This is an optimization exercise on Yosys and OpenROAD, whose aim is small area, a short achievable clock period and few clock cycles per item, not a production implementation.
RTL that was checked went through simulation tests only; none was proved equivalent to the original.
Some runs may be left out. An edit can pass the tests and still lose a function that they never use.
The RTL of runs 1 to 3, 9, 10, 14 and 15 was laid out without a check of its function.

**Run 1: supply voltage drop heat map**

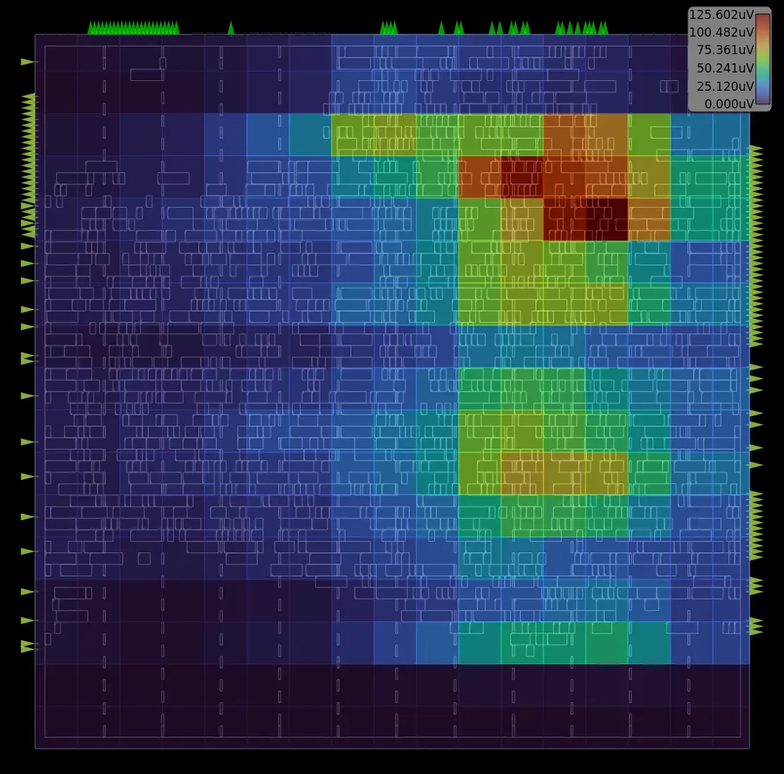
**Run 1: close-up of the layout**

Bar = 5 um. Region (116, 32) to (136, 52) um. Cells in gray, sequential cells in the stronger gray; small squares are vias.
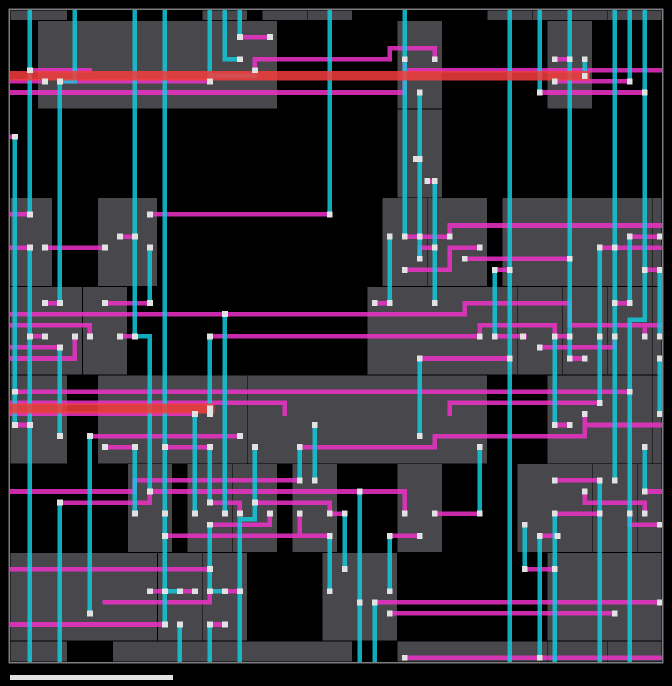
**Run 1: placed cells, one color a class**

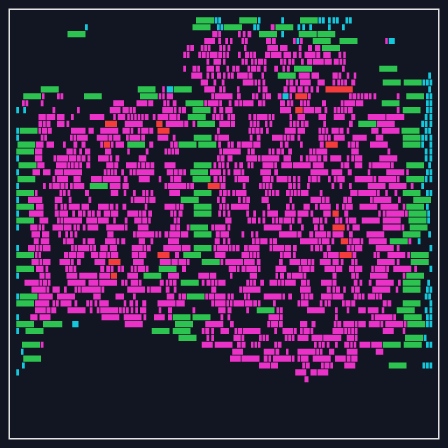
<file path="flow/config.mk">
export PLATFORM = sky130hd
export DESIGN_NAME = sigmoid_unit
export DESIGN_NICKNAME = sigmoid_unit
export VERILOG_FILES = /design/flow/design.v
export SDC_FILE = /design/flow/constraint.sdc
export NUM_CORES = 4
export LEC_CHECK = 0
export ABC_AREA = 1
export CAP_MARGIN = 20
export CORE_MARGIN = 2
export CORE_UTILIZATION = 40
export CTS_BUF_LIST = sky130_fd_sc_hd__clkbuf_4 sky130_fd_sc_hd__clkbuf_8
export SLEW_MARGIN = 20
</file>
<file path="flow/constraint.sdc">
create_clock -name core_clock -period 62.0 [get_ports {clk}]
set_input_delay 12.4000 -clock core_clock [delete_from_list [all_inputs] [get_ports {clk}]]
set_output_delay 12.4000 -clock core_clock [all_outputs]
set_load 0.01 [all_outputs]
</file>
<file path="flow/design.v">
module sigmoid_unit (
    input  wire               clk,
    input  wire               rst,
    input  wire               in_valid,
    input  wire signed [15:0] net_in,
    output wire               out_valid,
    output wire signed [31:0] f_net,
    output wire signed [31:0] x,
    output wire signed [31:0] y,
    output wire signed [31:0] z
);
reg [15:0] net_q;
reg        v0;
always @(posedge clk) begin
    net_q <= net_in;
    v0    <= in_valid & ~rst;
end
wire        s0 = net_q[15];
wire [15:0] d0 = ((net_q ^ {16{s0}}) + {15'd0, s0} + 16'd1000);
wire [10:0] tk9 = 11'd1953;
wire [10:0] df9;
wire        ge9;
pfx_row_h3_11_11 row9 (.t(tk9), .d(d0[10:0]), .hz(~|d0[15:11]), .ge(ge9), .r(df9));
wire [10:0] tr9 = df9;
wire [11:0] tk8 = {tr9, 1'b0};
wire [11:0] df8;
wire        ge8;
pfx_row_h3_12_12 row8 (.t(tk8), .d(d0[11:0]), .hz(~|d0[15:12]), .ge(ge8), .r(df8));
wire [11:0] tr8 = df8;
wire [12:0] tk7 = {tr8, 1'b0};
wire [12:0] df7;
wire        ge7;
pfx_row_h3_13_13 row7 (.t(tk7), .d(d0[12:0]), .hz(~|d0[15:13]), .ge(ge7), .r(df7));
wire [12:0] tr7 = df7;
wire [13:0] tk6 = {tr7, 1'b0};
wire [13:0] df6;
wire        ge6;
pfx_row_h3_14_14 row6 (.t(tk6), .d(d0[13:0]), .hz(~|d0[15:14]), .ge(ge6), .r(df6));
wire [13:0] tr6 = df6;
wire [14:0] tk5 = {tr6, 1'b1};
wire [14:0] df5;
wire        ge5;
pfx_row_h3_15_15 row5 (.t(tk5), .d(d0[14:0]), .hz(~|d0[15:15]), .ge(ge5), .r(df5));
wire [14:0] tr5 = df5;
reg [15:0] d1;
reg        s1;
reg        v1;
reg [14:0] t1;
reg        q9_1;
reg        q8_1;
reg        q7_1;
reg        q6_1;
reg        q5_1;
always @(posedge clk) begin
    d1 <= d0;
    s1 <= s0;
    v1 <= v0 & ~rst;
    t1 <= tr5;
    q9_1 <= ge9;
    q8_1 <= ge8;
    q7_1 <= ge7;
    q6_1 <= ge6;
    q5_1 <= ge5;
end
wire [15:0] tk4 = {t1, 1'b1};
wire [15:0] df4;
wire        ge4;
pfx_row_h3_16_16 row4 (.t(tk4), .d(d1[15:0]), .hz(1'b1), .ge(ge4), .r(df4));
wire [15:0] tr4 = df4;
wire [16:0] tk3 = {tr4, 1'b1};
wire [15:0] df3;
wire        ge3;
pfx_row_h3_17_16 row3 (.t(tk3), .d(d1[15:0]), .hz(1'b1), .ge(ge3), .r(df3));
wire [15:0] tr3 = df3;
wire [16:0] tk2 = {tr3, 1'b1};
wire [15:0] df2;
wire        ge2;
pfx_row_h3_17_16 row2 (.t(tk2), .d(d1[15:0]), .hz(1'b1), .ge(ge2), .r(df2));
wire [15:0] tr2 = df2;
wire [16:0] tk1 = {tr2, 1'b1};
wire [15:0] df1;
wire        ge1;
pfx_row_h3_17_16 row1 (.t(tk1), .d(d1[15:0]), .hz(1'b1), .ge(ge1), .r(df1));
wire [15:0] tr1 = df1;
wire [16:0] tk0 = {tr1, 1'b1};
wire [15:0] df0;
wire        ge0;
pfx_row_h3_17_16 row0 (.t(tk0), .d(d1[15:0]), .hz(1'b1), .ge(ge0), .r(df0));
wire [8:0]  qh = {q9_1, q8_1, q7_1, q6_1, q5_1, ge4, ge3, ge2, ge1};
wire        q0 = ge0;
wire [8:0] v;
wire [9:0] v_p, v_g;
assign v_g[0] = 1'b0; assign v_p[0] = 1'b0;
assign v_p[1] = (~qh[0]) ^ (1'b0); assign v_g[1] = (~qh[0]) & (1'b0);
assign v_p[2] = (~qh[1]) ^ (1'b0); assign v_g[2] = (~qh[1]) & (1'b0);
assign v_p[3] = (~qh[2]) ^ (1'b1); assign v_g[3] = (~qh[2]) & (1'b1);
assign v_p[4] = (~qh[3]) ^ (1'b0); assign v_g[4] = (~qh[3]) & (1'b0);
assign v_p[5] = (~qh[4]) ^ (1'b1); assign v_g[5] = (~qh[4]) & (1'b1);
assign v_p[6] = (~qh[5]) ^ (1'b1); assign v_g[6] = (~qh[5]) & (1'b1);
assign v_p[7] = (~qh[6]) ^ (1'b1); assign v_g[7] = (~qh[6]) & (1'b1);
assign v_p[8] = (~qh[7]) ^ (1'b1); assign v_g[8] = (~qh[7]) & (1'b1);
assign v_p[9] = (~qh[8]) ^ (1'b1); assign v_g[9] = (~qh[8]) & (1'b1);
wire v_g0_1 = v_g[1] | (v_p[1] & v_g[0]);
wire v_p0_1 = v_p[1] & v_p[0];
wire v_g0_3 = v_g[3] | (v_p[3] & v_g[2]);
wire v_p0_3 = v_p[3] & v_p[2];
wire v_g0_5 = v_g[5] | (v_p[5] & v_g[4]);
wire v_p0_5 = v_p[5] & v_p[4];
wire v_g0_7 = v_g[7] | (v_p[7] & v_g[6]);
wire v_p0_7 = v_p[7] & v_p[6];
wire v_g0_9 = v_g[9] | (v_p[9] & v_g[8]);
wire v_p0_9 = v_p[9] & v_p[8];
wire v_g1_2 = v_g[2] | (v_p[2] & v_g0_1);
wire v_p1_2 = v_p[2] & v_p0_1;
wire v_g1_3 = v_g0_3 | (v_p0_3 & v_g0_1);
wire v_p1_3 = v_p0_3 & v_p0_1;
wire v_g1_6 = v_g[6] | (v_p[6] & v_g0_5);
wire v_p1_6 = v_p[6] & v_p0_5;
wire v_g1_7 = v_g0_7 | (v_p0_7 & v_g0_5);
wire v_p1_7 = v_p0_7 & v_p0_5;
wire v_g2_4 = v_g[4] | (v_p[4] & v_g1_3);
wire v_p2_4 = v_p[4] & v_p1_3;
wire v_g2_5 = v_g0_5 | (v_p0_5 & v_g1_3);
wire v_p2_5 = v_p0_5 & v_p1_3;
wire v_g2_6 = v_g1_6 | (v_p1_6 & v_g1_3);
wire v_p2_6 = v_p1_6 & v_p1_3;
wire v_g2_7 = v_g1_7 | (v_p1_7 & v_g1_3);
wire v_p2_7 = v_p1_7 & v_p1_3;
wire v_g3_8 = v_g[8] | (v_p[8] & v_g2_7);
wire v_p3_8 = v_p[8] & v_p2_7;
wire v_g3_9 = v_g0_9 | (v_p0_9 & v_g2_7);
wire v_p3_9 = v_p0_9 & v_p2_7;
assign v[0] = v_p[1] ^ v_g[0];
assign v[1] = v_p[2] ^ v_g0_1;
assign v[2] = v_p[3] ^ v_g1_2;
assign v[3] = v_p[4] ^ v_g1_3;
assign v[4] = v_p[5] ^ v_g2_4;
assign v[5] = v_p[6] ^ v_g2_5;
assign v[6] = v_p[7] ^ v_g2_6;
assign v[7] = v_p[8] ^ v_g2_7;
assign v[8] = v_p[9] ^ v_g3_8;
wire [9:0] nv;
wire [10:0] nv_p, nv_g;
assign nv_g[0] = 1'b0; assign nv_p[0] = 1'b0;
assign nv_p[1] = (qh[0]) ^ (1'b1); assign nv_g[1] = (qh[0]) & (1'b1);
assign nv_p[2] = (qh[1]) ^ (1'b0); assign nv_g[2] = (qh[1]) & (1'b0);
assign nv_p[3] = (qh[2]) ^ (1'b1); assign nv_g[3] = (qh[2]) & (1'b1);
assign nv_p[4] = (qh[3]) ^ (1'b1); assign nv_g[4] = (qh[3]) & (1'b1);
assign nv_p[5] = (qh[4]) ^ (1'b0); assign nv_g[5] = (qh[4]) & (1'b0);
assign nv_p[6] = (qh[5]) ^ (1'b0); assign nv_g[6] = (qh[5]) & (1'b0);
assign nv_p[7] = (qh[6]) ^ (1'b0); assign nv_g[7] = (qh[6]) & (1'b0);
assign nv_p[8] = (qh[7]) ^ (1'b0); assign nv_g[8] = (qh[7]) & (1'b0);
assign nv_p[9] = (qh[8]) ^ (1'b0); assign nv_g[9] = (qh[8]) & (1'b0);
assign nv_p[10] = (1'b0) ^ (1'b1); assign nv_g[10] = (1'b0) & (1'b1);
wire nv_g0_1 = nv_g[1] | (nv_p[1] & nv_g[0]);
wire nv_p0_1 = nv_p[1] & nv_p[0];
wire nv_g0_3 = nv_g[3] | (nv_p[3] & nv_g[2]);
wire nv_p0_3 = nv_p[3] & nv_p[2];
wire nv_g0_5 = nv_g[5] | (nv_p[5] & nv_g[4]);
wire nv_p0_5 = nv_p[5] & nv_p[4];
wire nv_g0_7 = nv_g[7] | (nv_p[7] & nv_g[6]);
wire nv_p0_7 = nv_p[7] & nv_p[6];
wire nv_g0_9 = nv_g[9] | (nv_p[9] & nv_g[8]);
wire nv_p0_9 = nv_p[9] & nv_p[8];
wire nv_g1_2 = nv_g[2] | (nv_p[2] & nv_g0_1);
wire nv_p1_2 = nv_p[2] & nv_p0_1;
wire nv_g1_3 = nv_g0_3 | (nv_p0_3 & nv_g0_1);
wire nv_p1_3 = nv_p0_3 & nv_p0_1;
wire nv_g1_6 = nv_g[6] | (nv_p[6] & nv_g0_5);
wire nv_p1_6 = nv_p[6] & nv_p0_5;
wire nv_g1_7 = nv_g0_7 | (nv_p0_7 & nv_g0_5);
wire nv_p1_7 = nv_p0_7 & nv_p0_5;
wire nv_g1_10 = nv_g[10] | (nv_p[10] & nv_g0_9);
wire nv_p1_10 = nv_p[10] & nv_p0_9;
wire nv_g2_4 = nv_g[4] | (nv_p[4] & nv_g1_3);
wire nv_p2_4 = nv_p[4] & nv_p1_3;
wire nv_g2_5 = nv_g0_5 | (nv_p0_5 & nv_g1_3);
wire nv_p2_5 = nv_p0_5 & nv_p1_3;
wire nv_g2_6 = nv_g1_6 | (nv_p1_6 & nv_g1_3);
wire nv_p2_6 = nv_p1_6 & nv_p1_3;
wire nv_g2_7 = nv_g1_7 | (nv_p1_7 & nv_g1_3);
wire nv_p2_7 = nv_p1_7 & nv_p1_3;
wire nv_g3_8 = nv_g[8] | (nv_p[8] & nv_g2_7);
wire nv_p3_8 = nv_p[8] & nv_p2_7;
wire nv_g3_9 = nv_g0_9 | (nv_p0_9 & nv_g2_7);
wire nv_p3_9 = nv_p0_9 & nv_p2_7;
wire nv_g3_10 = nv_g1_10 | (nv_p1_10 & nv_g2_7);
wire nv_p3_10 = nv_p1_10 & nv_p2_7;
assign nv[0] = nv_p[1] ^ nv_g[0];
assign nv[1] = nv_p[2] ^ nv_g0_1;
assign nv[2] = nv_p[3] ^ nv_g1_2;
assign nv[3] = nv_p[4] ^ nv_g1_3;
assign nv[4] = nv_p[5] ^ nv_g2_4;
assign nv[5] = nv_p[6] ^ nv_g2_5;
assign nv[6] = nv_p[7] ^ nv_g2_6;
assign nv[7] = nv_p[8] ^ nv_g2_7;
assign nv[8] = nv_p[9] ^ nv_g3_8;
assign nv[9] = nv_p[10] ^ nv_g3_9;
wire [9:0] zp;
wire [10:0] zp_p, zp_g;
assign zp_g[0] = 1'b0; assign zp_p[0] = 1'b0;
assign zp_p[1] = (~qh[0]) ^ (1'b0); assign zp_g[1] = (~qh[0]) & (1'b0);
assign zp_p[2] = (~qh[1]) ^ (1'b0); assign zp_g[2] = (~qh[1]) & (1'b0);
assign zp_p[3] = (~qh[2]) ^ (1'b0); assign zp_g[3] = (~qh[2]) & (1'b0);
assign zp_p[4] = (~qh[3]) ^ (1'b1); assign zp_g[4] = (~qh[3]) & (1'b1);
assign zp_p[5] = (~qh[4]) ^ (1'b0); assign zp_g[5] = (~qh[4]) & (1'b0);
assign zp_p[6] = (~qh[5]) ^ (1'b1); assign zp_g[6] = (~qh[5]) & (1'b1);
assign zp_p[7] = (~qh[6]) ^ (1'b1); assign zp_g[7] = (~qh[6]) & (1'b1);
assign zp_p[8] = (~qh[7]) ^ (1'b1); assign zp_g[8] = (~qh[7]) & (1'b1);
assign zp_p[9] = (~qh[8]) ^ (1'b1); assign zp_g[9] = (~qh[8]) & (1'b1);
assign zp_p[10] = (1'b1) ^ (1'b1); assign zp_g[10] = (1'b1) & (1'b1);
wire zp_g0_1 = zp_g[1] | (zp_p[1] & zp_g[0]);
wire zp_p0_1 = zp_p[1] & zp_p[0];
wire zp_g0_3 = zp_g[3] | (zp_p[3] & zp_g[2]);
wire zp_p0_3 = zp_p[3] & zp_p[2];
wire zp_g0_5 = zp_g[5] | (zp_p[5] & zp_g[4]);
wire zp_p0_5 = zp_p[5] & zp_p[4];
wire zp_g0_7 = zp_g[7] | (zp_p[7] & zp_g[6]);
wire zp_p0_7 = zp_p[7] & zp_p[6];
wire zp_g0_9 = zp_g[9] | (zp_p[9] & zp_g[8]);
wire zp_p0_9 = zp_p[9] & zp_p[8];
wire zp_g1_2 = zp_g[2] | (zp_p[2] & zp_g0_1);
wire zp_p1_2 = zp_p[2] & zp_p0_1;
wire zp_g1_3 = zp_g0_3 | (zp_p0_3 & zp_g0_1);
wire zp_p1_3 = zp_p0_3 & zp_p0_1;
wire zp_g1_6 = zp_g[6] | (zp_p[6] & zp_g0_5);
wire zp_p1_6 = zp_p[6] & zp_p0_5;
wire zp_g1_7 = zp_g0_7 | (zp_p0_7 & zp_g0_5);
wire zp_p1_7 = zp_p0_7 & zp_p0_5;
wire zp_g1_10 = zp_g[10] | (zp_p[10] & zp_g0_9);
wire zp_p1_10 = zp_p[10] & zp_p0_9;
wire zp_g2_4 = zp_g[4] | (zp_p[4] & zp_g1_3);
wire zp_p2_4 = zp_p[4] & zp_p1_3;
wire zp_g2_5 = zp_g0_5 | (zp_p0_5 & zp_g1_3);
wire zp_p2_5 = zp_p0_5 & zp_p1_3;
wire zp_g2_6 = zp_g1_6 | (zp_p1_6 & zp_g1_3);
wire zp_p2_6 = zp_p1_6 & zp_p1_3;
wire zp_g2_7 = zp_g1_7 | (zp_p1_7 & zp_g1_3);
wire zp_p2_7 = zp_p1_7 & zp_p1_3;
wire zp_g3_8 = zp_g[8] | (zp_p[8] & zp_g2_7);
wire zp_p3_8 = zp_p[8] & zp_p2_7;
wire zp_g3_9 = zp_g0_9 | (zp_p0_9 & zp_g2_7);
wire zp_p3_9 = zp_p0_9 & zp_p2_7;
wire zp_g3_10 = zp_g1_10 | (zp_p1_10 & zp_g2_7);
wire zp_p3_10 = zp_p1_10 & zp_p2_7;
assign zp[0] = zp_p[1] ^ zp_g[0];
assign zp[1] = zp_p[2] ^ zp_g0_1;
assign zp[2] = zp_p[3] ^ zp_g1_2;
assign zp[3] = zp_p[4] ^ zp_g1_3;
assign zp[4] = zp_p[5] ^ zp_g2_4;
assign zp[5] = zp_p[6] ^ zp_g2_5;
assign zp[6] = zp_p[7] ^ zp_g2_6;
assign zp[7] = zp_p[8] ^ zp_g2_7;
assign zp[8] = zp_p[9] ^ zp_g3_8;
assign zp[9] = zp_p[10] ^ zp_g3_9;
wire [9:0] qh1;
wire [10:0] qh1_p, qh1_g;
assign qh1_g[0] = 1'b1; assign qh1_p[0] = 1'b0;
assign qh1_p[1] = (qh[0]) ^ (1'b0); assign qh1_g[1] = (qh[0]) & (1'b0);
assign qh1_p[2] = (qh[1]) ^ (1'b0); assign qh1_g[2] = (qh[1]) & (1'b0);
assign qh1_p[3] = (qh[2]) ^ (1'b0); assign qh1_g[3] = (qh[2]) & (1'b0);
assign qh1_p[4] = (qh[3]) ^ (1'b0); assign qh1_g[4] = (qh[3]) & (1'b0);
assign qh1_p[5] = (qh[4]) ^ (1'b0); assign qh1_g[5] = (qh[4]) & (1'b0);
assign qh1_p[6] = (qh[5]) ^ (1'b0); assign qh1_g[6] = (qh[5]) & (1'b0);
assign qh1_p[7] = (qh[6]) ^ (1'b0); assign qh1_g[7] = (qh[6]) & (1'b0);
assign qh1_p[8] = (qh[7]) ^ (1'b0); assign qh1_g[8] = (qh[7]) & (1'b0);
assign qh1_p[9] = (qh[8]) ^ (1'b0); assign qh1_g[9] = (qh[8]) & (1'b0);
assign qh1_p[10] = (1'b0) ^ (1'b0); assign qh1_g[10] = (1'b0) & (1'b0);
wire qh1_g0_1 = qh1_g[1] | (qh1_p[1] & qh1_g[0]);
wire qh1_p0_1 = qh1_p[1] & qh1_p[0];
wire qh1_g0_3 = qh1_g[3] | (qh1_p[3] & qh1_g[2]);
wire qh1_p0_3 = qh1_p[3] & qh1_p[2];
wire qh1_g0_5 = qh1_g[5] | (qh1_p[5] & qh1_g[4]);
wire qh1_p0_5 = qh1_p[5] & qh1_p[4];
wire qh1_g0_7 = qh1_g[7] | (qh1_p[7] & qh1_g[6]);
wire qh1_p0_7 = qh1_p[7] & qh1_p[6];
wire qh1_g0_9 = qh1_g[9] | (qh1_p[9] & qh1_g[8]);
wire qh1_p0_9 = qh1_p[9] & qh1_p[8];
wire qh1_g1_2 = qh1_g[2] | (qh1_p[2] & qh1_g0_1);
wire qh1_p1_2 = qh1_p[2] & qh1_p0_1;
wire qh1_g1_3 = qh1_g0_3 | (qh1_p0_3 & qh1_g0_1);
wire qh1_p1_3 = qh1_p0_3 & qh1_p0_1;
wire qh1_g1_6 = qh1_g[6] | (qh1_p[6] & qh1_g0_5);
wire qh1_p1_6 = qh1_p[6] & qh1_p0_5;
wire qh1_g1_7 = qh1_g0_7 | (qh1_p0_7 & qh1_g0_5);
wire qh1_p1_7 = qh1_p0_7 & qh1_p0_5;
wire qh1_g1_10 = qh1_g[10] | (qh1_p[10] & qh1_g0_9);
wire qh1_p1_10 = qh1_p[10] & qh1_p0_9;
wire qh1_g2_4 = qh1_g[4] | (qh1_p[4] & qh1_g1_3);
wire qh1_p2_4 = qh1_p[4] & qh1_p1_3;
wire qh1_g2_5 = qh1_g0_5 | (qh1_p0_5 & qh1_g1_3);
wire qh1_p2_5 = qh1_p0_5 & qh1_p1_3;
wire qh1_g2_6 = qh1_g1_6 | (qh1_p1_6 & qh1_g1_3);
wire qh1_p2_6 = qh1_p1_6 & qh1_p1_3;
wire qh1_g2_7 = qh1_g1_7 | (qh1_p1_7 & qh1_g1_3);
wire qh1_p2_7 = qh1_p1_7 & qh1_p1_3;
wire qh1_g3_8 = qh1_g[8] | (qh1_p[8] & qh1_g2_7);
wire qh1_p3_8 = qh1_p[8] & qh1_p2_7;
wire qh1_g3_9 = qh1_g0_9 | (qh1_p0_9 & qh1_g2_7);
wire qh1_p3_9 = qh1_p0_9 & qh1_p2_7;
wire qh1_g3_10 = qh1_g1_10 | (qh1_p1_10 & qh1_g2_7);
wire qh1_p3_10 = qh1_p1_10 & qh1_p2_7;
assign qh1[0] = qh1_p[1] ^ qh1_g[0];
assign qh1[1] = qh1_p[2] ^ qh1_g0_1;
assign qh1[2] = qh1_p[3] ^ qh1_g1_2;
assign qh1[3] = qh1_p[4] ^ qh1_g1_3;
assign qh1[4] = qh1_p[5] ^ qh1_g2_4;
assign qh1[5] = qh1_p[6] ^ qh1_g2_5;
assign qh1[6] = qh1_p[7] ^ qh1_g2_6;
assign qh1[7] = qh1_p[8] ^ qh1_g2_7;
assign qh1[8] = qh1_p[9] ^ qh1_g3_8;
assign qh1[9] = qh1_p[10] ^ qh1_g3_9;
wire [9:0]  yv  = s1 ? (q0 ? {nv[8:0], 1'b0} : {~v, 1'b1}) : {v, ~q0};
wire [9:0]  zv  = s1 ? (q0 ? qh1 : {1'b0, qh}) : zp;
wire        yneg0 = s1 & (d1 >= 16'd1002);
wire        yneg1 = s1 & (d1 != 16'd1001);
wire        yneg2 = s1 & ((|d1[15:10]) | (d1[9:0] >= 10'd1002));
wire        yneg3 = s1 & (d1[15:1] != 15'd500);
wire [15:0] nn;
wire [16:0] nn_p, nn_g;
assign nn_g[0] = 1'b0; assign nn_p[0] = 1'b0;
assign nn_p[1] = (d1[0] ^ s1) ^ (s1); assign nn_g[1] = (d1[0] ^ s1) & (s1);
assign nn_p[2] = (d1[1] ^ s1) ^ (1'b0); assign nn_g[2] = (d1[1] ^ s1) & (1'b0);
assign nn_p[3] = (d1[2] ^ s1) ^ (1'b0); assign nn_g[3] = (d1[2] ^ s1) & (1'b0);
assign nn_p[4] = (d1[3] ^ s1) ^ (1'b1); assign nn_g[4] = (d1[3] ^ s1) & (1'b1);
assign nn_p[5] = (d1[4] ^ s1) ^ (~s1); assign nn_g[5] = (d1[4] ^ s1) & (~s1);
assign nn_p[6] = (d1[5] ^ s1) ^ (s1); assign nn_g[6] = (d1[5] ^ s1) & (s1);
assign nn_p[7] = (d1[6] ^ s1) ^ (s1); assign nn_g[7] = (d1[6] ^ s1) & (s1);
assign nn_p[8] = (d1[7] ^ s1) ^ (s1); assign nn_g[8] = (d1[7] ^ s1) & (s1);
assign nn_p[9] = (d1[8] ^ s1) ^ (s1); assign nn_g[9] = (d1[8] ^ s1) & (s1);
assign nn_p[10] = (d1[9] ^ s1) ^ (s1); assign nn_g[10] = (d1[9] ^ s1) & (s1);
assign nn_p[11] = (d1[10] ^ s1) ^ (~s1); assign nn_g[11] = (d1[10] ^ s1) & (~s1);
assign nn_p[12] = (d1[11] ^ s1) ^ (~s1); assign nn_g[12] = (d1[11] ^ s1) & (~s1);
assign nn_p[13] = (d1[12] ^ s1) ^ (~s1); assign nn_g[13] = (d1[12] ^ s1) & (~s1);
assign nn_p[14] = (d1[13] ^ s1) ^ (~s1); assign nn_g[14] = (d1[13] ^ s1) & (~s1);
assign nn_p[15] = (d1[14] ^ s1) ^ (~s1); assign nn_g[15] = (d1[14] ^ s1) & (~s1);
assign nn_p[16] = (d1[15] ^ s1) ^ (~s1); assign nn_g[16] = (d1[15] ^ s1) & (~s1);
wire nn_g0_1 = nn_g[1] | (nn_p[1] & nn_g[0]);
wire nn_p0_1 = nn_p[1] & nn_p[0];
wire nn_g1_2 = nn_g[2] | (nn_p[2] & nn_g0_1);
wire nn_p1_2 = nn_p[2] & nn_p0_1;
wire nn_g2_3 = nn_g[3] | (nn_p[3] & nn_g1_2);
wire nn_p2_3 = nn_p[3] & nn_p1_2;
wire nn_g3_4 = nn_g[4] | (nn_p[4] & nn_g2_3);
wire nn_p3_4 = nn_p[4] & nn_p2_3;
wire nn_g4_5 = nn_g[5] | (nn_p[5] & nn_g3_4);
wire nn_p4_5 = nn_p[5] & nn_p3_4;
wire nn_g5_6 = nn_g[6] | (nn_p[6] & nn_g4_5);
wire nn_p5_6 = nn_p[6] & nn_p4_5;
wire nn_g6_7 = nn_g[7] | (nn_p[7] & nn_g5_6);
wire nn_p6_7 = nn_p[7] & nn_p5_6;
wire nn_g7_8 = nn_g[8] | (nn_p[8] & nn_g6_7);
wire nn_p7_8 = nn_p[8] & nn_p6_7;
wire nn_g8_9 = nn_g[9] | (nn_p[9] & nn_g7_8);
wire nn_p8_9 = nn_p[9] & nn_p7_8;
wire nn_g9_10 = nn_g[10] | (nn_p[10] & nn_g8_9);
wire nn_p9_10 = nn_p[10] & nn_p8_9;
wire nn_g10_11 = nn_g[11] | (nn_p[11] & nn_g9_10);
wire nn_p10_11 = nn_p[11] & nn_p9_10;
wire nn_g11_12 = nn_g[12] | (nn_p[12] & nn_g10_11);
wire nn_p11_12 = nn_p[12] & nn_p10_11;
wire nn_g12_13 = nn_g[13] | (nn_p[13] & nn_g11_12);
wire nn_p12_13 = nn_p[13] & nn_p11_12;
wire nn_g13_14 = nn_g[14] | (nn_p[14] & nn_g12_13);
wire nn_p13_14 = nn_p[14] & nn_p12_13;
wire nn_g14_15 = nn_g[15] | (nn_p[15] & nn_g13_14);
wire nn_p14_15 = nn_p[15] & nn_p13_14;
wire nn_g15_16 = nn_g[16] | (nn_p[16] & nn_g14_15);
wire nn_p15_16 = nn_p[16] & nn_p14_15;
assign nn[0] = nn_p[1] ^ nn_g[0];
assign nn[1] = nn_p[2] ^ nn_g0_1;
assign nn[2] = nn_p[3] ^ nn_g1_2;
assign nn[3] = nn_p[4] ^ nn_g2_3;
assign nn[4] = nn_p[5] ^ nn_g3_4;
assign nn[5] = nn_p[6] ^ nn_g4_5;
assign nn[6] = nn_p[7] ^ nn_g5_6;
assign nn[7] = nn_p[8] ^ nn_g6_7;
assign nn[8] = nn_p[9] ^ nn_g7_8;
assign nn[9] = nn_p[10] ^ nn_g8_9;
assign nn[10] = nn_p[11] ^ nn_g9_10;
assign nn[11] = nn_p[12] ^ nn_g10_11;
assign nn[12] = nn_p[13] ^ nn_g11_12;
assign nn[13] = nn_p[14] ^ nn_g12_13;
assign nn[14] = nn_p[15] ^ nn_g13_14;
assign nn[15] = nn_p[16] ^ nn_g14_15;
wire [21:0] n22  = {{6{s1}}, nn};
wire [21:0] x1;
wire [22:0] x1_p, x1_g;
assign x1_g[0] = 1'b0; assign x1_p[0] = 1'b0;
assign x1_p[1] = (n22[0]) ^ (1'b0); assign x1_g[1] = (n22[0]) & (1'b0);
assign x1_p[2] = (n22[1]) ^ (1'b0); assign x1_g[2] = (n22[1]) & (1'b0);
assign x1_p[3] = (n22[2]) ^ (1'b0); assign x1_g[3] = (n22[2]) & (1'b0);
assign x1_p[4] = (n22[3]) ^ (1'b0); assign x1_g[4] = (n22[3]) & (1'b0);
assign x1_p[5] = (n22[4]) ^ (1'b0); assign x1_g[5] = (n22[4]) & (1'b0);
assign x1_p[6] = (n22[5]) ^ (1'b0); assign x1_g[6] = (n22[5]) & (1'b0);
assign x1_p[7] = (n22[6]) ^ (1'b0); assign x1_g[7] = (n22[6]) & (1'b0);
assign x1_p[8] = (n22[7]) ^ (n22[0]); assign x1_g[8] = (n22[7]) & (n22[0]);
assign x1_p[9] = (n22[8]) ^ (n22[1]); assign x1_g[9] = (n22[8]) & (n22[1]);
assign x1_p[10] = (n22[9]) ^ (n22[2]); assign x1_g[10] = (n22[9]) & (n22[2]);
assign x1_p[11] = (n22[10]) ^ (n22[3]); assign x1_g[11] = (n22[10]) & (n22[3]);
assign x1_p[12] = (n22[11]) ^ (n22[4]); assign x1_g[12] = (n22[11]) & (n22[4]);
assign x1_p[13] = (n22[12]) ^ (n22[5]); assign x1_g[13] = (n22[12]) & (n22[5]);
assign x1_p[14] = (n22[13]) ^ (n22[6]); assign x1_g[14] = (n22[13]) & (n22[6]);
assign x1_p[15] = (n22[14]) ^ (n22[7]); assign x1_g[15] = (n22[14]) & (n22[7]);
assign x1_p[16] = (n22[15]) ^ (n22[8]); assign x1_g[16] = (n22[15]) & (n22[8]);
assign x1_p[17] = (n22[16]) ^ (n22[9]); assign x1_g[17] = (n22[16]) & (n22[9]);
assign x1_p[18] = (n22[17]) ^ (n22[10]); assign x1_g[18] = (n22[17]) & (n22[10]);
assign x1_p[19] = (n22[18]) ^ (n22[11]); assign x1_g[19] = (n22[18]) & (n22[11]);
assign x1_p[20] = (n22[19]) ^ (n22[12]); assign x1_g[20] = (n22[19]) & (n22[12]);
assign x1_p[21] = (n22[20]) ^ (n22[13]); assign x1_g[21] = (n22[20]) & (n22[13]);
assign x1_p[22] = (n22[21]) ^ (n22[14]); assign x1_g[22] = (n22[21]) & (n22[14]);
wire x1_g0_1 = x1_g[1] | (x1_p[1] & x1_g[0]);
wire x1_p0_1 = x1_p[1] & x1_p[0];
wire x1_g1_2 = x1_g[2] | (x1_p[2] & x1_g0_1);
wire x1_p1_2 = x1_p[2] & x1_p0_1;
wire x1_g2_3 = x1_g[3] | (x1_p[3] & x1_g1_2);
wire x1_p2_3 = x1_p[3] & x1_p1_2;
wire x1_g3_4 = x1_g[4] | (x1_p[4] & x1_g2_3);
wire x1_p3_4 = x1_p[4] & x1_p2_3;
wire x1_g4_5 = x1_g[5] | (x1_p[5] & x1_g3_4);
wire x1_p4_5 = x1_p[5] & x1_p3_4;
wire x1_g5_6 = x1_g[6] | (x1_p[6] & x1_g4_5);
wire x1_p5_6 = x1_p[6] & x1_p4_5;
wire x1_g6_7 = x1_g[7] | (x1_p[7] & x1_g5_6);
wire x1_p6_7 = x1_p[7] & x1_p5_6;
wire x1_g7_8 = x1_g[8] | (x1_p[8] & x1_g6_7);
wire x1_p7_8 = x1_p[8] & x1_p6_7;
wire x1_g8_9 = x1_g[9] | (x1_p[9] & x1_g7_8);
wire x1_p8_9 = x1_p[9] & x1_p7_8;
wire x1_g9_10 = x1_g[10] | (x1_p[10] & x1_g8_9);
wire x1_p9_10 = x1_p[10] & x1_p8_9;
wire x1_g10_11 = x1_g[11] | (x1_p[11] & x1_g9_10);
wire x1_p10_11 = x1_p[11] & x1_p9_10;
wire x1_g11_12 = x1_g[12] | (x1_p[12] & x1_g10_11);
wire x1_p11_12 = x1_p[12] & x1_p10_11;
wire x1_g12_13 = x1_g[13] | (x1_p[13] & x1_g11_12);
wire x1_p12_13 = x1_p[13] & x1_p11_12;
wire x1_g13_14 = x1_g[14] | (x1_p[14] & x1_g12_13);
wire x1_p13_14 = x1_p[14] & x1_p12_13;
wire x1_g14_15 = x1_g[15] | (x1_p[15] & x1_g13_14);
wire x1_p14_15 = x1_p[15] & x1_p13_14;
wire x1_g15_16 = x1_g[16] | (x1_p[16] & x1_g14_15);
wire x1_p15_16 = x1_p[16] & x1_p14_15;
wire x1_g16_17 = x1_g[17] | (x1_p[17] & x1_g15_16);
wire x1_p16_17 = x1_p[17] & x1_p15_16;
wire x1_g17_18 = x1_g[18] | (x1_p[18] & x1_g16_17);
wire x1_p17_18 = x1_p[18] & x1_p16_17;
wire x1_g18_19 = x1_g[19] | (x1_p[19] & x1_g17_18);
wire x1_p18_19 = x1_p[19] & x1_p17_18;
wire x1_g19_20 = x1_g[20] | (x1_p[20] & x1_g18_19);
wire x1_p19_20 = x1_p[20] & x1_p18_19;
wire x1_g20_21 = x1_g[21] | (x1_p[21] & x1_g19_20);
wire x1_p20_21 = x1_p[21] & x1_p19_20;
wire x1_g21_22 = x1_g[22] | (x1_p[22] & x1_g20_21);
wire x1_p21_22 = x1_p[22] & x1_p20_21;
assign x1[0] = x1_p[1] ^ x1_g[0];
assign x1[1] = x1_p[2] ^ x1_g0_1;
assign x1[2] = x1_p[3] ^ x1_g1_2;
assign x1[3] = x1_p[4] ^ x1_g2_3;
assign x1[4] = x1_p[5] ^ x1_g3_4;
assign x1[5] = x1_p[6] ^ x1_g4_5;
assign x1[6] = x1_p[7] ^ x1_g5_6;
assign x1[7] = x1_p[8] ^ x1_g6_7;
assign x1[8] = x1_p[9] ^ x1_g7_8;
assign x1[9] = x1_p[10] ^ x1_g8_9;
assign x1[10] = x1_p[11] ^ x1_g9_10;
assign x1[11] = x1_p[12] ^ x1_g10_11;
assign x1[12] = x1_p[13] ^ x1_g11_12;
assign x1[13] = x1_p[14] ^ x1_g12_13;
assign x1[14] = x1_p[15] ^ x1_g13_14;
assign x1[15] = x1_p[16] ^ x1_g14_15;
assign x1[16] = x1_p[17] ^ x1_g15_16;
assign x1[17] = x1_p[18] ^ x1_g16_17;
assign x1[18] = x1_p[19] ^ x1_g17_18;
assign x1[19] = x1_p[20] ^ x1_g18_19;
assign x1[20] = x1_p[21] ^ x1_g19_20;
assign x1[21] = x1_p[22] ^ x1_g20_21;
wire [21:0] xx;
wire [22:0] xx_p, xx_g;
assign xx_g[0] = 1'b1; assign xx_p[0] = 1'b0;
assign xx_p[1] = (x1[0]) ^ (1'b1); assign xx_g[1] = (x1[0]) & (1'b1);
assign xx_p[2] = (x1[1]) ^ (1'b1); assign xx_g[2] = (x1[1]) & (1'b1);
assign xx_p[3] = (x1[2]) ^ (~n22[0]); assign xx_g[3] = (x1[2]) & (~n22[0]);
assign xx_p[4] = (x1[3]) ^ (~n22[1]); assign xx_g[4] = (x1[3]) & (~n22[1]);
assign xx_p[5] = (x1[4]) ^ (~n22[2]); assign xx_g[5] = (x1[4]) & (~n22[2]);
assign xx_p[6] = (x1[5]) ^ (~n22[3]); assign xx_g[6] = (x1[5]) & (~n22[3]);
assign xx_p[7] = (x1[6]) ^ (~n22[4]); assign xx_g[7] = (x1[6]) & (~n22[4]);
assign xx_p[8] = (x1[7]) ^ (~n22[5]); assign xx_g[8] = (x1[7]) & (~n22[5]);
assign xx_p[9] = (x1[8]) ^ (~n22[6]); assign xx_g[9] = (x1[8]) & (~n22[6]);
assign xx_p[10] = (x1[9]) ^ (~n22[7]); assign xx_g[10] = (x1[9]) & (~n22[7]);
assign xx_p[11] = (x1[10]) ^ (~n22[8]); assign xx_g[11] = (x1[10]) & (~n22[8]);
assign xx_p[12] = (x1[11]) ^ (~n22[9]); assign xx_g[12] = (x1[11]) & (~n22[9]);
assign xx_p[13] = (x1[12]) ^ (~n22[10]); assign xx_g[13] = (x1[12]) & (~n22[10]);
assign xx_p[14] = (x1[13]) ^ (~n22[11]); assign xx_g[14] = (x1[13]) & (~n22[11]);
assign xx_p[15] = (x1[14]) ^ (~n22[12]); assign xx_g[15] = (x1[14]) & (~n22[12]);
assign xx_p[16] = (x1[15]) ^ (~n22[13]); assign xx_g[16] = (x1[15]) & (~n22[13]);
assign xx_p[17] = (x1[16]) ^ (~n22[14]); assign xx_g[17] = (x1[16]) & (~n22[14]);
assign xx_p[18] = (x1[17]) ^ (~n22[15]); assign xx_g[18] = (x1[17]) & (~n22[15]);
assign xx_p[19] = (x1[18]) ^ (~n22[16]); assign xx_g[19] = (x1[18]) & (~n22[16]);
assign xx_p[20] = (x1[19]) ^ (~n22[17]); assign xx_g[20] = (x1[19]) & (~n22[17]);
assign xx_p[21] = (x1[20]) ^ (~n22[18]); assign xx_g[21] = (x1[20]) & (~n22[18]);
assign xx_p[22] = (x1[21]) ^ (~n22[19]); assign xx_g[22] = (x1[21]) & (~n22[19]);
wire xx_g0_1 = xx_g[1] | (xx_p[1] & xx_g[0]);
wire xx_p0_1 = xx_p[1] & xx_p[0];
wire xx_g1_2 = xx_g[2] | (xx_p[2] & xx_g0_1);
wire xx_p1_2 = xx_p[2] & xx_p0_1;
wire xx_g2_3 = xx_g[3] | (xx_p[3] & xx_g1_2);
wire xx_p2_3 = xx_p[3] & xx_p1_2;
wire xx_g3_4 = xx_g[4] | (xx_p[4] & xx_g2_3);
wire xx_p3_4 = xx_p[4] & xx_p2_3;
wire xx_g4_5 = xx_g[5] | (xx_p[5] & xx_g3_4);
wire xx_p4_5 = xx_p[5] & xx_p3_4;
wire xx_g5_6 = xx_g[6] | (xx_p[6] & xx_g4_5);
wire xx_p5_6 = xx_p[6] & xx_p4_5;
wire xx_g6_7 = xx_g[7] | (xx_p[7] & xx_g5_6);
wire xx_p6_7 = xx_p[7] & xx_p5_6;
wire xx_g7_8 = xx_g[8] | (xx_p[8] & xx_g6_7);
wire xx_p7_8 = xx_p[8] & xx_p6_7;
wire xx_g8_9 = xx_g[9] | (xx_p[9] & xx_g7_8);
wire xx_p8_9 = xx_p[9] & xx_p7_8;
wire xx_g9_10 = xx_g[10] | (xx_p[10] & xx_g8_9);
wire xx_p9_10 = xx_p[10] & xx_p8_9;
wire xx_g10_11 = xx_g[11] | (xx_p[11] & xx_g9_10);
wire xx_p10_11 = xx_p[11] & xx_p9_10;
wire xx_g11_12 = xx_g[12] | (xx_p[12] & xx_g10_11);
wire xx_p11_12 = xx_p[12] & xx_p10_11;
wire xx_g12_13 = xx_g[13] | (xx_p[13] & xx_g11_12);
wire xx_p12_13 = xx_p[13] & xx_p11_12;
wire xx_g13_14 = xx_g[14] | (xx_p[14] & xx_g12_13);
wire xx_p13_14 = xx_p[14] & xx_p12_13;
wire xx_g14_15 = xx_g[15] | (xx_p[15] & xx_g13_14);
wire xx_p14_15 = xx_p[15] & xx_p13_14;
wire xx_g15_16 = xx_g[16] | (xx_p[16] & xx_g14_15);
wire xx_p15_16 = xx_p[16] & xx_p14_15;
wire xx_g16_17 = xx_g[17] | (xx_p[17] & xx_g15_16);
wire xx_p16_17 = xx_p[17] & xx_p15_16;
wire xx_g17_18 = xx_g[18] | (xx_p[18] & xx_g16_17);
wire xx_p17_18 = xx_p[18] & xx_p16_17;
wire xx_g18_19 = xx_g[19] | (xx_p[19] & xx_g17_18);
wire xx_p18_19 = xx_p[19] & xx_p17_18;
wire xx_g19_20 = xx_g[20] | (xx_p[20] & xx_g18_19);
wire xx_p19_20 = xx_p[20] & xx_p18_19;
wire xx_g20_21 = xx_g[21] | (xx_p[21] & xx_g19_20);
wire xx_p20_21 = xx_p[21] & xx_p19_20;
wire xx_g21_22 = xx_g[22] | (xx_p[22] & xx_g20_21);
wire xx_p21_22 = xx_p[22] & xx_p20_21;
assign xx[0] = xx_p[1] ^ xx_g[0];
assign xx[1] = xx_p[2] ^ xx_g0_1;
assign xx[2] = xx_p[3] ^ xx_g1_2;
assign xx[3] = xx_p[4] ^ xx_g2_3;
assign xx[4] = xx_p[5] ^ xx_g3_4;
assign xx[5] = xx_p[6] ^ xx_g4_5;
assign xx[6] = xx_p[7] ^ xx_g5_6;
assign xx[7] = xx_p[8] ^ xx_g6_7;
assign xx[8] = xx_p[9] ^ xx_g7_8;
assign xx[9] = xx_p[10] ^ xx_g8_9;
assign xx[10] = xx_p[11] ^ xx_g9_10;
assign xx[11] = xx_p[12] ^ xx_g10_11;
assign xx[12] = xx_p[13] ^ xx_g11_12;
assign xx[13] = xx_p[14] ^ xx_g12_13;
assign xx[14] = xx_p[15] ^ xx_g13_14;
assign xx[15] = xx_p[16] ^ xx_g14_15;
assign xx[16] = xx_p[17] ^ xx_g15_16;
assign xx[17] = xx_p[18] ^ xx_g16_17;
assign xx[18] = xx_p[19] ^ xx_g17_18;
assign xx[19] = xx_p[20] ^ xx_g18_19;
assign xx[20] = xx_p[21] ^ xx_g19_20;
assign xx[21] = xx_p[22] ^ xx_g20_21;
reg        vo;
reg [2:0] xs;
reg [3:0] ys;
reg [21:0] xr;
reg [9:0]  yr;
reg [9:0]  zr;
always @(posedge clk) begin
    vo <= v1 & ~rst;
    xs[0] <= s1;
    xs[1] <= s1 & (d1 != 16'd1000);
    xs[2] <= nn[15];
    ys[0] <= yneg0;
    ys[1] <= yneg1;
    ys[2] <= yneg2;
    ys[3] <= yneg3;
    xr <= xx;
    yr <= yv;
    zr <= zv;
end
assign out_valid = vo;
assign x     = {xs[0], xs[0], xs[0], xs[1], xs[1], xs[2], xs[2], xr, 3'b000};
assign y     = {ys[0], ys[0], ys[0], ys[0], ys[0], ys[0], ys[1], ys[1], ys[1], ys[1], ys[1], ys[2], ys[2], ys[2], ys[2], ys[2], ys[2], ys[3], ys[3], ys[3], ys[3], ys[3], yr};
assign z     = {21'd0, zr, yr[0]};
assign f_net = {22'd0, zr};
endmodule
module pfx_row_h3_11_11 (
    input  wire [10:0] t,
    input  wire [10:0] d,
    input  wire        hz,
    output wire        ge,
    output wire [10:0] r
);
wire [10:0] dd = d;
wire [10:0] p = ~(t ^ dd);    
wire [10:0] g = ~t & dd;      
wire g0_1 = g[1] | (p[1] & g[0]);
wire p0_1 = p[1] & p[0];
wire g0_4 = g[4] | (p[4] & g[3]);
wire p0_4 = p[4] & p[3];
wire g0_7 = g[7] | (p[7] & g[6]);
wire p0_7 = p[7] & p[6];
wire g0_10 = g[10] | (p[10] & g[9]);
wire p0_10 = p[10] & p[9];
wire g1_2 = g[2] | (p[2] & g0_1);
wire p1_2 = p[2] & p0_1;
wire g1_5 = g[5] | (p[5] & g0_4);
wire p1_5 = p[5] & p0_4;
wire g1_8 = g[8] | (p[8] & g0_7);
wire p1_8 = p[8] & p0_7;
wire g2_5 = g1_5 | (p1_5 & g1_2);
wire p2_5 = p1_5 & p1_2;
wire g3_8 = g1_8 | (p1_8 & g2_5);
wire p3_8 = p1_8 & p2_5;
wire g4_3 = g[3] | (p[3] & g1_2);
wire p4_3 = p[3] & p1_2;
wire g4_4 = g0_4 | (p0_4 & g1_2);
wire p4_4 = p0_4 & p1_2;
wire g4_6 = g[6] | (p[6] & g2_5);
wire p4_6 = p[6] & p2_5;
wire g4_7 = g0_7 | (p0_7 & g2_5);
wire p4_7 = p0_7 & p2_5;
wire g4_9 = g[9] | (p[9] & g3_8);
wire p4_9 = p[9] & p3_8;
wire g4_10 = g0_10 | (p0_10 & g3_8);
wire p4_10 = p0_10 & p3_8;
wire [10:0] bi = {g4_9, g3_8, g4_7, g4_6, g2_5, g4_4, g4_3, g1_2, g0_1, g[0], 1'b0};
assign ge = hz & ~g4_10;
wire [10:0] df = t ^ dd ^ bi;
assign r  = ge ? df[10:0] : t[10:0];
endmodule
module pfx_row_h3_12_12 (
    input  wire [11:0] t,
    input  wire [11:0] d,
    input  wire        hz,
    output wire        ge,
    output wire [11:0] r
);
wire [11:0] dd = d;
wire [11:0] p = ~(t ^ dd);    
wire [11:0] g = ~t & dd;      
wire g0_1 = g[1] | (p[1] & g[0]);
wire p0_1 = p[1] & p[0];
wire g0_4 = g[4] | (p[4] & g[3]);
wire p0_4 = p[4] & p[3];
wire g0_7 = g[7] | (p[7] & g[6]);
wire p0_7 = p[7] & p[6];
wire g0_10 = g[10] | (p[10] & g[9]);
wire p0_10 = p[10] & p[9];
wire g1_2 = g[2] | (p[2] & g0_1);
wire p1_2 = p[2] & p0_1;
wire g1_5 = g[5] | (p[5] & g0_4);
wire p1_5 = p[5] & p0_4;
wire g1_8 = g[8] | (p[8] & g0_7);
wire p1_8 = p[8] & p0_7;
wire g1_11 = g[11] | (p[11] & g0_10);
wire p1_11 = p[11] & p0_10;
wire g2_5 = g1_5 | (p1_5 & g1_2);
wire p2_5 = p1_5 & p1_2;
wire g2_11 = g1_11 | (p1_11 & g1_8);
wire p2_11 = p1_11 & p1_8;
wire g3_8 = g1_8 | (p1_8 & g2_5);
wire p3_8 = p1_8 & p2_5;
wire g3_11 = g2_11 | (p2_11 & g2_5);
wire p3_11 = p2_11 & p2_5;
wire g4_3 = g[3] | (p[3] & g1_2);
wire p4_3 = p[3] & p1_2;
wire g4_4 = g0_4 | (p0_4 & g1_2);
wire p4_4 = p0_4 & p1_2;
wire g4_6 = g[6] | (p[6] & g2_5);
wire p4_6 = p[6] & p2_5;
wire g4_7 = g0_7 | (p0_7 & g2_5);
wire p4_7 = p0_7 & p2_5;
wire g4_9 = g[9] | (p[9] & g3_8);
wire p4_9 = p[9] & p3_8;
wire g4_10 = g0_10 | (p0_10 & g3_8);
wire p4_10 = p0_10 & p3_8;
wire [11:0] bi = {g4_10, g4_9, g3_8, g4_7, g4_6, g2_5, g4_4, g4_3, g1_2, g0_1, g[0], 1'b0};
assign ge = hz & ~g3_11;
wire [11:0] df = t ^ dd ^ bi;
assign r  = ge ? df[11:0] : t[11:0];
endmodule
module pfx_row_h3_13_13 (
    input  wire [12:0] t,
    input  wire [12:0] d,
    input  wire        hz,
    output wire        ge,
    output wire [12:0] r
);
wire [12:0] dd = d;
wire [12:0] p = ~(t ^ dd);    
wire [12:0] g = ~t & dd;      
wire g0_1 = g[1] | (p[1] & g[0]);
wire p0_1 = p[1] & p[0];
wire g0_4 = g[4] | (p[4] & g[3]);
wire p0_4 = p[4] & p[3];
wire g0_7 = g[7] | (p[7] & g[6]);
wire p0_7 = p[7] & p[6];
wire g0_10 = g[10] | (p[10] & g[9]);
wire p0_10 = p[10] & p[9];
wire g1_2 = g[2] | (p[2] & g0_1);
wire p1_2 = p[2] & p0_1;
wire g1_5 = g[5] | (p[5] & g0_4);
wire p1_5 = p[5] & p0_4;
wire g1_8 = g[8] | (p[8] & g0_7);
wire p1_8 = p[8] & p0_7;
wire g1_11 = g[11] | (p[11] & g0_10);
wire p1_11 = p[11] & p0_10;
wire g2_5 = g1_5 | (p1_5 & g1_2);
wire p2_5 = p1_5 & p1_2;
wire g2_11 = g1_11 | (p1_11 & g1_8);
wire p2_11 = p1_11 & p1_8;
wire g3_8 = g1_8 | (p1_8 & g2_5);
wire p3_8 = p1_8 & p2_5;
wire g3_11 = g2_11 | (p2_11 & g2_5);
wire p3_11 = p2_11 & p2_5;
wire g4_3 = g[3] | (p[3] & g1_2);
wire p4_3 = p[3] & p1_2;
wire g4_4 = g0_4 | (p0_4 & g1_2);
wire p4_4 = p0_4 & p1_2;
wire g4_6 = g[6] | (p[6] & g2_5);
wire p4_6 = p[6] & p2_5;
wire g4_7 = g0_7 | (p0_7 & g2_5);
wire p4_7 = p0_7 & p2_5;
wire g4_9 = g[9] | (p[9] & g3_8);
wire p4_9 = p[9] & p3_8;
wire g4_10 = g0_10 | (p0_10 & g3_8);
wire p4_10 = p0_10 & p3_8;
wire g4_12 = g[12] | (p[12] & g3_11);
wire p4_12 = p[12] & p3_11;
wire [12:0] bi = {g3_11, g4_10, g4_9, g3_8, g4_7, g4_6, g2_5, g4_4, g4_3, g1_2, g0_1, g[0], 1'b0};
assign ge = hz & ~g4_12;
wire [12:0] df = t ^ dd ^ bi;
assign r  = ge ? df[12:0] : t[12:0];
endmodule
module pfx_row_h3_14_14 (
    input  wire [13:0] t,
    input  wire [13:0] d,
    input  wire        hz,
    output wire        ge,
    output wire [13:0] r
);
wire [13:0] dd = d;
wire [13:0] p = ~(t ^ dd);    
wire [13:0] g = ~t & dd;      
wire g0_1 = g[1] | (p[1] & g[0]);
wire p0_1 = p[1] & p[0];
wire g0_4 = g[4] | (p[4] & g[3]);
wire p0_4 = p[4] & p[3];
wire g0_7 = g[7] | (p[7] & g[6]);
wire p0_7 = p[7] & p[6];
wire g0_10 = g[10] | (p[10] & g[9]);
wire p0_10 = p[10] & p[9];
wire g0_13 = g[13] | (p[13] & g[12]);
wire p0_13 = p[13] & p[12];
wire g1_2 = g[2] | (p[2] & g0_1);
wire p1_2 = p[2] & p0_1;
wire g1_5 = g[5] | (p[5] & g0_4);
wire p1_5 = p[5] & p0_4;
wire g1_8 = g[8] | (p[8] & g0_7);
wire p1_8 = p[8] & p0_7;
wire g1_11 = g[11] | (p[11] & g0_10);
wire p1_11 = p[11] & p0_10;
wire g2_5 = g1_5 | (p1_5 & g1_2);
wire p2_5 = p1_5 & p1_2;
wire g2_11 = g1_11 | (p1_11 & g1_8);
wire p2_11 = p1_11 & p1_8;
wire g3_8 = g1_8 | (p1_8 & g2_5);
wire p3_8 = p1_8 & p2_5;
wire g3_11 = g2_11 | (p2_11 & g2_5);
wire p3_11 = p2_11 & p2_5;
wire g4_3 = g[3] | (p[3] & g1_2);
wire p4_3 = p[3] & p1_2;
wire g4_4 = g0_4 | (p0_4 & g1_2);
wire p4_4 = p0_4 & p1_2;
wire g4_6 = g[6] | (p[6] & g2_5);
wire p4_6 = p[6] & p2_5;
wire g4_7 = g0_7 | (p0_7 & g2_5);
wire p4_7 = p0_7 & p2_5;
wire g4_9 = g[9] | (p[9] & g3_8);
wire p4_9 = p[9] & p3_8;
wire g4_10 = g0_10 | (p0_10 & g3_8);
wire p4_10 = p0_10 & p3_8;
wire g4_12 = g[12] | (p[12] & g3_11);
wire p4_12 = p[12] & p3_11;
wire g4_13 = g0_13 | (p0_13 & g3_11);
wire p4_13 = p0_13 & p3_11;
wire [13:0] bi = {g4_12, g3_11, g4_10, g4_9, g3_8, g4_7, g4_6, g2_5, g4_4, g4_3, g1_2, g0_1, g[0], 1'b0};
assign ge = hz & ~g4_13;
wire [13:0] df = t ^ dd ^ bi;
assign r  = ge ? df[13:0] : t[13:0];
endmodule
module pfx_row_h3_15_15 (
    input  wire [14:0] t,
    input  wire [14:0] d,
    input  wire        hz,
    output wire        ge,
    output wire [14:0] r
);
wire [14:0] dd = d;
wire [14:0] p = ~(t ^ dd);    
wire [14:0] g = ~t & dd;      
wire g0_1 = g[1] | (p[1] & g[0]);
wire p0_1 = p[1] & p[0];
wire g0_4 = g[4] | (p[4] & g[3]);
wire p0_4 = p[4] & p[3];
wire g0_7 = g[7] | (p[7] & g[6]);
wire p0_7 = p[7] & p[6];
wire g0_10 = g[10] | (p[10] & g[9]);
wire p0_10 = p[10] & p[9];
wire g0_13 = g[13] | (p[13] & g[12]);
wire p0_13 = p[13] & p[12];
wire g1_2 = g[2] | (p[2] & g0_1);
wire p1_2 = p[2] & p0_1;
wire g1_5 = g[5] | (p[5] & g0_4);
wire p1_5 = p[5] & p0_4;
wire g1_8 = g[8] | (p[8] & g0_7);
wire p1_8 = p[8] & p0_7;
wire g1_11 = g[11] | (p[11] & g0_10);
wire p1_11 = p[11] & p0_10;
wire g1_14 = g[14] | (p[14] & g0_13);
wire p1_14 = p[14] & p0_13;
wire g2_5 = g1_5 | (p1_5 & g1_2);
wire p2_5 = p1_5 & p1_2;
wire g2_11 = g1_11 | (p1_11 & g1_8);
wire p2_11 = p1_11 & p1_8;
wire g3_8 = g1_8 | (p1_8 & g2_5);
wire p3_8 = p1_8 & p2_5;
wire g3_11 = g2_11 | (p2_11 & g2_5);
wire p3_11 = p2_11 & p2_5;
wire g4_14 = g1_14 | (p1_14 & g3_11);
wire p4_14 = p1_14 & p3_11;
wire g5_3 = g[3] | (p[3] & g1_2);
wire p5_3 = p[3] & p1_2;
wire g5_4 = g0_4 | (p0_4 & g1_2);
wire p5_4 = p0_4 & p1_2;
wire g5_6 = g[6] | (p[6] & g2_5);
wire p5_6 = p[6] & p2_5;
wire g5_7 = g0_7 | (p0_7 & g2_5);
wire p5_7 = p0_7 & p2_5;
wire g5_9 = g[9] | (p[9] & g3_8);
wire p5_9 = p[9] & p3_8;
wire g5_10 = g0_10 | (p0_10 & g3_8);
wire p5_10 = p0_10 & p3_8;
wire g5_12 = g[12] | (p[12] & g3_11);
wire p5_12 = p[12] & p3_11;
wire g5_13 = g0_13 | (p0_13 & g3_11);
wire p5_13 = p0_13 & p3_11;
wire [14:0] bi = {g5_13, g5_12, g3_11, g5_10, g5_9, g3_8, g5_7, g5_6, g2_5, g5_4, g5_3, g1_2, g0_1, g[0], 1'b0};
assign ge = hz & ~g4_14;
wire [14:0] df = t ^ dd ^ bi;
assign r  = ge ? df[14:0] : t[14:0];
endmodule
module pfx_row_h3_16_16 (
    input  wire [15:0] t,
    input  wire [15:0] d,
    input  wire        hz,
    output wire        ge,
    output wire [15:0] r
);
wire [15:0] dd = d;
wire [15:0] p = ~(t ^ dd);    
wire [15:0] g = ~t & dd;      
wire g0_1 = g[1] | (p[1] & g[0]);
wire p0_1 = p[1] & p[0];
wire g0_4 = g[4] | (p[4] & g[3]);
wire p0_4 = p[4] & p[3];
wire g0_7 = g[7] | (p[7] & g[6]);
wire p0_7 = p[7] & p[6];
wire g0_10 = g[10] | (p[10] & g[9]);
wire p0_10 = p[10] & p[9];
wire g0_13 = g[13] | (p[13] & g[12]);
wire p0_13 = p[13] & p[12];
wire g1_2 = g[2] | (p[2] & g0_1);
wire p1_2 = p[2] & p0_1;
wire g1_5 = g[5] | (p[5] & g0_4);
wire p1_5 = p[5] & p0_4;
wire g1_8 = g[8] | (p[8] & g0_7);
wire p1_8 = p[8] & p0_7;
wire g1_11 = g[11] | (p[11] & g0_10);
wire p1_11 = p[11] & p0_10;
wire g1_14 = g[14] | (p[14] & g0_13);
wire p1_14 = p[14] & p0_13;
wire g2_5 = g1_5 | (p1_5 & g1_2);
wire p2_5 = p1_5 & p1_2;
wire g2_11 = g1_11 | (p1_11 & g1_8);
wire p2_11 = p1_11 & p1_8;
wire g3_8 = g1_8 | (p1_8 & g2_5);
wire p3_8 = p1_8 & p2_5;
wire g3_11 = g2_11 | (p2_11 & g2_5);
wire p3_11 = p2_11 & p2_5;
wire g4_14 = g1_14 | (p1_14 & g3_11);
wire p4_14 = p1_14 & p3_11;
wire g5_3 = g[3] | (p[3] & g1_2);
wire p5_3 = p[3] & p1_2;
wire g5_4 = g0_4 | (p0_4 & g1_2);
wire p5_4 = p0_4 & p1_2;
wire g5_6 = g[6] | (p[6] & g2_5);
wire p5_6 = p[6] & p2_5;
wire g5_7 = g0_7 | (p0_7 & g2_5);
wire p5_7 = p0_7 & p2_5;
wire g5_9 = g[9] | (p[9] & g3_8);
wire p5_9 = p[9] & p3_8;
wire g5_10 = g0_10 | (p0_10 & g3_8);
wire p5_10 = p0_10 & p3_8;
wire g5_12 = g[12] | (p[12] & g3_11);
wire p5_12 = p[12] & p3_11;
wire g5_13 = g0_13 | (p0_13 & g3_11);
wire p5_13 = p0_13 & p3_11;
wire g5_15 = g[15] | (p[15] & g4_14);
wire p5_15 = p[15] & p4_14;
wire [15:0] bi = {g4_14, g5_13, g5_12, g3_11, g5_10, g5_9, g3_8, g5_7, g5_6, g2_5, g5_4, g5_3, g1_2, g0_1, g[0], 1'b0};
assign ge = hz & ~g5_15;
wire [15:0] df = t ^ dd ^ bi;
assign r  = ge ? df[15:0] : t[15:0];
endmodule
module pfx_row_h3_17_16 (
    input  wire [16:0] t,
    input  wire [15:0] d,
    input  wire        hz,
    output wire        ge,
    output wire [15:0] r
);
wire [16:0] dd = {1'd0, d};
wire [16:0] p = ~(t ^ dd);    
wire [16:0] g = ~t & dd;      
wire g0_1 = g[1] | (p[1] & g[0]);
wire p0_1 = p[1] & p[0];
wire g0_4 = g[4] | (p[4] & g[3]);
wire p0_4 = p[4] & p[3];
wire g0_7 = g[7] | (p[7] & g[6]);
wire p0_7 = p[7] & p[6];
wire g0_10 = g[10] | (p[10] & g[9]);
wire p0_10 = p[10] & p[9];
wire g0_13 = g[13] | (p[13] & g[12]);
wire p0_13 = p[13] & p[12];
wire g0_16 = g[16] | (p[16] & g[15]);
wire p0_16 = p[16] & p[15];
wire g1_2 = g[2] | (p[2] & g0_1);
wire p1_2 = p[2] & p0_1;
wire g1_5 = g[5] | (p[5] & g0_4);
wire p1_5 = p[5] & p0_4;
wire g1_8 = g[8] | (p[8] & g0_7);
wire p1_8 = p[8] & p0_7;
wire g1_11 = g[11] | (p[11] & g0_10);
wire p1_11 = p[11] & p0_10;
wire g1_14 = g[14] | (p[14] & g0_13);
wire p1_14 = p[14] & p0_13;
wire g2_5 = g1_5 | (p1_5 & g1_2);
wire p2_5 = p1_5 & p1_2;
wire g2_11 = g1_11 | (p1_11 & g1_8);
wire p2_11 = p1_11 & p1_8;
wire g3_8 = g1_8 | (p1_8 & g2_5);
wire p3_8 = p1_8 & p2_5;
wire g3_11 = g2_11 | (p2_11 & g2_5);
wire p3_11 = p2_11 & p2_5;
wire g4_14 = g1_14 | (p1_14 & g3_11);
wire p4_14 = p1_14 & p3_11;
wire g5_3 = g[3] | (p[3] & g1_2);
wire p5_3 = p[3] & p1_2;
wire g5_4 = g0_4 | (p0_4 & g1_2);
wire p5_4 = p0_4 & p1_2;
wire g5_6 = g[6] | (p[6] & g2_5);
wire p5_6 = p[6] & p2_5;
wire g5_7 = g0_7 | (p0_7 & g2_5);
wire p5_7 = p0_7 & p2_5;
wire g5_9 = g[9] | (p[9] & g3_8);
wire p5_9 = p[9] & p3_8;
wire g5_10 = g0_10 | (p0_10 & g3_8);
wire p5_10 = p0_10 & p3_8;
wire g5_12 = g[12] | (p[12] & g3_11);
wire p5_12 = p[12] & p3_11;
wire g5_13 = g0_13 | (p0_13 & g3_11);
wire p5_13 = p0_13 & p3_11;
wire g5_15 = g[15] | (p[15] & g4_14);
wire p5_15 = p[15] & p4_14;
wire g5_16 = g0_16 | (p0_16 & g4_14);
wire p5_16 = p0_16 & p4_14;
wire [16:0] bi = {g5_15, g4_14, g5_13, g5_12, g3_11, g5_10, g5_9, g3_8, g5_7, g5_6, g2_5, g5_4, g5_3, g1_2, g0_1, g[0], 1'b0};
assign ge = hz & ~g5_16;
wire [16:0] df = t ^ dd ^ bi;
assign r  = ge ? df[15:0] : t[15:0];
endmodule
</file>
<file path="flow/flow/run.sh">
#!/bin/bash
set -euo pipefail
export BUFFER_PORTS_ARGS="-buffer_cell sky130_fd_sc_hd__buf_1"
# one tie cell drives all constant outputs
export SKIP_REPAIR_TIE_FANOUT=1
bash standard.sh > standard.log 2>&1
</file>
<file path="flow/standard.sh">
#!/bin/bash
# synth_recipe.tcl (not shown) runs the flow's synth.tcl, then flattens the netlist and writes it again
# the make line also repeats each setting of config.mk as NAME=value (left out here)
make -C /OpenROAD-flow-scripts/flow DESIGN_CONFIG=/design/flow/config.mk WORK_HOME=/design/flow/orfs CLKGATE_MAP_FILE= SYNTH_SCRIPT=/design/flow/synth_recipe.tcl "${@:-finish}"
</file>
==> notes.md, run 1 <==
Tmin final 15.23 ns; Area growth, synth to finish 2.59%; Hold/Removal Path Class flop to flop; FFs w/ async S/R, synth 0; IO buf count 101; postcts setup bufs 0; Root Buffer clkbuf_8; Starting Density 0.405; Routed wire per std cell 12.0 um; CP dominant cell by count nor2_1; Netlist cell types 51; CTS Sinks 103; vias in the first global route 8,061; io pins 148; DRC violations left 0; Routed WL 20,900 um; post-synthesis sequential area ratio 0.190; Die ar. 0.0284 mm2; total number of vias 8,224; Antenna diodes 0; Final #Nets 1,626; CTS tree built; final number of hold-violating endpoints 0; Worst-path clk slew 0.10 ns; Ys Warns 1; number of synthesized flops with an enable pin 0; CP endpoint kind flop; largest net degree at the start of global routing 47; slowest stage delay, CP 1.02 ns; Register Area 0.00206 mm2; Yosys top cell by area dfxtp_1; most common flop cell mapped by yosys dfxtp_1; status no timing/DRC/antenna violations; Final setup viols 0; Die H 169 um; top cells by area, synth dfxtp_1, ha_1, fa_1; hold_buf cts 0; 1st-pass router iterations 4; share of the synthesized area in the top cell type 0.190; ANT nets after route 0; antenna violations before repair 0; DIE WIDTH 169 um; post-CTS sizing 0; area occupied by multi-input gates 0.00730 mm2; Rel. slew slack 0.304; Synth Instances 1,393; Final period util 0.246; Max clock buf depth 2; H-tree Lvls 3; overflow left after global routing 0; critical path required time 62.32 ns; syn_nets 1,621; first-pass GRT wire length 36,700 um; most frequent cells in the layout nand2_1, inv_1, ha_1, dfxtp_1, buf_1; setup TNS 0 ns; Tot GR Track Use 0.156; count leader, synth nand2_1; fmax 65.6 MHz; Vias/cell 4.72; # Max-Cap Violations 0; clock skew 0.0142 ns; post-DP HPWL 17,700 um; most common library cells after synthesis nand2_1, inv_1, ha_1, dfxtp_1, nor2_1; total CTS buffers 9; Least-Margin Pin Slew 1.04 ns; RSZ-0062 raised after global routing no; Iter 0 DRT Violations 304; Max Slew Vio Count 0; Yosys reg bits 103; commonest non-fill, non-tap cell in the layout nand2_1
About 'supply voltage drop heat map':

About 'close-up of the layout':
legend:
  magenta:
    layer: met1
  cyan:
    layer: met2
  red:
    layer: met3
sequential cells in the window: 0
cells with their middle in the window: 30
most frequent: nand2_1 (11), nor2_1 (5), ha_1 (4)

About 'placed cells, one color a class':
legend:
  cyan:
    class: other buffers and delay cells
    cells: 105
    share_of_their_area: 3.8%
  red:
    class: clock drivers and dummy loads
    cells: 16
    share_of_their_area: 1.9%
  magenta:
    class: all other logic
    cells: 1,179
    share_of_their_area: 75%
  green:
    class: flip-flops
    cells: 103
    share_of_their_area: 19%
Core ar.: 0.0268 mm2
row cnt: 60
post-route cell area: 0.0111 mm2
Core Util, Final: 0.415
Seq area share: 0.185

-- run 1: sequential cells by signal, summed over array words and instances, names as in the netlist, 3 cells and up --
name / flops
d1: 16
net_q: 16
t1: 15
xr: 22
xs: 3
yr: 8
ys: 4
zr: 10
-- run 1: worst max-delay path, delay by kind of cell (launching register included) --
kind	cells	cell delay, ns
simple gates	36	4.17
compound gates	21	3.98
fa+ha+maj	8	2.69
buf+inv	11	1.93
flops	1	1.02
xor+xnor	1	0.69
mux	2	0.59
-- run 1: layout make-up --
cell class	instances	area share
multi-input cells	987	0.656
clock inverters	6	0.00630
well taps	341	0.0384
inverters	192	0.0650
clock buffers	10	0.0118
repair buffers	105	0.0368
flip-flops and latches	103	0.185
-- run 1: final timing paths --
check               startpoint            end  slack [ns]  cells after the start
max          net_q[15]$_DFF_P_  t1[2]$_DFF_P_       46.77                     79
min                 v0$_DFF_P_     v1$_DFF_P_        0.41                      2
max reg2reg  net_q[15]$_DFF_P_  t1[2]$_DFF_P_       46.77                     79
min reg2reg         v0$_DFF_P_     v1$_DFF_P_        0.41                      2
-- run 1: cells by family after synthesis --
logic type      count (synthesis)  synth area share
compound gates                173            0.0921
xor+xnor                      109            0.0929
fa+ha+maj                     209             0.292
buf+inv                       303             0.137
flops                         103             0.190
mux                             5           0.00462
other cells                     1          0.000346
simple gates                  490             0.191
-- run 1: stage by stage --
| stage | instances | util | hold slack, ns | worst slack [ns] |
|---|---|---|---|---|
| floorplan | 1393 | - | 0.367 | 49.03 |
| global placement | 1728 | 0.408 | 0.394 | 47.00 |
| detailed placement | 1728 | 0.408 | 0.398 | 46.59 |
| CTS | 1744 | 0.415 | 0.414 | 46.54 |
| global route | 1744 | 0.415 | 0.442 | 44.89 |
| finish | 1744 | 0.415 | 0.409 | 46.77 |
-- run 1: routing by layer --
layer	track usage	vias up	share of wire
met5	0	-	0
met3	0.0241	20	0.031
met1	0.193	3719	0.48
met2	0.285	136	0.48
met4	0.0386	0	0.013
li1	-	4349	-
**Run 1: metal 1**

Cells faint in the background.
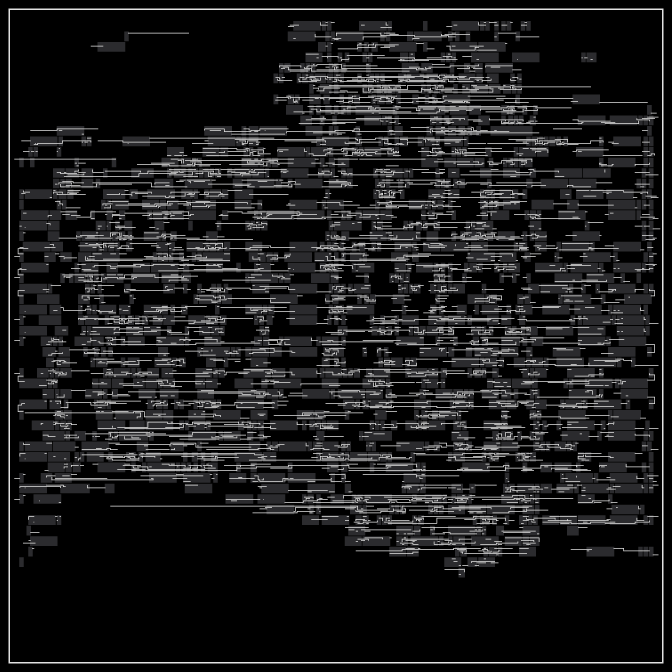

==> inputs of run 2 (changes only) <==
--- a/flow/design.v
+++ b/flow/design.v
@@ -17,5 +17,106 @@
 end
 wire        s0 = net_q[15];
-wire [15:0] d0 = ((net_q ^ {16{s0}}) + {15'd0, s0} + 16'd1000);
+wire [15:0] dp0;
+wire [16:0] dp0_p, dp0_g;
+assign dp0_g[0] = s0; assign dp0_p[0] = 1'b0;
+assign dp0_p[1] = (net_q[0] ^ s0) ^ (1'b0); assign dp0_g[1] = (net_q[0] ^ s0) & (1'b0);
+assign dp0_p[2] = (net_q[1] ^ s0) ^ (1'b0); assign dp0_g[2] = (net_q[1] ^ s0) & (1'b0);
+assign dp0_p[3] = (net_q[2] ^ s0) ^ (1'b0); assign dp0_g[3] = (net_q[2] ^ s0) & (1'b0);
+assign dp0_p[4] = (net_q[3] ^ s0) ^ (1'b1); assign dp0_g[4] = (net_q[3] ^ s0) & (1'b1);
+assign dp0_p[5] = (net_q[4] ^ s0) ^ (1'b0); assign dp0_g[5] = (net_q[4] ^ s0) & (1'b0);
+assign dp0_p[6] = (net_q[5] ^ s0) ^ (1'b1); assign dp0_g[6] = (net_q[5] ^ s0) & (1'b1);
+assign dp0_p[7] = (net_q[6] ^ s0) ^ (1'b1); assign dp0_g[7] = (net_q[6] ^ s0) & (1'b1);
+assign dp0_p[8] = (net_q[7] ^ s0) ^ (1'b1); assign dp0_g[8] = (net_q[7] ^ s0) & (1'b1);
+assign dp0_p[9] = (net_q[8] ^ s0) ^ (1'b1); assign dp0_g[9] = (net_q[8] ^ s0) & (1'b1);
+assign dp0_p[10] = (net_q[9] ^ s0) ^ (1'b1); assign dp0_g[10] = (net_q[9] ^ s0) & (1'b1);
+assign dp0_p[11] = (net_q[10] ^ s0) ^ (1'b0); assign dp0_g[11] = (net_q[10] ^ s0) & (1'b0);
+assign dp0_p[12] = (net_q[11] ^ s0) ^ (1'b0); assign dp0_g[12] = (net_q[11] ^ s0) & (1'b0);
+assign dp0_p[13] = (net_q[12] ^ s0) ^ (1'b0); assign dp0_g[13] = (net_q[12] ^ s0) & (1'b0);
+assign dp0_p[14] = (net_q[13] ^ s0) ^ (1'b0); assign dp0_g[14] = (net_q[13] ^ s0) & (1'b0);
+assign dp0_p[15] = (net_q[14] ^ s0) ^ (1'b0); assign dp0_g[15] = (net_q[14] ^ s0) & (1'b0);
+assign dp0_p[16] = (net_q[15] ^ s0) ^ (1'b0); assign dp0_g[16] = (net_q[15] ^ s0) & (1'b0);
+wire dp0_g0_1 = dp0_g[1] | (dp0_p[1] & dp0_g[0]);
+wire dp0_p0_1 = dp0_p[1] & dp0_p[0];
+wire dp0_g0_3 = dp0_g[3] | (dp0_p[3] & dp0_g[2]);
+wire dp0_p0_3 = dp0_p[3] & dp0_p[2];
+wire dp0_g0_5 = dp0_g[5] | (dp0_p[5] & dp0_g[4]);
+wire dp0_p0_5 = dp0_p[5] & dp0_p[4];
+wire dp0_g0_7 = dp0_g[7] | (dp0_p[7] & dp0_g[6]);
+wire dp0_p0_7 = dp0_p[7] & dp0_p[6];
+wire dp0_g0_9 = dp0_g[9] | (dp0_p[9] & dp0_g[8]);
+wire dp0_p0_9 = dp0_p[9] & dp0_p[8];
+wire dp0_g0_11 = dp0_g[11] | (dp0_p[11] & dp0_g[10]);
+wire dp0_p0_11 = dp0_p[11] & dp0_p[10];
+wire dp0_g0_13 = dp0_g[13] | (dp0_p[13] & dp0_g[12]);
+wire dp0_p0_13 = dp0_p[13] & dp0_p[12];
+wire dp0_g0_15 = dp0_g[15] | (dp0_p[15] & dp0_g[14]);
+wire dp0_p0_15 = dp0_p[15] & dp0_p[14];
+wire dp0_g1_2 = dp0_g[2] | (dp0_p[2] & dp0_g0_1);
+wire dp0_p1_2 = dp0_p[2] & dp0_p0_1;
+wire dp0_g1_3 = dp0_g0_3 | (dp0_p0_3 & dp0_g0_1);
+wire dp0_p1_3 = dp0_p0_3 & dp0_p0_1;
+wire dp0_g1_6 = dp0_g[6] | (dp0_p[6] & dp0_g0_5);
+wire dp0_p1_6 = dp0_p[6] & dp0_p0_5;
+wire dp0_g1_7 = dp0_g0_7 | (dp0_p0_7 & dp0_g0_5);
+wire dp0_p1_7 = dp0_p0_7 & dp0_p0_5;
+wire dp0_g1_10 = dp0_g[10] | (dp0_p[10] & dp0_g0_9);
+wire dp0_p1_10 = dp0_p[10] & dp0_p0_9;
+wire dp0_g1_11 = dp0_g0_11 | (dp0_p0_11 & dp0_g0_9);
+wire dp0_p1_11 = dp0_p0_11 & dp0_p0_9;
+wire dp0_g1_14 = dp0_g[14] | (dp0_p[14] & dp0_g0_13);
+wire dp0_p1_14 = dp0_p[14] & dp0_p0_13;
+wire dp0_g1_15 = dp0_g0_15 | (dp0_p0_15 & dp0_g0_13);
+wire dp0_p1_15 = dp0_p0_15 & dp0_p0_13;
+wire dp0_g2_4 = dp0_g[4] | (dp0_p[4] & dp0_g1_3);
+wire dp0_p2_4 = dp0_p[4] & dp0_p1_3;
+wire dp0_g2_5 = dp0_g0_5 | (dp0_p0_5 & dp0_g1_3);
+wire dp0_p2_5 = dp0_p0_5 & dp0_p1_3;
+wire dp0_g2_6 = dp0_g1_6 | (dp0_p1_6 & dp0_g1_3);
+wire dp0_p2_6 = dp0_p1_6 & dp0_p1_3;
+wire dp0_g2_7 = dp0_g1_7 | (dp0_p1_7 & dp0_g1_3);
+wire dp0_p2_7 = dp0_p1_7 & dp0_p1_3;
+wire dp0_g2_12 = dp0_g[12] | (dp0_p[12] & dp0_g1_11);
+wire dp0_p2_12 = dp0_p[12] & dp0_p1_11;
+wire dp0_g2_13 = dp0_g0_13 | (dp0_p0_13 & dp0_g1_11);
+wire dp0_p2_13 = dp0_p0_13 & dp0_p1_11;
+wire dp0_g2_14 = dp0_g1_14 | (dp0_p1_14 & dp0_g1_11);
+wire dp0_p2_14 = dp0_p1_14 & dp0_p1_11;
+wire dp0_g2_15 = dp0_g1_15 | (dp0_p1_15 & dp0_g1_11);
+wire dp0_p2_15 = dp0_p1_15 & dp0_p1_11;
+wire dp0_g3_8 = dp0_g[8] | (dp0_p[8] & dp0_g2_7);
+wire dp0_p3_8 = dp0_p[8] & dp0_p2_7;
+wire dp0_g3_9 = dp0_g0_9 | (dp0_p0_9 & dp0_g2_7);
+wire dp0_p3_9 = dp0_p0_9 & dp0_p2_7;
+wire dp0_g3_10 = dp0_g1_10 | (dp0_p1_10 & dp0_g2_7);
+wire dp0_p3_10 = dp0_p1_10 & dp0_p2_7;
+wire dp0_g3_11 = dp0_g1_11 | (dp0_p1_11 & dp0_g2_7);
+wire dp0_p3_11 = dp0_p1_11 & dp0_p2_7;
+wire dp0_g3_12 = dp0_g2_12 | (dp0_p2_12 & dp0_g2_7);
+wire dp0_p3_12 = dp0_p2_12 & dp0_p2_7;
+wire dp0_g3_13 = dp0_g2_13 | (dp0_p2_13 & dp0_g2_7);
+wire dp0_p3_13 = dp0_p2_13 & dp0_p2_7;
+wire dp0_g3_14 = dp0_g2_14 | (dp0_p2_14 & dp0_g2_7);
+wire dp0_p3_14 = dp0_p2_14 & dp0_p2_7;
+wire dp0_g3_15 = dp0_g2_15 | (dp0_p2_15 & dp0_g2_7);
+wire dp0_p3_15 = dp0_p2_15 & dp0_p2_7;
+wire dp0_g4_16 = dp0_g[16] | (dp0_p[16] & dp0_g3_15);
+wire dp0_p4_16 = dp0_p[16] & dp0_p3_15;
+assign dp0[0] = dp0_p[1] ^ dp0_g[0];
+assign dp0[1] = dp0_p[2] ^ dp0_g0_1;
+assign dp0[2] = dp0_p[3] ^ dp0_g1_2;
+assign dp0[3] = dp0_p[4] ^ dp0_g1_3;
+assign dp0[4] = dp0_p[5] ^ dp0_g2_4;
+assign dp0[5] = dp0_p[6] ^ dp0_g2_5;
+assign dp0[6] = dp0_p[7] ^ dp0_g2_6;
+assign dp0[7] = dp0_p[8] ^ dp0_g2_7;
+assign dp0[8] = dp0_p[9] ^ dp0_g3_8;
+assign dp0[9] = dp0_p[10] ^ dp0_g3_9;
+assign dp0[10] = dp0_p[11] ^ dp0_g3_10;
+assign dp0[11] = dp0_p[12] ^ dp0_g3_11;
+assign dp0[12] = dp0_p[13] ^ dp0_g3_12;
+assign dp0[13] = dp0_p[14] ^ dp0_g3_13;
+assign dp0[14] = dp0_p[15] ^ dp0_g3_14;
+assign dp0[15] = dp0_p[16] ^ dp0_g3_15;
+wire [15:0] d0 = dp0;
 wire [10:0] tk9 = 11'd1953;
 wire [10:0] df9;
@@ -66,25 +167,25 @@
 wire [15:0] df4;
 wire        ge4;
-pfx_row_h3_16_16 row4 (.t(tk4), .d(d1[15:0]), .hz(1'b1), .ge(ge4), .r(df4));
+pfx_row_bk_16_16 row4 (.t(tk4), .d(d1[15:0]), .hz(1'b1), .ge(ge4), .r(df4));
 wire [15:0] tr4 = df4;
 wire [16:0] tk3 = {tr4, 1'b1};
 wire [15:0] df3;
 wire        ge3;
-pfx_row_h3_17_16 row3 (.t(tk3), .d(d1[15:0]), .hz(1'b1), .ge(ge3), .r(df3));
+pfx_row_bk_17_16 row3 (.t(tk3), .d(d1[15:0]), .hz(1'b1), .ge(ge3), .r(df3));
 wire [15:0] tr3 = df3;
 wire [16:0] tk2 = {tr3, 1'b1};
 wire [15:0] df2;
 wire        ge2;
-pfx_row_h3_17_16 row2 (.t(tk2), .d(d1[15:0]), .hz(1'b1), .ge(ge2), .r(df2));
+pfx_row_bk_17_16 row2 (.t(tk2), .d(d1[15:0]), .hz(1'b1), .ge(ge2), .r(df2));
 wire [15:0] tr2 = df2;
 wire [16:0] tk1 = {tr2, 1'b1};
 wire [15:0] df1;
 wire        ge1;
-pfx_row_h3_17_16 row1 (.t(tk1), .d(d1[15:0]), .hz(1'b1), .ge(ge1), .r(df1));
+pfx_row_bk_17_16 row1 (.t(tk1), .d(d1[15:0]), .hz(1'b1), .ge(ge1), .r(df1));
 wire [15:0] tr1 = df1;
 wire [16:0] tk0 = {tr1, 1'b1};
 wire [15:0] df0;
 wire        ge0;
-pfx_row_h3_17_16 row0 (.t(tk0), .d(d1[15:0]), .hz(1'b1), .ge(ge0), .r(df0));
+pfx_row_bk_17_16 row0 (.t(tk0), .d(d1[15:0]), .hz(1'b1), .ge(ge0), .r(df0));
 wire [8:0]  qh = {q9_1, q8_1, q7_1, q6_1, q5_1, ge4, ge3, ge2, ge1};
 wire        q0 = ge0;
@@ -859,5 +960,5 @@
 assign r  = ge ? df[14:0] : t[14:0];
 endmodule
-module pfx_row_h3_16_16 (
+module pfx_row_bk_16_16 (
     input  wire [15:0] t,
     input  wire [15:0] d,
@@ -871,56 +972,60 @@
 wire g0_1 = g[1] | (p[1] & g[0]);
 wire p0_1 = p[1] & p[0];
-wire g0_4 = g[4] | (p[4] & g[3]);
-wire p0_4 = p[4] & p[3];
+wire g0_3 = g[3] | (p[3] & g[2]);
+wire p0_3 = p[3] & p[2];
+wire g0_5 = g[5] | (p[5] & g[4]);
+wire p0_5 = p[5] & p[4];
 wire g0_7 = g[7] | (p[7] & g[6]);
 wire p0_7 = p[7] & p[6];
-wire g0_10 = g[10] | (p[10] & g[9]);
-wire p0_10 = p[10] & p[9];
+wire g0_9 = g[9] | (p[9] & g[8]);
+wire p0_9 = p[9] & p[8];
+wire g0_11 = g[11] | (p[11] & g[10]);
+wire p0_11 = p[11] & p[10];
 wire g0_13 = g[13] | (p[13] & g[12]);
 wire p0_13 = p[13] & p[12];
-wire g1_2 = g[2] | (p[2] & g0_1);
-wire p1_2 = p[2] & p0_1;
-wire g1_5 = g[5] | (p[5] & g0_4);
-wire p1_5 = p[5] & p0_4;
-wire g1_8 = g[8] | (p[8] & g0_7);
-wire p1_8 = p[8] & p0_7;
-wire g1_11 = g[11] | (p[11] & g0_10);
-wire p1_11 = p[11] & p0_10;
-wire g1_14 = g[14] | (p[14] & g0_13);
-wire p1_14 = p[14] & p0_13;
-wire g2_5 = g1_5 | (p1_5 & g1_2);
-wire p2_5 = p1_5 & p1_2;
-wire g2_11 = g1_11 | (p1_11 & g1_8);
-wire p2_11 = p1_11 & p1_8;
-wire g3_8 = g1_8 | (p1_8 & g2_5);
-wire p3_8 = p1_8 & p2_5;
-wire g3_11 = g2_11 | (p2_11 & g2_5);
-wire p3_11 = p2_11 & p2_5;
-wire g4_14 = g1_14 | (p1_14 & g3_11);
-wire p4_14 = p1_14 & p3_11;
-wire g5_3 = g[3] | (p[3] & g1_2);
-wire p5_3 = p[3] & p1_2;
-wire g5_4 = g0_4 | (p0_4 & g1_2);
-wire p5_4 = p0_4 & p1_2;
-wire g5_6 = g[6] | (p[6] & g2_5);
-wire p5_6 = p[6] & p2_5;
-wire g5_7 = g0_7 | (p0_7 & g2_5);
-wire p5_7 = p0_7 & p2_5;
-wire g5_9 = g[9] | (p[9] & g3_8);
-wire p5_9 = p[9] & p3_8;
-wire g5_10 = g0_10 | (p0_10 & g3_8);
-wire p5_10 = p0_10 & p3_8;
-wire g5_12 = g[12] | (p[12] & g3_11);
-wire p5_12 = p[12] & p3_11;
-wire g5_13 = g0_13 | (p0_13 & g3_11);
-wire p5_13 = p0_13 & p3_11;
-wire g5_15 = g[15] | (p[15] & g4_14);
-wire p5_15 = p[15] & p4_14;
-wire [15:0] bi = {g4_14, g5_13, g5_12, g3_11, g5_10, g5_9, g3_8, g5_7, g5_6, g2_5, g5_4, g5_3, g1_2, g0_1, g[0], 1'b0};
-assign ge = hz & ~g5_15;
+wire g0_15 = g[15] | (p[15] & g[14]);
+wire p0_15 = p[15] & p[14];
+wire g1_3 = g0_3 | (p0_3 & g0_1);
+wire p1_3 = p0_3 & p0_1;
+wire g1_7 = g0_7 | (p0_7 & g0_5);
+wire p1_7 = p0_7 & p0_5;
+wire g1_11 = g0_11 | (p0_11 & g0_9);
+wire p1_11 = p0_11 & p0_9;
+wire g1_15 = g0_15 | (p0_15 & g0_13);
+wire p1_15 = p0_15 & p0_13;
+wire g2_7 = g1_7 | (p1_7 & g1_3);
+wire p2_7 = p1_7 & p1_3;
+wire g2_15 = g1_15 | (p1_15 & g1_11);
+wire p2_15 = p1_15 & p1_11;
+wire g3_15 = g2_15 | (p2_15 & g2_7);
+wire p3_15 = p2_15 & p2_7;
+wire g4_11 = g1_11 | (p1_11 & g2_7);
+wire p4_11 = p1_11 & p2_7;
+wire g5_5 = g0_5 | (p0_5 & g1_3);
+wire p5_5 = p0_5 & p1_3;
+wire g5_9 = g0_9 | (p0_9 & g2_7);
+wire p5_9 = p0_9 & p2_7;
+wire g5_13 = g0_13 | (p0_13 & g4_11);
+wire p5_13 = p0_13 & p4_11;
+wire g6_2 = g[2] | (p[2] & g0_1);
+wire p6_2 = p[2] & p0_1;
+wire g6_4 = g[4] | (p[4] & g1_3);
+wire p6_4 = p[4] & p1_3;
+wire g6_6 = g[6] | (p[6] & g5_5);
+wire p6_6 = p[6] & p5_5;
+wire g6_8 = g[8] | (p[8] & g2_7);
+wire p6_8 = p[8] & p2_7;
+wire g6_10 = g[10] | (p[10] & g5_9);
+wire p6_10 = p[10] & p5_9;
+wire g6_12 = g[12] | (p[12] & g4_11);
+wire p6_12 = p[12] & p4_11;
+wire g6_14 = g[14] | (p[14] & g5_13);
+wire p6_14 = p[14] & p5_13;
+wire [15:0] bi = {g6_14, g5_13, g6_12, g4_11, g6_10, g5_9, g6_8, g2_7, g6_6, g5_5, g6_4, g1_3, g6_2, g0_1, g[0], 1'b0};
+assign ge = hz & ~g3_15;
 wire [15:0] df = t ^ dd ^ bi;
 assign r  = ge ? df[15:0] : t[15:0];
 endmodule
-module pfx_row_h3_17_16 (
+module pfx_row_bk_17_16 (
     input  wire [16:0] t,
     input  wire [15:0] d,
@@ -934,56 +1039,58 @@
 wire g0_1 = g[1] | (p[1] & g[0]);
 wire p0_1 = p[1] & p[0];
-wire g0_4 = g[4] | (p[4] & g[3]);
-wire p0_4 = p[4] & p[3];
+wire g0_3 = g[3] | (p[3] & g[2]);
+wire p0_3 = p[3] & p[2];
+wire g0_5 = g[5] | (p[5] & g[4]);
+wire p0_5 = p[5] & p[4];
 wire g0_7 = g[7] | (p[7] & g[6]);
 wire p0_7 = p[7] & p[6];
-wire g0_10 = g[10] | (p[10] & g[9]);
-wire p0_10 = p[10] & p[9];
+wire g0_9 = g[9] | (p[9] & g[8]);
+wire p0_9 = p[9] & p[8];
+wire g0_11 = g[11] | (p[11] & g[10]);
+wire p0_11 = p[11] & p[10];
 wire g0_13 = g[13] | (p[13] & g[12]);
 wire p0_13 = p[13] & p[12];
-wire g0_16 = g[16] | (p[16] & g[15]);
-wire p0_16 = p[16] & p[15];
-wire g1_2 = g[2] | (p[2] & g0_1);
-wire p1_2 = p[2] & p0_1;
-wire g1_5 = g[5] | (p[5] & g0_4);
-wire p1_5 = p[5] & p0_4;
-wire g1_8 = g[8] | (p[8] & g0_7);
-wire p1_8 = p[8] & p0_7;
-wire g1_11 = g[11] | (p[11] & g0_10);
-wire p1_11 = p[11] & p0_10;
-wire g1_14 = g[14] | (p[14] & g0_13);
-wire p1_14 = p[14] & p0_13;
-wire g2_5 = g1_5 | (p1_5 & g1_2);
-wire p2_5 = p1_5 & p1_2;
-wire g2_11 = g1_11 | (p1_11 & g1_8);
-wire p2_11 = p1_11 & p1_8;
-wire g3_8 = g1_8 | (p1_8 & g2_5);
-wire p3_8 = p1_8 & p2_5;
-wire g3_11 = g2_11 | (p2_11 & g2_5);
-wire p3_11 = p2_11 & p2_5;
-wire g4_14 = g1_14 | (p1_14 & g3_11);
-wire p4_14 = p1_14 & p3_11;
-wire g5_3 = g[3] | (p[3] & g1_2);
-wire p5_3 = p[3] & p1_2;
-wire g5_4 = g0_4 | (p0_4 & g1_2);
-wire p5_4 = p0_4 & p1_2;
-wire g5_6 = g[6] | (p[6] & g2_5);
-wire p5_6 = p[6] & p2_5;
-wire g5_7 = g0_7 | (p0_7 & g2_5);
-wire p5_7 = p0_7 & p2_5;
-wire g5_9 = g[9] | (p[9] & g3_8);
-wire p5_9 = p[9] & p3_8;
-wire g5_10 = g0_10 | (p0_10 & g3_8);
-wire p5_10 = p0_10 & p3_8;
-wire g5_12 = g[12] | (p[12] & g3_11);
-wire p5_12 = p[12] & p3_11;
-wire g5_13 = g0_13 | (p0_13 & g3_11);
-wire p5_13 = p0_13 & p3_11;
-wire g5_15 = g[15] | (p[15] & g4_14);
-wire p5_15 = p[15] & p4_14;
-wire g5_16 = g0_16 | (p0_16 & g4_14);
-wire p5_16 = p0_16 & p4_14;
-wire [16:0] bi = {g5_15, g4_14, g5_13, g5_12, g3_11, g5_10, g5_9, g3_8, g5_7, g5_6, g2_5, g5_4, g5_3, g1_2, g0_1, g[0], 1'b0};
-assign ge = hz & ~g5_16;
+wire g0_15 = g[15] | (p[15] & g[14]);
+wire p0_15 = p[15] & p[14];
+wire g1_3 = g0_3 | (p0_3 & g0_1);
+wire p1_3 = p0_3 & p0_1;
+wire g1_7 = g0_7 | (p0_7 & g0_5);
+wire p1_7 = p0_7 & p0_5;
+wire g1_11 = g0_11 | (p0_11 & g0_9);
+wire p1_11 = p0_11 & p0_9;
+wire g1_15 = g0_15 | (p0_15 & g0_13);
+wire p1_15 = p0_15 & p0_13;
+wire g2_7 = g1_7 | (p1_7 & g1_3);
+wire p2_7 = p1_7 & p1_3;
+wire g2_15 = g1_15 | (p1_15 & g1_11);
+wire p2_15 = p1_15 & p1_11;
+wire g3_15 = g2_15 | (p2_15 & g2_7);
+wire p3_15 = p2_15 & p2_7;
+wire g4_11 = g1_11 | (p1_11 & g2_7);
+wire p4_11 = p1_11 & p2_7;
+wire g5_5 = g0_5 | (p0_5 & g1_3);
+wire p5_5 = p0_5 & p1_3;
+wire g5_9 = g0_9 | (p0_9 & g2_7);
+wire p5_9 = p0_9 & p2_7;
+wire g5_13 = g0_13 | (p0_13 & g4_11);
+wire p5_13 = p0_13 & p4_11;
+wire g6_2 = g[2] | (p[2] & g0_1);
+wire p6_2 = p[2] & p0_1;
+wire g6_4 = g[4] | (p[4] & g1_3);
+wire p6_4 = p[4] & p1_3;
+wire g6_6 = g[6] | (p[6] & g5_5);
+wire p6_6 = p[6] & p5_5;
+wire g6_8 = g[8] | (p[8] & g2_7);
+wire p6_8 = p[8] & p2_7;
+wire g6_10 = g[10] | (p[10] & g5_9);
+wire p6_10 = p[10] & p5_9;
+wire g6_12 = g[12] | (p[12] & g4_11);
+wire p6_12 = p[12] & p4_11;
+wire g6_14 = g[14] | (p[14] & g5_13);
+wire p6_14 = p[14] & p5_13;
+wire g6_16 = g[16] | (p[16] & g3_15);
+wire p6_16 = p[16] & p3_15;
+wire [16:0] bi = {g3_15, g6_14, g5_13, g6_12, g4_11, g6_10, g5_9, g6_8, g2_7, g6_6, g5_5, g6_4, g1_3, g6_2, g0_1, g[0], 1'b0};
+assign ge = hz & ~g6_16;
 wire [16:0] df = t ^ dd ^ bi;
 assign r  = ge ? df[15:0] : t[15:0];
**Run 2: metal 1**

Cells faint in the background.
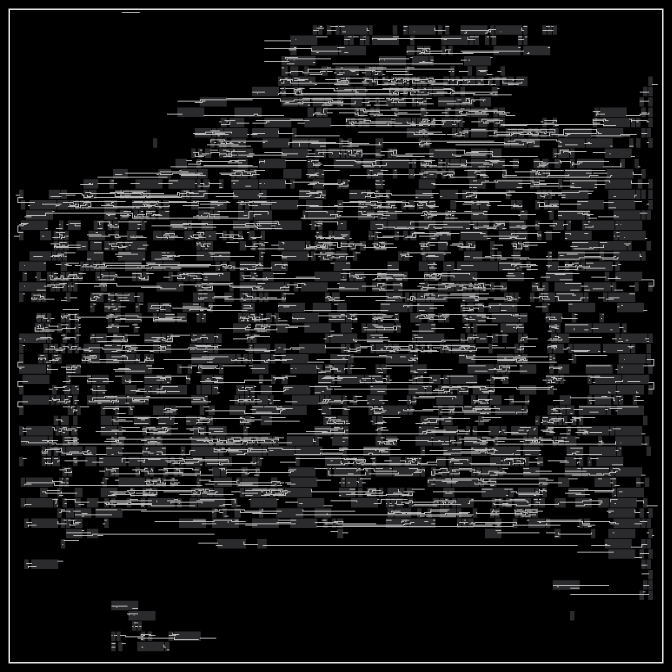
main direction: horizontal
share of all routed wire: 46%
nets with wire on the layer: 1,570
wire length on this layer: 10,300 um
total number of vias: 8,872
met1 GRT Util: 0.191

**Run 2: close-up of the layout**

Bar = 5 um. Region (119, 33) to (139, 53) um. Cells in gray, sequential cells in the stronger gray; small squares are vias.
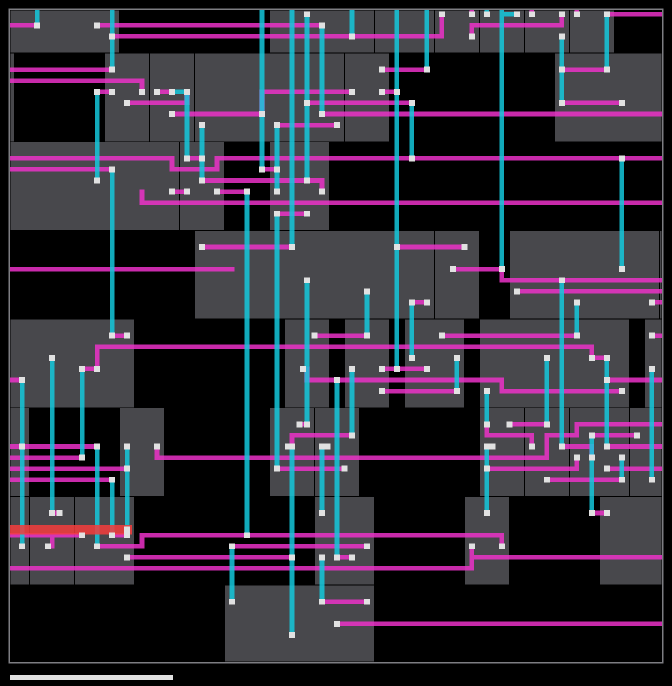
legend:
  cyan:
    layer: met2
  magenta:
    layer: met1
  red:
    layer: met3
cells with their middle in the window: 28
most frequent: nand2_1 (7), inv_1 (6), ha_1 (6)
sequential cells in the window: 0

==> notes.md, run 2 <==
status no timing/DRC/antenna violations; io pins 148 (unchanged); share of the synthesized area in the top cell type 0.181 (-0.00873); Vias/cell 4.73 (+0.40%); DRC violations left 0 (unchanged); Yosys reg bits 103 (unchanged); RSZ-0062 raised after global routing no; overflow left after global routing 0 (unchanged); Max clock buf depth 2 (unchanged); post-route cell area 0.0117 mm2 (+4.8%); post-DP HPWL 18,800 um (+6.2%); setup TNS 0 ns (unchanged); syn_nets 1,728 (+6.6%); post-synthesis compound-gate area fraction 0.0966 (+0.00447); cell family with most CP delay flip-flops; Routed WL 22,300 um (+6.7%); most frequent cells in the layout nand2_1, inv_1, ha_1, dfxtp_1, buf_1; Worst-path clk slew 0.12 ns (+0.02 ns); Root Buffer clkbuf_8; post-CTS sizing 0 (unchanged); post-synthesis mux area share 0.000881 (-0.00373); Simple-Gate Fraction of Synth Area 0.219 (+0.0278); Ys Warns 1 (unchanged); Die ar. 0.0298 mm2 (+4.7%); Routed wire per std cell 11.9 um (-0.71%); Hold Path Cell Cnt 2 (unchanged); Netlist cell types 55 (+7.8%); critical path required time 49.60 ns (-12.72 ns); Area growth, synth to finish 2.59% (about the same); clock skew 0.0187 ns (+0.00447 ns); H-tree Lvls 3 (unchanged); Yosys top cell by area dfxtp_1; main combinational cell family by area after synthesis adder cells; Register Area 0.00206 mm2 (unchanged); IO buf count 101 (unchanged); Core Util, Final 0.419 (+0.00347); ANT nets after route 0 (unchanged); vias in the first global route 8,822 (+9.4%); fmax 74.8 MHz (+14%); Antenna diodes 0 (unchanged); Synth Area in Adders 0.296 (+0.00375); met3 Track Usage GR 0.0209 (-0.00319)
[run 2: cell types whose count changed in the layout (fill, tap and decap cells not counted), sizes merged, moves of 6 or more]
| cell | delta |
|---|---|
| nand3 | +35 |
| o21ai | -8 |
| xor2 | -11 |
| fa | +6 |
| inv | +11 |
| ha | +6 |
| a21oi | +10 |
| a21o | +10 |
| nand2 | +67 |
| nor2 | -26 |
| xnor2 | -9 |
[run 2: how the worst max path moves through the flow]
stage	start	slack, ns	endpoint	cells after the start
after floorplan	ys[2]$_DFF_P_	49.03	y[16]	1
after global placement	ys[1]$_DFF_P_	49.05	y[21]	1
after detailed placement	ys[1]$_DFF_P_	49.04	y[21]	1
after CTS	ys[1]$_DFF_P_	48.60	y[21]	1
after global routing	net_q[15]$_DFF_P_	48.47	t1[13]$_DFF_P_	67
final	ys[2]$_DFF_P_	48.63	y[16]	1
[run 2: layer usage]
| layer | part of all wire | vias up |
|---|---|---|
| met2 | 0.50 | 121 |
| met5 | 0 | - |
| met1 | 0.46 | 4058 |
| met4 | 0.0053 | 0 |
| met3 | 0.028 | 11 |
| li1 | - | 4682 |
[run 2: layout make-up]
| cell class | instances | share of cell area |
|---|---|---|
| multi-input cells | 1070 | 0.665 |
| flip-flops and latches | 103 | 0.177 |
| inverters | 204 | 0.0663 |
| well taps | 378 | 0.0406 |
| repair buffers | 104 | 0.0344 |
| clock buffers | 11 | 0.0124 |
| clock inverters | 4 | 0.00461 |
[run 2: logic make-up (layout without fill, tap and decap cells)]
family          count (synthesis)  count (layout)
compound gates                191             191
simple gates                  567             567
other cells                     1               1
mux                             1               1
xor+xnor                       89              89
buf+inv                       315             323
fa+ha+maj                     221             221
flops                         103             103
[run 2: stage by stage]
step	worst slack, ns	std cells	hold slack, ns
4_1_cts	48.60	1874	0.417
2_1_floorplan	49.03	1488	0.367
3_3_place_gp	49.05	1859	0.393
6_report	48.63	1874	0.414
3_5_place_dp	49.04	1859	0.400
5_1_grt	48.47	1874	0.438
==> inputs of run 3 (changes only) <==
--- a/flow/design.v
+++ b/flow/design.v
@@ -38,84 +38,70 @@
 wire dp0_g0_1 = dp0_g[1] | (dp0_p[1] & dp0_g[0]);
 wire dp0_p0_1 = dp0_p[1] & dp0_p[0];
-wire dp0_g0_3 = dp0_g[3] | (dp0_p[3] & dp0_g[2]);
-wire dp0_p0_3 = dp0_p[3] & dp0_p[2];
-wire dp0_g0_5 = dp0_g[5] | (dp0_p[5] & dp0_g[4]);
-wire dp0_p0_5 = dp0_p[5] & dp0_p[4];
+wire dp0_g0_4 = dp0_g[4] | (dp0_p[4] & dp0_g[3]);
+wire dp0_p0_4 = dp0_p[4] & dp0_p[3];
 wire dp0_g0_7 = dp0_g[7] | (dp0_p[7] & dp0_g[6]);
 wire dp0_p0_7 = dp0_p[7] & dp0_p[6];
-wire dp0_g0_9 = dp0_g[9] | (dp0_p[9] & dp0_g[8]);
-wire dp0_p0_9 = dp0_p[9] & dp0_p[8];
-wire dp0_g0_11 = dp0_g[11] | (dp0_p[11] & dp0_g[10]);
-wire dp0_p0_11 = dp0_p[11] & dp0_p[10];
+wire dp0_g0_10 = dp0_g[10] | (dp0_p[10] & dp0_g[9]);
+wire dp0_p0_10 = dp0_p[10] & dp0_p[9];
 wire dp0_g0_13 = dp0_g[13] | (dp0_p[13] & dp0_g[12]);
 wire dp0_p0_13 = dp0_p[13] & dp0_p[12];
-wire dp0_g0_15 = dp0_g[15] | (dp0_p[15] & dp0_g[14]);
-wire dp0_p0_15 = dp0_p[15] & dp0_p[14];
+wire dp0_g0_16 = dp0_g[16] | (dp0_p[16] & dp0_g[15]);
+wire dp0_p0_16 = dp0_p[16] & dp0_p[15];
 wire dp0_g1_2 = dp0_g[2] | (dp0_p[2] & dp0_g0_1);
 wire dp0_p1_2 = dp0_p[2] & dp0_p0_1;
-wire dp0_g1_3 = dp0_g0_3 | (dp0_p0_3 & dp0_g0_1);
-wire dp0_p1_3 = dp0_p0_3 & dp0_p0_1;
-wire dp0_g1_6 = dp0_g[6] | (dp0_p[6] & dp0_g0_5);
-wire dp0_p1_6 = dp0_p[6] & dp0_p0_5;
-wire dp0_g1_7 = dp0_g0_7 | (dp0_p0_7 & dp0_g0_5);
-wire dp0_p1_7 = dp0_p0_7 & dp0_p0_5;
-wire dp0_g1_10 = dp0_g[10] | (dp0_p[10] & dp0_g0_9);
-wire dp0_p1_10 = dp0_p[10] & dp0_p0_9;
-wire dp0_g1_11 = dp0_g0_11 | (dp0_p0_11 & dp0_g0_9);
-wire dp0_p1_11 = dp0_p0_11 & dp0_p0_9;
+wire dp0_g1_5 = dp0_g[5] | (dp0_p[5] & dp0_g0_4);
+wire dp0_p1_5 = dp0_p[5] & dp0_p0_4;
+wire dp0_g1_8 = dp0_g[8] | (dp0_p[8] & dp0_g0_7);
+wire dp0_p1_8 = dp0_p[8] & dp0_p0_7;
+wire dp0_g1_11 = dp0_g[11] | (dp0_p[11] & dp0_g0_10);
+wire dp0_p1_11 = dp0_p[11] & dp0_p0_10;
 wire dp0_g1_14 = dp0_g[14] | (dp0_p[14] & dp0_g0_13);
 wire dp0_p1_14 = dp0_p[14] & dp0_p0_13;
-wire dp0_g1_15 = dp0_g0_15 | (dp0_p0_15 & dp0_g0_13);
-wire dp0_p1_15 = dp0_p0_15 & dp0_p0_13;
-wire dp0_g2_4 = dp0_g[4] | (dp0_p[4] & dp0_g1_3);
-wire dp0_p2_4 = dp0_p[4] & dp0_p1_3;
-wire dp0_g2_5 = dp0_g0_5 | (dp0_p0_5 & dp0_g1_3);
-wire dp0_p2_5 = dp0_p0_5 & dp0_p1_3;
-wire dp0_g2_6 = dp0_g1_6 | (dp0_p1_6 & dp0_g1_3);
-wire dp0_p2_6 = dp0_p1_6 & dp0_p1_3;
-wire dp0_g2_7 = dp0_g1_7 | (dp0_p1_7 & dp0_g1_3);
-wire dp0_p2_7 = dp0_p1_7 & dp0_p1_3;
-wire dp0_g2_12 = dp0_g[12] | (dp0_p[12] & dp0_g1_11);
-wire dp0_p2_12 = dp0_p[12] & dp0_p1_11;
-wire dp0_g2_13 = dp0_g0_13 | (dp0_p0_13 & dp0_g1_11);
-wire dp0_p2_13 = dp0_p0_13 & dp0_p1_11;
-wire dp0_g2_14 = dp0_g1_14 | (dp0_p1_14 & dp0_g1_11);
-wire dp0_p2_14 = dp0_p1_14 & dp0_p1_11;
-wire dp0_g2_15 = dp0_g1_15 | (dp0_p1_15 & dp0_g1_11);
-wire dp0_p2_15 = dp0_p1_15 & dp0_p1_11;
-wire dp0_g3_8 = dp0_g[8] | (dp0_p[8] & dp0_g2_7);
-wire dp0_p3_8 = dp0_p[8] & dp0_p2_7;
-wire dp0_g3_9 = dp0_g0_9 | (dp0_p0_9 & dp0_g2_7);
-wire dp0_p3_9 = dp0_p0_9 & dp0_p2_7;
-wire dp0_g3_10 = dp0_g1_10 | (dp0_p1_10 & dp0_g2_7);
-wire dp0_p3_10 = dp0_p1_10 & dp0_p2_7;
-wire dp0_g3_11 = dp0_g1_11 | (dp0_p1_11 & dp0_g2_7);
-wire dp0_p3_11 = dp0_p1_11 & dp0_p2_7;
-wire dp0_g3_12 = dp0_g2_12 | (dp0_p2_12 & dp0_g2_7);
-wire dp0_p3_12 = dp0_p2_12 & dp0_p2_7;
-wire dp0_g3_13 = dp0_g2_13 | (dp0_p2_13 & dp0_g2_7);
-wire dp0_p3_13 = dp0_p2_13 & dp0_p2_7;
-wire dp0_g3_14 = dp0_g2_14 | (dp0_p2_14 & dp0_g2_7);
-wire dp0_p3_14 = dp0_p2_14 & dp0_p2_7;
-wire dp0_g3_15 = dp0_g2_15 | (dp0_p2_15 & dp0_g2_7);
-wire dp0_p3_15 = dp0_p2_15 & dp0_p2_7;
-wire dp0_g4_16 = dp0_g[16] | (dp0_p[16] & dp0_g3_15);
-wire dp0_p4_16 = dp0_p[16] & dp0_p3_15;
+wire dp0_g2_5 = dp0_g1_5 | (dp0_p1_5 & dp0_g1_2);
+wire dp0_p2_5 = dp0_p1_5 & dp0_p1_2;
+wire dp0_g2_11 = dp0_g1_11 | (dp0_p1_11 & dp0_g1_8);
+wire dp0_p2_11 = dp0_p1_11 & dp0_p1_8;
+wire dp0_g3_8 = dp0_g1_8 | (dp0_p1_8 & dp0_g2_5);
+wire dp0_p3_8 = dp0_p1_8 & dp0_p2_5;
+wire dp0_g3_11 = dp0_g2_11 | (dp0_p2_11 & dp0_g2_5);
+wire dp0_p3_11 = dp0_p2_11 & dp0_p2_5;
+wire dp0_g4_14 = dp0_g1_14 | (dp0_p1_14 & dp0_g3_11);
+wire dp0_p4_14 = dp0_p1_14 & dp0_p3_11;
+wire dp0_g5_3 = dp0_g[3] | (dp0_p[3] & dp0_g1_2);
+wire dp0_p5_3 = dp0_p[3] & dp0_p1_2;
+wire dp0_g5_4 = dp0_g0_4 | (dp0_p0_4 & dp0_g1_2);
+wire dp0_p5_4 = dp0_p0_4 & dp0_p1_2;
+wire dp0_g5_6 = dp0_g[6] | (dp0_p[6] & dp0_g2_5);
+wire dp0_p5_6 = dp0_p[6] & dp0_p2_5;
+wire dp0_g5_7 = dp0_g0_7 | (dp0_p0_7 & dp0_g2_5);
+wire dp0_p5_7 = dp0_p0_7 & dp0_p2_5;
+wire dp0_g5_9 = dp0_g[9] | (dp0_p[9] & dp0_g3_8);
+wire dp0_p5_9 = dp0_p[9] & dp0_p3_8;
+wire dp0_g5_10 = dp0_g0_10 | (dp0_p0_10 & dp0_g3_8);
+wire dp0_p5_10 = dp0_p0_10 & dp0_p3_8;
+wire dp0_g5_12 = dp0_g[12] | (dp0_p[12] & dp0_g3_11);
+wire dp0_p5_12 = dp0_p[12] & dp0_p3_11;
+wire dp0_g5_13 = dp0_g0_13 | (dp0_p0_13 & dp0_g3_11);
+wire dp0_p5_13 = dp0_p0_13 & dp0_p3_11;
+wire dp0_g5_15 = dp0_g[15] | (dp0_p[15] & dp0_g4_14);
+wire dp0_p5_15 = dp0_p[15] & dp0_p4_14;
+wire dp0_g5_16 = dp0_g0_16 | (dp0_p0_16 & dp0_g4_14);
+wire dp0_p5_16 = dp0_p0_16 & dp0_p4_14;
 assign dp0[0] = dp0_p[1] ^ dp0_g[0];
 assign dp0[1] = dp0_p[2] ^ dp0_g0_1;
 assign dp0[2] = dp0_p[3] ^ dp0_g1_2;
-assign dp0[3] = dp0_p[4] ^ dp0_g1_3;
-assign dp0[4] = dp0_p[5] ^ dp0_g2_4;
+assign dp0[3] = dp0_p[4] ^ dp0_g5_3;
+assign dp0[4] = dp0_p[5] ^ dp0_g5_4;
 assign dp0[5] = dp0_p[6] ^ dp0_g2_5;
-assign dp0[6] = dp0_p[7] ^ dp0_g2_6;
-assign dp0[7] = dp0_p[8] ^ dp0_g2_7;
+assign dp0[6] = dp0_p[7] ^ dp0_g5_6;
+assign dp0[7] = dp0_p[8] ^ dp0_g5_7;
 assign dp0[8] = dp0_p[9] ^ dp0_g3_8;
-assign dp0[9] = dp0_p[10] ^ dp0_g3_9;
-assign dp0[10] = dp0_p[11] ^ dp0_g3_10;
+assign dp0[9] = dp0_p[10] ^ dp0_g5_9;
+assign dp0[10] = dp0_p[11] ^ dp0_g5_10;
 assign dp0[11] = dp0_p[12] ^ dp0_g3_11;
-assign dp0[12] = dp0_p[13] ^ dp0_g3_12;
-assign dp0[13] = dp0_p[14] ^ dp0_g3_13;
-assign dp0[14] = dp0_p[15] ^ dp0_g3_14;
-assign dp0[15] = dp0_p[16] ^ dp0_g3_15;
+assign dp0[12] = dp0_p[13] ^ dp0_g5_12;
+assign dp0[13] = dp0_p[14] ^ dp0_g5_13;
+assign dp0[14] = dp0_p[15] ^ dp0_g4_14;
+assign dp0[15] = dp0_p[16] ^ dp0_g5_15;
 wire [15:0] d0 = dp0;
 wire [10:0] tk9 = 11'd1953;
--- a/flow/flow/run.sh
+++ b/flow/flow/run.sh
@@ -4,3 +4,5 @@
 # one tie cell drives all constant outputs
 export SKIP_REPAIR_TIE_FANOUT=1
+# stronger flip-flops where one drives several output buffers
+export POST_GLOBAL_PLACE_TCL=$PWD/flow/upsize_out_ff.tcl UPSIZE_FF4_MIN=4 UPSIZE_FF2_MIN=2
 bash standard.sh > standard.log 2>&1
==> flow/flow/upsize_out_ff.tcl (new file) <==
# Give the flip-flops that drive several output-port buffers (the copies of
# the sign bits, and the z bits that also drive f_net) a stronger drive.
set block [ord::get_db_block]
set n_up 0
foreach inst [$block getInsts] {
  if {[[$inst getMaster] getName] ne "sky130_fd_sc_hd__dfxtp_1"} { continue }
  set q [$inst findITerm Q]
  set net [$q getNet]
  if {$net eq "NULL"} { continue }
  set nout 0
  foreach it [$net getITerms] {
    if {[string match "output*" [[$it getInst] getName]]} { incr nout }
  }
  if {$nout >= $::env(UPSIZE_FF4_MIN)} {
    replace_cell [$inst getName] sky130_fd_sc_hd__dfxtp_4
    incr n_up
  } elseif {$nout >= $::env(UPSIZE_FF2_MIN)} {
    replace_cell [$inst getName] sky130_fd_sc_hd__dfxtp_2
    incr n_up
  }
}
puts "upsize_out_ff: resized $n_up flip-flops"
**Run 3: clock distribution**

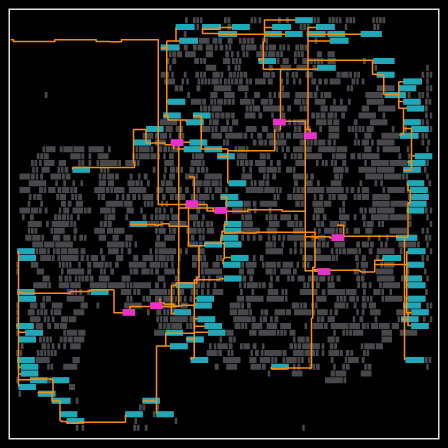
legend:
  cyan:
    item: flip-flops
    count: 103
  magenta:
    item: cells driving clock nets
    count: 9
  orange:
    item: clock wires
    length: 1,700 um
flops lie: all over the die
routed clock nets: 10
clock latency on the worst-skew pair: 0.40 ns
clock skew: 0.0236 ns

**Run 3: placed cells, one color a class**

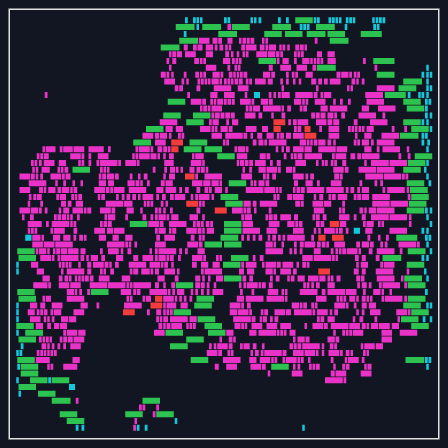
legend:
  cyan:
    class: other buffers and delay cells
    cells: 105
    share_of_their_area: 3.7%
  red:
    class: clock drivers and dummy loads
    cells: 16
    share_of_their_area: 1.7%
  green:
    class: flip-flops
    cells: 103
    share_of_their_area: 19%
  magenta:
    class: all other logic
    cells: 1,214
    share_of_their_area: 76%
Seq area share: 0.182
post-route cell area: 0.0115 mm2
Core ar.: 0.0277 mm2
row cnt: 61

==> notes.md, run 3 <==
Root Buffer clkbuf_8; overflow left after global routing 0 (unchanged); post-synthesis mux area share 0.00179 (+0.000905); Hold/Removal Path Class flop to flop; Routed wire per std cell 12.9 um (+8.8%); ANT nets after route 0 (unchanged); share of cells above drive strength 1 0.0702; postcts setup bufs 0; RSZ-0062 raised after global routing no; xor/xnor share of the synthesized area 0.0786; Vias/cell 4.70 (-0.82%); fmax 74.9 MHz (+0.15%); Netlist cell types 52 (-5.5%); total CTS buffers 9; Tmin final 13.35 ns; met1 GRT Util 0.205 (+0.0141); total number of vias 8,527 (-3.9%); reg2reg end t1[12]$_DFF_P_; commonest non-fill, non-tap cell in the layout nand2_1; main combinational cell family by area after synthesis adder cells; Final period util 0.215; Setup crit start kind flop; FFs w/ async S/R, synth 0; CTS Sinks 103; RR Startpoint net_q[15]$_DFF_P_; post-DP HPWL 19,800 um (+5.6%); setup slack on the worst flop-to-flop path 49.49 ns; Hold Path Cell Cnt 2 (unchanged); status no timing/DRC/antenna violations; non-filler instance count after layout 1,816 (-3.1%); cells on worst reg2reg path 69; Yosys top cell by area dfxtp_1; Max clock buf depth 2 (unchanged); 1st-pass router iterations 5; final number of hold-violating endpoints 0; Simple-Gate Fraction of Synth Area 0.195 (-0.0241); count leader, synth nand2_1; most flop-heavy register xr; hold_buf cts 0; Routed WL 23,500 um (+5.5%); Critical Path Stages 1 (unchanged); met2 Track Usage GR 0.316; Syn Std Cell Area 0.0112 mm2; Rel. slew slack 0.376; Worst-path clk slew 0.12 ns (about the same); Least-Margin Pin Slew 0.933 ns; cell family with most CP delay flip-flops; # Max-Cap Violations 0; post-CTS sizing 0 (unchanged); Area growth, synth to finish 2.88%; share of the synthesized area in the top cell type 0.184 (+0.00249); Synth Area in Adders 0.306 (+0.00965); critical-path cell list buf_1; Final #Nets 1,678; DRC violations left 0 (unchanged); Yosys reg bits 103 (unchanged); largest registers xr (22), d1 (16), net_q (16); critical path type flop to primary output; Ys Warns 1 (unchanged); Final setup viols 0; most frequent cells in the layout nand2_1, inv_1, ha_1, buf_1, dfxtp_1; Core Util, Final 0.416 (-0.00221); Worst path slowest cell dfxtp_2; most common flop cell mapped by yosys dfxtp_1; critical path required time 49.60 ns (about the same); H-tree Lvls 3 (unchanged); Iter 0 DRT Violations 266; DIE WIDTH 171 um; largest net degree at the start of global routing 48; setup TNS 0 ns (unchanged); placed cell areas 0.0113 mm2; vias in the first global route 8,562 (-2.9%); Tot GR Track Use 0.171; number of synthesized flops with an enable pin 0; fill cell count 2,868; CP endpoint kind primary output; crit path to f_net[1]; crit path from zr[1]$_DFF_P_; most common library cells after synthesis nand2_1, inv_1, ha_1, dfxtp_1, buf_4; Worst Path Max Fanout 3; top cells by area, synth dfxtp_1, ha_1, fa_1; IO buf count 101 (unchanged); post-synthesis compound-gate area fraction 0.0973 (+0.000767); placed instance count 1,800 (-3.2%); met3 Track Usage GR 0.0196 (-0.00133); CTS tree built; syn_nets 1,675 (-3.1%); Die H 171 um; io pins 148 (unchanged); Die ar. 0.0294 mm2 (-1.3%); Avg Inst Size Synth 7.84 um2; Antenna diodes 0 (unchanged); antenna violations before repair 0
## run 3: how the worst min path moves through the flow
stage	start	endpoint	slack [ns]
floorplan	net_q[15]$_DFF_P_	s1$_DFF_P_	0.37
global placement	v0$_DFF_P_	v1$_DFF_P_	0.39
detailed placement	v0$_DFF_P_	v1$_DFF_P_	0.40
CTS	v1$_DFF_P_	vo$_DFF_P_	0.42
global route	v1$_DFF_P_	vo$_DFF_P_	0.43
finish	v1$_DFF_P_	vo$_DFF_P_	0.41
## run 3: through the flow
step	hold WS [ns]	setup WS, ns
6_report	0.412	48.65
5_1_grt	0.430	48.06
4_1_cts	0.417	48.60
3_5_place_dp	0.397	49.07
3_3_place_gp	0.390	49.01
2_1_floorplan	0.367	49.03
## run 3: logic make-up (layout without fill, tap and decap cells)
group                      count (synthesis)  in the layout
AOI/OAI and AO/OA                        192            192
xor gates and xnor gates                  98             98
adders and majority gates                226            226
buffers and inverters                    314            322
DFF                                      103            103
muxes                                      2              2
other                                      1              1
and+or+nand+nor                          494            494
## run 3: layout make-up
| class | instances | area (um2) | share of cell area |
|---|---|---|---|
| multi-input cells | 1013 | 7600 | 0.659 |
| flip-flops and latches | 103 | 2100 | 0.182 |
| inverters | 201 | 762 | 0.0661 |
| well taps | 378 | 473 | 0.0410 |
| repair buffers | 105 | 409 | 0.0355 |
| clock buffers | 10 | 131 | 0.0114 |
| clock inverters | 6 | 57.6 | 0.00499 |
## run 3: routing by layer
metal	vias to the layer above	routed length [um]
li1	4491	-
met1	3882	10600
met2	126	11600
met3	28	632
met4	0	599
met5	-	0
==> inputs of run 4 (changes only) <==
--- a/flow/design.v
+++ b/flow/design.v
@@ -17,116 +17,29 @@
 end
 wire        s0 = net_q[15];
-wire [15:0] dp0;
-wire [16:0] dp0_p, dp0_g;
-assign dp0_g[0] = s0; assign dp0_p[0] = 1'b0;
-assign dp0_p[1] = (net_q[0] ^ s0) ^ (1'b0); assign dp0_g[1] = (net_q[0] ^ s0) & (1'b0);
-assign dp0_p[2] = (net_q[1] ^ s0) ^ (1'b0); assign dp0_g[2] = (net_q[1] ^ s0) & (1'b0);
-assign dp0_p[3] = (net_q[2] ^ s0) ^ (1'b0); assign dp0_g[3] = (net_q[2] ^ s0) & (1'b0);
-assign dp0_p[4] = (net_q[3] ^ s0) ^ (1'b1); assign dp0_g[4] = (net_q[3] ^ s0) & (1'b1);
-assign dp0_p[5] = (net_q[4] ^ s0) ^ (1'b0); assign dp0_g[5] = (net_q[4] ^ s0) & (1'b0);
-assign dp0_p[6] = (net_q[5] ^ s0) ^ (1'b1); assign dp0_g[6] = (net_q[5] ^ s0) & (1'b1);
-assign dp0_p[7] = (net_q[6] ^ s0) ^ (1'b1); assign dp0_g[7] = (net_q[6] ^ s0) & (1'b1);
-assign dp0_p[8] = (net_q[7] ^ s0) ^ (1'b1); assign dp0_g[8] = (net_q[7] ^ s0) & (1'b1);
-assign dp0_p[9] = (net_q[8] ^ s0) ^ (1'b1); assign dp0_g[9] = (net_q[8] ^ s0) & (1'b1);
-assign dp0_p[10] = (net_q[9] ^ s0) ^ (1'b1); assign dp0_g[10] = (net_q[9] ^ s0) & (1'b1);
-assign dp0_p[11] = (net_q[10] ^ s0) ^ (1'b0); assign dp0_g[11] = (net_q[10] ^ s0) & (1'b0);
-assign dp0_p[12] = (net_q[11] ^ s0) ^ (1'b0); assign dp0_g[12] = (net_q[11] ^ s0) & (1'b0);
-assign dp0_p[13] = (net_q[12] ^ s0) ^ (1'b0); assign dp0_g[13] = (net_q[12] ^ s0) & (1'b0);
-assign dp0_p[14] = (net_q[13] ^ s0) ^ (1'b0); assign dp0_g[14] = (net_q[13] ^ s0) & (1'b0);
-assign dp0_p[15] = (net_q[14] ^ s0) ^ (1'b0); assign dp0_g[15] = (net_q[14] ^ s0) & (1'b0);
-assign dp0_p[16] = (net_q[15] ^ s0) ^ (1'b0); assign dp0_g[16] = (net_q[15] ^ s0) & (1'b0);
-wire dp0_g0_1 = dp0_g[1] | (dp0_p[1] & dp0_g[0]);
-wire dp0_p0_1 = dp0_p[1] & dp0_p[0];
-wire dp0_g0_4 = dp0_g[4] | (dp0_p[4] & dp0_g[3]);
-wire dp0_p0_4 = dp0_p[4] & dp0_p[3];
-wire dp0_g0_7 = dp0_g[7] | (dp0_p[7] & dp0_g[6]);
-wire dp0_p0_7 = dp0_p[7] & dp0_p[6];
-wire dp0_g0_10 = dp0_g[10] | (dp0_p[10] & dp0_g[9]);
-wire dp0_p0_10 = dp0_p[10] & dp0_p[9];
-wire dp0_g0_13 = dp0_g[13] | (dp0_p[13] & dp0_g[12]);
-wire dp0_p0_13 = dp0_p[13] & dp0_p[12];
-wire dp0_g0_16 = dp0_g[16] | (dp0_p[16] & dp0_g[15]);
-wire dp0_p0_16 = dp0_p[16] & dp0_p[15];
-wire dp0_g1_2 = dp0_g[2] | (dp0_p[2] & dp0_g0_1);
-wire dp0_p1_2 = dp0_p[2] & dp0_p0_1;
-wire dp0_g1_5 = dp0_g[5] | (dp0_p[5] & dp0_g0_4);
-wire dp0_p1_5 = dp0_p[5] & dp0_p0_4;
-wire dp0_g1_8 = dp0_g[8] | (dp0_p[8] & dp0_g0_7);
-wire dp0_p1_8 = dp0_p[8] & dp0_p0_7;
-wire dp0_g1_11 = dp0_g[11] | (dp0_p[11] & dp0_g0_10);
-wire dp0_p1_11 = dp0_p[11] & dp0_p0_10;
-wire dp0_g1_14 = dp0_g[14] | (dp0_p[14] & dp0_g0_13);
-wire dp0_p1_14 = dp0_p[14] & dp0_p0_13;
-wire dp0_g2_5 = dp0_g1_5 | (dp0_p1_5 & dp0_g1_2);
-wire dp0_p2_5 = dp0_p1_5 & dp0_p1_2;
-wire dp0_g2_11 = dp0_g1_11 | (dp0_p1_11 & dp0_g1_8);
-wire dp0_p2_11 = dp0_p1_11 & dp0_p1_8;
-wire dp0_g3_8 = dp0_g1_8 | (dp0_p1_8 & dp0_g2_5);
-wire dp0_p3_8 = dp0_p1_8 & dp0_p2_5;
-wire dp0_g3_11 = dp0_g2_11 | (dp0_p2_11 & dp0_g2_5);
-wire dp0_p3_11 = dp0_p2_11 & dp0_p2_5;
-wire dp0_g4_14 = dp0_g1_14 | (dp0_p1_14 & dp0_g3_11);
-wire dp0_p4_14 = dp0_p1_14 & dp0_p3_11;
-wire dp0_g5_3 = dp0_g[3] | (dp0_p[3] & dp0_g1_2);
-wire dp0_p5_3 = dp0_p[3] & dp0_p1_2;
-wire dp0_g5_4 = dp0_g0_4 | (dp0_p0_4 & dp0_g1_2);
-wire dp0_p5_4 = dp0_p0_4 & dp0_p1_2;
-wire dp0_g5_6 = dp0_g[6] | (dp0_p[6] & dp0_g2_5);
-wire dp0_p5_6 = dp0_p[6] & dp0_p2_5;
-wire dp0_g5_7 = dp0_g0_7 | (dp0_p0_7 & dp0_g2_5);
-wire dp0_p5_7 = dp0_p0_7 & dp0_p2_5;
-wire dp0_g5_9 = dp0_g[9] | (dp0_p[9] & dp0_g3_8);
-wire dp0_p5_9 = dp0_p[9] & dp0_p3_8;
-wire dp0_g5_10 = dp0_g0_10 | (dp0_p0_10 & dp0_g3_8);
-wire dp0_p5_10 = dp0_p0_10 & dp0_p3_8;
-wire dp0_g5_12 = dp0_g[12] | (dp0_p[12] & dp0_g3_11);
-wire dp0_p5_12 = dp0_p[12] & dp0_p3_11;
-wire dp0_g5_13 = dp0_g0_13 | (dp0_p0_13 & dp0_g3_11);
-wire dp0_p5_13 = dp0_p0_13 & dp0_p3_11;
-wire dp0_g5_15 = dp0_g[15] | (dp0_p[15] & dp0_g4_14);
-wire dp0_p5_15 = dp0_p[15] & dp0_p4_14;
-wire dp0_g5_16 = dp0_g0_16 | (dp0_p0_16 & dp0_g4_14);
-wire dp0_p5_16 = dp0_p0_16 & dp0_p4_14;
-assign dp0[0] = dp0_p[1] ^ dp0_g[0];
-assign dp0[1] = dp0_p[2] ^ dp0_g0_1;
-assign dp0[2] = dp0_p[3] ^ dp0_g1_2;
-assign dp0[3] = dp0_p[4] ^ dp0_g5_3;
-assign dp0[4] = dp0_p[5] ^ dp0_g5_4;
-assign dp0[5] = dp0_p[6] ^ dp0_g2_5;
-assign dp0[6] = dp0_p[7] ^ dp0_g5_6;
-assign dp0[7] = dp0_p[8] ^ dp0_g5_7;
-assign dp0[8] = dp0_p[9] ^ dp0_g3_8;
-assign dp0[9] = dp0_p[10] ^ dp0_g5_9;
-assign dp0[10] = dp0_p[11] ^ dp0_g5_10;
-assign dp0[11] = dp0_p[12] ^ dp0_g3_11;
-assign dp0[12] = dp0_p[13] ^ dp0_g5_12;
-assign dp0[13] = dp0_p[14] ^ dp0_g5_13;
-assign dp0[14] = dp0_p[15] ^ dp0_g4_14;
-assign dp0[15] = dp0_p[16] ^ dp0_g5_15;
-wire [15:0] d0 = dp0;
+wire [15:0] d0 = ((net_q ^ {16{s0}}) + {15'd0, s0} + 16'd1000);
 wire [10:0] tk9 = 11'd1953;
 wire [10:0] df9;
 wire        ge9;
-pfx_row_h3_11_11 row9 (.t(tk9), .d(d0[10:0]), .hz(~|d0[15:11]), .ge(ge9), .r(df9));
+pfx_row_h3_r11_11_11 row9 (.t(tk9), .d(d0[10:0]), .hz(~|d0[15:11]), .ge(ge9), .r(df9));
 wire [10:0] tr9 = df9;
 wire [11:0] tk8 = {tr9, 1'b0};
 wire [11:0] df8;
 wire        ge8;
-pfx_row_h3_12_12 row8 (.t(tk8), .d(d0[11:0]), .hz(~|d0[15:12]), .ge(ge8), .r(df8));
+pfx_row_h3_r12_12_12 row8 (.t(tk8), .d(d0[11:0]), .hz(~|d0[15:12]), .ge(ge8), .r(df8));
 wire [11:0] tr8 = df8;
 wire [12:0] tk7 = {tr8, 1'b0};
 wire [12:0] df7;
 wire        ge7;
-pfx_row_h3_13_13 row7 (.t(tk7), .d(d0[12:0]), .hz(~|d0[15:13]), .ge(ge7), .r(df7));
+pfx_row_h3_r13_13_13 row7 (.t(tk7), .d(d0[12:0]), .hz(~|d0[15:13]), .ge(ge7), .r(df7));
 wire [12:0] tr7 = df7;
 wire [13:0] tk6 = {tr7, 1'b0};
 wire [13:0] df6;
 wire        ge6;
-pfx_row_h3_14_14 row6 (.t(tk6), .d(d0[13:0]), .hz(~|d0[15:14]), .ge(ge6), .r(df6));
+pfx_row_h3_r14_14_14 row6 (.t(tk6), .d(d0[13:0]), .hz(~|d0[15:14]), .ge(ge6), .r(df6));
 wire [13:0] tr6 = df6;
 wire [14:0] tk5 = {tr6, 1'b1};
 wire [14:0] df5;
 wire        ge5;
-pfx_row_h3_15_15 row5 (.t(tk5), .d(d0[14:0]), .hz(~|d0[15:15]), .ge(ge5), .r(df5));
+pfx_row_h3_r15_15_15 row5 (.t(tk5), .d(d0[14:0]), .hz(~|d0[15:15]), .ge(ge5), .r(df5));
 wire [14:0] tr5 = df5;
 reg [15:0] d1;
@@ -151,27 +64,27 @@
 end
 wire [15:0] tk4 = {t1, 1'b1};
-wire [15:0] df4;
+wire [14:0] df4;
 wire        ge4;
-pfx_row_bk_16_16 row4 (.t(tk4), .d(d1[15:0]), .hz(1'b1), .ge(ge4), .r(df4));
-wire [15:0] tr4 = df4;
-wire [16:0] tk3 = {tr4, 1'b1};
-wire [15:0] df3;
+pfx_row_bk_r15_16_16 row4 (.t(tk4), .d(d1[15:0]), .hz(1'b1), .ge(ge4), .r(df4));
+wire [14:0] tr4 = df4;
+wire [15:0] tk3 = {tr4, 1'b1};
+wire [14:0] df3;
 wire        ge3;
-pfx_row_bk_17_16 row3 (.t(tk3), .d(d1[15:0]), .hz(1'b1), .ge(ge3), .r(df3));
-wire [15:0] tr3 = df3;
-wire [16:0] tk2 = {tr3, 1'b1};
-wire [15:0] df2;
+pfx_row_bk_r15_16_16 row3 (.t(tk3), .d(d1[15:0]), .hz(1'b1), .ge(ge3), .r(df3));
+wire [14:0] tr3 = df3;
+wire [15:0] tk2 = {tr3, 1'b1};
+wire [14:0] df2;
 wire        ge2;
-pfx_row_bk_17_16 row2 (.t(tk2), .d(d1[15:0]), .hz(1'b1), .ge(ge2), .r(df2));
-wire [15:0] tr2 = df2;
-wire [16:0] tk1 = {tr2, 1'b1};
+pfx_row_bk_r15_16_16 row2 (.t(tk2), .d(d1[15:0]), .hz(1'b1), .ge(ge2), .r(df2));
+wire [14:0] tr2 = df2;
+wire [15:0] tk1 = {tr2, 1'b1};
 wire [15:0] df1;
 wire        ge1;
-pfx_row_bk_17_16 row1 (.t(tk1), .d(d1[15:0]), .hz(1'b1), .ge(ge1), .r(df1));
+pfx_row_bk_r16_16_16 row1 (.t(tk1), .d(d1[15:0]), .hz(1'b1), .ge(ge1), .r(df1));
 wire [15:0] tr1 = df1;
 wire [16:0] tk0 = {tr1, 1'b1};
 wire [15:0] df0;
 wire        ge0;
-pfx_row_bk_17_16 row0 (.t(tk0), .d(d1[15:0]), .hz(1'b1), .ge(ge0), .r(df0));
+pfx_row_bk_r16_17_16 row0 (.t(tk0), .d(d1[15:0]), .hz(1'b1), .ge(ge0), .r(df0));
 wire [8:0]  qh = {q9_1, q8_1, q7_1, q6_1, q5_1, ge4, ge3, ge2, ge1};
 wire        q0 = ge0;
@@ -679,5 +592,5 @@
 assign f_net = {22'd0, zr};
 endmodule
-module pfx_row_h3_11_11 (
+module pfx_row_h3_r11_11_11 (
     input  wire [10:0] t,
     input  wire [10:0] d,
@@ -724,5 +637,5 @@
 assign r  = ge ? df[10:0] : t[10:0];
 endmodule
-module pfx_row_h3_12_12 (
+module pfx_row_h3_r12_12_12 (
     input  wire [11:0] t,
     input  wire [11:0] d,
@@ -775,5 +688,5 @@
 assign r  = ge ? df[11:0] : t[11:0];
 endmodule
-module pfx_row_h3_13_13 (
+module pfx_row_h3_r13_13_13 (
     input  wire [12:0] t,
     input  wire [12:0] d,
@@ -828,5 +741,5 @@
 assign r  = ge ? df[12:0] : t[12:0];
 endmodule
-module pfx_row_h3_14_14 (
+module pfx_row_h3_r14_14_14 (
     input  wire [13:0] t,
     input  wire [13:0] d,
@@ -885,5 +798,5 @@
 assign r  = ge ? df[13:0] : t[13:0];
 endmodule
-module pfx_row_h3_15_15 (
+module pfx_row_h3_r15_15_15 (
     input  wire [14:0] t,
     input  wire [14:0] d,
@@ -946,5 +859,72 @@
 assign r  = ge ? df[14:0] : t[14:0];
 endmodule
-module pfx_row_bk_16_16 (
+module pfx_row_bk_r15_16_16 (
+    input  wire [15:0] t,
+    input  wire [15:0] d,
+    input  wire        hz,
+    output wire        ge,
+    output wire [14:0] r
+);
+wire [15:0] dd = d;
+wire [15:0] p = ~(t ^ dd);    
+wire [15:0] g = ~t & dd;      
+wire g0_1 = g[1] | (p[1] & g[0]);
+wire p0_1 = p[1] & p[0];
+wire g0_3 = g[3] | (p[3] & g[2]);
+wire p0_3 = p[3] & p[2];
+wire g0_5 = g[5] | (p[5] & g[4]);
+wire p0_5 = p[5] & p[4];
+wire g0_7 = g[7] | (p[7] & g[6]);
+wire p0_7 = p[7] & p[6];
+wire g0_9 = g[9] | (p[9] & g[8]);
+wire p0_9 = p[9] & p[8];
+wire g0_11 = g[11] | (p[11] & g[10]);
+wire p0_11 = p[11] & p[10];
+wire g0_13 = g[13] | (p[13] & g[12]);
+wire p0_13 = p[13] & p[12];
+wire g0_15 = g[15] | (p[15] & g[14]);
+wire p0_15 = p[15] & p[14];
+wire g1_3 = g0_3 | (p0_3 & g0_1);
+wire p1_3 = p0_3 & p0_1;
+wire g1_7 = g0_7 | (p0_7 & g0_5);
+wire p1_7 = p0_7 & p0_5;
+wire g1_11 = g0_11 | (p0_11 & g0_9);
+wire p1_11 = p0_11 & p0_9;
+wire g1_15 = g0_15 | (p0_15 & g0_13);
+wire p1_15 = p0_15 & p0_13;
+wire g2_7 = g1_7 | (p1_7 & g1_3);
+wire p2_7 = p1_7 & p1_3;
+wire g2_15 = g1_15 | (p1_15 & g1_11);
+wire p2_15 = p1_15 & p1_11;
+wire g3_15 = g2_15 | (p2_15 & g2_7);
+wire p3_15 = p2_15 & p2_7;
+wire g4_11 = g1_11 | (p1_11 & g2_7);
+wire p4_11 = p1_11 & p2_7;
+wire g5_5 = g0_5 | (p0_5 & g1_3);
+wire p5_5 = p0_5 & p1_3;
+wire g5_9 = g0_9 | (p0_9 & g2_7);
+wire p5_9 = p0_9 & p2_7;
+wire g5_13 = g0_13 | (p0_13 & g4_11);
+wire p5_13 = p0_13 & p4_11;
+wire g6_2 = g[2] | (p[2] & g0_1);
+wire p6_2 = p[2] & p0_1;
+wire g6_4 = g[4] | (p[4] & g1_3);
+wire p6_4 = p[4] & p1_3;
+wire g6_6 = g[6] | (p[6] & g5_5);
+wire p6_6 = p[6] & p5_5;
+wire g6_8 = g[8] | (p[8] & g2_7);
+wire p6_8 = p[8] & p2_7;
+wire g6_10 = g[10] | (p[10] & g5_9);
+wire p6_10 = p[10] & p5_9;
+wire g6_12 = g[12] | (p[12] & g4_11);
+wire p6_12 = p[12] & p4_11;
+wire g6_14 = g[14] | (p[14] & g5_13);
+wire p6_14 = p[14] & p5_13;
+wire [15:0] bi = {g6_14, g5_13, g6_12, g4_11, g6_10, g5_9, g6_8, g2_7, g6_6, g5_5, g6_4, g1_3, g6_2, g0_1, g[0], 1'b0};
+assign ge = hz & ~g3_15;
+wire [15:0] df = t ^ dd ^ bi;
+assign r  = ge ? df[14:0] : t[14:0];
+endmodule
+module pfx_row_bk_r16_16_16 (
     input  wire [15:0] t,
     input  wire [15:0] d,
@@ -1013,5 +993,5 @@
 assign r  = ge ? df[15:0] : t[15:0];
 endmodule
-module pfx_row_bk_17_16 (
+module pfx_row_bk_r16_17_16 (
     input  wire [16:0] t,
     input  wire [15:0] d,
==> notes.md, run 4 <==
status no timing/DRC/antenna violations; CP endpoint kind primary output; Yosys top cell by area dfxtp_1; Setup crit start kind flop; Netlist cell types 51 (-1.9%); Avg Inst Size Synth 7.69 um2 (-2.0%); Final setup viols 0 (unchanged); count leader, synth nand2_1; CTS Sinks 103 (unchanged); syn_nets 1,679 (+0.24%); area occupied by multi-input gates 0.00752 mm2 (-1.1%); first-pass GRT wire length 39,800 um; clock latency on the worst-skew pair 0.40 ns (about the same); most common library cells after synthesis nand2_1, inv_1, ha_1, dfxtp_1, buf_4; Worst Path Max Fanout 6 (+3); Tot GR Track Use 0.169 (-0.00258); number of synthesized flops with an enable pin 0 (unchanged); vias in the first global route 8,606 (+0.51%); setup TNS 0 ns (unchanged); Final period util 0.215 (-0.000331); cell family with most CP delay flip-flops; Worst path slowest cell dfxtp_4; overflow left after global routing 0 (unchanged); DRC violations left 0 (unchanged); Register Area 0.00209 mm2 (about the same); # Max-Cap Violations 0 (unchanged); Rel. slew slack 0.433 (+0.0574); DIE WIDTH 171 um (-0.52%); io pins 148 (unchanged); Syn Std Cell Area 0.0111 mm2 (-1.1%); most frequent cells in the layout nand2_1, inv_1, ha_1, buf_1, dfxtp_1; IO buf count 101 (unchanged); critical-path cell list buf_1; Core ar. 0.0271 mm2 (-2.2%); Iter 0 DRT Violations 380 (+43%); FFs w/ async S/R, synth 0 (unchanged); postcts setup bufs 0 (unchanged); Hold/Removal Path Class flop to flop; post-DP HPWL 19,200 um (-2.9%); Worst-path clk slew 0.11 ns (about the same); share of the synthesized area in the top cell type 0.186 (+0.00197); final number of hold-violating endpoints 0 (unchanged); Die H 171 um (-0.52%); CTS tree built; total CTS buffers 9 (unchanged); setup slack on the worst flop-to-flop path 49.70 ns (+0.21 ns); Die ar. 0.0291 mm2 (-1.0%); fmax 75.0 MHz (+0.15%); hold_buf cts 0 (unchanged); Least-Margin Pin Slew 0.848 ns (-0.0850 ns); fill cell count 2,778 (-3.1%); Area growth, synth to finish 3.20%; share of cells above drive strength 1 0.0679 (-0.00238); most flop-heavy register xr; ANT nets after route 0 (unchanged); Routed wire per std cell 12.3 um (-4.5%); H-tree Lvls 3 (unchanged); Ys Warns 1 (unchanged); Final #Nets 1,690 (+0.72%); Max clock buf depth 2 (unchanged); Tmin final 13.33 ns (-0.0205 ns); most common flop cell mapped by yosys dfxtp_1; Antenna diodes 0 (unchanged); slowest stage delay, CP 0.38 ns; row cnt 60 (-1.6%); largest net degree at the start of global routing 47 (-2.1%); critical path required time 49.60 ns (about the same)
Testbench counts for the RTL of run 4, summed over its fixed seeds: cycles 16,024, items 16,000.
==> run 4: through the flow <==
stage	setup slack, ns	hold slack (ns)	util	cell area [um2]	instances
2_1_floorplan	49.03	0.388	-	11100	1443
3_3_place_gp	49.05	0.392	0.414	11200	1815
3_5_place_dp	49.10	0.400	0.416	11300	1815
4_1_cts	48.64	0.418	0.422	11400	1831
5_1_grt	48.36	0.429	0.422	11400	1831
6_report	48.67	0.412	0.422	11400	1831
==> run 4: path summary, 6_finish.rpt <==
kind,end,cells past startpoint,from
max,y[15],1,ys[2]$_DFF_P_
min,vo$_DFF_P_,2,v1$_DFF_P_
max reg2reg,t1[13]$_DFF_P_,65,net_q[15]$_DFF_P_
min reg2reg,vo$_DFF_P_,2,v1$_DFF_P_
==> run 4: logic make-up (layout without fill, tap and decap cells) <==
logic type | Yosys count | count (layout) | synth area share
AND/OR/NAND/NOR | 500 | 500 | 0.194
buffers and inverters | 308 | 324 | 0.136
AO/OA/AOI/OAI | 221 | 221 | 0.113
adder cells (fa/ha/maj) | 217 | 217 | 0.297
flip-flops | 103 | 103 | 0.186
XOR/XNOR | 92 | 92 | 0.0726
other | 1 | 1 | 0.000338
multiplexers | 1 | 1 | 0.000902
==> run 4: final cells by class <==
cell class	instances	share of cell area
multi-input combinational	1032	0.657
clock buffer	10	0.0115
timing repair buffer	106	0.0364
inverter	202	0.0665
sequential	103	0.183
tap	372	0.0407
clock inverter	6	0.00470
==> run 4: routing by layer <==
metal  global-route usage  routed length, um  vias to the layer above
met5                    0                  0                        -
met1                0.195               9950                     3972
met3               0.0199                567                       20
li1                     -                  -                     4558
met4               0.0398                318                        0
met2                0.328              11800                      120
**Run 4: clock distribution**

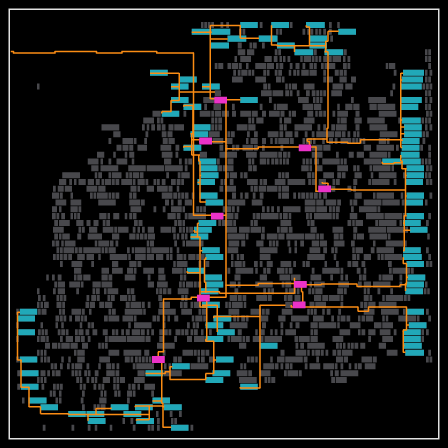
legend:
  magenta:
    item: cells driving clock nets
    count: 9
  orange:
    item: clock wires
    length: 1,420 um
  cyan:
    item: flip-flops
    count: 103
routed clock nets: 10
flops lie: all over the die
clock skew: 0.0251 ns

**Run 4: metal 1**

Cells faint in the background.
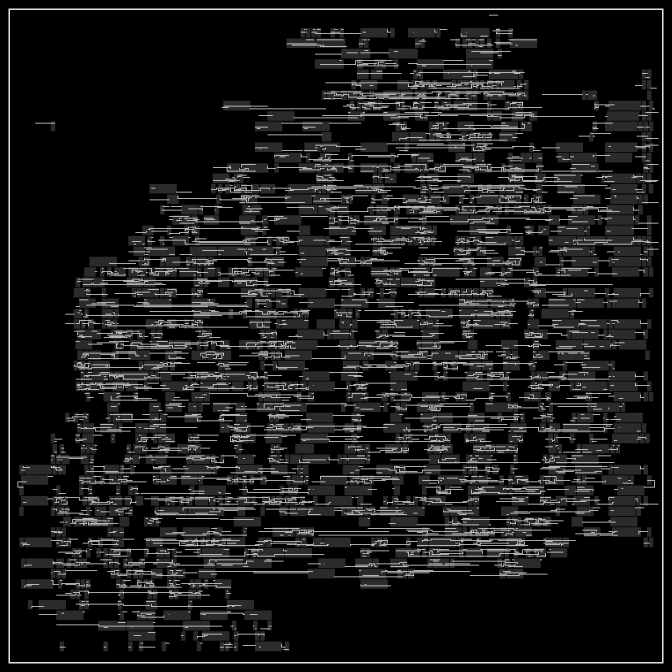
share of all routed wire: 44%
main direction: horizontal
longest straight run: 44.6 um
wire length on this layer: 9,950 um
total number of vias: 8,670
Routed WL: 22,600 um
met1 GRT Util: 0.195

==> inputs of run 5 (changes only) <==
--- a/flow/design.v
+++ b/flow/design.v
@@ -18,28 +18,28 @@
 wire        s0 = net_q[15];
 wire [15:0] d0 = ((net_q ^ {16{s0}}) + {15'd0, s0} + 16'd1000);
-wire [10:0] tk9 = 11'd1953;
+wire [10:0] tk9 = ~11'd1953;    
 wire [10:0] df9;
 wire        ge9;
-pfx_row_h3_r11_11_11 row9 (.t(tk9), .d(d0[10:0]), .hz(~|d0[15:11]), .ge(ge9), .r(df9));
+pfxi_row_h3_r11_11_11 row9 (.t(tk9), .d(d0[10:0]), .hz(~|d0[15:11]), .ge(ge9), .r(df9));
 wire [10:0] tr9 = df9;
-wire [11:0] tk8 = {tr9, 1'b0};
+wire [11:0] tk8 = {tr9, 1'b1};
 wire [11:0] df8;
 wire        ge8;
-pfx_row_h3_r12_12_12 row8 (.t(tk8), .d(d0[11:0]), .hz(~|d0[15:12]), .ge(ge8), .r(df8));
+pfxi_row_h3_r12_12_12 row8 (.t(tk8), .d(d0[11:0]), .hz(~|d0[15:12]), .ge(ge8), .r(df8));
 wire [11:0] tr8 = df8;
-wire [12:0] tk7 = {tr8, 1'b0};
+wire [12:0] tk7 = {tr8, 1'b1};
 wire [12:0] df7;
 wire        ge7;
-pfx_row_h3_r13_13_13 row7 (.t(tk7), .d(d0[12:0]), .hz(~|d0[15:13]), .ge(ge7), .r(df7));
+pfxi_row_h3_r13_13_13 row7 (.t(tk7), .d(d0[12:0]), .hz(~|d0[15:13]), .ge(ge7), .r(df7));
 wire [12:0] tr7 = df7;
-wire [13:0] tk6 = {tr7, 1'b0};
+wire [13:0] tk6 = {tr7, 1'b1};
 wire [13:0] df6;
 wire        ge6;
-pfx_row_h3_r14_14_14 row6 (.t(tk6), .d(d0[13:0]), .hz(~|d0[15:14]), .ge(ge6), .r(df6));
+pfxi_row_h3_r14_14_14 row6 (.t(tk6), .d(d0[13:0]), .hz(~|d0[15:14]), .ge(ge6), .r(df6));
 wire [13:0] tr6 = df6;
-wire [14:0] tk5 = {tr6, 1'b1};
+wire [14:0] tk5 = {tr6, 1'b0};
 wire [14:0] df5;
 wire        ge5;
-pfx_row_h3_r15_15_15 row5 (.t(tk5), .d(d0[14:0]), .hz(~|d0[15:15]), .ge(ge5), .r(df5));
+pfxi_row_h3_r15_15_15 row5 (.t(tk5), .d(d0[14:0]), .hz(~|d0[15:15]), .ge(ge5), .r(df5));
 wire [14:0] tr5 = df5;
 reg [15:0] d1;
@@ -63,28 +63,28 @@
     q5_1 <= ge5;
 end
-wire [15:0] tk4 = {t1, 1'b1};
+wire [15:0] tk4 = {t1, 1'b0};
 wire [14:0] df4;
 wire        ge4;
-pfx_row_bk_r15_16_16 row4 (.t(tk4), .d(d1[15:0]), .hz(1'b1), .ge(ge4), .r(df4));
+pfxi_row_bk_r15_16_16 row4 (.t(tk4), .d(d1[15:0]), .hz(1'b1), .ge(ge4), .r(df4));
 wire [14:0] tr4 = df4;
-wire [15:0] tk3 = {tr4, 1'b1};
+wire [15:0] tk3 = {tr4, 1'b0};
 wire [14:0] df3;
 wire        ge3;
-pfx_row_bk_r15_16_16 row3 (.t(tk3), .d(d1[15:0]), .hz(1'b1), .ge(ge3), .r(df3));
+pfxi_row_bk_r15_16_16 row3 (.t(tk3), .d(d1[15:0]), .hz(1'b1), .ge(ge3), .r(df3));
 wire [14:0] tr3 = df3;
-wire [15:0] tk2 = {tr3, 1'b1};
+wire [15:0] tk2 = {tr3, 1'b0};
 wire [14:0] df2;
 wire        ge2;
-pfx_row_bk_r15_16_16 row2 (.t(tk2), .d(d1[15:0]), .hz(1'b1), .ge(ge2), .r(df2));
+pfxi_row_bk_r15_16_16 row2 (.t(tk2), .d(d1[15:0]), .hz(1'b1), .ge(ge2), .r(df2));
 wire [14:0] tr2 = df2;
-wire [15:0] tk1 = {tr2, 1'b1};
+wire [15:0] tk1 = {tr2, 1'b0};
 wire [15:0] df1;
 wire        ge1;
-pfx_row_bk_r16_16_16 row1 (.t(tk1), .d(d1[15:0]), .hz(1'b1), .ge(ge1), .r(df1));
+pfxi_row_bk_r16_16_16 row1 (.t(tk1), .d(d1[15:0]), .hz(1'b1), .ge(ge1), .r(df1));
 wire [15:0] tr1 = df1;
-wire [16:0] tk0 = {tr1, 1'b1};
+wire [16:0] tk0 = {tr1, 1'b0};
 wire [15:0] df0;
 wire        ge0;
-pfx_row_bk_r16_17_16 row0 (.t(tk0), .d(d1[15:0]), .hz(1'b1), .ge(ge0), .r(df0));
+pfxi_row_bk_r16_17_16 row0 (.t(tk0), .d(d1[15:0]), .hz(1'b1), .ge(ge0), .r(df0));
 wire [8:0]  qh = {q9_1, q8_1, q7_1, q6_1, q5_1, ge4, ge3, ge2, ge1};
 wire        q0 = ge0;
@@ -592,5 +592,5 @@
 assign f_net = {22'd0, zr};
 endmodule
-module pfx_row_h3_r11_11_11 (
+module pfxi_row_h3_r11_11_11 (
     input  wire [10:0] t,
     input  wire [10:0] d,
@@ -600,6 +600,6 @@
 );
 wire [10:0] dd = d;
-wire [10:0] p = ~(t ^ dd);    
-wire [10:0] g = ~t & dd;      
+wire [10:0] p = t ^ dd;    
+wire [10:0] g = t & dd;    
 wire g0_1 = g[1] | (p[1] & g[0]);
 wire p0_1 = p[1] & p[0];
@@ -634,8 +634,8 @@
 wire [10:0] bi = {g4_9, g3_8, g4_7, g4_6, g2_5, g4_4, g4_3, g1_2, g0_1, g[0], 1'b0};
 assign ge = hz & ~g4_10;
-wire [10:0] df = t ^ dd ^ bi;
-assign r  = ge ? df[10:0] : t[10:0];
+wire [10:0] dn = p ^ bi;    
+assign r  = ge ? dn[10:0] : t[10:0];
 endmodule
-module pfx_row_h3_r12_12_12 (
+module pfxi_row_h3_r12_12_12 (
     input  wire [11:0] t,
     input  wire [11:0] d,
@@ -645,6 +645,6 @@
 );
 wire [11:0] dd = d;
-wire [11:0] p = ~(t ^ dd);    
-wire [11:0] g = ~t & dd;      
+wire [11:0] p = t ^ dd;    
+wire [11:0] g = t & dd;    
 wire g0_1 = g[1] | (p[1] & g[0]);
 wire p0_1 = p[1] & p[0];
@@ -685,8 +685,8 @@
 wire [11:0] bi = {g4_10, g4_9, g3_8, g4_7, g4_6, g2_5, g4_4, g4_3, g1_2, g0_1, g[0], 1'b0};
 assign ge = hz & ~g3_11;
-wire [11:0] df = t ^ dd ^ bi;
-assign r  = ge ? df[11:0] : t[11:0];
+wire [11:0] dn = p ^ bi;    
+assign r  = ge ? dn[11:0] : t[11:0];
 endmodule
-module pfx_row_h3_r13_13_13 (
+module pfxi_row_h3_r13_13_13 (
     input  wire [12:0] t,
     input  wire [12:0] d,
@@ -696,6 +696,6 @@
 );
 wire [12:0] dd = d;
-wire [12:0] p = ~(t ^ dd);    
-wire [12:0] g = ~t & dd;      
+wire [12:0] p = t ^ dd;    
+wire [12:0] g = t & dd;    
 wire g0_1 = g[1] | (p[1] & g[0]);
 wire p0_1 = p[1] & p[0];
@@ -738,8 +738,8 @@
 wire [12:0] bi = {g3_11, g4_10, g4_9, g3_8, g4_7, g4_6, g2_5, g4_4, g4_3, g1_2, g0_1, g[0], 1'b0};
 assign ge = hz & ~g4_12;
-wire [12:0] df = t ^ dd ^ bi;
-assign r  = ge ? df[12:0] : t[12:0];
+wire [12:0] dn = p ^ bi;    
+assign r  = ge ? dn[12:0] : t[12:0];
 endmodule
-module pfx_row_h3_r14_14_14 (
+module pfxi_row_h3_r14_14_14 (
     input  wire [13:0] t,
     input  wire [13:0] d,
@@ -749,6 +749,6 @@
 );
 wire [13:0] dd = d;
-wire [13:0] p = ~(t ^ dd);    
-wire [13:0] g = ~t & dd;      
+wire [13:0] p = t ^ dd;    
+wire [13:0] g = t & dd;    
 wire g0_1 = g[1] | (p[1] & g[0]);
 wire p0_1 = p[1] & p[0];
@@ -795,8 +795,8 @@
 wire [13:0] bi = {g4_12, g3_11, g4_10, g4_9, g3_8, g4_7, g4_6, g2_5, g4_4, g4_3, g1_2, g0_1, g[0], 1'b0};
 assign ge = hz & ~g4_13;
-wire [13:0] df = t ^ dd ^ bi;
-assign r  = ge ? df[13:0] : t[13:0];
+wire [13:0] dn = p ^ bi;    
+assign r  = ge ? dn[13:0] : t[13:0];
 endmodule
-module pfx_row_h3_r15_15_15 (
+module pfxi_row_h3_r15_15_15 (
     input  wire [14:0] t,
     input  wire [14:0] d,
@@ -806,6 +806,6 @@
 );
 wire [14:0] dd = d;
-wire [14:0] p = ~(t ^ dd);    
-wire [14:0] g = ~t & dd;      
+wire [14:0] p = t ^ dd;    
+wire [14:0] g = t & dd;    
 wire g0_1 = g[1] | (p[1] & g[0]);
 wire p0_1 = p[1] & p[0];
@@ -856,8 +856,8 @@
 wire [14:0] bi = {g5_13, g5_12, g3_11, g5_10, g5_9, g3_8, g5_7, g5_6, g2_5, g5_4, g5_3, g1_2, g0_1, g[0], 1'b0};
 assign ge = hz & ~g4_14;
-wire [14:0] df = t ^ dd ^ bi;
-assign r  = ge ? df[14:0] : t[14:0];
+wire [14:0] dn = p ^ bi;    
+assign r  = ge ? dn[14:0] : t[14:0];
 endmodule
-module pfx_row_bk_r15_16_16 (
+module pfxi_row_bk_r15_16_16 (
     input  wire [15:0] t,
     input  wire [15:0] d,
@@ -867,6 +867,6 @@
 );
 wire [15:0] dd = d;
-wire [15:0] p = ~(t ^ dd);    
-wire [15:0] g = ~t & dd;      
+wire [15:0] p = t ^ dd;    
+wire [15:0] g = t & dd;    
 wire g0_1 = g[1] | (p[1] & g[0]);
 wire p0_1 = p[1] & p[0];
@@ -923,8 +923,8 @@
 wire [15:0] bi = {g6_14, g5_13, g6_12, g4_11, g6_10, g5_9, g6_8, g2_7, g6_6, g5_5, g6_4, g1_3, g6_2, g0_1, g[0], 1'b0};
 assign ge = hz & ~g3_15;
-wire [15:0] df = t ^ dd ^ bi;
-assign r  = ge ? df[14:0] : t[14:0];
+wire [15:0] dn = p ^ bi;    
+assign r  = ge ? dn[14:0] : t[14:0];
 endmodule
-module pfx_row_bk_r16_16_16 (
+module pfxi_row_bk_r16_16_16 (
     input  wire [15:0] t,
     input  wire [15:0] d,
@@ -934,6 +934,6 @@
 );
 wire [15:0] dd = d;
-wire [15:0] p = ~(t ^ dd);    
-wire [15:0] g = ~t & dd;      
+wire [15:0] p = t ^ dd;    
+wire [15:0] g = t & dd;    
 wire g0_1 = g[1] | (p[1] & g[0]);
 wire p0_1 = p[1] & p[0];
@@ -990,8 +990,8 @@
 wire [15:0] bi = {g6_14, g5_13, g6_12, g4_11, g6_10, g5_9, g6_8, g2_7, g6_6, g5_5, g6_4, g1_3, g6_2, g0_1, g[0], 1'b0};
 assign ge = hz & ~g3_15;
-wire [15:0] df = t ^ dd ^ bi;
-assign r  = ge ? df[15:0] : t[15:0];
+wire [15:0] dn = p ^ bi;    
+assign r  = ge ? dn[15:0] : t[15:0];
 endmodule
-module pfx_row_bk_r16_17_16 (
+module pfxi_row_bk_r16_17_16 (
     input  wire [16:0] t,
     input  wire [15:0] d,
@@ -1001,6 +1001,6 @@
 );
 wire [16:0] dd = {1'd0, d};
-wire [16:0] p = ~(t ^ dd);    
-wire [16:0] g = ~t & dd;      
+wire [16:0] p = t ^ dd;    
+wire [16:0] g = t & dd;    
 wire g0_1 = g[1] | (p[1] & g[0]);
 wire p0_1 = p[1] & p[0];
@@ -1059,5 +1059,5 @@
 wire [16:0] bi = {g3_15, g6_14, g5_13, g6_12, g4_11, g6_10, g5_9, g6_8, g2_7, g6_6, g5_5, g6_4, g1_3, g6_2, g0_1, g[0], 1'b0};
 assign ge = hz & ~g6_16;
-wire [16:0] df = t ^ dd ^ bi;
-assign r  = ge ? df[15:0] : t[15:0];
+wire [16:0] dn = p ^ bi;    
+assign r  = ge ? dn[15:0] : t[15:0];
 endmodule
--- a/flow/config.mk
+++ b/flow/config.mk
@@ -10,4 +10,3 @@
 export CORE_MARGIN = 2
 export CORE_UTILIZATION = 40
-export CTS_BUF_LIST = sky130_fd_sc_hd__clkbuf_4 sky130_fd_sc_hd__clkbuf_8
 export SLEW_MARGIN = 20
**Run 5: placed cells, one color a class**

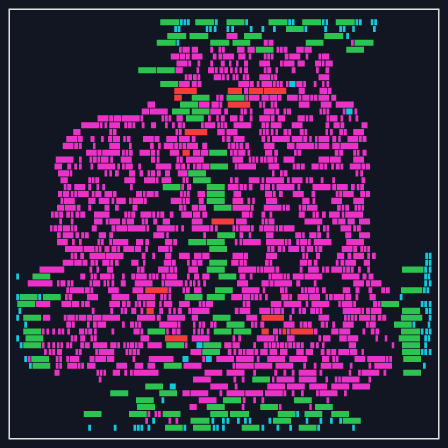
legend:
  green:
    class: flip-flops
    cells: 103
    share_of_their_area: 19%
  magenta:
    class: all other logic
    cells: 1,150
    share_of_their_area: 74%
  red:
    class: clock drivers and dummy loads
    cells: 16
    share_of_their_area: 2.7%
  cyan:
    class: other buffers and delay cells
    cells: 107
    share_of_their_area: 3.9%
post-route cell area: 0.0114 mm2
Core Util, Final: 0.424
row cnt: 60
Seq area share: 0.184
Core ar.: 0.0269 mm2

==> notes.md, run 5 <==
total CTS buffers 9 (unchanged); critical path required time 49.60 ns (about the same); Routed WL 22,300 um (-1.5%); Hold/Removal Path Class flop to flop; Iter 0 DRT Violations 289 (-24%); Worst Path Max Fanout 6 (unchanged); most flop-heavy register xr; most frequent cells in the layout nand2_1, inv_1, ha_1, o21ai_0, buf_1; first-pass GRT wire length 38,500 um (-3.1%); cell family with most CP delay flip-flops; final number of hold-violating endpoints 0 (unchanged); placed cell areas 0.0111 mm2 (-1.5%); status no timing/DRC/antenna violations; Routed wire per std cell 13.0 um (+5.1%); IO buf count 101 (unchanged); Ys Warns 1 (unchanged); ANT nets after route 0 (unchanged); DIE WIDTH 169 um (-0.67%); RR Startpoint net_q[15]$_DFF_P_; CTS tree built; setup TNS 0 ns (unchanged); crit path from ys[0]$_DFF_P_; number of synthesized flops with an enable pin 0 (unchanged); H-tree Lvls 3 (unchanged); # Max-Cap Violations 0 (unchanged); io pins 148 (unchanged); Final #Nets 1,606 (-5.0%); most common flop cell mapped by yosys dfxtp_1; Worst-path clk slew 0.09 ns (-0.02 ns); slowest stage delay, CP 0.37 ns (about the same); Least-Margin Pin Slew 1.06 ns (+0.213 ns); Area growth, synth to finish 4.08%; Final setup viols 0 (unchanged); overflow left after global routing 0 (unchanged); Syn Std Cell Area 0.0109 mm2 (-1.4%); Antenna diodes 0 (unchanged); Worst path slowest cell dfxtp_4; Final period util 0.214 (-0.000808); vias in the first global route 8,193 (-4.8%); share of the synthesized area in the top cell type 0.188 (+0.00257); Die H 169 um (-0.67%); fill cell count 2,751 (-0.97%); fmax 75.3 MHz (+0.38%); cells on worst reg2reg path 68 (+4.6%); reg2reg end t1[13]$_DFF_P_; Setup crit start kind flop; DRC violations left 0 (unchanged); clock skew 0.0160 ns (-0.00913 ns); share of cells above drive strength 1 0.0778 (+0.00991); FFs w/ async S/R, synth 0 (unchanged); Die ar. 0.0287 mm2 (-1.3%); largest net degree at the start of global routing 47 (unchanged); Tot GR Track Use 0.165 (-0.00327); Netlist cell types 55 (+7.8%); syn_nets 1,592 (-5.2%); hold_buf cts 0 (unchanged); Avg Inst Size Synth 8.06 um2 (+4.9%); postcts setup bufs 0 (unchanged); most common library cells after synthesis nand2_1, inv_1, ha_1, o21ai_0, dfxtp_1; Critical Path Stages 1 (unchanged); setup slack on the worst flop-to-flop path 49.20 ns (-0.50 ns)
Testbench counts for the RTL of run 5, summed over its fixed seeds: cycles 16,024, items 16,000.
**Run 5: supply voltage drop heat map**

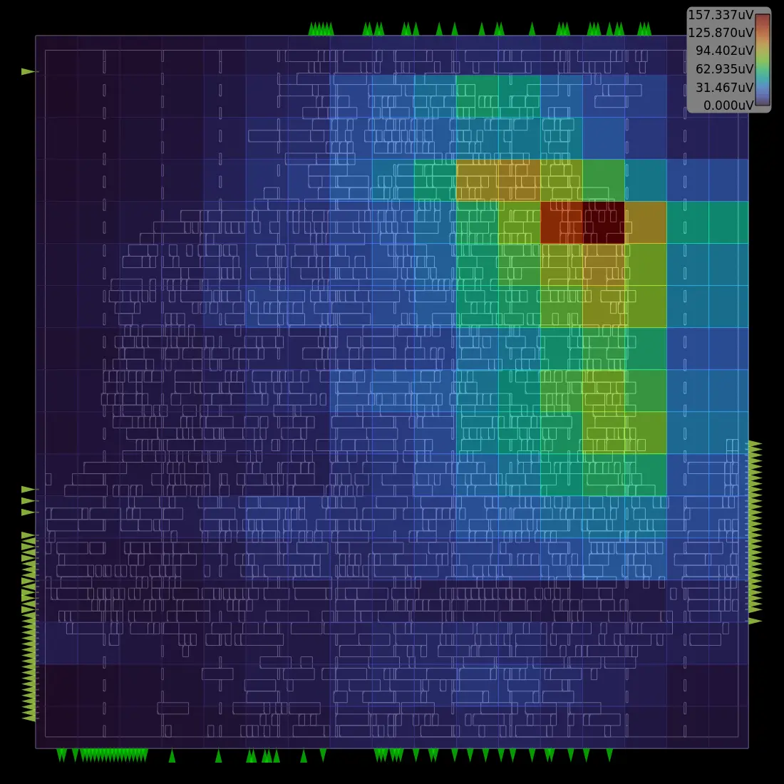

-- run 5: changes by cell type after synthesis, moves of 10 or more --
cell | before | now
o21ai_0 | 76 | 104
inv_1 | 188 | 167
xor2_1 | 53 | 40
nand2_1 | 330 | 284
nor2_1 | 68 | 58
o21ai_1 | 31 | 2
-- run 5: logic make-up after synthesis --
kind of cell | after synthesis | share of synthesized area
buffers and inverters | 278 | 0.127
AND/OR/NAND/NOR | 453 | 0.189
adder cells (fa/ha/maj) | 216 | 0.301
XOR/XNOR | 95 | 0.0857
other | 1 | 0.000343
AO/OA/AOI/OAI | 211 | 0.109
flip-flops | 103 | 0.188
-- run 5: worst min path at each step --
stage,startpoint,to,cells after the start
after floorplan,net_q[15]$_DFF_P_,s1$_DFF_P_,0
after global placement,v0$_DFF_P_,v1$_DFF_P_,2
after detailed placement,v0$_DFF_P_,v1$_DFF_P_,2
after CTS,v0$_DFF_P_,v1$_DFF_P_,2
after global routing,v0$_DFF_P_,v1$_DFF_P_,2
final,v0$_DFF_P_,v1$_DFF_P_,2
-- run 5: per-layer routing --
layer,up-vias,GRT usage,routed length [um]
li1,4329,-,-
met1,3780,0.201,10200
met2,114,0.307,11200
met3,24,0.0208,517
met4,0,0.0431,354
met5,-,0,0
-- run 5: layout make-up --
class,instances,area (um2),share of cell area
clock buffer,9,225,0.0198
clock inverter,7,72.6,0.00637
inverter,174,659,0.0579
multi-input combinational,976,7480,0.657
sequential,103,2090,0.184
tap,341,427,0.0375
timing repair buffer,107,424,0.0372
-- run 5: through the flow --
step,utilization,cells,hold WS (ns),setup slack [ns]
2_1_floorplan,-,1357,0.367,49.03
3_3_place_gp,0.411,1701,0.390,49.07
3_5_place_dp,0.413,1701,0.395,49.04
4_1_cts,0.424,1717,0.408,48.70
5_1_grt,0.424,1717,0.419,47.52
6_report,0.424,1717,0.406,48.72
-- run 5: worst register-to-register path, delay by kind of cell, from the launching register on --
kind	cells	cell delay, ns
buf+inv	8	1.57
xor+xnor	2	0.71
simple gates	35	4.18
compound gates	12	1.87
flops	1	0.32
fa+ha+maj	11	4.04
==> inputs of run 6 (changes only) <==
--- a/flow/design.v
+++ b/flow/design.v
@@ -568,5 +568,5 @@
 assign xx[21] = xx_p[22] ^ xx_g20_21;
 reg        vo;
-reg [2:0] xs;
+reg [1:0] xs;
 reg [3:0] ys;
 reg [21:0] xr;
@@ -577,5 +577,4 @@
     xs[0] <= s1;
     xs[1] <= s1 & (d1 != 16'd1000);
-    xs[2] <= nn[15];
     ys[0] <= yneg0;
     ys[1] <= yneg1;
@@ -587,5 +586,5 @@
 end
 assign out_valid = vo;
-assign x     = {xs[0], xs[0], xs[0], xs[1], xs[1], xs[2], xs[2], xr, 3'b000};
+assign x     = {xs[0], xs[0], xs[0], xs[0], xs[1], xs[1], xs[1], xr, 3'b000};
 assign y     = {ys[0], ys[0], ys[0], ys[0], ys[0], ys[0], ys[1], ys[1], ys[1], ys[1], ys[1], ys[2], ys[2], ys[2], ys[2], ys[2], ys[2], ys[3], ys[3], ys[3], ys[3], ys[3], yr};
 assign z     = {21'd0, zr, yr[0]};
==> notes.md, run 6 <==
Netlist cell types 52 (-5.5%); Final #Nets 1,639 (+2.1%); met2 Track Usage GR 0.302 (-0.00515); non-filler instance count after layout 1,750 (+1.9%); most flop-heavy register xr; cell family with most CP delay flip-flops; final number of hold-violating endpoints 0 (unchanged); number of synthesized flops with an enable pin 0 (unchanged); Synth Area in Adders 0.300 (-0.000412); overflow left after global routing 0 (unchanged); DRC violations left 0 (unchanged); H-tree Lvls 3 (unchanged); Ys Warns 1 (unchanged); Core ar. 0.0270 mm2 (+0.28%); ANT nets after route 0 (unchanged); FFs w/ async S/R, synth 0 (unchanged); most frequent cells in the layout nand2_1, inv_1, ha_1, o21ai_0, buf_1; max reg flops 22; Syn Std Cell Area 0.0110 mm2 (+0.14%); Iter 0 DRT Violations 316 (+9.3%); critical path type flop to primary output; post-synthesis mux area share 0 (unchanged); most common library cells after synthesis nand2_1, inv_1, ha_1, o21ai_0, dfxtp_1; row cnt 60 (unchanged); Register Area 0.00208 mm2 (-0.90%); total CTS buffers 9 (unchanged); hold_buf cts 0 (unchanged); Antenna diodes 0 (unchanged); io pins 148 (unchanged); fill cell count 2,748 (-0.11%); most common flop cell mapped by yosys dfxtp_1; critical path required time 49.60 ns (about the same); post-synthesis compound-gate area fraction 0.112 (+0.00339); share of the synthesized area in the top cell type 0.186 (-0.00209); DIE WIDTH 169 um (about the same); RSZ-0062 raised after global routing no; vias in the first global route 8,245 (+0.63%); Final setup viols 0 (unchanged); CTS tree built; status no timing/DRC/antenna violations; main combinational cell family by area after synthesis adder cells; # Max-Cap Violations 0 (unchanged); Final period util 0.214 (about the same); first-pass GRT wire length 37,700 um (-2.1%); postcts setup bufs 0 (unchanged); GRT busiest layer met2; Least-Margin Pin Slew 0.858 ns (-0.202 ns); fmax 75.3 MHz (about the same); Hold/Removal Path Class flop to flop; Routed wire per std cell 12.4 um (-4.2%); syn_nets 1,627 (+2.2%); Worst-path clk slew 0.08 ns (about the same); placed instance count 1,734 (+1.9%); area occupied by multi-input gates 0.00749 mm2 (+0.10%); Setup crit start kind flop; IO buf count 101 (unchanged); Worst Path Max Fanout 6 (unchanged); Worst path slowest cell dfxtp_4; setup TNS 0 ns (unchanged); Avg Inst Size Synth 7.87 um2 (-2.4%); share of cells above drive strength 1 0.0646 (-0.0132); Die H 169 um (about the same); xor/xnor share of the synthesized area 0.0812 (-0.00446); largest net degree at the start of global routing 47 (unchanged); Tot GR Track Use 0.160 (-0.00560); Simple-Gate Fraction of Synth Area 0.190 (+0.00123); Die ar. 0.0287 mm2 (+0.14%); slowest stage delay, CP 0.37 ns (about the same)
Testbench counts for the RTL of run 6, summed over its fixed seeds: cycles 16,024, items 16,000.
==> run 6: cell count changes after synthesis, sizes merged, moves of 3 or more <==
cell,before,now
nand2,310,320
nor2,63,68
o21ai,114,119
buf,89,92
inv,170,173
nand3,48,51
==> run 6: worst reg2reg max path, delay by kind of cell (launching register included) <==
kind	cells	cell delay, ns
adders and majority gates	11	3.99
AOI/OAI and AO/OA	12	1.82
xor gates and xnor gates	2	0.70
DFF	1	0.31
and+or+nand+nor	35	3.88
buffers and inverters	9	1.82
==> run 6: layer usage <==
layer,part of all wire,vias to the layer above
met3,0.024,31
met1,0.44,3795
met2,0.51,128
met4,0.026,0
met5,0,-
li1,-,4428
==> run 6: cells by family (layout without fill, tap and decap cells) <==
family,count (synthesis),count (layout)
and+or+nand+nor,473,473
adders and majority gates,216,216
xor gates and xnor gates,96,96
AOI/OAI and AO/OA,219,219
DFF,102,102
other,1,1
buffers and inverters,285,302
==> run 6: cell type report <==
class,instances,share of cell area
Multi-Input combinational cell,1005,0.658
Tap cell,341,0.0375
Sequential cell,102,0.182
Clock inverter,7,0.00506
Timing Repair Buffer,108,0.0379
Clock buffer,9,0.0198
Inverter,178,0.0589
==> run 6: through the flow <==
stage / cell area [um2] / hold slack, ns / utilization / worst slack, ns
2_1_floorplan: 11000 / 0.386 / - / 49.03
3_5_place_dp: 11100 / 0.395 / 0.412 / 49.10
5_1_grt: 11400 / 0.435 / 0.422 / 47.97
4_1_cts: 11400 / 0.405 / 0.422 / 48.70
6_report: 11400 / 0.401 / 0.422 / 48.72
3_3_place_gp: 11100 / 0.392 / 0.410 / 49.07
==> run 6: worst paths after layout <==
path	start	slack (ns)	cells after the start	endpoint
setup reg to reg	net_q[15]$_DFF_P_	49.34	69	t1[13]$_DFF_P_
hold / removal	v0$_DFF_P_	0.40	2	v1$_DFF_P_
hold reg to reg	v0$_DFF_P_	0.40	2	v1$_DFF_P_
setup / recovery	ys[2]$_DFF_P_	48.72	1	y[18]
**Run 6: metal 1**

Cells faint in the background.
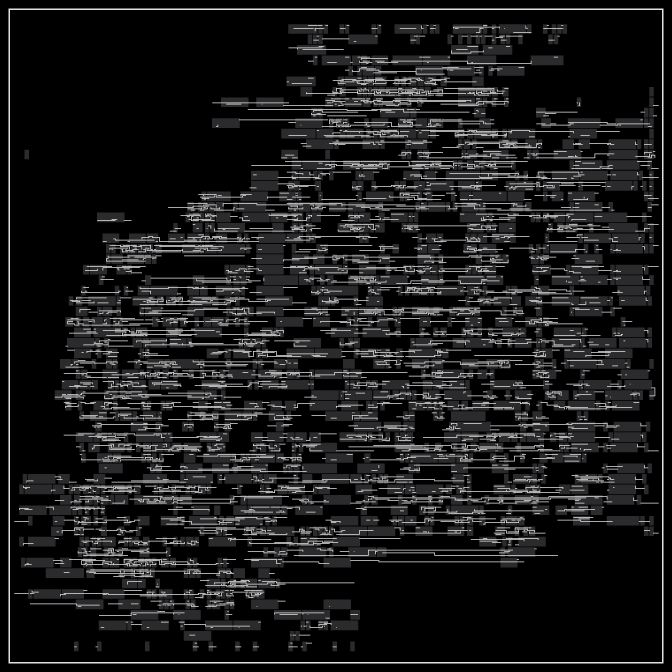
longest straight run: 37.7 um
main direction: horizontal
wire length on this layer: 9,600 um
nets with wire on the layer: 1,500
Routed WL: 21,800 um
met1 GRT Util: 0.186
total number of vias: 8,382

**Run 6: clock distribution**

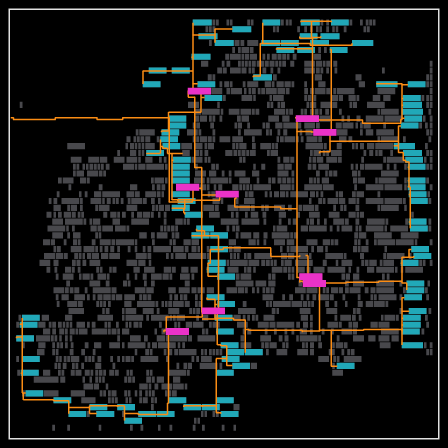
legend:
  orange:
    item: clock wires
    length: 1,440 um
  cyan:
    item: flip-flops
    count: 102
  magenta:
    item: cells driving clock nets
    count: 9
routed clock nets: 10
clock latency on the worst-skew pair: 0.36 ns
clock skew: 0.0167 ns

==> inputs of run 7 (changes only) <==
--- a/flow/config.mk
+++ b/flow/config.mk
@@ -9,4 +9,4 @@
 export CAP_MARGIN = 20
 export CORE_MARGIN = 2
-export CORE_UTILIZATION = 40
+export CORE_UTILIZATION = 50
 export SLEW_MARGIN = 20
**Run 7: supply voltage drop heat map**

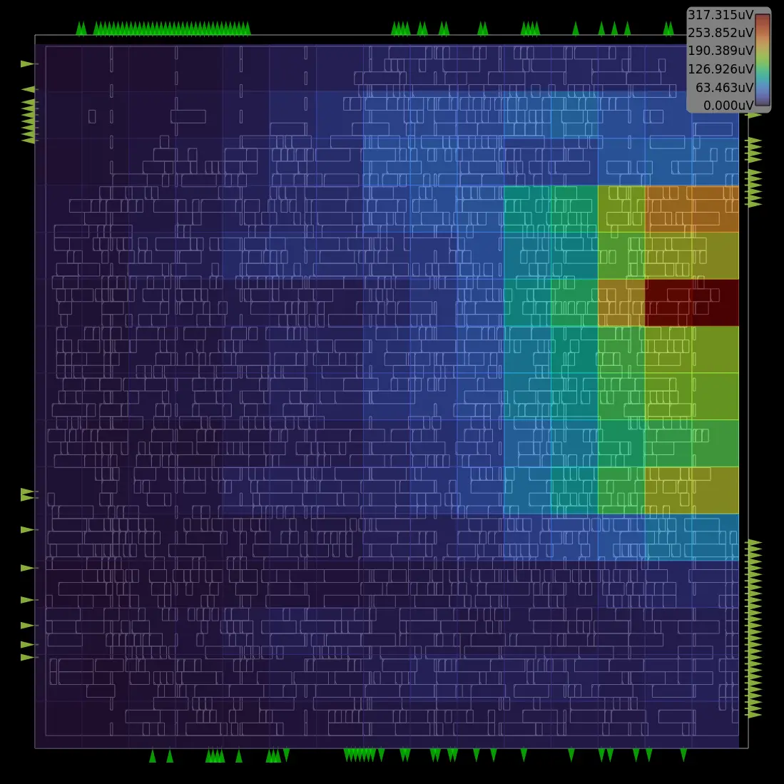

**Run 7: placed cells, one color a class**

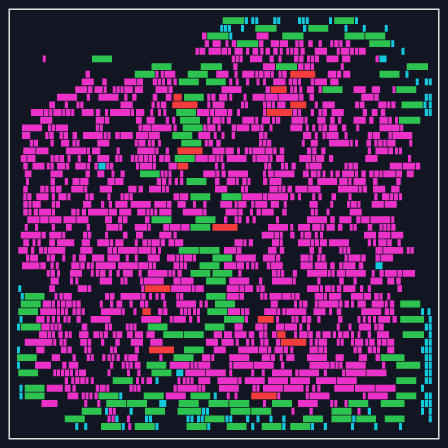
legend:
  magenta:
    class: all other logic
    cells: 1,183
    share_of_their_area: 74%
  green:
    class: flip-flops
    cells: 102
    share_of_their_area: 19%
  cyan:
    class: other buffers and delay cells
    cells: 106
    share_of_their_area: 3.8%
  red:
    class: clock drivers and dummy loads
    cells: 16
    share_of_their_area: 2.8%
Core Util, Final: 0.522
Seq area share: 0.183
Core ar.: 0.0217 mm2

==> notes.md, run 7 <==
status no timing/DRC/antenna violations; critical-path cell list buf_1; Die H 152 um (-10%); Die ar. 0.0231 mm2 (-20%); most flop-heavy register xr; overflow left after global routing 0 (unchanged); share of cells above drive strength 1 0.0633 (-0.00133); setup TNS 0 ns (unchanged); largest net degree at the start of global routing 47 (unchanged); DRC violations left 0 (unchanged); placed instance count 1,671 (-3.6%); IO buf count 101 (unchanged); ANT nets after route 0 (unchanged); Least-Margin Pin Slew 0.911 ns (+0.0524 ns); Netlist cell types 52 (unchanged); number of synthesized flops with an enable pin 0 (unchanged); Final setup viols 0 (unchanged); Final period util 0.214 (about the same); Ys Warns 1 (unchanged); hold_buf cts 0 (unchanged); total CTS buffers 9 (unchanged); vias in the first global route 7,844 (-4.9%); first-pass GRT wire length 38,100 um (+1.1%); cell family with most CP delay flip-flops; Antenna diodes 0 (unchanged); syn_nets 1,627 (unchanged); Syn Std Cell Area 0.0110 mm2 (unchanged); most common flop cell mapped by yosys dfxtp_1; total number of vias 8,453 (+0.85%); DIE WIDTH 152 um (-10%); H-tree Lvls 3 (unchanged); max reg flops 22 (unchanged); Worst Path Max Fanout 6 (unchanged); Avg Inst Size Synth 7.87 um2 (unchanged); share of the synthesized area in the top cell type 0.186 (unchanged); critical path type flop to primary output; Worst-path clk slew 0.08 ns (about the same); final number of hold-violating endpoints 0 (unchanged); slowest stage delay, CP 0.37 ns (about the same); Tot GR Track Use 0.201 (+0.0409); Routed wire per std cell 13.4 um (+7.4%); clock skew 0.0103 ns (-0.00642 ns); row cnt 54 (-10%); pre-CTS WS 49.10 ns (-0.000500 ns); io pins 148 (unchanged); antenna violations before repair 0; Hold/Removal Path Class flop to flop; FFs w/ async S/R, synth 0 (unchanged); Final WS setup 48.71 ns (-0.00800 ns); non-filler instance count after layout 1,687 (-3.6%); CTS tree built; postcts setup bufs 0 (unchanged); clock latency on the worst-skew pair 0.37 ns (about the same); critical path required time 49.60 ns (about the same); most common library cells after synthesis nand2_1, inv_1, ha_1, o21ai_0, dfxtp_1; Setup crit start kind flop; most frequent cells in the layout nand2_1, inv_1, ha_1, o21ai_0, buf_1; Worst path slowest cell dfxtp_4; Final #Nets 1,637 (-0.12%); Routed WL 22,500 um (+3.6%); Iter 0 DRT Violations 306 (-3.2%); RSZ-0062 raised after global routing no; fmax 75.3 MHz (about the same); # Max-Cap Violations 0 (unchanged)
-- run 7: worst paths after layout --
check / start / endpoint / slack (ns) / depth (start not counted)
max reg2reg: d1[3]$_DFF_P_ / zr[8]$_DFF_P_ / 49.28 / 54
min reg2reg: v1$_DFF_P_ / vo$_DFF_P_ / 0.41 / 2
max: ys[0]$_DFF_P_ / y[29] / 48.71 / 1
min: v1$_DFF_P_ / vo$_DFF_P_ / 0.41 / 2
-- run 7: cell families (layout without fill, tap and decap cells) --
group                    Yosys count  after routing  share of synthesized area
AND/OR/NAND/NOR                  473            473                      0.190
flip-flops                       102            102                      0.186
AO/OA/AOI/OAI                    219            219                      0.112
adder cells (fa/ha/maj)          216            216                      0.300
other                              1              1                   0.000342
XOR/XNOR                          96             96                     0.0812
buffers and inverters            285            300                      0.130
-- run 7: final cells by class --
| cell class | instances | area, um2 |
|---|---|---|
| timing repair buffer | 106 | 417 |
| multi-input combinational | 1005 | 7490 |
| fill | 2166 | 10400 |
| clock buffer | 9 | 225 |
| sequential | 102 | 2080 |
| clock inverter | 7 | 86.3 |
| inverter | 178 | 671 |
| tap | 280 | 350 |
-- run 7: layer usage --
metal | up-vias | GRT usage | routed length (um)
met5 | - | 0 | 0
met4 | 0 | 0.0641 | 526
met3 | 33 | 0.0268 | 663
met2 | 114 | 0.334 | 10400
met1 | 3877 | 0.272 | 10900
li1 | 4429 | - | -
-- run 7: stage by stage --
stage          hold slack, ns  area [um2]
2_1_floorplan           0.386       11000
3_3_place_gp            0.390       11000
3_5_place_dp            0.402       11000
4_1_cts                 0.414       11300
5_1_grt                 0.439       11300
6_report                0.409       11300
==> inputs of run 8 (changes only) <==
--- a/flow/design.v
+++ b/flow/design.v
@@ -10,12 +10,15 @@
     output wire signed [31:0] z
 );
-reg [15:0] net_q;
+reg [14:0] nx_q;
+reg        s_q;
 reg        v0;
 always @(posedge clk) begin
-    net_q <= net_in;
+    nx_q  <= net_in[14:0] ^ {15{net_in[15]}};
+    s_q   <= net_in[15];
     v0    <= in_valid & ~rst;
 end
-wire        s0 = net_q[15];
-wire [15:0] d0 = ((net_q ^ {16{s0}}) + {15'd0, s0} + 16'd1000);
+wire        s0 = s_q;
+wire [15:0] nx0 = {1'b0, nx_q};
+wire [15:0] d0 = (nx0 + {15'd0, s0} + 16'd1000);
 wire [10:0] tk9 = ~11'd1953;    
 wire [10:0] df9;
--- a/flow/config.mk
+++ b/flow/config.mk
@@ -9,4 +9,4 @@
 export CAP_MARGIN = 20
 export CORE_MARGIN = 2
-export CORE_UTILIZATION = 50
+export CORE_UTILIZATION = 40
 export SLEW_MARGIN = 20
==> notes.md, run 8 <==
Worst Path Buf+Inv 1; Netlist cell types 52 (unchanged); Final #Nets 1,646 (+0.55%); clock latency on the worst-skew pair 0.36 ns (about the same); Yosys reg bits 102; Yosys top cell by area dfxtp_1; 1st-pass router iterations 4; row cnt 60 (+11%); Final period util 0.214 (about the same); Die H 169 um (+11%); Synth Instances 1,403; critical-path cell list buf_1; Max Slew Vio Count 0; syn_nets 1,639 (+0.74%); Syn Std Cell Area 0.0109 mm2 (-0.26%); Worst-path clk slew 0.07 ns (about the same); Least-Margin Pin Slew 1.03 ns (+0.123 ns); number of synthesized flops with an enable pin 0 (unchanged); Worst Path Max Fanout 3 (-3); status no timing/DRC/antenna violations; Die ar. 0.0287 mm2 (+24%); count leader, synth nand2_1; crit path from zr[1]$_DFF_P_; RR Startpoint d1[2]$_DFF_P_; largest registers xr (22), d1 (16); CP endpoint kind primary output; Avg Inst Size Synth 7.79 um2 (-1.0%); largest net degree at the start of global routing 47 (unchanged); H-tree Lvls 3 (unchanged); CP arrival 0.88 ns; most common flop cell mapped by yosys dfxtp_1; Tot GR Track Use 0.163 (-0.0381); Area growth, synth to finish 3.63%; post-DP HPWL 18,400 um; io pins 148 (unchanged); CTS Sinks 102; Vias/cell 4.82; first-pass GRT wire length 38,400 um (+0.71%); crit path to f_net[1]; DIE WIDTH 169 um (+11%); RSZ-0062 raised after global routing no; reg2reg end yr[7]$_DFF_P_; Setup crit start kind flop; Rel. slew slack 0.311; post-synthesis sequential area ratio 0.187; Starting Density 0.407; setup TNS 0 ns (unchanged); top cells by area, synth dfxtp_1, ha_1, fa_1; Max clock buf depth 2; Ys Warns 1 (unchanged); antenna violations before repair 0 (unchanged); Hold/Removal Path Class flop to flop; most flop-heavy register xr; overflow left after global routing 0 (unchanged); critical path required time 49.60 ns (about the same); Tmin final 13.28 ns; fill cell count 2,762 (+28%); final number of hold-violating endpoints 0 (unchanged); cells on worst reg2reg path 54 (unchanged); vias in the first global route 8,485 (+8.2%); ANT nets after route 0 (unchanged); DRC violations left 0 (unchanged); clock skew 0.0175 ns (+0.00721 ns); FFs w/ async S/R, synth 0 (unchanged); hold_buf cts 0 (unchanged); Final setup viols 0 (unchanged); share of cells above drive strength 1 0.0657 (+0.00247); commonest non-fill, non-tap cell in the layout nand2_1; fmax 75.3 MHz (about the same); CTS tree built; Worst path slowest cell dfxtp_2; Routed wire per std cell 12.4 um (-7.1%); post-CTS sizing 0; most frequent cells in the layout nand2_1, inv_1, ha_1, buf_1, dfxtp_1; IO buf count 101 (unchanged); setup slack on the worst flop-to-flop path 49.25 ns (-0.03 ns); max reg flops 22 (unchanged); # Max-Cap Violations 0 (unchanged); Iter 0 DRT Violations 308 (+0.65%); Antenna diodes 0 (unchanged); total CTS buffers 9 (unchanged); most common library cells after synthesis nand2_1, inv_1, ha_1, dfxtp_1, buf_4; Root Buffer clkbuf_16; cell family with most CP delay flip-flops; postcts setup bufs 0 (unchanged); slowest stage delay, CP 0.36 ns (about the same); Critical Path Stages 1 (unchanged); critical path type flop to primary output; share of the synthesized area in the top cell type 0.187 (+0.000491)
Testbench counts for the RTL of run 8, summed over its fixed seeds: cycles 16,024, items 16,000.
run 8: metal layers:
layer  share of wire  track usage  routed length (um)  up-vias
li1                -            -                   -     4445
met1            0.45        0.190                9860     3901
met2            0.51        0.309               11000      104
met3           0.024       0.0205                 520       22
met4           0.017       0.0446                 367        0
met5               0            0                   0        -
run 8: layout make-up:
type / instances / area (um2) / share of cell area
clock buffers: 11 / 243 / 0.0214
clock inverters: 5 / 41.3 / 0.00365
inverters: 172 / 646 / 0.0570
multi-input cells: 1020 / 7480 / 0.661
flip-flops and latches: 102 / 2080 / 0.183
well taps: 341 / 427 / 0.0377
repair buffers: 105 / 409 / 0.0361
run 8: how the worst min path moves through the flow:
stage / start / to / slack, ns / depth (start not counted)
after floorplan: s_q$_DFF_P_ / s1$_DFF_P_ / 0.34 / 0
after global placement: s_q$_DFF_P_ / s1$_DFF_P_ / 0.34 / 0
after detailed placement: s_q$_DFF_P_ / s1$_DFF_P_ / 0.35 / 0
after CTS: s_q$_DFF_P_ / s1$_DFF_P_ / 0.37 / 0
after global routing: s_q$_DFF_P_ / s1$_DFF_P_ / 0.38 / 0
final: s_q$_DFF_P_ / s1$_DFF_P_ / 0.37 / 0
run 8: stage by stage:
step                      hold slack [ns]  cells  setup WS [ns]  utilization  cell area [um2]
final                               0.367   1756          48.72        0.421            11300
after global routing                0.380   1756          47.62        0.421            11300
after CTS                           0.372   1756          48.69        0.421            11300
after detailed placement            0.354   1740          48.51        0.411            11000
after global placement              0.341   1740          48.54        0.409            11000
after floorplan                     0.337   1403          48.64            -            10900
run 8: kinds of logic after synthesis:
logic type / after synthesis / synth area share
AND/OR/NAND/NOR: 496 / 0.195
buffers and inverters: 281 / 0.128
adder cells (fa/ha/maj): 217 / 0.302
AO/OA/AOI/OAI: 211 / 0.110
flip-flops: 102 / 0.187
XOR/XNOR: 94 / 0.0766
other: 1 / 0.000343
multiplexers: 1 / 0.000916
**Run 8: placed cells, one color a class**

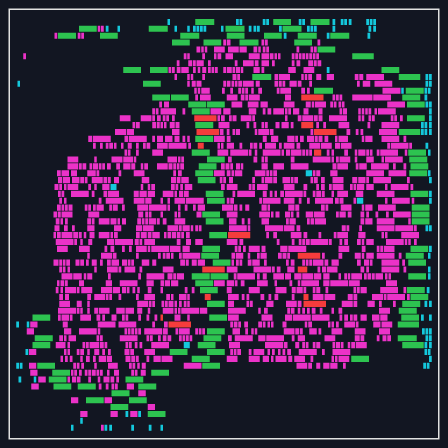
legend:
  magenta:
    class: all other logic
    cells: 1,192
    share_of_their_area: 75%
  red:
    class: clock drivers and dummy loads
    cells: 16
    share_of_their_area: 2.6%
  cyan:
    class: other buffers and delay cells
    cells: 105
    share_of_their_area: 3.8%
  green:
    class: flip-flops
    cells: 102
    share_of_their_area: 19%
post-route cell area: 0.0113 mm2
Core ar.: 0.0269 mm2
Core Util, Final: 0.421
Seq area share: 0.183

**Run 8: metal 1**

Cells faint in the background.
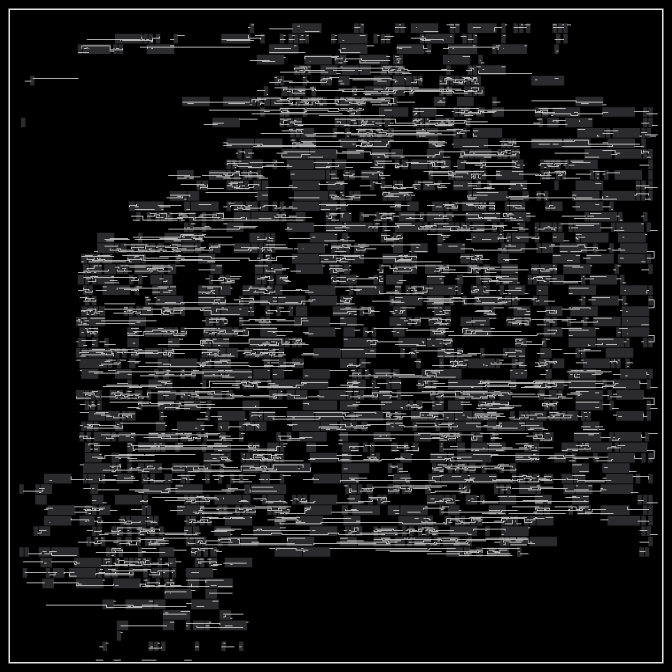
main direction: horizontal
nets with wire on the layer: 1,505
wire length on this layer: 9,860 um
total number of vias: 8,472
Routed WL: 21,800 um
met1 GRT Util: 0.190

==> inputs of run 9 (changes only) <==
--- a/flow/design.v
+++ b/flow/design.v
@@ -24,5 +24,5 @@
 wire [10:0] df9;
 wire        ge9;
-pfxi_row_h3_r11_11_11 row9 (.t(tk9), .d(d0[10:0]), .hz(~|d0[15:11]), .ge(ge9), .r(df9));
+pfxi_row_rc_r11_11_11 row9 (.t(tk9), .d(d0[10:0]), .hz(~|d0[15:11]), .ge(ge9), .r(df9));
 wire [10:0] tr9 = df9;
 wire [11:0] tk8 = {tr9, 1'b1};
@@ -594,5 +594,5 @@
 assign f_net = {22'd0, zr};
 endmodule
-module pfxi_row_h3_r11_11_11 (
+module pfxi_row_rc_r11_11_11 (
     input  wire [10:0] t,
     input  wire [10:0] d,
@@ -606,34 +606,24 @@
 wire g0_1 = g[1] | (p[1] & g[0]);
 wire p0_1 = p[1] & p[0];
-wire g0_4 = g[4] | (p[4] & g[3]);
-wire p0_4 = p[4] & p[3];
-wire g0_7 = g[7] | (p[7] & g[6]);
-wire p0_7 = p[7] & p[6];
-wire g0_10 = g[10] | (p[10] & g[9]);
-wire p0_10 = p[10] & p[9];
 wire g1_2 = g[2] | (p[2] & g0_1);
 wire p1_2 = p[2] & p0_1;
-wire g1_5 = g[5] | (p[5] & g0_4);
-wire p1_5 = p[5] & p0_4;
-wire g1_8 = g[8] | (p[8] & g0_7);
-wire p1_8 = p[8] & p0_7;
-wire g2_5 = g1_5 | (p1_5 & g1_2);
-wire p2_5 = p1_5 & p1_2;
-wire g3_8 = g1_8 | (p1_8 & g2_5);
-wire p3_8 = p1_8 & p2_5;
-wire g4_3 = g[3] | (p[3] & g1_2);
-wire p4_3 = p[3] & p1_2;
-wire g4_4 = g0_4 | (p0_4 & g1_2);
-wire p4_4 = p0_4 & p1_2;
-wire g4_6 = g[6] | (p[6] & g2_5);
-wire p4_6 = p[6] & p2_5;
-wire g4_7 = g0_7 | (p0_7 & g2_5);
-wire p4_7 = p0_7 & p2_5;
-wire g4_9 = g[9] | (p[9] & g3_8);
-wire p4_9 = p[9] & p3_8;
-wire g4_10 = g0_10 | (p0_10 & g3_8);
-wire p4_10 = p0_10 & p3_8;
-wire [10:0] bi = {g4_9, g3_8, g4_7, g4_6, g2_5, g4_4, g4_3, g1_2, g0_1, g[0], 1'b0};
-assign ge = hz & ~g4_10;
+wire g2_3 = g[3] | (p[3] & g1_2);
+wire p2_3 = p[3] & p1_2;
+wire g3_4 = g[4] | (p[4] & g2_3);
+wire p3_4 = p[4] & p2_3;
+wire g4_5 = g[5] | (p[5] & g3_4);
+wire p4_5 = p[5] & p3_4;
+wire g5_6 = g[6] | (p[6] & g4_5);
+wire p5_6 = p[6] & p4_5;
+wire g6_7 = g[7] | (p[7] & g5_6);
+wire p6_7 = p[7] & p5_6;
+wire g7_8 = g[8] | (p[8] & g6_7);
+wire p7_8 = p[8] & p6_7;
+wire g8_9 = g[9] | (p[9] & g7_8);
+wire p8_9 = p[9] & p7_8;
+wire g9_10 = g[10] | (p[10] & g8_9);
+wire p9_10 = p[10] & p8_9;
+wire [10:0] bi = {g8_9, g7_8, g6_7, g5_6, g4_5, g3_4, g2_3, g1_2, g0_1, g[0], 1'b0};
+assign ge = hz & ~g9_10;
 wire [10:0] dn = p ^ bi;    
 assign r  = ge ? dn[10:0] : t[10:0];
**Run 9: close-up of the layout**

Bar = 5 um. Region (118, 33) to (138, 53) um. Cells in gray, sequential cells in the stronger gray; small squares are vias.
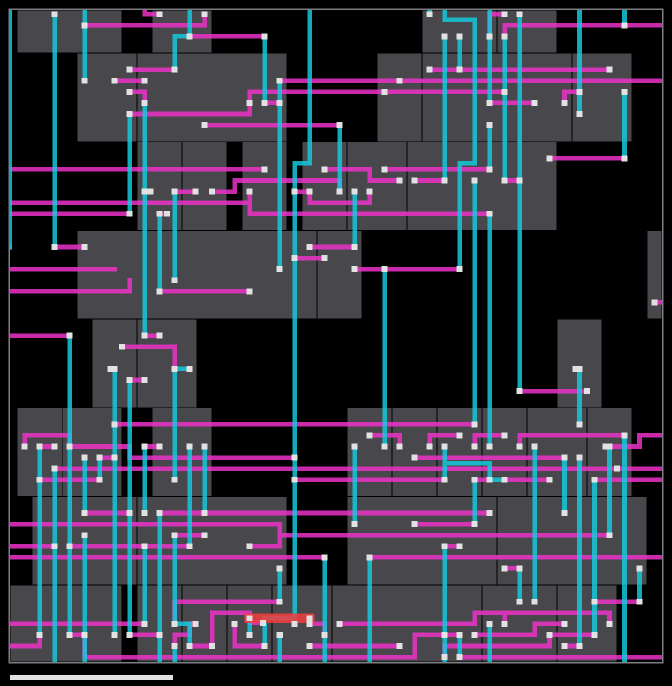
legend:
  magenta:
    layer: met1
  red:
    layer: met3
  cyan:
    layer: met2
cells with their middle in the window: 37
most frequent: ha_1 (8), nand2_1 (7), inv_1 (6)
sequential cells in the window: 0

**Run 9: placed cells, one color a class**

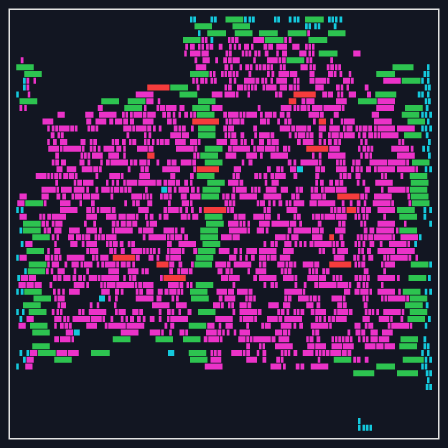
legend:
  green:
    class: flip-flops
    cells: 102
    share_of_their_area: 19%
  magenta:
    class: all other logic
    cells: 1,237
    share_of_their_area: 75%
  cyan:
    class: other buffers and delay cells
    cells: 106
    share_of_their_area: 3.7%
  red:
    class: clock drivers and dummy loads
    cells: 16
    share_of_their_area: 2.8%
post-route cell area: 0.0116 mm2
Seq area share: 0.178
row cnt: 61

==> notes.md, run 9 <==
final number of hold-violating endpoints 0 (unchanged); setup TNS 0 ns (unchanged); Final setup viols 0 (unchanged); Max Slew Vio Count 0 (unchanged); pre-CTS WS 48.53 ns (+0.0195 ns); H-tree Lvls 3 (unchanged); vias in the first global route 8,550 (+0.77%); Final #Nets 1,699 (+3.2%); area occupied by multi-input gates 0.00764 mm2 (+2.1%); fill cell count 2,839 (+2.8%); most frequent cells in the layout nand2_1, inv_1, ha_1, nand3_1, buf_1; Least-Margin Pin Slew 0.952 ns (-0.0815 ns); CP endpoint kind primary output; Routed wire per std cell 12.3 um (-0.50%); Starting Density 0.404 (-0.00234); Antenna diodes 0 (unchanged); Tot GR Track Use 0.165 (+0.00297); most common flop cell mapped by yosys dfxtp_1; fmax 75.3 MHz (about the same); total CTS buffers 9 (unchanged); ANT nets after route 0 (unchanged); # Max-Cap Violations 0 (unchanged); Worst Path Max Fanout 6 (+3); Final period util 0.214 (about the same); Die H 171 um (+1.1%); post-CTS sizing 0 (unchanged); total number of vias 8,699 (+2.7%); critical-path cell list buf_1; largest registers xr (22), d1 (16); antenna violations before repair 0 (unchanged); io pins 148 (unchanged); Root Buffer clkbuf_16; critical path required time 49.60 ns (about the same); Yosys reg bits 102 (unchanged); Vias/cell 4.73 (-2.0%); share of cells above drive strength 1 0.0753 (+0.00957); RSZ-0062 raised after global routing no; Setup crit start kind flop; number of synthesized flops with an enable pin 0 (unchanged); 1st-pass router iterations 5 (+1); cells on worst reg2reg path 84 (+56%); FFs w/ async S/R, synth 0 (unchanged); first-pass GRT wire length 39,400 um (+2.5%); share of the synthesized area in the top cell type 0.183 (-0.00404); commonest non-fill, non-tap cell in the layout nand2_1; Ys Warns 1 (unchanged); HP Start s_q$_DFF_P_; Critical Path Stages 1 (unchanged); cell family with most CP delay flip-flops; crit path from ys[0]$_DFF_P_; top cells by area, synth dfxtp_1, ha_1, fa_1; Yosys top cell by area dfxtp_1; Register Area 0.00208 mm2 (about the same); largest net degree at the start of global routing 47 (unchanged); post-DP HPWL 19,200 um (+4.4%); Routed WL 22,700 um (+4.2%); Final WS setup 48.71 ns (-0.0105 ns); Hold Path Cell Cnt 0 (unchanged); RR Startpoint s_q$_DFF_P_; overflow left after global routing 0 (unchanged); Iter 0 DRT Violations 302 (-1.9%); most flop-heavy register xr; DRC violations left 0 (unchanged); post-synthesis sequential area ratio 0.183 (-0.00404); clock latency on the worst-skew pair 0.36 ns (about the same); syn_nets 1,692 (+3.2%); IO buf count 101 (unchanged); status no timing/DRC/antenna violations; critical path type flop to primary output; Tmin final 13.29 ns (+0.0105 ns); Rel. slew slack 0.365 (+0.0543); Area growth, synth to finish 4.19%; count leader, synth nand2_1; Avg Inst Size Synth 7.71 um2 (-1.0%); Worst-path clk slew 0.08 ns (about the same); max reg flops 22 (unchanged); postcts setup bufs 0 (unchanged); Max clock buf depth 2 (unchanged); Worst Path Buf+Inv 1 (unchanged); Die ar. 0.0293 mm2 (+2.2%); slowest stage delay, CP 0.37 ns (about the same); hold_buf cts 0 (unchanged); CTS tree built; Worst path slowest cell dfxtp_4; Netlist cell types 54 (+3.8%); Core ar. 0.0276 mm2 (+2.8%); CP arrival 0.89 ns (about the same); Syn Std Cell Area 0.0112 mm2 (+2.2%); Hold/Removal Path Class flop to flop; DIE WIDTH 171 um (+1.1%); Synth Instances 1,449 (+3.3%); clock skew 0.0106 ns (-0.00687 ns); CTS Sinks 102 (unchanged); most common library cells after synthesis nand2_1, inv_1, ha_1, dfxtp_1, nand3_1
run 9: per-layer routing:
| metal | up-vias | wire length, um | global-route usage |
|---|---|---|---|
| li1 | 4574 | - | - |
| met1 | 3955 | 10300 | 0.197 |
| met2 | 140 | 11100 | 0.302 |
| met3 | 30 | 692 | 0.0236 |
| met4 | 0 | 598 | 0.0578 |
| met5 | - | 0 | 0 |
run 9: per-stage QoR:
stage	cell area, um2	instances	hold WS, ns	utilization
final	11600	1839	0.375	0.421
after global routing	11600	1839	0.394	0.421
after CTS	11600	1839	0.379	0.421
after detailed placement	11300	1823	0.366	0.410
after global placement	11300	1823	0.361	0.409
after floorplan	11200	1449	0.359	-
run 9: final cells by class:
type	count	area share
inverter	190	0.0618
tap	378	0.0406
multi-input combinational	1047	0.656
clock inverter	6	0.00634
sequential	102	0.178
timing repair buffer	106	0.0358
clock buffer	10	0.0205
run 9: path summary, 6_finish.rpt:
path / to / slack (ns)
worst max register to register: t1[8]$_DFF_P_ / 49.25
worst min register to register: s1$_DFF_P_ / 0.38
worst min-delay path: s1$_DFF_P_ / 0.38
worst max-delay path: y[28] / 48.71
run 9: cells by family (layout without fill, tap and decap cells):
| kind of cell | after synthesis | in the layout | synth area share |
|---|---|---|---|
| other | 1 | 1 | 0.000336 |
| adders and majority gates | 224 | 224 | 0.303 |
| xor gates and xnor gates | 83 | 83 | 0.0664 |
| and+or+nand+nor | 585 | 585 | 0.236 |
| DFF | 102 | 102 | 0.183 |
| buffers and inverters | 300 | 312 | 0.133 |
| AOI/OAI and AO/OA | 154 | 154 | 0.0773 |
==> inputs of run 10 (changes only) <==
--- a/flow/design.v
+++ b/flow/design.v
@@ -10,19 +10,16 @@
     output wire signed [31:0] z
 );
-reg [14:0] nx_q;
-reg        s_q;
+reg [15:0] net_q;
 reg        v0;
 always @(posedge clk) begin
-    nx_q  <= net_in[14:0] ^ {15{net_in[15]}};
-    s_q   <= net_in[15];
+    net_q <= net_in;
     v0    <= in_valid & ~rst;
 end
-wire        s0 = s_q;
-wire [15:0] nx0 = {1'b0, nx_q};
-wire [15:0] d0 = (nx0 + {15'd0, s0} + 16'd1000);
+wire        s0 = net_q[15];
+wire [15:0] d0 = ((net_q ^ {16{s0}}) + {15'd0, s0} + 16'd1000);
 wire [10:0] tk9 = ~11'd1953;    
 wire [10:0] df9;
 wire        ge9;
-pfxi_row_rc_r11_11_11 row9 (.t(tk9), .d(d0[10:0]), .hz(~|d0[15:11]), .ge(ge9), .r(df9));
+pfxi_row_h3_r11_11_11 row9 (.t(tk9), .d(d0[10:0]), .hz(~|d0[15:11]), .ge(ge9), .r(df9));
 wire [10:0] tr9 = df9;
 wire [11:0] tk8 = {tr9, 1'b1};
@@ -319,5 +316,4 @@
 wire        yneg1 = s1 & (d1 != 16'd1001);
 wire        yneg2 = s1 & ((|d1[15:10]) | (d1[9:0] >= 10'd1002));
-wire        yneg3 = s1 & (d1[15:1] != 15'd500);
 wire [15:0] nn;
 wire [16:0] nn_p, nn_g;
@@ -571,6 +567,6 @@
 assign xx[21] = xx_p[22] ^ xx_g20_21;
 reg        vo;
-reg [1:0] xs;
-reg [3:0] ys;
+reg [2:0] xs;
+reg [2:0] ys;
 reg [21:0] xr;
 reg [9:0]  yr;
@@ -580,8 +576,8 @@
     xs[0] <= s1;
     xs[1] <= s1 & (d1 != 16'd1000);
+    xs[2] <= nn[15];
     ys[0] <= yneg0;
     ys[1] <= yneg1;
     ys[2] <= yneg2;
-    ys[3] <= yneg3;
     xr <= xx;
     yr <= yv;
@@ -589,10 +585,10 @@
 end
 assign out_valid = vo;
-assign x     = {xs[0], xs[0], xs[0], xs[0], xs[1], xs[1], xs[1], xr, 3'b000};
-assign y     = {ys[0], ys[0], ys[0], ys[0], ys[0], ys[0], ys[1], ys[1], ys[1], ys[1], ys[1], ys[2], ys[2], ys[2], ys[2], ys[2], ys[2], ys[3], ys[3], ys[3], ys[3], ys[3], yr};
+assign x     = {xs[0], xs[0], xs[0], xs[1], xs[1], xs[2], xs[2], xr, 3'b000};
+assign y     = {ys[0], ys[0], ys[0], ys[0], ys[0], ys[0], ys[0], ys[0], ys[1], ys[1], ys[1], ys[1], ys[1], ys[1], ys[1], ys[2], ys[2], ys[2], ys[2], ys[2], ys[2], ys[2], yr};
 assign z     = {21'd0, zr, yr[0]};
 assign f_net = {22'd0, zr};
 endmodule
-module pfxi_row_rc_r11_11_11 (
+module pfxi_row_h3_r11_11_11 (
     input  wire [10:0] t,
     input  wire [10:0] d,
@@ -606,24 +602,34 @@
 wire g0_1 = g[1] | (p[1] & g[0]);
 wire p0_1 = p[1] & p[0];
+wire g0_4 = g[4] | (p[4] & g[3]);
+wire p0_4 = p[4] & p[3];
+wire g0_7 = g[7] | (p[7] & g[6]);
+wire p0_7 = p[7] & p[6];
+wire g0_10 = g[10] | (p[10] & g[9]);
+wire p0_10 = p[10] & p[9];
 wire g1_2 = g[2] | (p[2] & g0_1);
 wire p1_2 = p[2] & p0_1;
-wire g2_3 = g[3] | (p[3] & g1_2);
-wire p2_3 = p[3] & p1_2;
-wire g3_4 = g[4] | (p[4] & g2_3);
-wire p3_4 = p[4] & p2_3;
-wire g4_5 = g[5] | (p[5] & g3_4);
-wire p4_5 = p[5] & p3_4;
-wire g5_6 = g[6] | (p[6] & g4_5);
-wire p5_6 = p[6] & p4_5;
-wire g6_7 = g[7] | (p[7] & g5_6);
-wire p6_7 = p[7] & p5_6;
-wire g7_8 = g[8] | (p[8] & g6_7);
-wire p7_8 = p[8] & p6_7;
-wire g8_9 = g[9] | (p[9] & g7_8);
-wire p8_9 = p[9] & p7_8;
-wire g9_10 = g[10] | (p[10] & g8_9);
-wire p9_10 = p[10] & p8_9;
-wire [10:0] bi = {g8_9, g7_8, g6_7, g5_6, g4_5, g3_4, g2_3, g1_2, g0_1, g[0], 1'b0};
-assign ge = hz & ~g9_10;
+wire g1_5 = g[5] | (p[5] & g0_4);
+wire p1_5 = p[5] & p0_4;
+wire g1_8 = g[8] | (p[8] & g0_7);
+wire p1_8 = p[8] & p0_7;
+wire g2_5 = g1_5 | (p1_5 & g1_2);
+wire p2_5 = p1_5 & p1_2;
+wire g3_8 = g1_8 | (p1_8 & g2_5);
+wire p3_8 = p1_8 & p2_5;
+wire g4_3 = g[3] | (p[3] & g1_2);
+wire p4_3 = p[3] & p1_2;
+wire g4_4 = g0_4 | (p0_4 & g1_2);
+wire p4_4 = p0_4 & p1_2;
+wire g4_6 = g[6] | (p[6] & g2_5);
+wire p4_6 = p[6] & p2_5;
+wire g4_7 = g0_7 | (p0_7 & g2_5);
+wire p4_7 = p0_7 & p2_5;
+wire g4_9 = g[9] | (p[9] & g3_8);
+wire p4_9 = p[9] & p3_8;
+wire g4_10 = g0_10 | (p0_10 & g3_8);
+wire p4_10 = p0_10 & p3_8;
+wire [10:0] bi = {g4_9, g3_8, g4_7, g4_6, g2_5, g4_4, g4_3, g1_2, g0_1, g[0], 1'b0};
+assign ge = hz & ~g4_10;
 wire [10:0] dn = p ^ bi;    
 assign r  = ge ? dn[10:0] : t[10:0];
**Run 10: close-up of the layout**

Bar = 5 um. Region (119, 33) to (139, 53) um. Cells in gray, sequential cells in the stronger gray; small squares are vias.
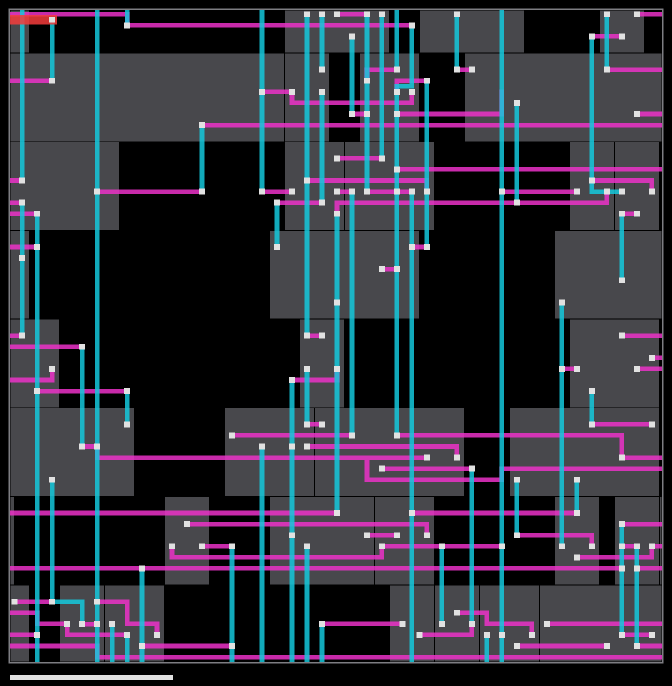
legend:
  magenta:
    layer: met1
  cyan:
    layer: met2
  red:
    layer: met3
cells with their middle in the window: 29
most frequent: nand2_1 (8), ha_1 (6), o21ai_0 (3)
sequential cells in the window: 0

**Run 10: metal 1**

Cells faint in the background.
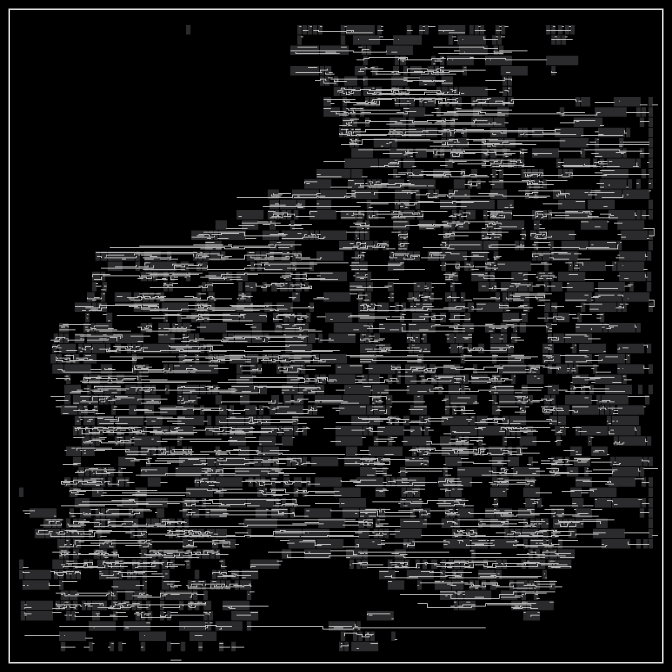
wire length on this layer: 11,000 um
share of all routed wire: 45%
Routed WL: 24,500 um
met1 GRT Util: 0.209
total number of vias: 9,083

==> notes.md, run 10 <==
status no timing/DRC/antenna violations; post-synthesis sequential area ratio 0.180 (-0.00302); postcts setup bufs 0 (unchanged); row cnt 61 (unchanged); most flop-heavy register xr; number of synthesized flops with an enable pin 0 (unchanged); fmax 64.4 MHz (-14%); Iter 0 DRT Violations 360 (+19%); area occupied by multi-input gates 0.00786 mm2 (+2.9%); total CTS buffers 9 (unchanged); Vias/cell 4.81 (+1.8%); setup slack on the worst flop-to-flop path 46.46 ns (-2.79 ns); FFs w/ async S/R, synth 0 (unchanged); Max Used Layer met4; commonest non-fill, non-tap cell in the layout nand2_1; Ys Warns 1 (unchanged); Syn Std Cell Area 0.0114 mm2 (+1.7%); max reg flops 22 (unchanged); count leader, synth nand2_1; Final WS setup 46.46 ns (-2.25 ns); Max Slew Vio Count 0 (unchanged); Core ar. 0.0279 mm2 (+0.83%); top cells by area, synth dfxtp_1, ha_1, fa_1; HP Start v0$_DFF_P_; Netlist cell types 53 (-1.9%); Avg Inst Size Synth 7.57 um2 (-1.8%); share of the synthesized area in the top cell type 0.180 (-0.00302); Setup crit start kind flop; routed metal-1 wirelength 11,000 um (+7.1%); share of cells above drive strength 1 0.0749 (-0.000407); first-pass GRT wire length 41,900 um (+6.4%); RSZ-0062 raised after global routing no; DIE WIDTH 172 um (+0.82%); Die H 172 um (+0.82%); H-tree Lvls 3 (unchanged); 1st-pass router iterations 5 (unchanged); Fin Hold WS 0.405 ns (+0.0293 ns); overflow left after global routing 0 (unchanged); met3 WL 574 um (-17%); Rel. slew slack 0.362 (-0.00259); Final setup viols 0 (unchanged); Worst Path Max Fanout 22 (+16); CTS Sinks 102 (unchanged); Hold/Removal Path Class flop to flop; Synth Area in Adders 0.291 (-0.0127); antenna violations before repair 0 (unchanged); DRC violations left 0 (unchanged); CP endpoint kind flop; Final #Nets 1,740 (+2.4%); Starting Density 0.408 (+0.00341); Antenna diodes 0 (unchanged); Core Util, Final 0.424 (+0.00265); Yosys top cell by area dfxtp_1; Least-Margin Pin Slew 0.950 ns (-0.00250 ns); IO buf count 101 (unchanged); slowest stage delay, CP 0.82 ns (+0.45 ns); vias in the first global route 8,979 (+5.0%); Yosys reg bits 102 (unchanged); # Max-Cap Violations 0 (unchanged); hold_buf cts 0 (unchanged)
## run 10: cell type report
cell class              count  share of cell area
multi-input cells        1104               0.665
flip-flops and latches    102               0.175
inverters                 183              0.0582
well taps                 378              0.0401
repair buffers            104              0.0340
clock buffers              10              0.0212
clock inverters             6             0.00572
## run 10: worst paths after layout
check,to,cells past startpoint
min reg2reg,v1$_DFF_P_,2
max reg2reg,t1[9]$_DFF_P_,78
max,t1[9]$_DFF_P_,78
min,v1$_DFF_P_,2
## run 10: worst max-delay path: cells and delay by family (launching register included)
| family | cells | cell delay (ns) |
|---|---|---|
| xor+xnor | 1 | 0.55 |
| simple gates | 44 | 6.09 |
| fa+ha+maj | 10 | 3.53 |
| flops | 1 | 0.82 |
| buf+inv | 11 | 2.49 |
| compound gates | 12 | 1.96 |
## run 10: cells by family (layout without fill, tap and decap cells)
| family | Yosys count | after routing |
|---|---|---|
| XOR/XNOR | 80 | 80 |
| buffers and inverters | 294 | 303 |
| AO/OA/AOI/OAI | 170 | 170 |
| flip-flops | 102 | 102 |
| adder cells (fa/ha/maj) | 217 | 217 |
| AND/OR/NAND/NOR | 635 | 635 |
| multiplexers | 1 | 1 |
| other | 1 | 1 |
## run 10: metrics by stage
step | cells | area (um2)
final | 1887 | 11800
after global routing | 1887 | 11800
after CTS | 1887 | 11800
after detailed placement | 1871 | 11500
after global placement | 1871 | 11500
after floorplan | 1500 | 11400
## run 10: metal layers
layer,GRT usage,vias to the layer above
met3,0.0236,31
met4,0.0552,0
li1,-,4747
met1,0.209,4182
met5,0,-
met2,0.326,123
==> inputs of run 11 (changes only) <==
--- a/flow/design.v
+++ b/flow/design.v
@@ -10,12 +10,104 @@
     output wire signed [31:0] z
 );
-reg [15:0] net_q;
+reg [14:0] nx_q;
+reg        s_q;
 reg        v0;
 always @(posedge clk) begin
-    net_q <= net_in;
+    nx_q  <= net_in[14:0] ^ {15{net_in[15]}};
+    s_q   <= net_in[15];
     v0    <= in_valid & ~rst;
 end
-wire        s0 = net_q[15];
-wire [15:0] d0 = ((net_q ^ {16{s0}}) + {15'd0, s0} + 16'd1000);
+wire        s0 = s_q;
+wire [15:0] nx0 = {1'b0, nx_q};
+wire [15:0] dp0;
+wire [16:0] dp0_p, dp0_g;
+assign dp0_g[0] = s0; assign dp0_p[0] = 1'b0;
+assign dp0_p[1] = (nx0[0]) ^ (1'b0); assign dp0_g[1] = (nx0[0]) & (1'b0);
+assign dp0_p[2] = (nx0[1]) ^ (1'b0); assign dp0_g[2] = (nx0[1]) & (1'b0);
+assign dp0_p[3] = (nx0[2]) ^ (1'b0); assign dp0_g[3] = (nx0[2]) & (1'b0);
+assign dp0_p[4] = (nx0[3]) ^ (1'b1); assign dp0_g[4] = (nx0[3]) & (1'b1);
+assign dp0_p[5] = (nx0[4]) ^ (1'b0); assign dp0_g[5] = (nx0[4]) & (1'b0);
+assign dp0_p[6] = (nx0[5]) ^ (1'b1); assign dp0_g[6] = (nx0[5]) & (1'b1);
+assign dp0_p[7] = (nx0[6]) ^ (1'b1); assign dp0_g[7] = (nx0[6]) & (1'b1);
+assign dp0_p[8] = (nx0[7]) ^ (1'b1); assign dp0_g[8] = (nx0[7]) & (1'b1);
+assign dp0_p[9] = (nx0[8]) ^ (1'b1); assign dp0_g[9] = (nx0[8]) & (1'b1);
+assign dp0_p[10] = (nx0[9]) ^ (1'b1); assign dp0_g[10] = (nx0[9]) & (1'b1);
+assign dp0_p[11] = (nx0[10]) ^ (1'b0); assign dp0_g[11] = (nx0[10]) & (1'b0);
+assign dp0_p[12] = (nx0[11]) ^ (1'b0); assign dp0_g[12] = (nx0[11]) & (1'b0);
+assign dp0_p[13] = (nx0[12]) ^ (1'b0); assign dp0_g[13] = (nx0[12]) & (1'b0);
+assign dp0_p[14] = (nx0[13]) ^ (1'b0); assign dp0_g[14] = (nx0[13]) & (1'b0);
+assign dp0_p[15] = (nx0[14]) ^ (1'b0); assign dp0_g[15] = (nx0[14]) & (1'b0);
+assign dp0_p[16] = (nx0[15]) ^ (1'b0); assign dp0_g[16] = (nx0[15]) & (1'b0);
+wire dp0_g0_1 = dp0_g[1] | (dp0_p[1] & dp0_g[0]);
+wire dp0_p0_1 = dp0_p[1] & dp0_p[0];
+wire dp0_g0_3 = dp0_g[3] | (dp0_p[3] & dp0_g[2]);
+wire dp0_p0_3 = dp0_p[3] & dp0_p[2];
+wire dp0_g0_5 = dp0_g[5] | (dp0_p[5] & dp0_g[4]);
+wire dp0_p0_5 = dp0_p[5] & dp0_p[4];
+wire dp0_g0_7 = dp0_g[7] | (dp0_p[7] & dp0_g[6]);
+wire dp0_p0_7 = dp0_p[7] & dp0_p[6];
+wire dp0_g0_9 = dp0_g[9] | (dp0_p[9] & dp0_g[8]);
+wire dp0_p0_9 = dp0_p[9] & dp0_p[8];
+wire dp0_g0_11 = dp0_g[11] | (dp0_p[11] & dp0_g[10]);
+wire dp0_p0_11 = dp0_p[11] & dp0_p[10];
+wire dp0_g0_13 = dp0_g[13] | (dp0_p[13] & dp0_g[12]);
+wire dp0_p0_13 = dp0_p[13] & dp0_p[12];
+wire dp0_g0_15 = dp0_g[15] | (dp0_p[15] & dp0_g[14]);
+wire dp0_p0_15 = dp0_p[15] & dp0_p[14];
+wire dp0_g1_3 = dp0_g0_3 | (dp0_p0_3 & dp0_g0_1);
+wire dp0_p1_3 = dp0_p0_3 & dp0_p0_1;
+wire dp0_g1_7 = dp0_g0_7 | (dp0_p0_7 & dp0_g0_5);
+wire dp0_p1_7 = dp0_p0_7 & dp0_p0_5;
+wire dp0_g1_11 = dp0_g0_11 | (dp0_p0_11 & dp0_g0_9);
+wire dp0_p1_11 = dp0_p0_11 & dp0_p0_9;
+wire dp0_g1_15 = dp0_g0_15 | (dp0_p0_15 & dp0_g0_13);
+wire dp0_p1_15 = dp0_p0_15 & dp0_p0_13;
+wire dp0_g2_7 = dp0_g1_7 | (dp0_p1_7 & dp0_g1_3);
+wire dp0_p2_7 = dp0_p1_7 & dp0_p1_3;
+wire dp0_g2_15 = dp0_g1_15 | (dp0_p1_15 & dp0_g1_11);
+wire dp0_p2_15 = dp0_p1_15 & dp0_p1_11;
+wire dp0_g3_15 = dp0_g2_15 | (dp0_p2_15 & dp0_g2_7);
+wire dp0_p3_15 = dp0_p2_15 & dp0_p2_7;
+wire dp0_g4_11 = dp0_g1_11 | (dp0_p1_11 & dp0_g2_7);
+wire dp0_p4_11 = dp0_p1_11 & dp0_p2_7;
+wire dp0_g5_5 = dp0_g0_5 | (dp0_p0_5 & dp0_g1_3);
+wire dp0_p5_5 = dp0_p0_5 & dp0_p1_3;
+wire dp0_g5_9 = dp0_g0_9 | (dp0_p0_9 & dp0_g2_7);
+wire dp0_p5_9 = dp0_p0_9 & dp0_p2_7;
+wire dp0_g5_13 = dp0_g0_13 | (dp0_p0_13 & dp0_g4_11);
+wire dp0_p5_13 = dp0_p0_13 & dp0_p4_11;
+wire dp0_g6_2 = dp0_g[2] | (dp0_p[2] & dp0_g0_1);
+wire dp0_p6_2 = dp0_p[2] & dp0_p0_1;
+wire dp0_g6_4 = dp0_g[4] | (dp0_p[4] & dp0_g1_3);
+wire dp0_p6_4 = dp0_p[4] & dp0_p1_3;
+wire dp0_g6_6 = dp0_g[6] | (dp0_p[6] & dp0_g5_5);
+wire dp0_p6_6 = dp0_p[6] & dp0_p5_5;
+wire dp0_g6_8 = dp0_g[8] | (dp0_p[8] & dp0_g2_7);
+wire dp0_p6_8 = dp0_p[8] & dp0_p2_7;
+wire dp0_g6_10 = dp0_g[10] | (dp0_p[10] & dp0_g5_9);
+wire dp0_p6_10 = dp0_p[10] & dp0_p5_9;
+wire dp0_g6_12 = dp0_g[12] | (dp0_p[12] & dp0_g4_11);
+wire dp0_p6_12 = dp0_p[12] & dp0_p4_11;
+wire dp0_g6_14 = dp0_g[14] | (dp0_p[14] & dp0_g5_13);
+wire dp0_p6_14 = dp0_p[14] & dp0_p5_13;
+wire dp0_g6_16 = dp0_g[16] | (dp0_p[16] & dp0_g3_15);
+wire dp0_p6_16 = dp0_p[16] & dp0_p3_15;
+assign dp0[0] = dp0_p[1] ^ dp0_g[0];
+assign dp0[1] = dp0_p[2] ^ dp0_g0_1;
+assign dp0[2] = dp0_p[3] ^ dp0_g6_2;
+assign dp0[3] = dp0_p[4] ^ dp0_g1_3;
+assign dp0[4] = dp0_p[5] ^ dp0_g6_4;
+assign dp0[5] = dp0_p[6] ^ dp0_g5_5;
+assign dp0[6] = dp0_p[7] ^ dp0_g6_6;
+assign dp0[7] = dp0_p[8] ^ dp0_g2_7;
+assign dp0[8] = dp0_p[9] ^ dp0_g6_8;
+assign dp0[9] = dp0_p[10] ^ dp0_g5_9;
+assign dp0[10] = dp0_p[11] ^ dp0_g6_10;
+assign dp0[11] = dp0_p[12] ^ dp0_g4_11;
+assign dp0[12] = dp0_p[13] ^ dp0_g6_12;
+assign dp0[13] = dp0_p[14] ^ dp0_g5_13;
+assign dp0[14] = dp0_p[15] ^ dp0_g6_14;
+assign dp0[15] = dp0_p[16] ^ dp0_g3_15;
+wire [15:0] d0 = dp0;
 wire [10:0] tk9 = ~11'd1953;    
 wire [10:0] df9;
@@ -316,4 +408,5 @@
 wire        yneg1 = s1 & (d1 != 16'd1001);
 wire        yneg2 = s1 & ((|d1[15:10]) | (d1[9:0] >= 10'd1002));
+wire        yneg3 = s1 & (d1[15:1] != 15'd500);
 wire [15:0] nn;
 wire [16:0] nn_p, nn_g;
@@ -568,5 +661,5 @@
 reg        vo;
 reg [2:0] xs;
-reg [2:0] ys;
+reg [3:0] ys;
 reg [21:0] xr;
 reg [9:0]  yr;
@@ -580,4 +673,5 @@
     ys[1] <= yneg1;
     ys[2] <= yneg2;
+    ys[3] <= yneg3;
     xr <= xx;
     yr <= yv;
@@ -586,5 +680,5 @@
 assign out_valid = vo;
 assign x     = {xs[0], xs[0], xs[0], xs[1], xs[1], xs[2], xs[2], xr, 3'b000};
-assign y     = {ys[0], ys[0], ys[0], ys[0], ys[0], ys[0], ys[0], ys[0], ys[1], ys[1], ys[1], ys[1], ys[1], ys[1], ys[1], ys[2], ys[2], ys[2], ys[2], ys[2], ys[2], ys[2], yr};
+assign y     = {ys[0], ys[0], ys[0], ys[0], ys[0], ys[0], ys[1], ys[1], ys[1], ys[1], ys[1], ys[2], ys[2], ys[2], ys[2], ys[2], ys[2], ys[3], ys[3], ys[3], ys[3], ys[3], yr};
 assign z     = {21'd0, zr, yr[0]};
 assign f_net = {22'd0, zr};
**Run 11: clock distribution**

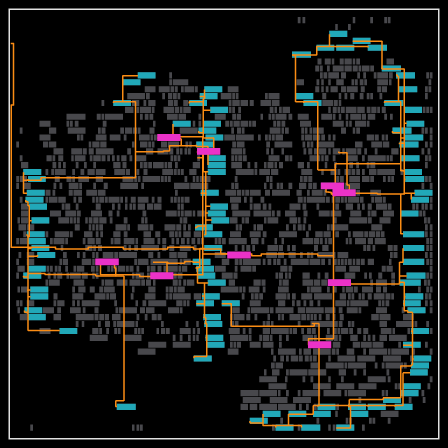
legend:
  magenta:
    item: cells driving clock nets
    count: 9
  cyan:
    item: flip-flops
    count: 103
  orange:
    item: clock wires
    length: 1,600 um
routed clock nets: 10
flops lie: all over the die
clock skew: 0.0129 ns

==> notes.md, run 11 <==
status no timing/DRC/antenna violations; Worst Path Max Fanout 6 (-73%); RSZ-0062 raised after global routing no; reg2reg end yr[4]$_DFF_P_; Max Used Layer met4; total number of vias 8,206 (-9.7%); Setup crit start kind flop; Routed WL 21,600 um (-12%); CTS Sinks 103 (+0.98%); vias in the first global route 8,185 (-8.8%); Critical Path Stages 1 (-99%); met3 WL 647 um (+13%); fmax 75.4 MHz (+17%); DIE WIDTH 169 um (-2.3%); Core ar. 0.0268 mm2 (-3.8%); Iter 0 DRT Violations 311 (-14%); # Max-Cap Violations 0 (unchanged); number of synthesized flops with an enable pin 0 (unchanged); Fin Hold WS 0.383 ns (-0.0214 ns); count leader, synth nand2_1; FFs w/ async S/R, synth 0 (unchanged); max reg flops 22 (unchanged); crit path to y[26]; commonest non-fill, non-tap cell in the layout nand2_1; area occupied by multi-input gates 0.00730 mm2 (-7.0%); routed metal-1 wirelength 10,200 um (-7.7%); Worst Path Buf+Inv 1 (-10); Starting Density 0.404 (-0.00357); most flop-heavy register xr; 1st-pass router iterations 4 (-1); total CTS buffers 9 (unchanged); Avg Inst Size Synth 7.99 um2 (+5.5%); top cells by area, synth dfxtp_1, ha_1, fa_1; hold_buf cts 0 (unchanged); cell family with most CP delay flip-flops; Final setup viols 0 (unchanged); Final #Nets 1,604 (-7.8%); postcts setup bufs 0 (unchanged); Max Slew Vio Count 0 (unchanged); Vias/cell 4.80 (-0.36%); Antenna diodes 0 (unchanged); Rel. slew slack 0.347 (-0.0155); Hold/Removal Path Class flop to flop; CP endpoint kind primary output; row cnt 60 (-1.6%); setup slack on the worst flop-to-flop path 49.20 ns (+2.74 ns); antenna violations before repair 0 (unchanged); Least-Margin Pin Slew 0.955 ns (+0.00493 ns); Yosys top cell by area dfxtp_1; IO buf count 101 (unchanged); Ys Warns 1 (unchanged); share of cells above drive strength 1 0.0664 (-0.00846)
Testbench counts for the RTL of run 11, summed over its fixed seeds: cycles 16,024, items 16,000.
**Run 11: placed cells, one color a class**

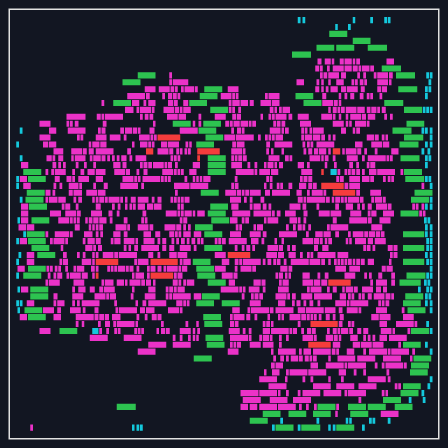
legend:
  magenta:
    class: all other logic
    cells: 1,148
    share_of_their_area: 74%
  red:
    class: clock drivers and dummy loads
    cells: 16
    share_of_their_area: 2.9%
  green:
    class: flip-flops
    cells: 103
    share_of_their_area: 19%
  cyan:
    class: other buffers and delay cells
    cells: 103
    share_of_their_area: 3.6%
post-route cell area: 0.0113 mm2
Core Util, Final: 0.421

-- run 11: worst register-to-register path, delay by kind of cell (launching register included) --
kind	cells	cell delay, ns
AO/OA/AOI/OAI	22	4.63
flip-flops	1	0.58
buffers and inverters	9	2.46
adder cells (fa/ha/maj)	5	1.44
AND/OR/NAND/NOR	19	3.53
-- run 11: cell families (layout without fill, tap and decap cells) --
logic type,after synthesis,count (layout),synth area share
AOI/OAI and AO/OA,213,213,0.112
xor gates and xnor gates,98,98,0.0800
adders and majority gates,220,220,0.307
buffers and inverters,302,316,0.135
DFF,103,103,0.190
muxes,1,1,0.000924
other,1,1,0.000346
and+or+nand+nor,418,418,0.174
-- run 11: through the flow --
stage / area [um2] / cells / setup slack [ns]
2_1_floorplan: 10800 / 1356 / 48.64
5_1_grt: 11300 / 1711 / 47.25
3_3_place_gp: 10900 / 1695 / 48.62
4_1_cts: 11300 / 1711 / 48.72
6_report: 11300 / 1711 / 48.74
3_5_place_dp: 11000 / 1695 / 48.56
-- run 11: how the worst min path moves through the flow --
stage,startpoint,endpoint,slack [ns],cells past startpoint
2_1_floorplan,s_q$_DFF_P_,s1$_DFF_P_,0.36,0
3_3_place_gp,s_q$_DFF_P_,s1$_DFF_P_,0.37,0
3_5_place_dp,s_q$_DFF_P_,s1$_DFF_P_,0.37,0
4_1_cts,s_q$_DFF_P_,s1$_DFF_P_,0.39,0
5_1_grt,s_q$_DFF_P_,s1$_DFF_P_,0.40,0
6_report,s_q$_DFF_P_,s1$_DFF_P_,0.38,0
-- run 11: cell type report --
class	instances	share of cell area
Multi-Input combinational cell	951	0.648
Sequential cell	103	0.186
Inverter	197	0.0656
Tap cell	341	0.0379
Timing Repair Buffer	103	0.0350
Clock buffer	10	0.0203
Clock inverter	6	0.00755
-- run 11: routing by layer --
layer,up-vias,GRT usage
met5,-,0
met4,0,0.0454
met3,21,0.0241
met2,129,0.296
met1,3766,0.200
li1,4290,-
==> inputs of run 12 (changes only) <==
--- a/flow/config.mk
+++ b/flow/config.mk
@@ -9,4 +9,4 @@
 export CAP_MARGIN = 20
 export CORE_MARGIN = 2
-export CORE_UTILIZATION = 40
+export CORE_UTILIZATION = 45
 export SLEW_MARGIN = 20
==> notes.md, run 12 <==
top cells by area, synth dfxtp_1, ha_1, fa_1; Iter 0 DRT Violations 373 (+20%); Starting Density 0.460 (+0.0559); Max Slew Vio Count 0 (unchanged); row cnt 56 (-6.7%); share of cells above drive strength 1 0.0672 (+0.000730); Final #Nets 1,604 (unchanged); Routed WL 22,200 um (+2.7%); post-synthesis compound-gate area fraction 0.112 (unchanged); max reg flops 22 (unchanged); Simple-Gate Fraction of Synth Area 0.174 (unchanged); placed cell areas 0.0109 mm2 (-0.25%); Hold/Removal Path Class flop to flop; # Max-Cap Violations 0 (unchanged); 1st-pass router iterations 5 (+1); Hold EP s1$_DFF_P_; fmax 75.4 MHz (about the same); GRT busiest layer met2; met1 GRT Util 0.233 (+0.0321); Antenna diodes 0 (unchanged); hold_buf cts 0 (unchanged); cell family with most CP delay flip-flops; DIE WIDTH 159 um (-5.6%); HP Start s_q$_DFF_P_; postcts setup bufs 0 (unchanged); FFs w/ async S/R, synth 0 (unchanged); CTS Sinks 103 (unchanged); post-synthesis mux area share 0.000924 (unchanged); placed instance count 1,673 (-1.3%); Yosys top cell by area dfxtp_1; setup slack on the worst flop-to-flop path 48.93 ns (-0.27 ns); Final setup viols 0 (unchanged); IO buf count 101 (unchanged); Final WS setup 48.73 ns (-0.00680 ns); Synth Area in Adders 0.307 (unchanged); met2 Track Usage GR 0.336 (+0.0397); reg2reg end yr[7]$_DFF_P_; Least-Margin Pin Slew 0.984 ns (+0.0289 ns); count leader, synth nand2_1; CP endpoint kind primary output; total number of vias 8,156 (-0.61%); antenna violations before repair 0 (unchanged); Core ar. 0.0235 mm2 (-12%); RSZ-0062 raised after global routing no; Ys Warns 1 (unchanged); xor/xnor share of the synthesized area 0.0800 (unchanged); total CTS buffers 9 (unchanged); Worst Path Max Fanout 6 (unchanged); status no timing/DRC/antenna violations
run 12: cell counts after synthesis:
Identical to the previous run, type by type.
run 12: layer usage:
layer,up-vias,wire (um)
li1,4288,-
met1,3703,10200
met2,141,10800
met3,24,740
met4,0,404
met5,-,0
run 12: worst max path at each step:
stage | endpoint | cells past startpoint | slack, ns
finish | y[19] | 1 | 48.73
detailed placement | nx_q[8]$_DFF_P_ | 2 | 48.52
floorplan | nx_q[10]$_DFF_P_ | 3 | 48.64
global route | yr[7]$_DFF_P_ | 56 | 47.29
global placement | nx_q[8]$_DFF_P_ | 2 | 48.54
CTS | y[19] | 1 | 48.71
run 12: layout make-up:
class | instances | area, um2
Clock buffer | 12 | 258
Clock inverter | 4 | 57.6
Fill cell | 2353 | 12300
Inverter | 197 | 739
Multi-Input combinational cell | 951 | 7300
Sequential cell | 103 | 2090
Tap cell | 319 | 399
Timing Repair Buffer | 103 | 394
run 12: cells by family (layout without fill, tap and decap cells):
logic type / after synthesis / after routing
xor+xnor: 98 / 98
simple gates: 418 / 418
mux: 1 / 1
buf+inv: 302 / 316
other cells: 1 / 1
fa+ha+maj: 220 / 220
compound gates: 213 / 213
flops: 103 / 103
run 12: metrics by stage:
step,hold WS (ns),util
3_3_place_gp,0.368,0.463
6_report,0.383,0.478
4_1_cts,0.380,0.478
2_1_floorplan,0.359,-
5_1_grt,0.399,0.478
3_5_place_dp,0.369,0.464
**Run 12: placed cells, one color a class**

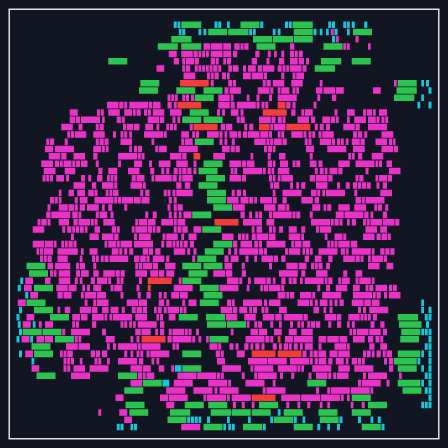
legend:
  red:
    class: clock drivers and dummy loads
    cells: 16
    share_of_their_area: 2.9%
  magenta:
    class: all other logic
    cells: 1,148
    share_of_their_area: 74%
  green:
    class: flip-flops
    cells: 103
    share_of_their_area: 19%
  cyan:
    class: other buffers and delay cells
    cells: 103
    share_of_their_area: 3.6%
Seq area share: 0.186
post-route cell area: 0.0112 mm2

**Run 12: clock distribution**

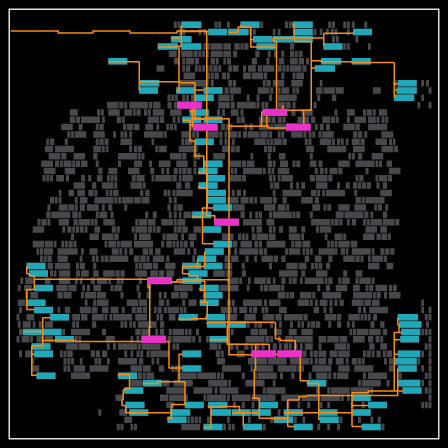
legend:
  orange:
    item: clock wires
    length: 1,470 um
  cyan:
    item: flip-flops
    count: 103
  magenta:
    item: cells driving clock nets
    count: 9
routed clock nets: 10
flops lie: all over the die
clock skew: 0.0125 ns
clock latency on the worst-skew pair: 0.35 ns

==> inputs of run 13 (changes only) <==
--- a/flow/design.v
+++ b/flow/design.v
@@ -660,5 +660,5 @@
 assign xx[21] = xx_p[22] ^ xx_g20_21;
 reg        vo;
-reg [2:0] xs;
+reg [1:0] xs;
 reg [3:0] ys;
 reg [21:0] xr;
@@ -669,5 +669,4 @@
     xs[0] <= s1;
     xs[1] <= s1 & (d1 != 16'd1000);
-    xs[2] <= nn[15];
     ys[0] <= yneg0;
     ys[1] <= yneg1;
@@ -679,5 +678,5 @@
 end
 assign out_valid = vo;
-assign x     = {xs[0], xs[0], xs[0], xs[1], xs[1], xs[2], xs[2], xr, 3'b000};
+assign x     = {xs[0], xs[0], xs[0], xs[0], xs[1], xs[1], xs[1], xr, 3'b000};
 assign y     = {ys[0], ys[0], ys[0], ys[0], ys[0], ys[0], ys[1], ys[1], ys[1], ys[1], ys[1], ys[2], ys[2], ys[2], ys[2], ys[2], ys[2], ys[3], ys[3], ys[3], ys[3], ys[3], yr};
 assign z     = {21'd0, zr, yr[0]};
--- a/flow/config.mk
+++ b/flow/config.mk
@@ -9,4 +9,4 @@
 export CAP_MARGIN = 20
 export CORE_MARGIN = 2
-export CORE_UTILIZATION = 45
+export CORE_UTILIZATION = 40
 export SLEW_MARGIN = 20
**Run 13: metal 1**

Cells faint in the background.
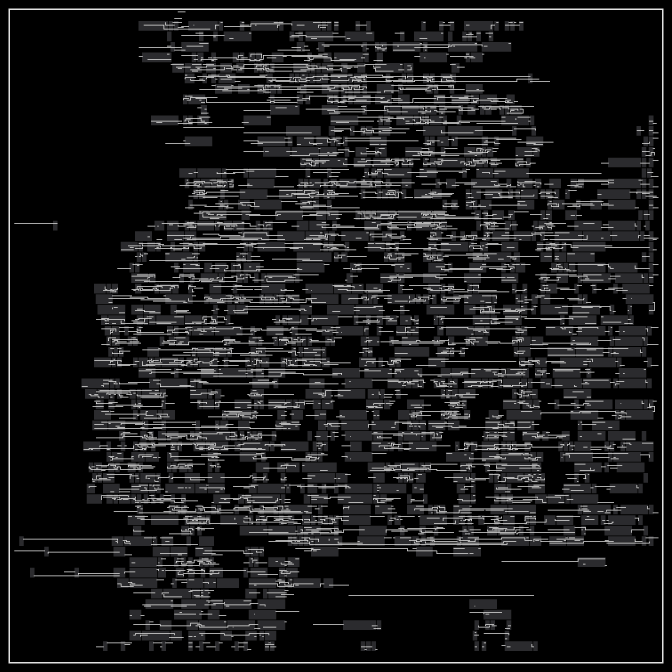
longest straight run: 51.1 um
nets with wire on the layer: 1,487
main direction: horizontal
wire length on this layer: 9,530 um
share of all routed wire: 43%
met1 GRT Util: 0.180
total number of vias: 8,344
Routed WL: 21,900 um

==> notes.md, run 13 <==
status no timing/DRC/antenna violations; Worst Path Buf+Inv 1; Core ar. 0.0268 mm2 (+14%); clock latency on the worst-skew pair 0.36 ns (about the same); FFs w/ async S/R, synth 0 (unchanged); post-DP HPWL 18,600 um; crit path to y[27]; Die H 169 um; clock skew 0.0152 ns (+0.00270 ns); cell family with most CP delay flip-flops; fmax 75.3 MHz (about the same); RR Startpoint s_q$_DFF_P_; CTS tree built; RSZ-0062 raised after global routing no; H-tree Lvls 3; HP Start s_q$_DFF_P_; Max clock buf depth 2; post-synthesis sequential area ratio 0.188; largest registers xr (22), d1 (16); number of synthesized flops with an enable pin 0; crit path from ys[0]$_DFF_P_; Yosys top cell by area dfxtp_1; Vias/cell 4.87; Worst path slowest cell dfxtp_4; commonest non-fill, non-tap cell in the layout nand2_1; Final setup viols 0 (unchanged); Root Buffer clkbuf_16; Starting Density 0.405 (-0.0554); Max Slew Vio Count 0 (unchanged); Critical Path Stages 1 (unchanged); Syn Std Cell Area 0.0108 mm2; Least-Margin Pin Slew 0.958 ns (-0.0255 ns); DIE WIDTH 169 um (+6.0%); Rel. slew slack 0.345; Worst Path Max Fanout 6 (unchanged); Routed wire per std cell 12.8 um; reg2reg end t1[13]$_DFF_P_; count leader, synth nand2_1; postcts setup bufs 0 (unchanged); DRC violations left 0; most flop-heavy register xr; share of cells above drive strength 1 0.0742 (+0.00708); Core Util, Final 0.421 (-0.0570); most frequent cells in the layout nand2_1, inv_1, ha_1, buf_1, o21ai_0; Antenna diodes 0 (unchanged); Final period util 0.214; Avg Inst Size Synth 7.98 um2; syn_nets 1,597; most common flop cell mapped by yosys dfxtp_1; slowest stage delay, CP 0.37 ns; setup slack on the worst flop-to-flop path 49.29 ns (+0.36 ns); 1st-pass router iterations 4 (-1); critical path type flop to primary output; CTS Sinks 102 (-0.97%); # Max-Cap Violations 0 (unchanged); largest net degree at the start of global routing 47; Setup crit start kind flop; share of the synthesized area in the top cell type 0.188; hold_buf cts 0 (unchanged); row cnt 60 (+7.1%); CP arrival 0.88 ns; Yosys reg bits 102; Hold/Removal Path Class flop to flop; CP endpoint kind primary output; Tot GR Track Use 0.163; Worst-path clk slew 0.08 ns; most common library cells after synthesis nand2_1, inv_1, ha_1, dfxtp_1, o21ai_0; Area growth, synth to finish 3.97%; total CTS buffers 9 (unchanged); Iter 0 DRT Violations 324 (-13%); top cells by area, synth dfxtp_1, ha_1, fa_1; first-pass GRT wire length 38,000 um; ANT nets after route 0; fill cell count 2,726 (+16%); Die ar. 0.0284 mm2; overflow left after global routing 0; critical path required time 49.60 ns; Netlist cell types 55; Tmin final 13.28 ns; final number of hold-violating endpoints 0; cells on worst reg2reg path 73; io pins 148; Synth Instances 1,358; max reg flops 22 (unchanged); post-CTS sizing 0; critical-path cell list buf_1; Ys Warns 1 (unchanged); setup TNS 0 ns; Final #Nets 1,608 (+0.25%); IO buf count 101 (unchanged); antenna violations before repair 0 (unchanged)
Testbench counts for the RTL of run 13, summed over its fixed seeds: cycles 16,024, items 16,000.
**Run 13: close-up of the layout**

Bar = 5 um. Region (116, 32) to (136, 52) um. Cells in gray, sequential cells in the stronger gray; small squares are vias.
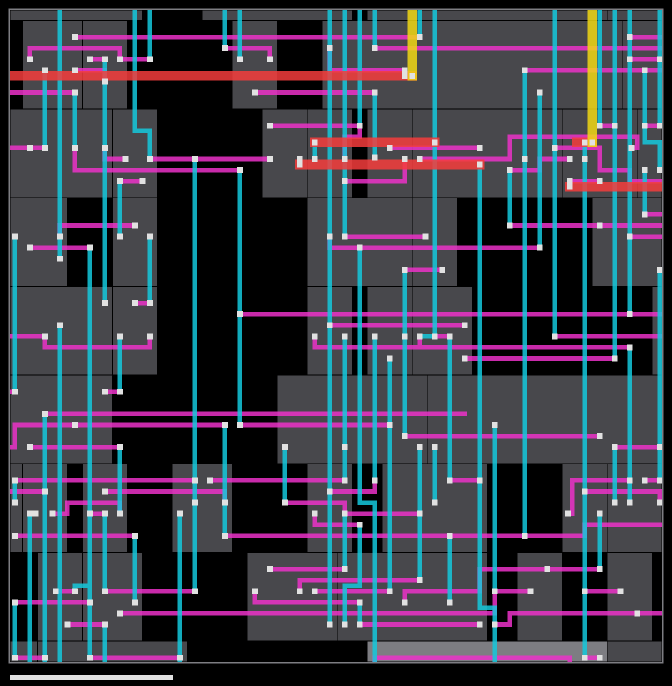
legend:
  magenta:
    layer: met1
  yellow:
    layer: met4
  cyan:
    layer: met2
  red:
    layer: met3
cells with their middle in the window: 36
sequential cells in the window: 0
most frequent: nand2_1 (10), inv_1 (6)

## run 13: kinds of logic (layout without fill, tap and decap cells)
| group | Yosys count | after routing | synth area share |
|---|---|---|---|
| compound gates | 207 | 207 | 0.110 |
| xor+xnor | 98 | 98 | 0.0799 |
| fa+ha+maj | 220 | 220 | 0.306 |
| buf+inv | 292 | 308 | 0.132 |
| flops | 102 | 102 | 0.188 |
| mux | 1 | 1 | 0.000923 |
| other cells | 1 | 1 | 0.000346 |
| simple gates | 437 | 437 | 0.182 |
## run 13: routing by layer
| metal | vias up | wire length [um] | GRT usage |
|---|---|---|---|
| met1 | 3876 | 9530 | 0.180 |
| met4 | 0 | 688 | 0.0618 |
| met3 | 40 | 631 | 0.0229 |
| met2 | 130 | 11100 | 0.313 |
| met5 | - | 0 | 0 |
| li1 | 4298 | - | - |
## run 13: worst min-delay path by stage
stage                     cells past startpoint  slack [ns]    endpoint
final                                         0        0.39  s1$_DFF_P_
after floorplan                               0        0.36  s1$_DFF_P_
after global placement                        0        0.37  s1$_DFF_P_
after detailed placement                      0        0.37  s1$_DFF_P_
after CTS                                     0        0.39  s1$_DFF_P_
after global routing                          0        0.39  s1$_DFF_P_
## run 13: final cells by class
cell class,count,area (um2),share of cell area
clock buffer,10,229,0.0203
clock inverter,6,62.6,0.00555
inverter,187,702,0.0623
multi-input combinational,964,7370,0.654
sequential,102,2080,0.184
tap,341,427,0.0378
timing repair buffer,105,409,0.0363
## run 13: metrics by stage
stage               instances  area [um2]  worst slack, ns  hold slack [ns]
finish                   1715       11300            48.72            0.385
global route             1715       11300            47.95            0.391
CTS                      1715       11300            48.70            0.387
detailed placement       1699       11000            48.56            0.375
global placement         1699       10900            48.58            0.368
floorplan                1358       10800            48.64            0.359
==> inputs of run 14 (changes only) <==
--- a/flow/design.v
+++ b/flow/design.v
@@ -409,4 +409,5 @@
 wire        yneg2 = s1 & ((|d1[15:10]) | (d1[9:0] >= 10'd1002));
 wire        yneg3 = s1 & (d1[15:1] != 15'd500);
+wire        yneg4 = s1 & (d1 > 16'd1001);
 wire [15:0] nn;
 wire [16:0] nn_p, nn_g;
@@ -660,6 +661,6 @@
 assign xx[21] = xx_p[22] ^ xx_g20_21;
 reg        vo;
-reg [1:0] xs;
-reg [3:0] ys;
+reg [2:0] xs;
+reg [4:0] ys;
 reg [21:0] xr;
 reg [9:0]  yr;
@@ -669,8 +670,10 @@
     xs[0] <= s1;
     xs[1] <= s1 & (d1 != 16'd1000);
+    xs[2] <= nn[15];
     ys[0] <= yneg0;
     ys[1] <= yneg1;
     ys[2] <= yneg2;
     ys[3] <= yneg3;
+    ys[4] <= yneg4;
     xr <= xx;
     yr <= yv;
@@ -678,6 +681,6 @@
 end
 assign out_valid = vo;
-assign x     = {xs[0], xs[0], xs[0], xs[0], xs[1], xs[1], xs[1], xr, 3'b000};
-assign y     = {ys[0], ys[0], ys[0], ys[0], ys[0], ys[0], ys[1], ys[1], ys[1], ys[1], ys[1], ys[2], ys[2], ys[2], ys[2], ys[2], ys[2], ys[3], ys[3], ys[3], ys[3], ys[3], yr};
+assign x     = {xs[0], xs[0], xs[0], xs[1], xs[1], xs[2], xs[2], xr, 3'b000};
+assign y     = {ys[0], ys[0], ys[0], ys[0], ys[0], ys[1], ys[1], ys[1], ys[1], ys[2], ys[2], ys[2], ys[2], ys[2], ys[3], ys[3], ys[3], ys[3], ys[4], ys[4], ys[4], ys[4], yr};
 assign z     = {21'd0, zr, yr[0]};
 assign f_net = {22'd0, zr};
**Run 14: clock distribution**

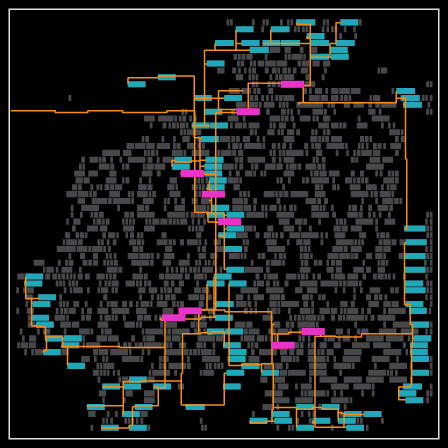
legend:
  orange:
    item: clock wires
    length: 1,520 um
  magenta:
    item: cells driving clock nets
    count: 9
  cyan:
    item: flip-flops
    count: 104
routed clock nets: 10
clock latency on the worst-skew pair: 0.36 ns
clock skew: 0.0204 ns

**Run 14: close-up of the layout**

Bar = 5 um. Region (117, 32) to (137, 52) um. Cells in gray, sequential cells in the stronger gray; small squares are vias.
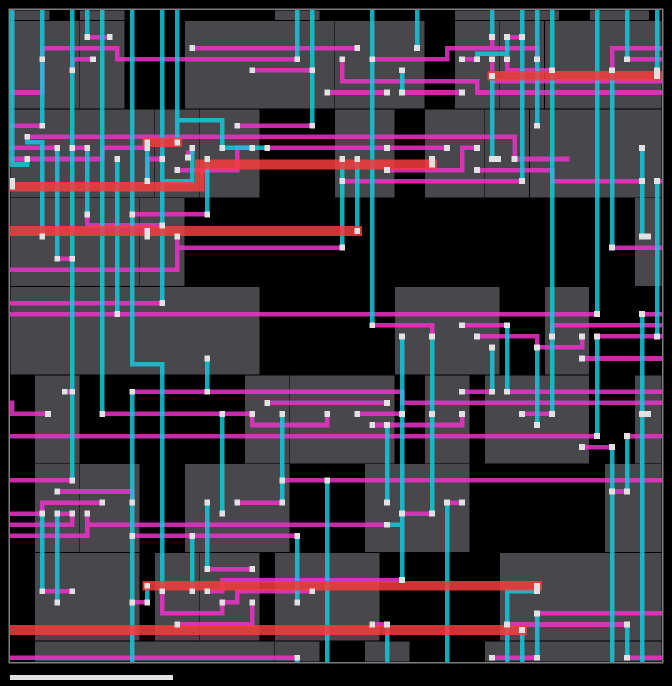
legend:
  red:
    layer: met3
  cyan:
    layer: met2
  magenta:
    layer: met1
sequential cells in the window: 0
most frequent: nand2_1 (7), inv_1 (5), xor2_1 (5)
cells with their middle in the window: 34

==> notes.md, run 14 <==
1st-pass router iterations 6 (+2); Worst Path Max Fanout 5 (-1); max reg flops 22 (unchanged); share of cells above drive strength 1 0.0805 (+0.00628); io pins 148 (unchanged); slowest stage delay, CP 0.36 ns (about the same); final number of hold-violating endpoints 0 (unchanged); first-pass GRT wire length 38,400 um (+1.1%); IO buf count 101 (unchanged); Hold Path Cell Cnt 0 (unchanged); largest registers xr (22), d1 (16); post-synthesis sequential area ratio 0.190 (+0.00181); Antenna diodes 0 (unchanged); ANT nets after route 0 (unchanged); Rel. slew slack 0.339 (-0.00559); Final #Nets 1,625 (+1.1%); Avg Inst Size Synth 7.98 um2 (-0.11%); Final period util 0.214 (about the same); Simple-Gate Fraction of Synth Area 0.185 (+0.00255); count leader, synth nand2_1; most flop-heavy register xr; Synth Instances 1,373 (+1.1%); postcts setup bufs 0 (unchanged); Least-Margin Pin Slew 0.991 ns (+0.0332 ns); Worst path slowest cell dfxtp_4; CTS tree built; Yosys reg bits 104 (+2.0%); setup TNS 0 ns (unchanged); RSZ-0062 raised after global routing no; status no timing/DRC/antenna violations; CP endpoint kind primary output; fmax 75.4 MHz (about the same); critical path type flop to primary output; Setup crit start kind flop; Routed wire per std cell 12.6 um (-1.5%); cells on worst reg2reg path 73 (unchanged); Syn Std Cell Area 0.0110 mm2 (+0.99%); Area growth, synth to finish 4.33%; Tmin final 13.27 ns (-0.0108 ns); Starting Density 0.406 (+0.00174); share of the synthesized area in the top cell type 0.190 (+0.00181); Critical Path Stages 1 (unchanged); Max Slew Vio Count 0 (unchanged); Final setup viols 0 (unchanged); Core ar. 0.0270 mm2 (+0.56%); antenna violations before repair 0 (unchanged); commonest non-fill, non-tap cell in the layout nand2_1; FFs w/ async S/R, synth 0 (unchanged); Hold/Removal Path Class flop to flop; main combinational cell family by area after synthesis adder cells; post-synthesis mux area share 0.000914 (-0.00000907); syn_nets 1,612 (+0.94%); critical path required time 49.60 ns (about the same); most frequent cells in the layout nand2_1, inv_1, ha_1, buf_1, o21ai_0; fill cell count 2,726 (unchanged); post-CTS sizing 0 (unchanged); Worst-path clk slew 0.08 ns (about the same); Max clock buf depth 2 (unchanged); Die H 169 um (+0.48%); total CTS buffers 9 (unchanged); cell family with most CP delay flip-flops; row cnt 60 (unchanged); Netlist cell types 55 (unchanged); top cells by area, synth dfxtp_1, ha_1, fa_1; Root Buffer clkbuf_16; Tot GR Track Use 0.163 (+0.000462); CTS Sinks 104 (+2.0%); overflow left after global routing 0 (unchanged); H-tree Lvls 3 (unchanged); critical-path cell list buf_1; Yosys top cell by area dfxtp_1; Worst Path Buf+Inv 1 (unchanged); number of synthesized flops with an enable pin 0 (unchanged); DIE WIDTH 169 um (+0.48%); Ys Warns 1 (unchanged); # Max-Cap Violations 0 (unchanged); Vias/cell 4.80 (-1.4%); post-synthesis compound-gate area fraction 0.110 (+0.000176); most common library cells after synthesis nand2_1, inv_1, ha_1, dfxtp_1, o21ai_0; total number of vias 8,307 (-0.44%); Synth Area in Adders 0.303 (-0.00301); Routed WL 21,800 um (-0.50%); xor/xnor share of the synthesized area 0.0791 (-0.000785); CP arrival 0.87 ns (about the same); largest net degree at the start of global routing 47 (unchanged); most common flop cell mapped by yosys dfxtp_1; Die ar. 0.0287 mm2 (+0.97%); DRC violations left 0 (unchanged); Fin Hold WS 0.381 ns (-0.00478 ns); Iter 0 DRT Violations 376 (+16%)
## run 14: cell type report
cell class              count  area, um2  share of cell area
multi-input cells         972       7430               0.650
flip-flops and latches    104       2120               0.185
inverters                 195        733              0.0642
well taps                 341        427              0.0373
repair buffers            104        402              0.0352
clock buffers              10        229              0.0200
clock inverters             6       86.3             0.00756
## run 14: logic make-up (layout without fill, tap and decap cells)
family / Yosys count / after routing
AOI/OAI and AO/OA: 208 / 208
xor gates and xnor gates: 98 / 98
adders and majority gates: 220 / 220
buffers and inverters: 297 / 315
DFF: 104 / 104
muxes: 1 / 1
other: 1 / 1
and+or+nand+nor: 444 / 444
## run 14: metal layers
layer / up-vias / track usage / wire length [um]
li1: 4352 / - / -
met1: 3810 / 0.202 / 9940
met2: 120 / 0.301 / 10900
met3: 25 / 0.0201 / 579
met4: 0 / 0.0386 / 388
met5: - / 0 / 0
## run 14: worst paths after layout
kind	endpoint	slack, ns	start
hold reg to reg	s1$_DFF_P_	0.38	s_q$_DFF_P_
setup / recovery	y[27]	48.73	ys[0]$_DFF_P_
hold / removal	s1$_DFF_P_	0.38	s_q$_DFF_P_
setup reg to reg	t1[13]$_DFF_P_	49.47	s_q$_DFF_P_
## run 14: stage by stage
stage	std cells	utilization	setup slack, ns	cell area [um2]
after floorplan	1373	-	48.64	11000
after global placement	1716	0.411	48.52	11100
after detailed placement	1716	0.412	48.49	11100
after CTS	1732	0.424	48.71	11400
after global routing	1732	0.424	47.88	11400
final	1732	0.424	48.73	11400
**Run 14: placed cells, one color a class**

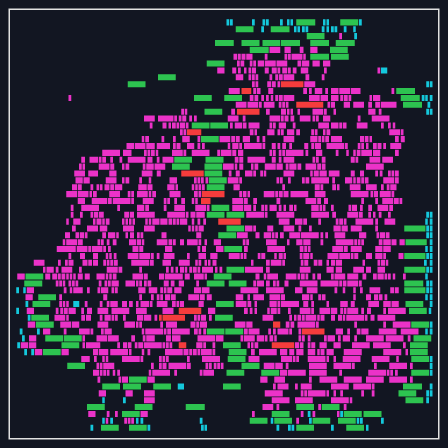

==> run 15: too many edits to list; what changed since run 14 <==
flow/design.v: 1157 -> 1166 lines; modules unchanged: 8
  sigmoid_unit: edited, 687 -> 696 lines
**Run 15: placed cells, one color a class**

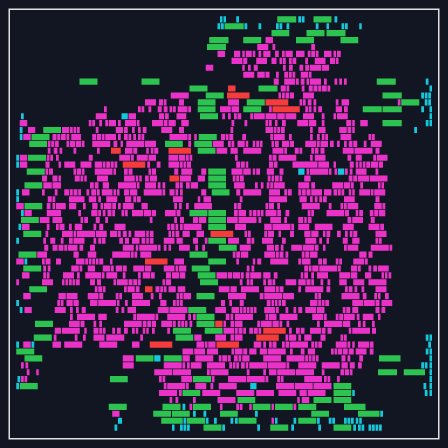
legend:
  cyan:
    class: other buffers and delay cells
    cells: 106
    share_of_their_area: 3.9%
  red:
    class: clock drivers and dummy loads
    cells: 16
    share_of_their_area: 3.0%
  green:
    class: flip-flops
    cells: 102
    share_of_their_area: 19%
  magenta:
    class: all other logic
    cells: 1,139
    share_of_their_area: 74%
Seq area share: 0.184
row cnt: 60

==> notes.md, run 15 <==
status no timing/DRC/antenna violations; Rel. slew slack 0.377 (+0.0383); reg2reg end zr[8]$_DFF_P_; Ys Warns 1 (unchanged); Worst Path Max Fanout 6 (+1); CP endpoint kind primary output; fmax 75.3 MHz (about the same); Yosys reg bits 102 (-1.9%); post-CTS sizing 0 (unchanged); Vias/cell 4.79 (-0.22%); Worst-path clk slew 0.08 ns (about the same); RSZ-0062 raised after global routing no; IO buf count 101 (unchanged); postcts setup bufs 0 (unchanged); Worst Path Buf+Inv 1 (unchanged); Hold Path Cell Cnt 0 (unchanged); Root Buffer clkbuf_16; clock latency on the worst-skew pair 0.36 ns (about the same); slowest stage delay, CP 0.37 ns (about the same); Synth Instances 1,345 (-2.0%); DRC violations left 0 (unchanged); DIE WIDTH 168 um (-0.73%); io pins 148 (unchanged); most common library cells after synthesis nand2_1, inv_1, ha_1, dfxtp_1, o21ai_0; H-tree Lvls 3 (unchanged); Least-Margin Pin Slew 0.910 ns (-0.0810 ns); Routed WL 21,700 um (-0.75%); Syn Std Cell Area 0.0108 mm2 (-1.5%); Final #Nets 1,594 (-1.9%); Worst path slowest cell dfxtp_4; cell family with most CP delay flip-flops; Max clock buf depth 2 (unchanged); cells on worst reg2reg path 56 (-23%); RR Startpoint d1[1]$_DFF_P_; non-filler instance count after layout 1,704 (-1.6%); share of the synthesized area in the top cell type 0.189 (-0.000845); Max Slew Vio Count 0 (unchanged); Final setup viols 0 (unchanged); largest registers xr (22), d1 (16); Area growth, synth to finish 4.57%; Die H 168 um (-0.73%); CTS tree built; setup TNS 0 ns (unchanged); first-pass GRT wire length 37,500 um (-2.4%); Avg Inst Size Synth 8.02 um2 (+0.57%); critical path type flop to primary output; FFs w/ async S/R, synth 0 (unchanged); Tmin final 13.27 ns (+0.00520 ns); CP arrival 0.87 ns (about the same); Yosys top cell by area dfxtp_1; number of synthesized flops with an enable pin 0 (unchanged); most common flop cell mapped by yosys dfxtp_1; CTS Sinks 102 (-1.9%); HP Start s_q$_DFF_P_; max reg flops 22 (unchanged); Routed wire per std cell 12.7 um (+0.88%); post-route cell area 0.0113 mm2 (-1.3%); Setup crit start kind flop; critical-path cell list buf_1; Starting Density 0.404 (-0.00266); placed cell areas 0.0110 mm2 (-1.4%); syn_nets 1,581 (-1.9%); Hold/Removal Path Class flop to flop; 1st-pass router iterations 4 (-2); post-synthesis sequential area ratio 0.189 (-0.000845); Iter 0 DRT Violations 375 (-0.27%); total CTS buffers 9 (unchanged); Tot GR Track Use 0.162 (-0.000907); total number of vias 8,155 (-1.8%); count leader, synth nand2_1; setup slack on the worst flop-to-flop path 49.48 ns (about the same); Antenna diodes 0 (unchanged); critical path required time 49.60 ns (about the same); placed instance count 1,688 (-1.6%); commonest non-fill, non-tap cell in the layout nand2_1
**Run 15: clock distribution**

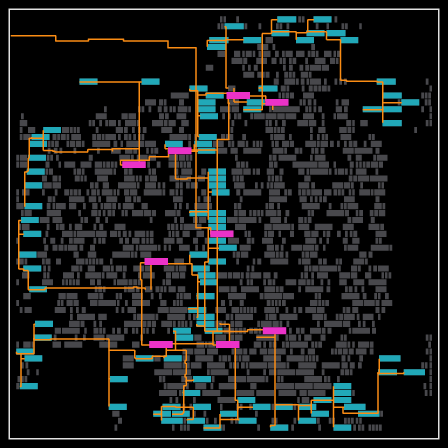
legend:
  orange:
    item: clock wires
    length: 1,510 um
  magenta:
    item: cells driving clock nets
    count: 9
  cyan:
    item: flip-flops
    count: 102
flops lie: all over the die
clock skew: 0.0148 ns

==> run 15: area by class of cell <==
class / count / area, um2
flip-flops and latches: 102 / 2080
repair buffers: 106 / 418
clock buffers: 10 / 250
inverters: 181 / 682
well taps: 341 / 427
multi-input cells: 958 / 7350
clock inverters: 6 / 78.8
fillers: 2740 / 15400
==> run 15: metrics by stage <==
step	hold WS, ns	util	setup slack, ns
after global placement	0.366	0.408	48.49
after detailed placement	0.372	0.410	48.45
after floorplan	0.359	-	48.64
after global routing	0.396	0.422	48.02
final	0.381	0.422	48.73
after CTS	0.383	0.422	48.70
==> run 15: kinds of logic after synthesis <==
family / count (synthesis) / share of synthesized area
xor+xnor: 97 / 0.0794
fa+ha+maj: 217 / 0.306
mux: 1 / 0.000928
flops: 102 / 0.189
simple gates: 425 / 0.178
other cells: 1 / 0.000348
buf+inv: 285 / 0.129
compound gates: 217 / 0.116
==> run 15: metal layers <==
layer,share of wire,routed length (um),global-route usage
met1,0.46,10100,0.205
met2,0.49,10500,0.286
met3,0.029,621,0.0266
met4,0.021,459,0.0461
met5,0,0,0
==> run 15: worst reg2reg max path: cells and delay by family (launching register included) <==
kind / cells / cell delay (ns)
AO/OA/AOI/OAI: 20 / 4.93
XOR/XNOR: 1 / 0.17
adder cells (fa/ha/maj): 6 / 1.87
buffers and inverters: 8 / 1.82
flip-flops: 1 / 0.56
AND/OR/NAND/NOR: 21 / 2.97
==> run 15: worst max path at each step <==
stage | to | depth (start not counted) | startpoint
after global placement | nx_q[12]$_DFF_P_ | 2 | net_in[15]
final | y[29] | 1 | ys[0]$_DFF_P_
after detailed placement | nx_q[11]$_DFF_P_ | 2 | net_in[15]
after floorplan | nx_q[10]$_DFF_P_ | 3 | net_in[15]
after global routing | zr[8]$_DFF_P_ | 56 | d1[1]$_DFF_P_
after CTS | y[29] | 1 | ys[0]$_DFF_P_

==> notes/layouts.md <==
Pictures saved along the way, in no particular order.

Metal 1.
Cells faint in the background.
(a)
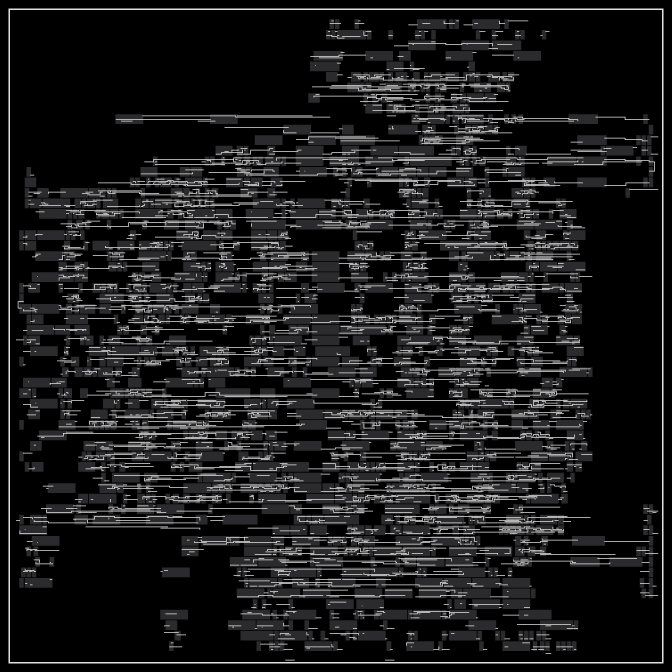
(b)
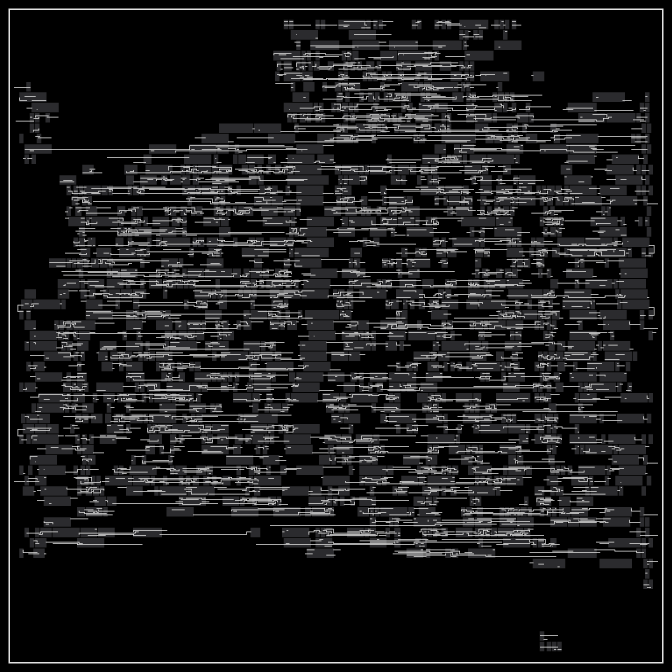
(c)
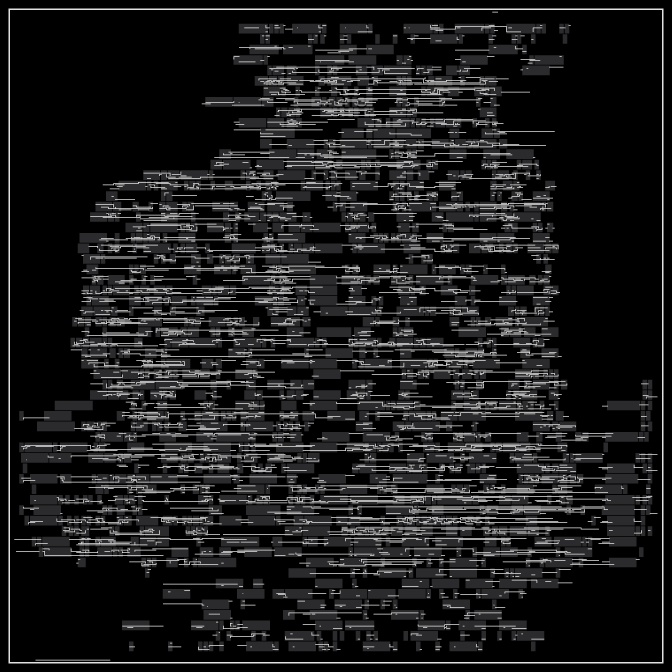
(d)
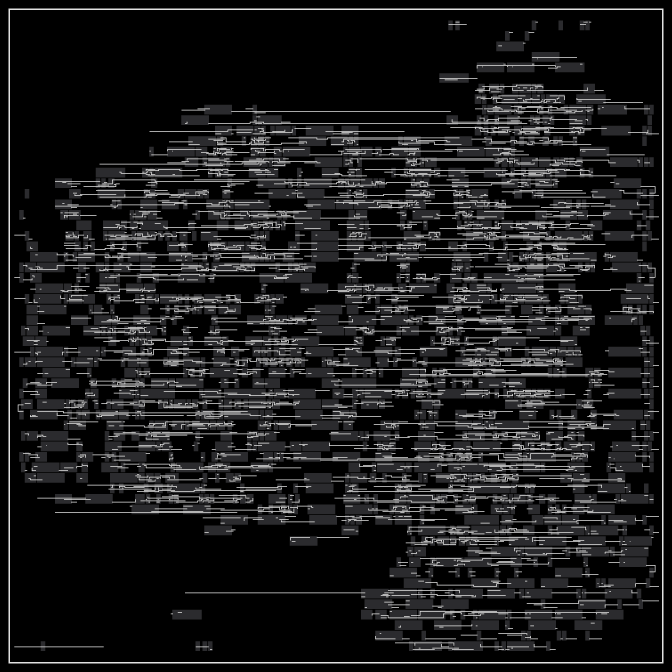
(e)
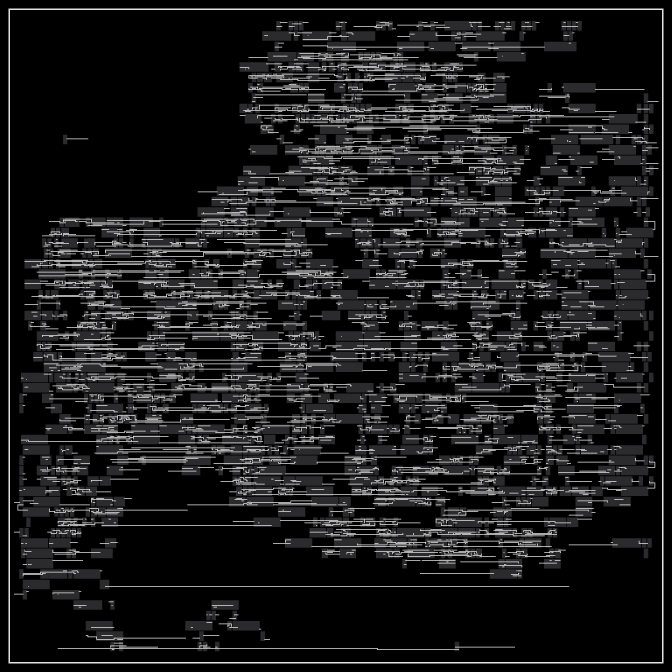
(f)
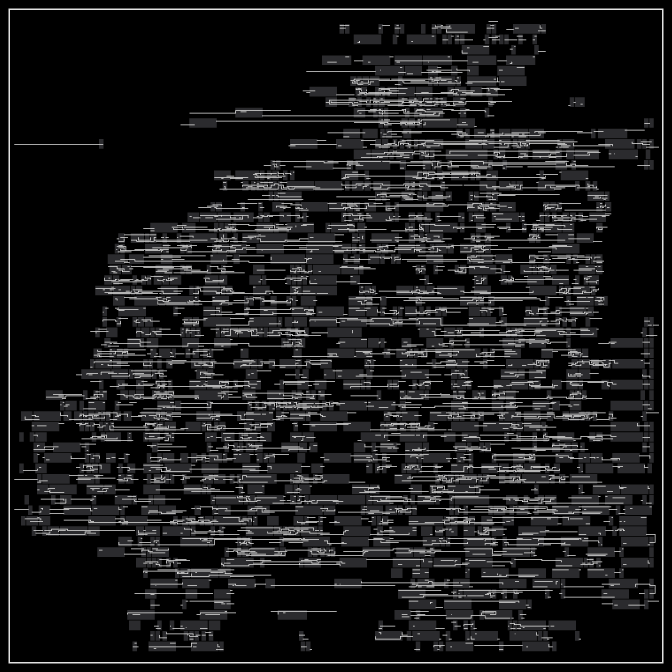
| from | picture |
|---|---|
| run 15 | (a) |
| run 9 | (b) |
| run 5 | (c) |
| run 14 | (f) |
| run 11 | (d) |
| run 3 | (e) |

Key to (f):
longest straight run: 53.4 um
share of all routed wire: 46%

port drivers added, routing unchanged:
The results above use ideal ports. As a check the final layouts listed here were re-extracted and re-timed, cells and wires unchanged. Step 1: set_driving_cell puts a clkbuf_16 on clk and a buf_2 on each other input, an assumption about the parent block. Step 2 moves the port delays by t, midway between the first and last clock arrival at a register: inputs arrive t later, outputs are due t later. That takes back most of the time a late clock gives input paths. a / b / c = no drivers / after step 1 / after step 2; a / b = the first two.
| run | t (ns) | setup WS [ns] | worst data-port slew with drivers (ns) |
|---|---|---|---|
| run 1 | 0.426 | 46.767 / 46.767 / 46.767 | 0.03 |
| run 2 | 0.425 | 48.625 / 48.590 / 49.015 | 0.03 |
| run 3 | 0.432 | 48.645 / 48.604 / 49.036 | 0.04 |
| run 4 | 0.427 | 48.666 / 48.626 / 49.053 | 0.03 |
| run 5 | 0.404 | 48.716 / 48.669 / 49.073 | 0.03 |
| run 6 | 0.394 | 48.719 / 48.678 / 49.071 | 0.03 |
| run 7 | 0.407 | 48.711 / 48.665 / 49.072 | 0.03 |
| run 8 | 0.398 | 48.723 / 48.678 / 48.531 | 0.03 |
| run 9 | 0.402 | 48.713 / 48.669 / 48.584 | 0.03 |
| run 10 | 0.400 | 46.463 / 46.463 / 46.463 | 0.06 |
| run 11 | 0.400 | 48.738 / 48.691 / 48.607 | 0.03 |
| run 12 | 0.392 | 48.731 / 48.686 / 48.557 | 0.04 |
| run 13 | 0.399 | 48.721 / 48.678 / 48.587 | 0.03 |
| run 14 | 0.392 | 48.731 / 48.689 / 48.553 | 0.03 |
| run 15 | 0.399 | 48.726 / 48.680 / 48.876 | 0.03 |
After both steps setup and hold are still met in every run listed. For run 8, which loses most, drivers alone change the setup slack by -0.045 ns; drivers and shift together by -0.192 ns.
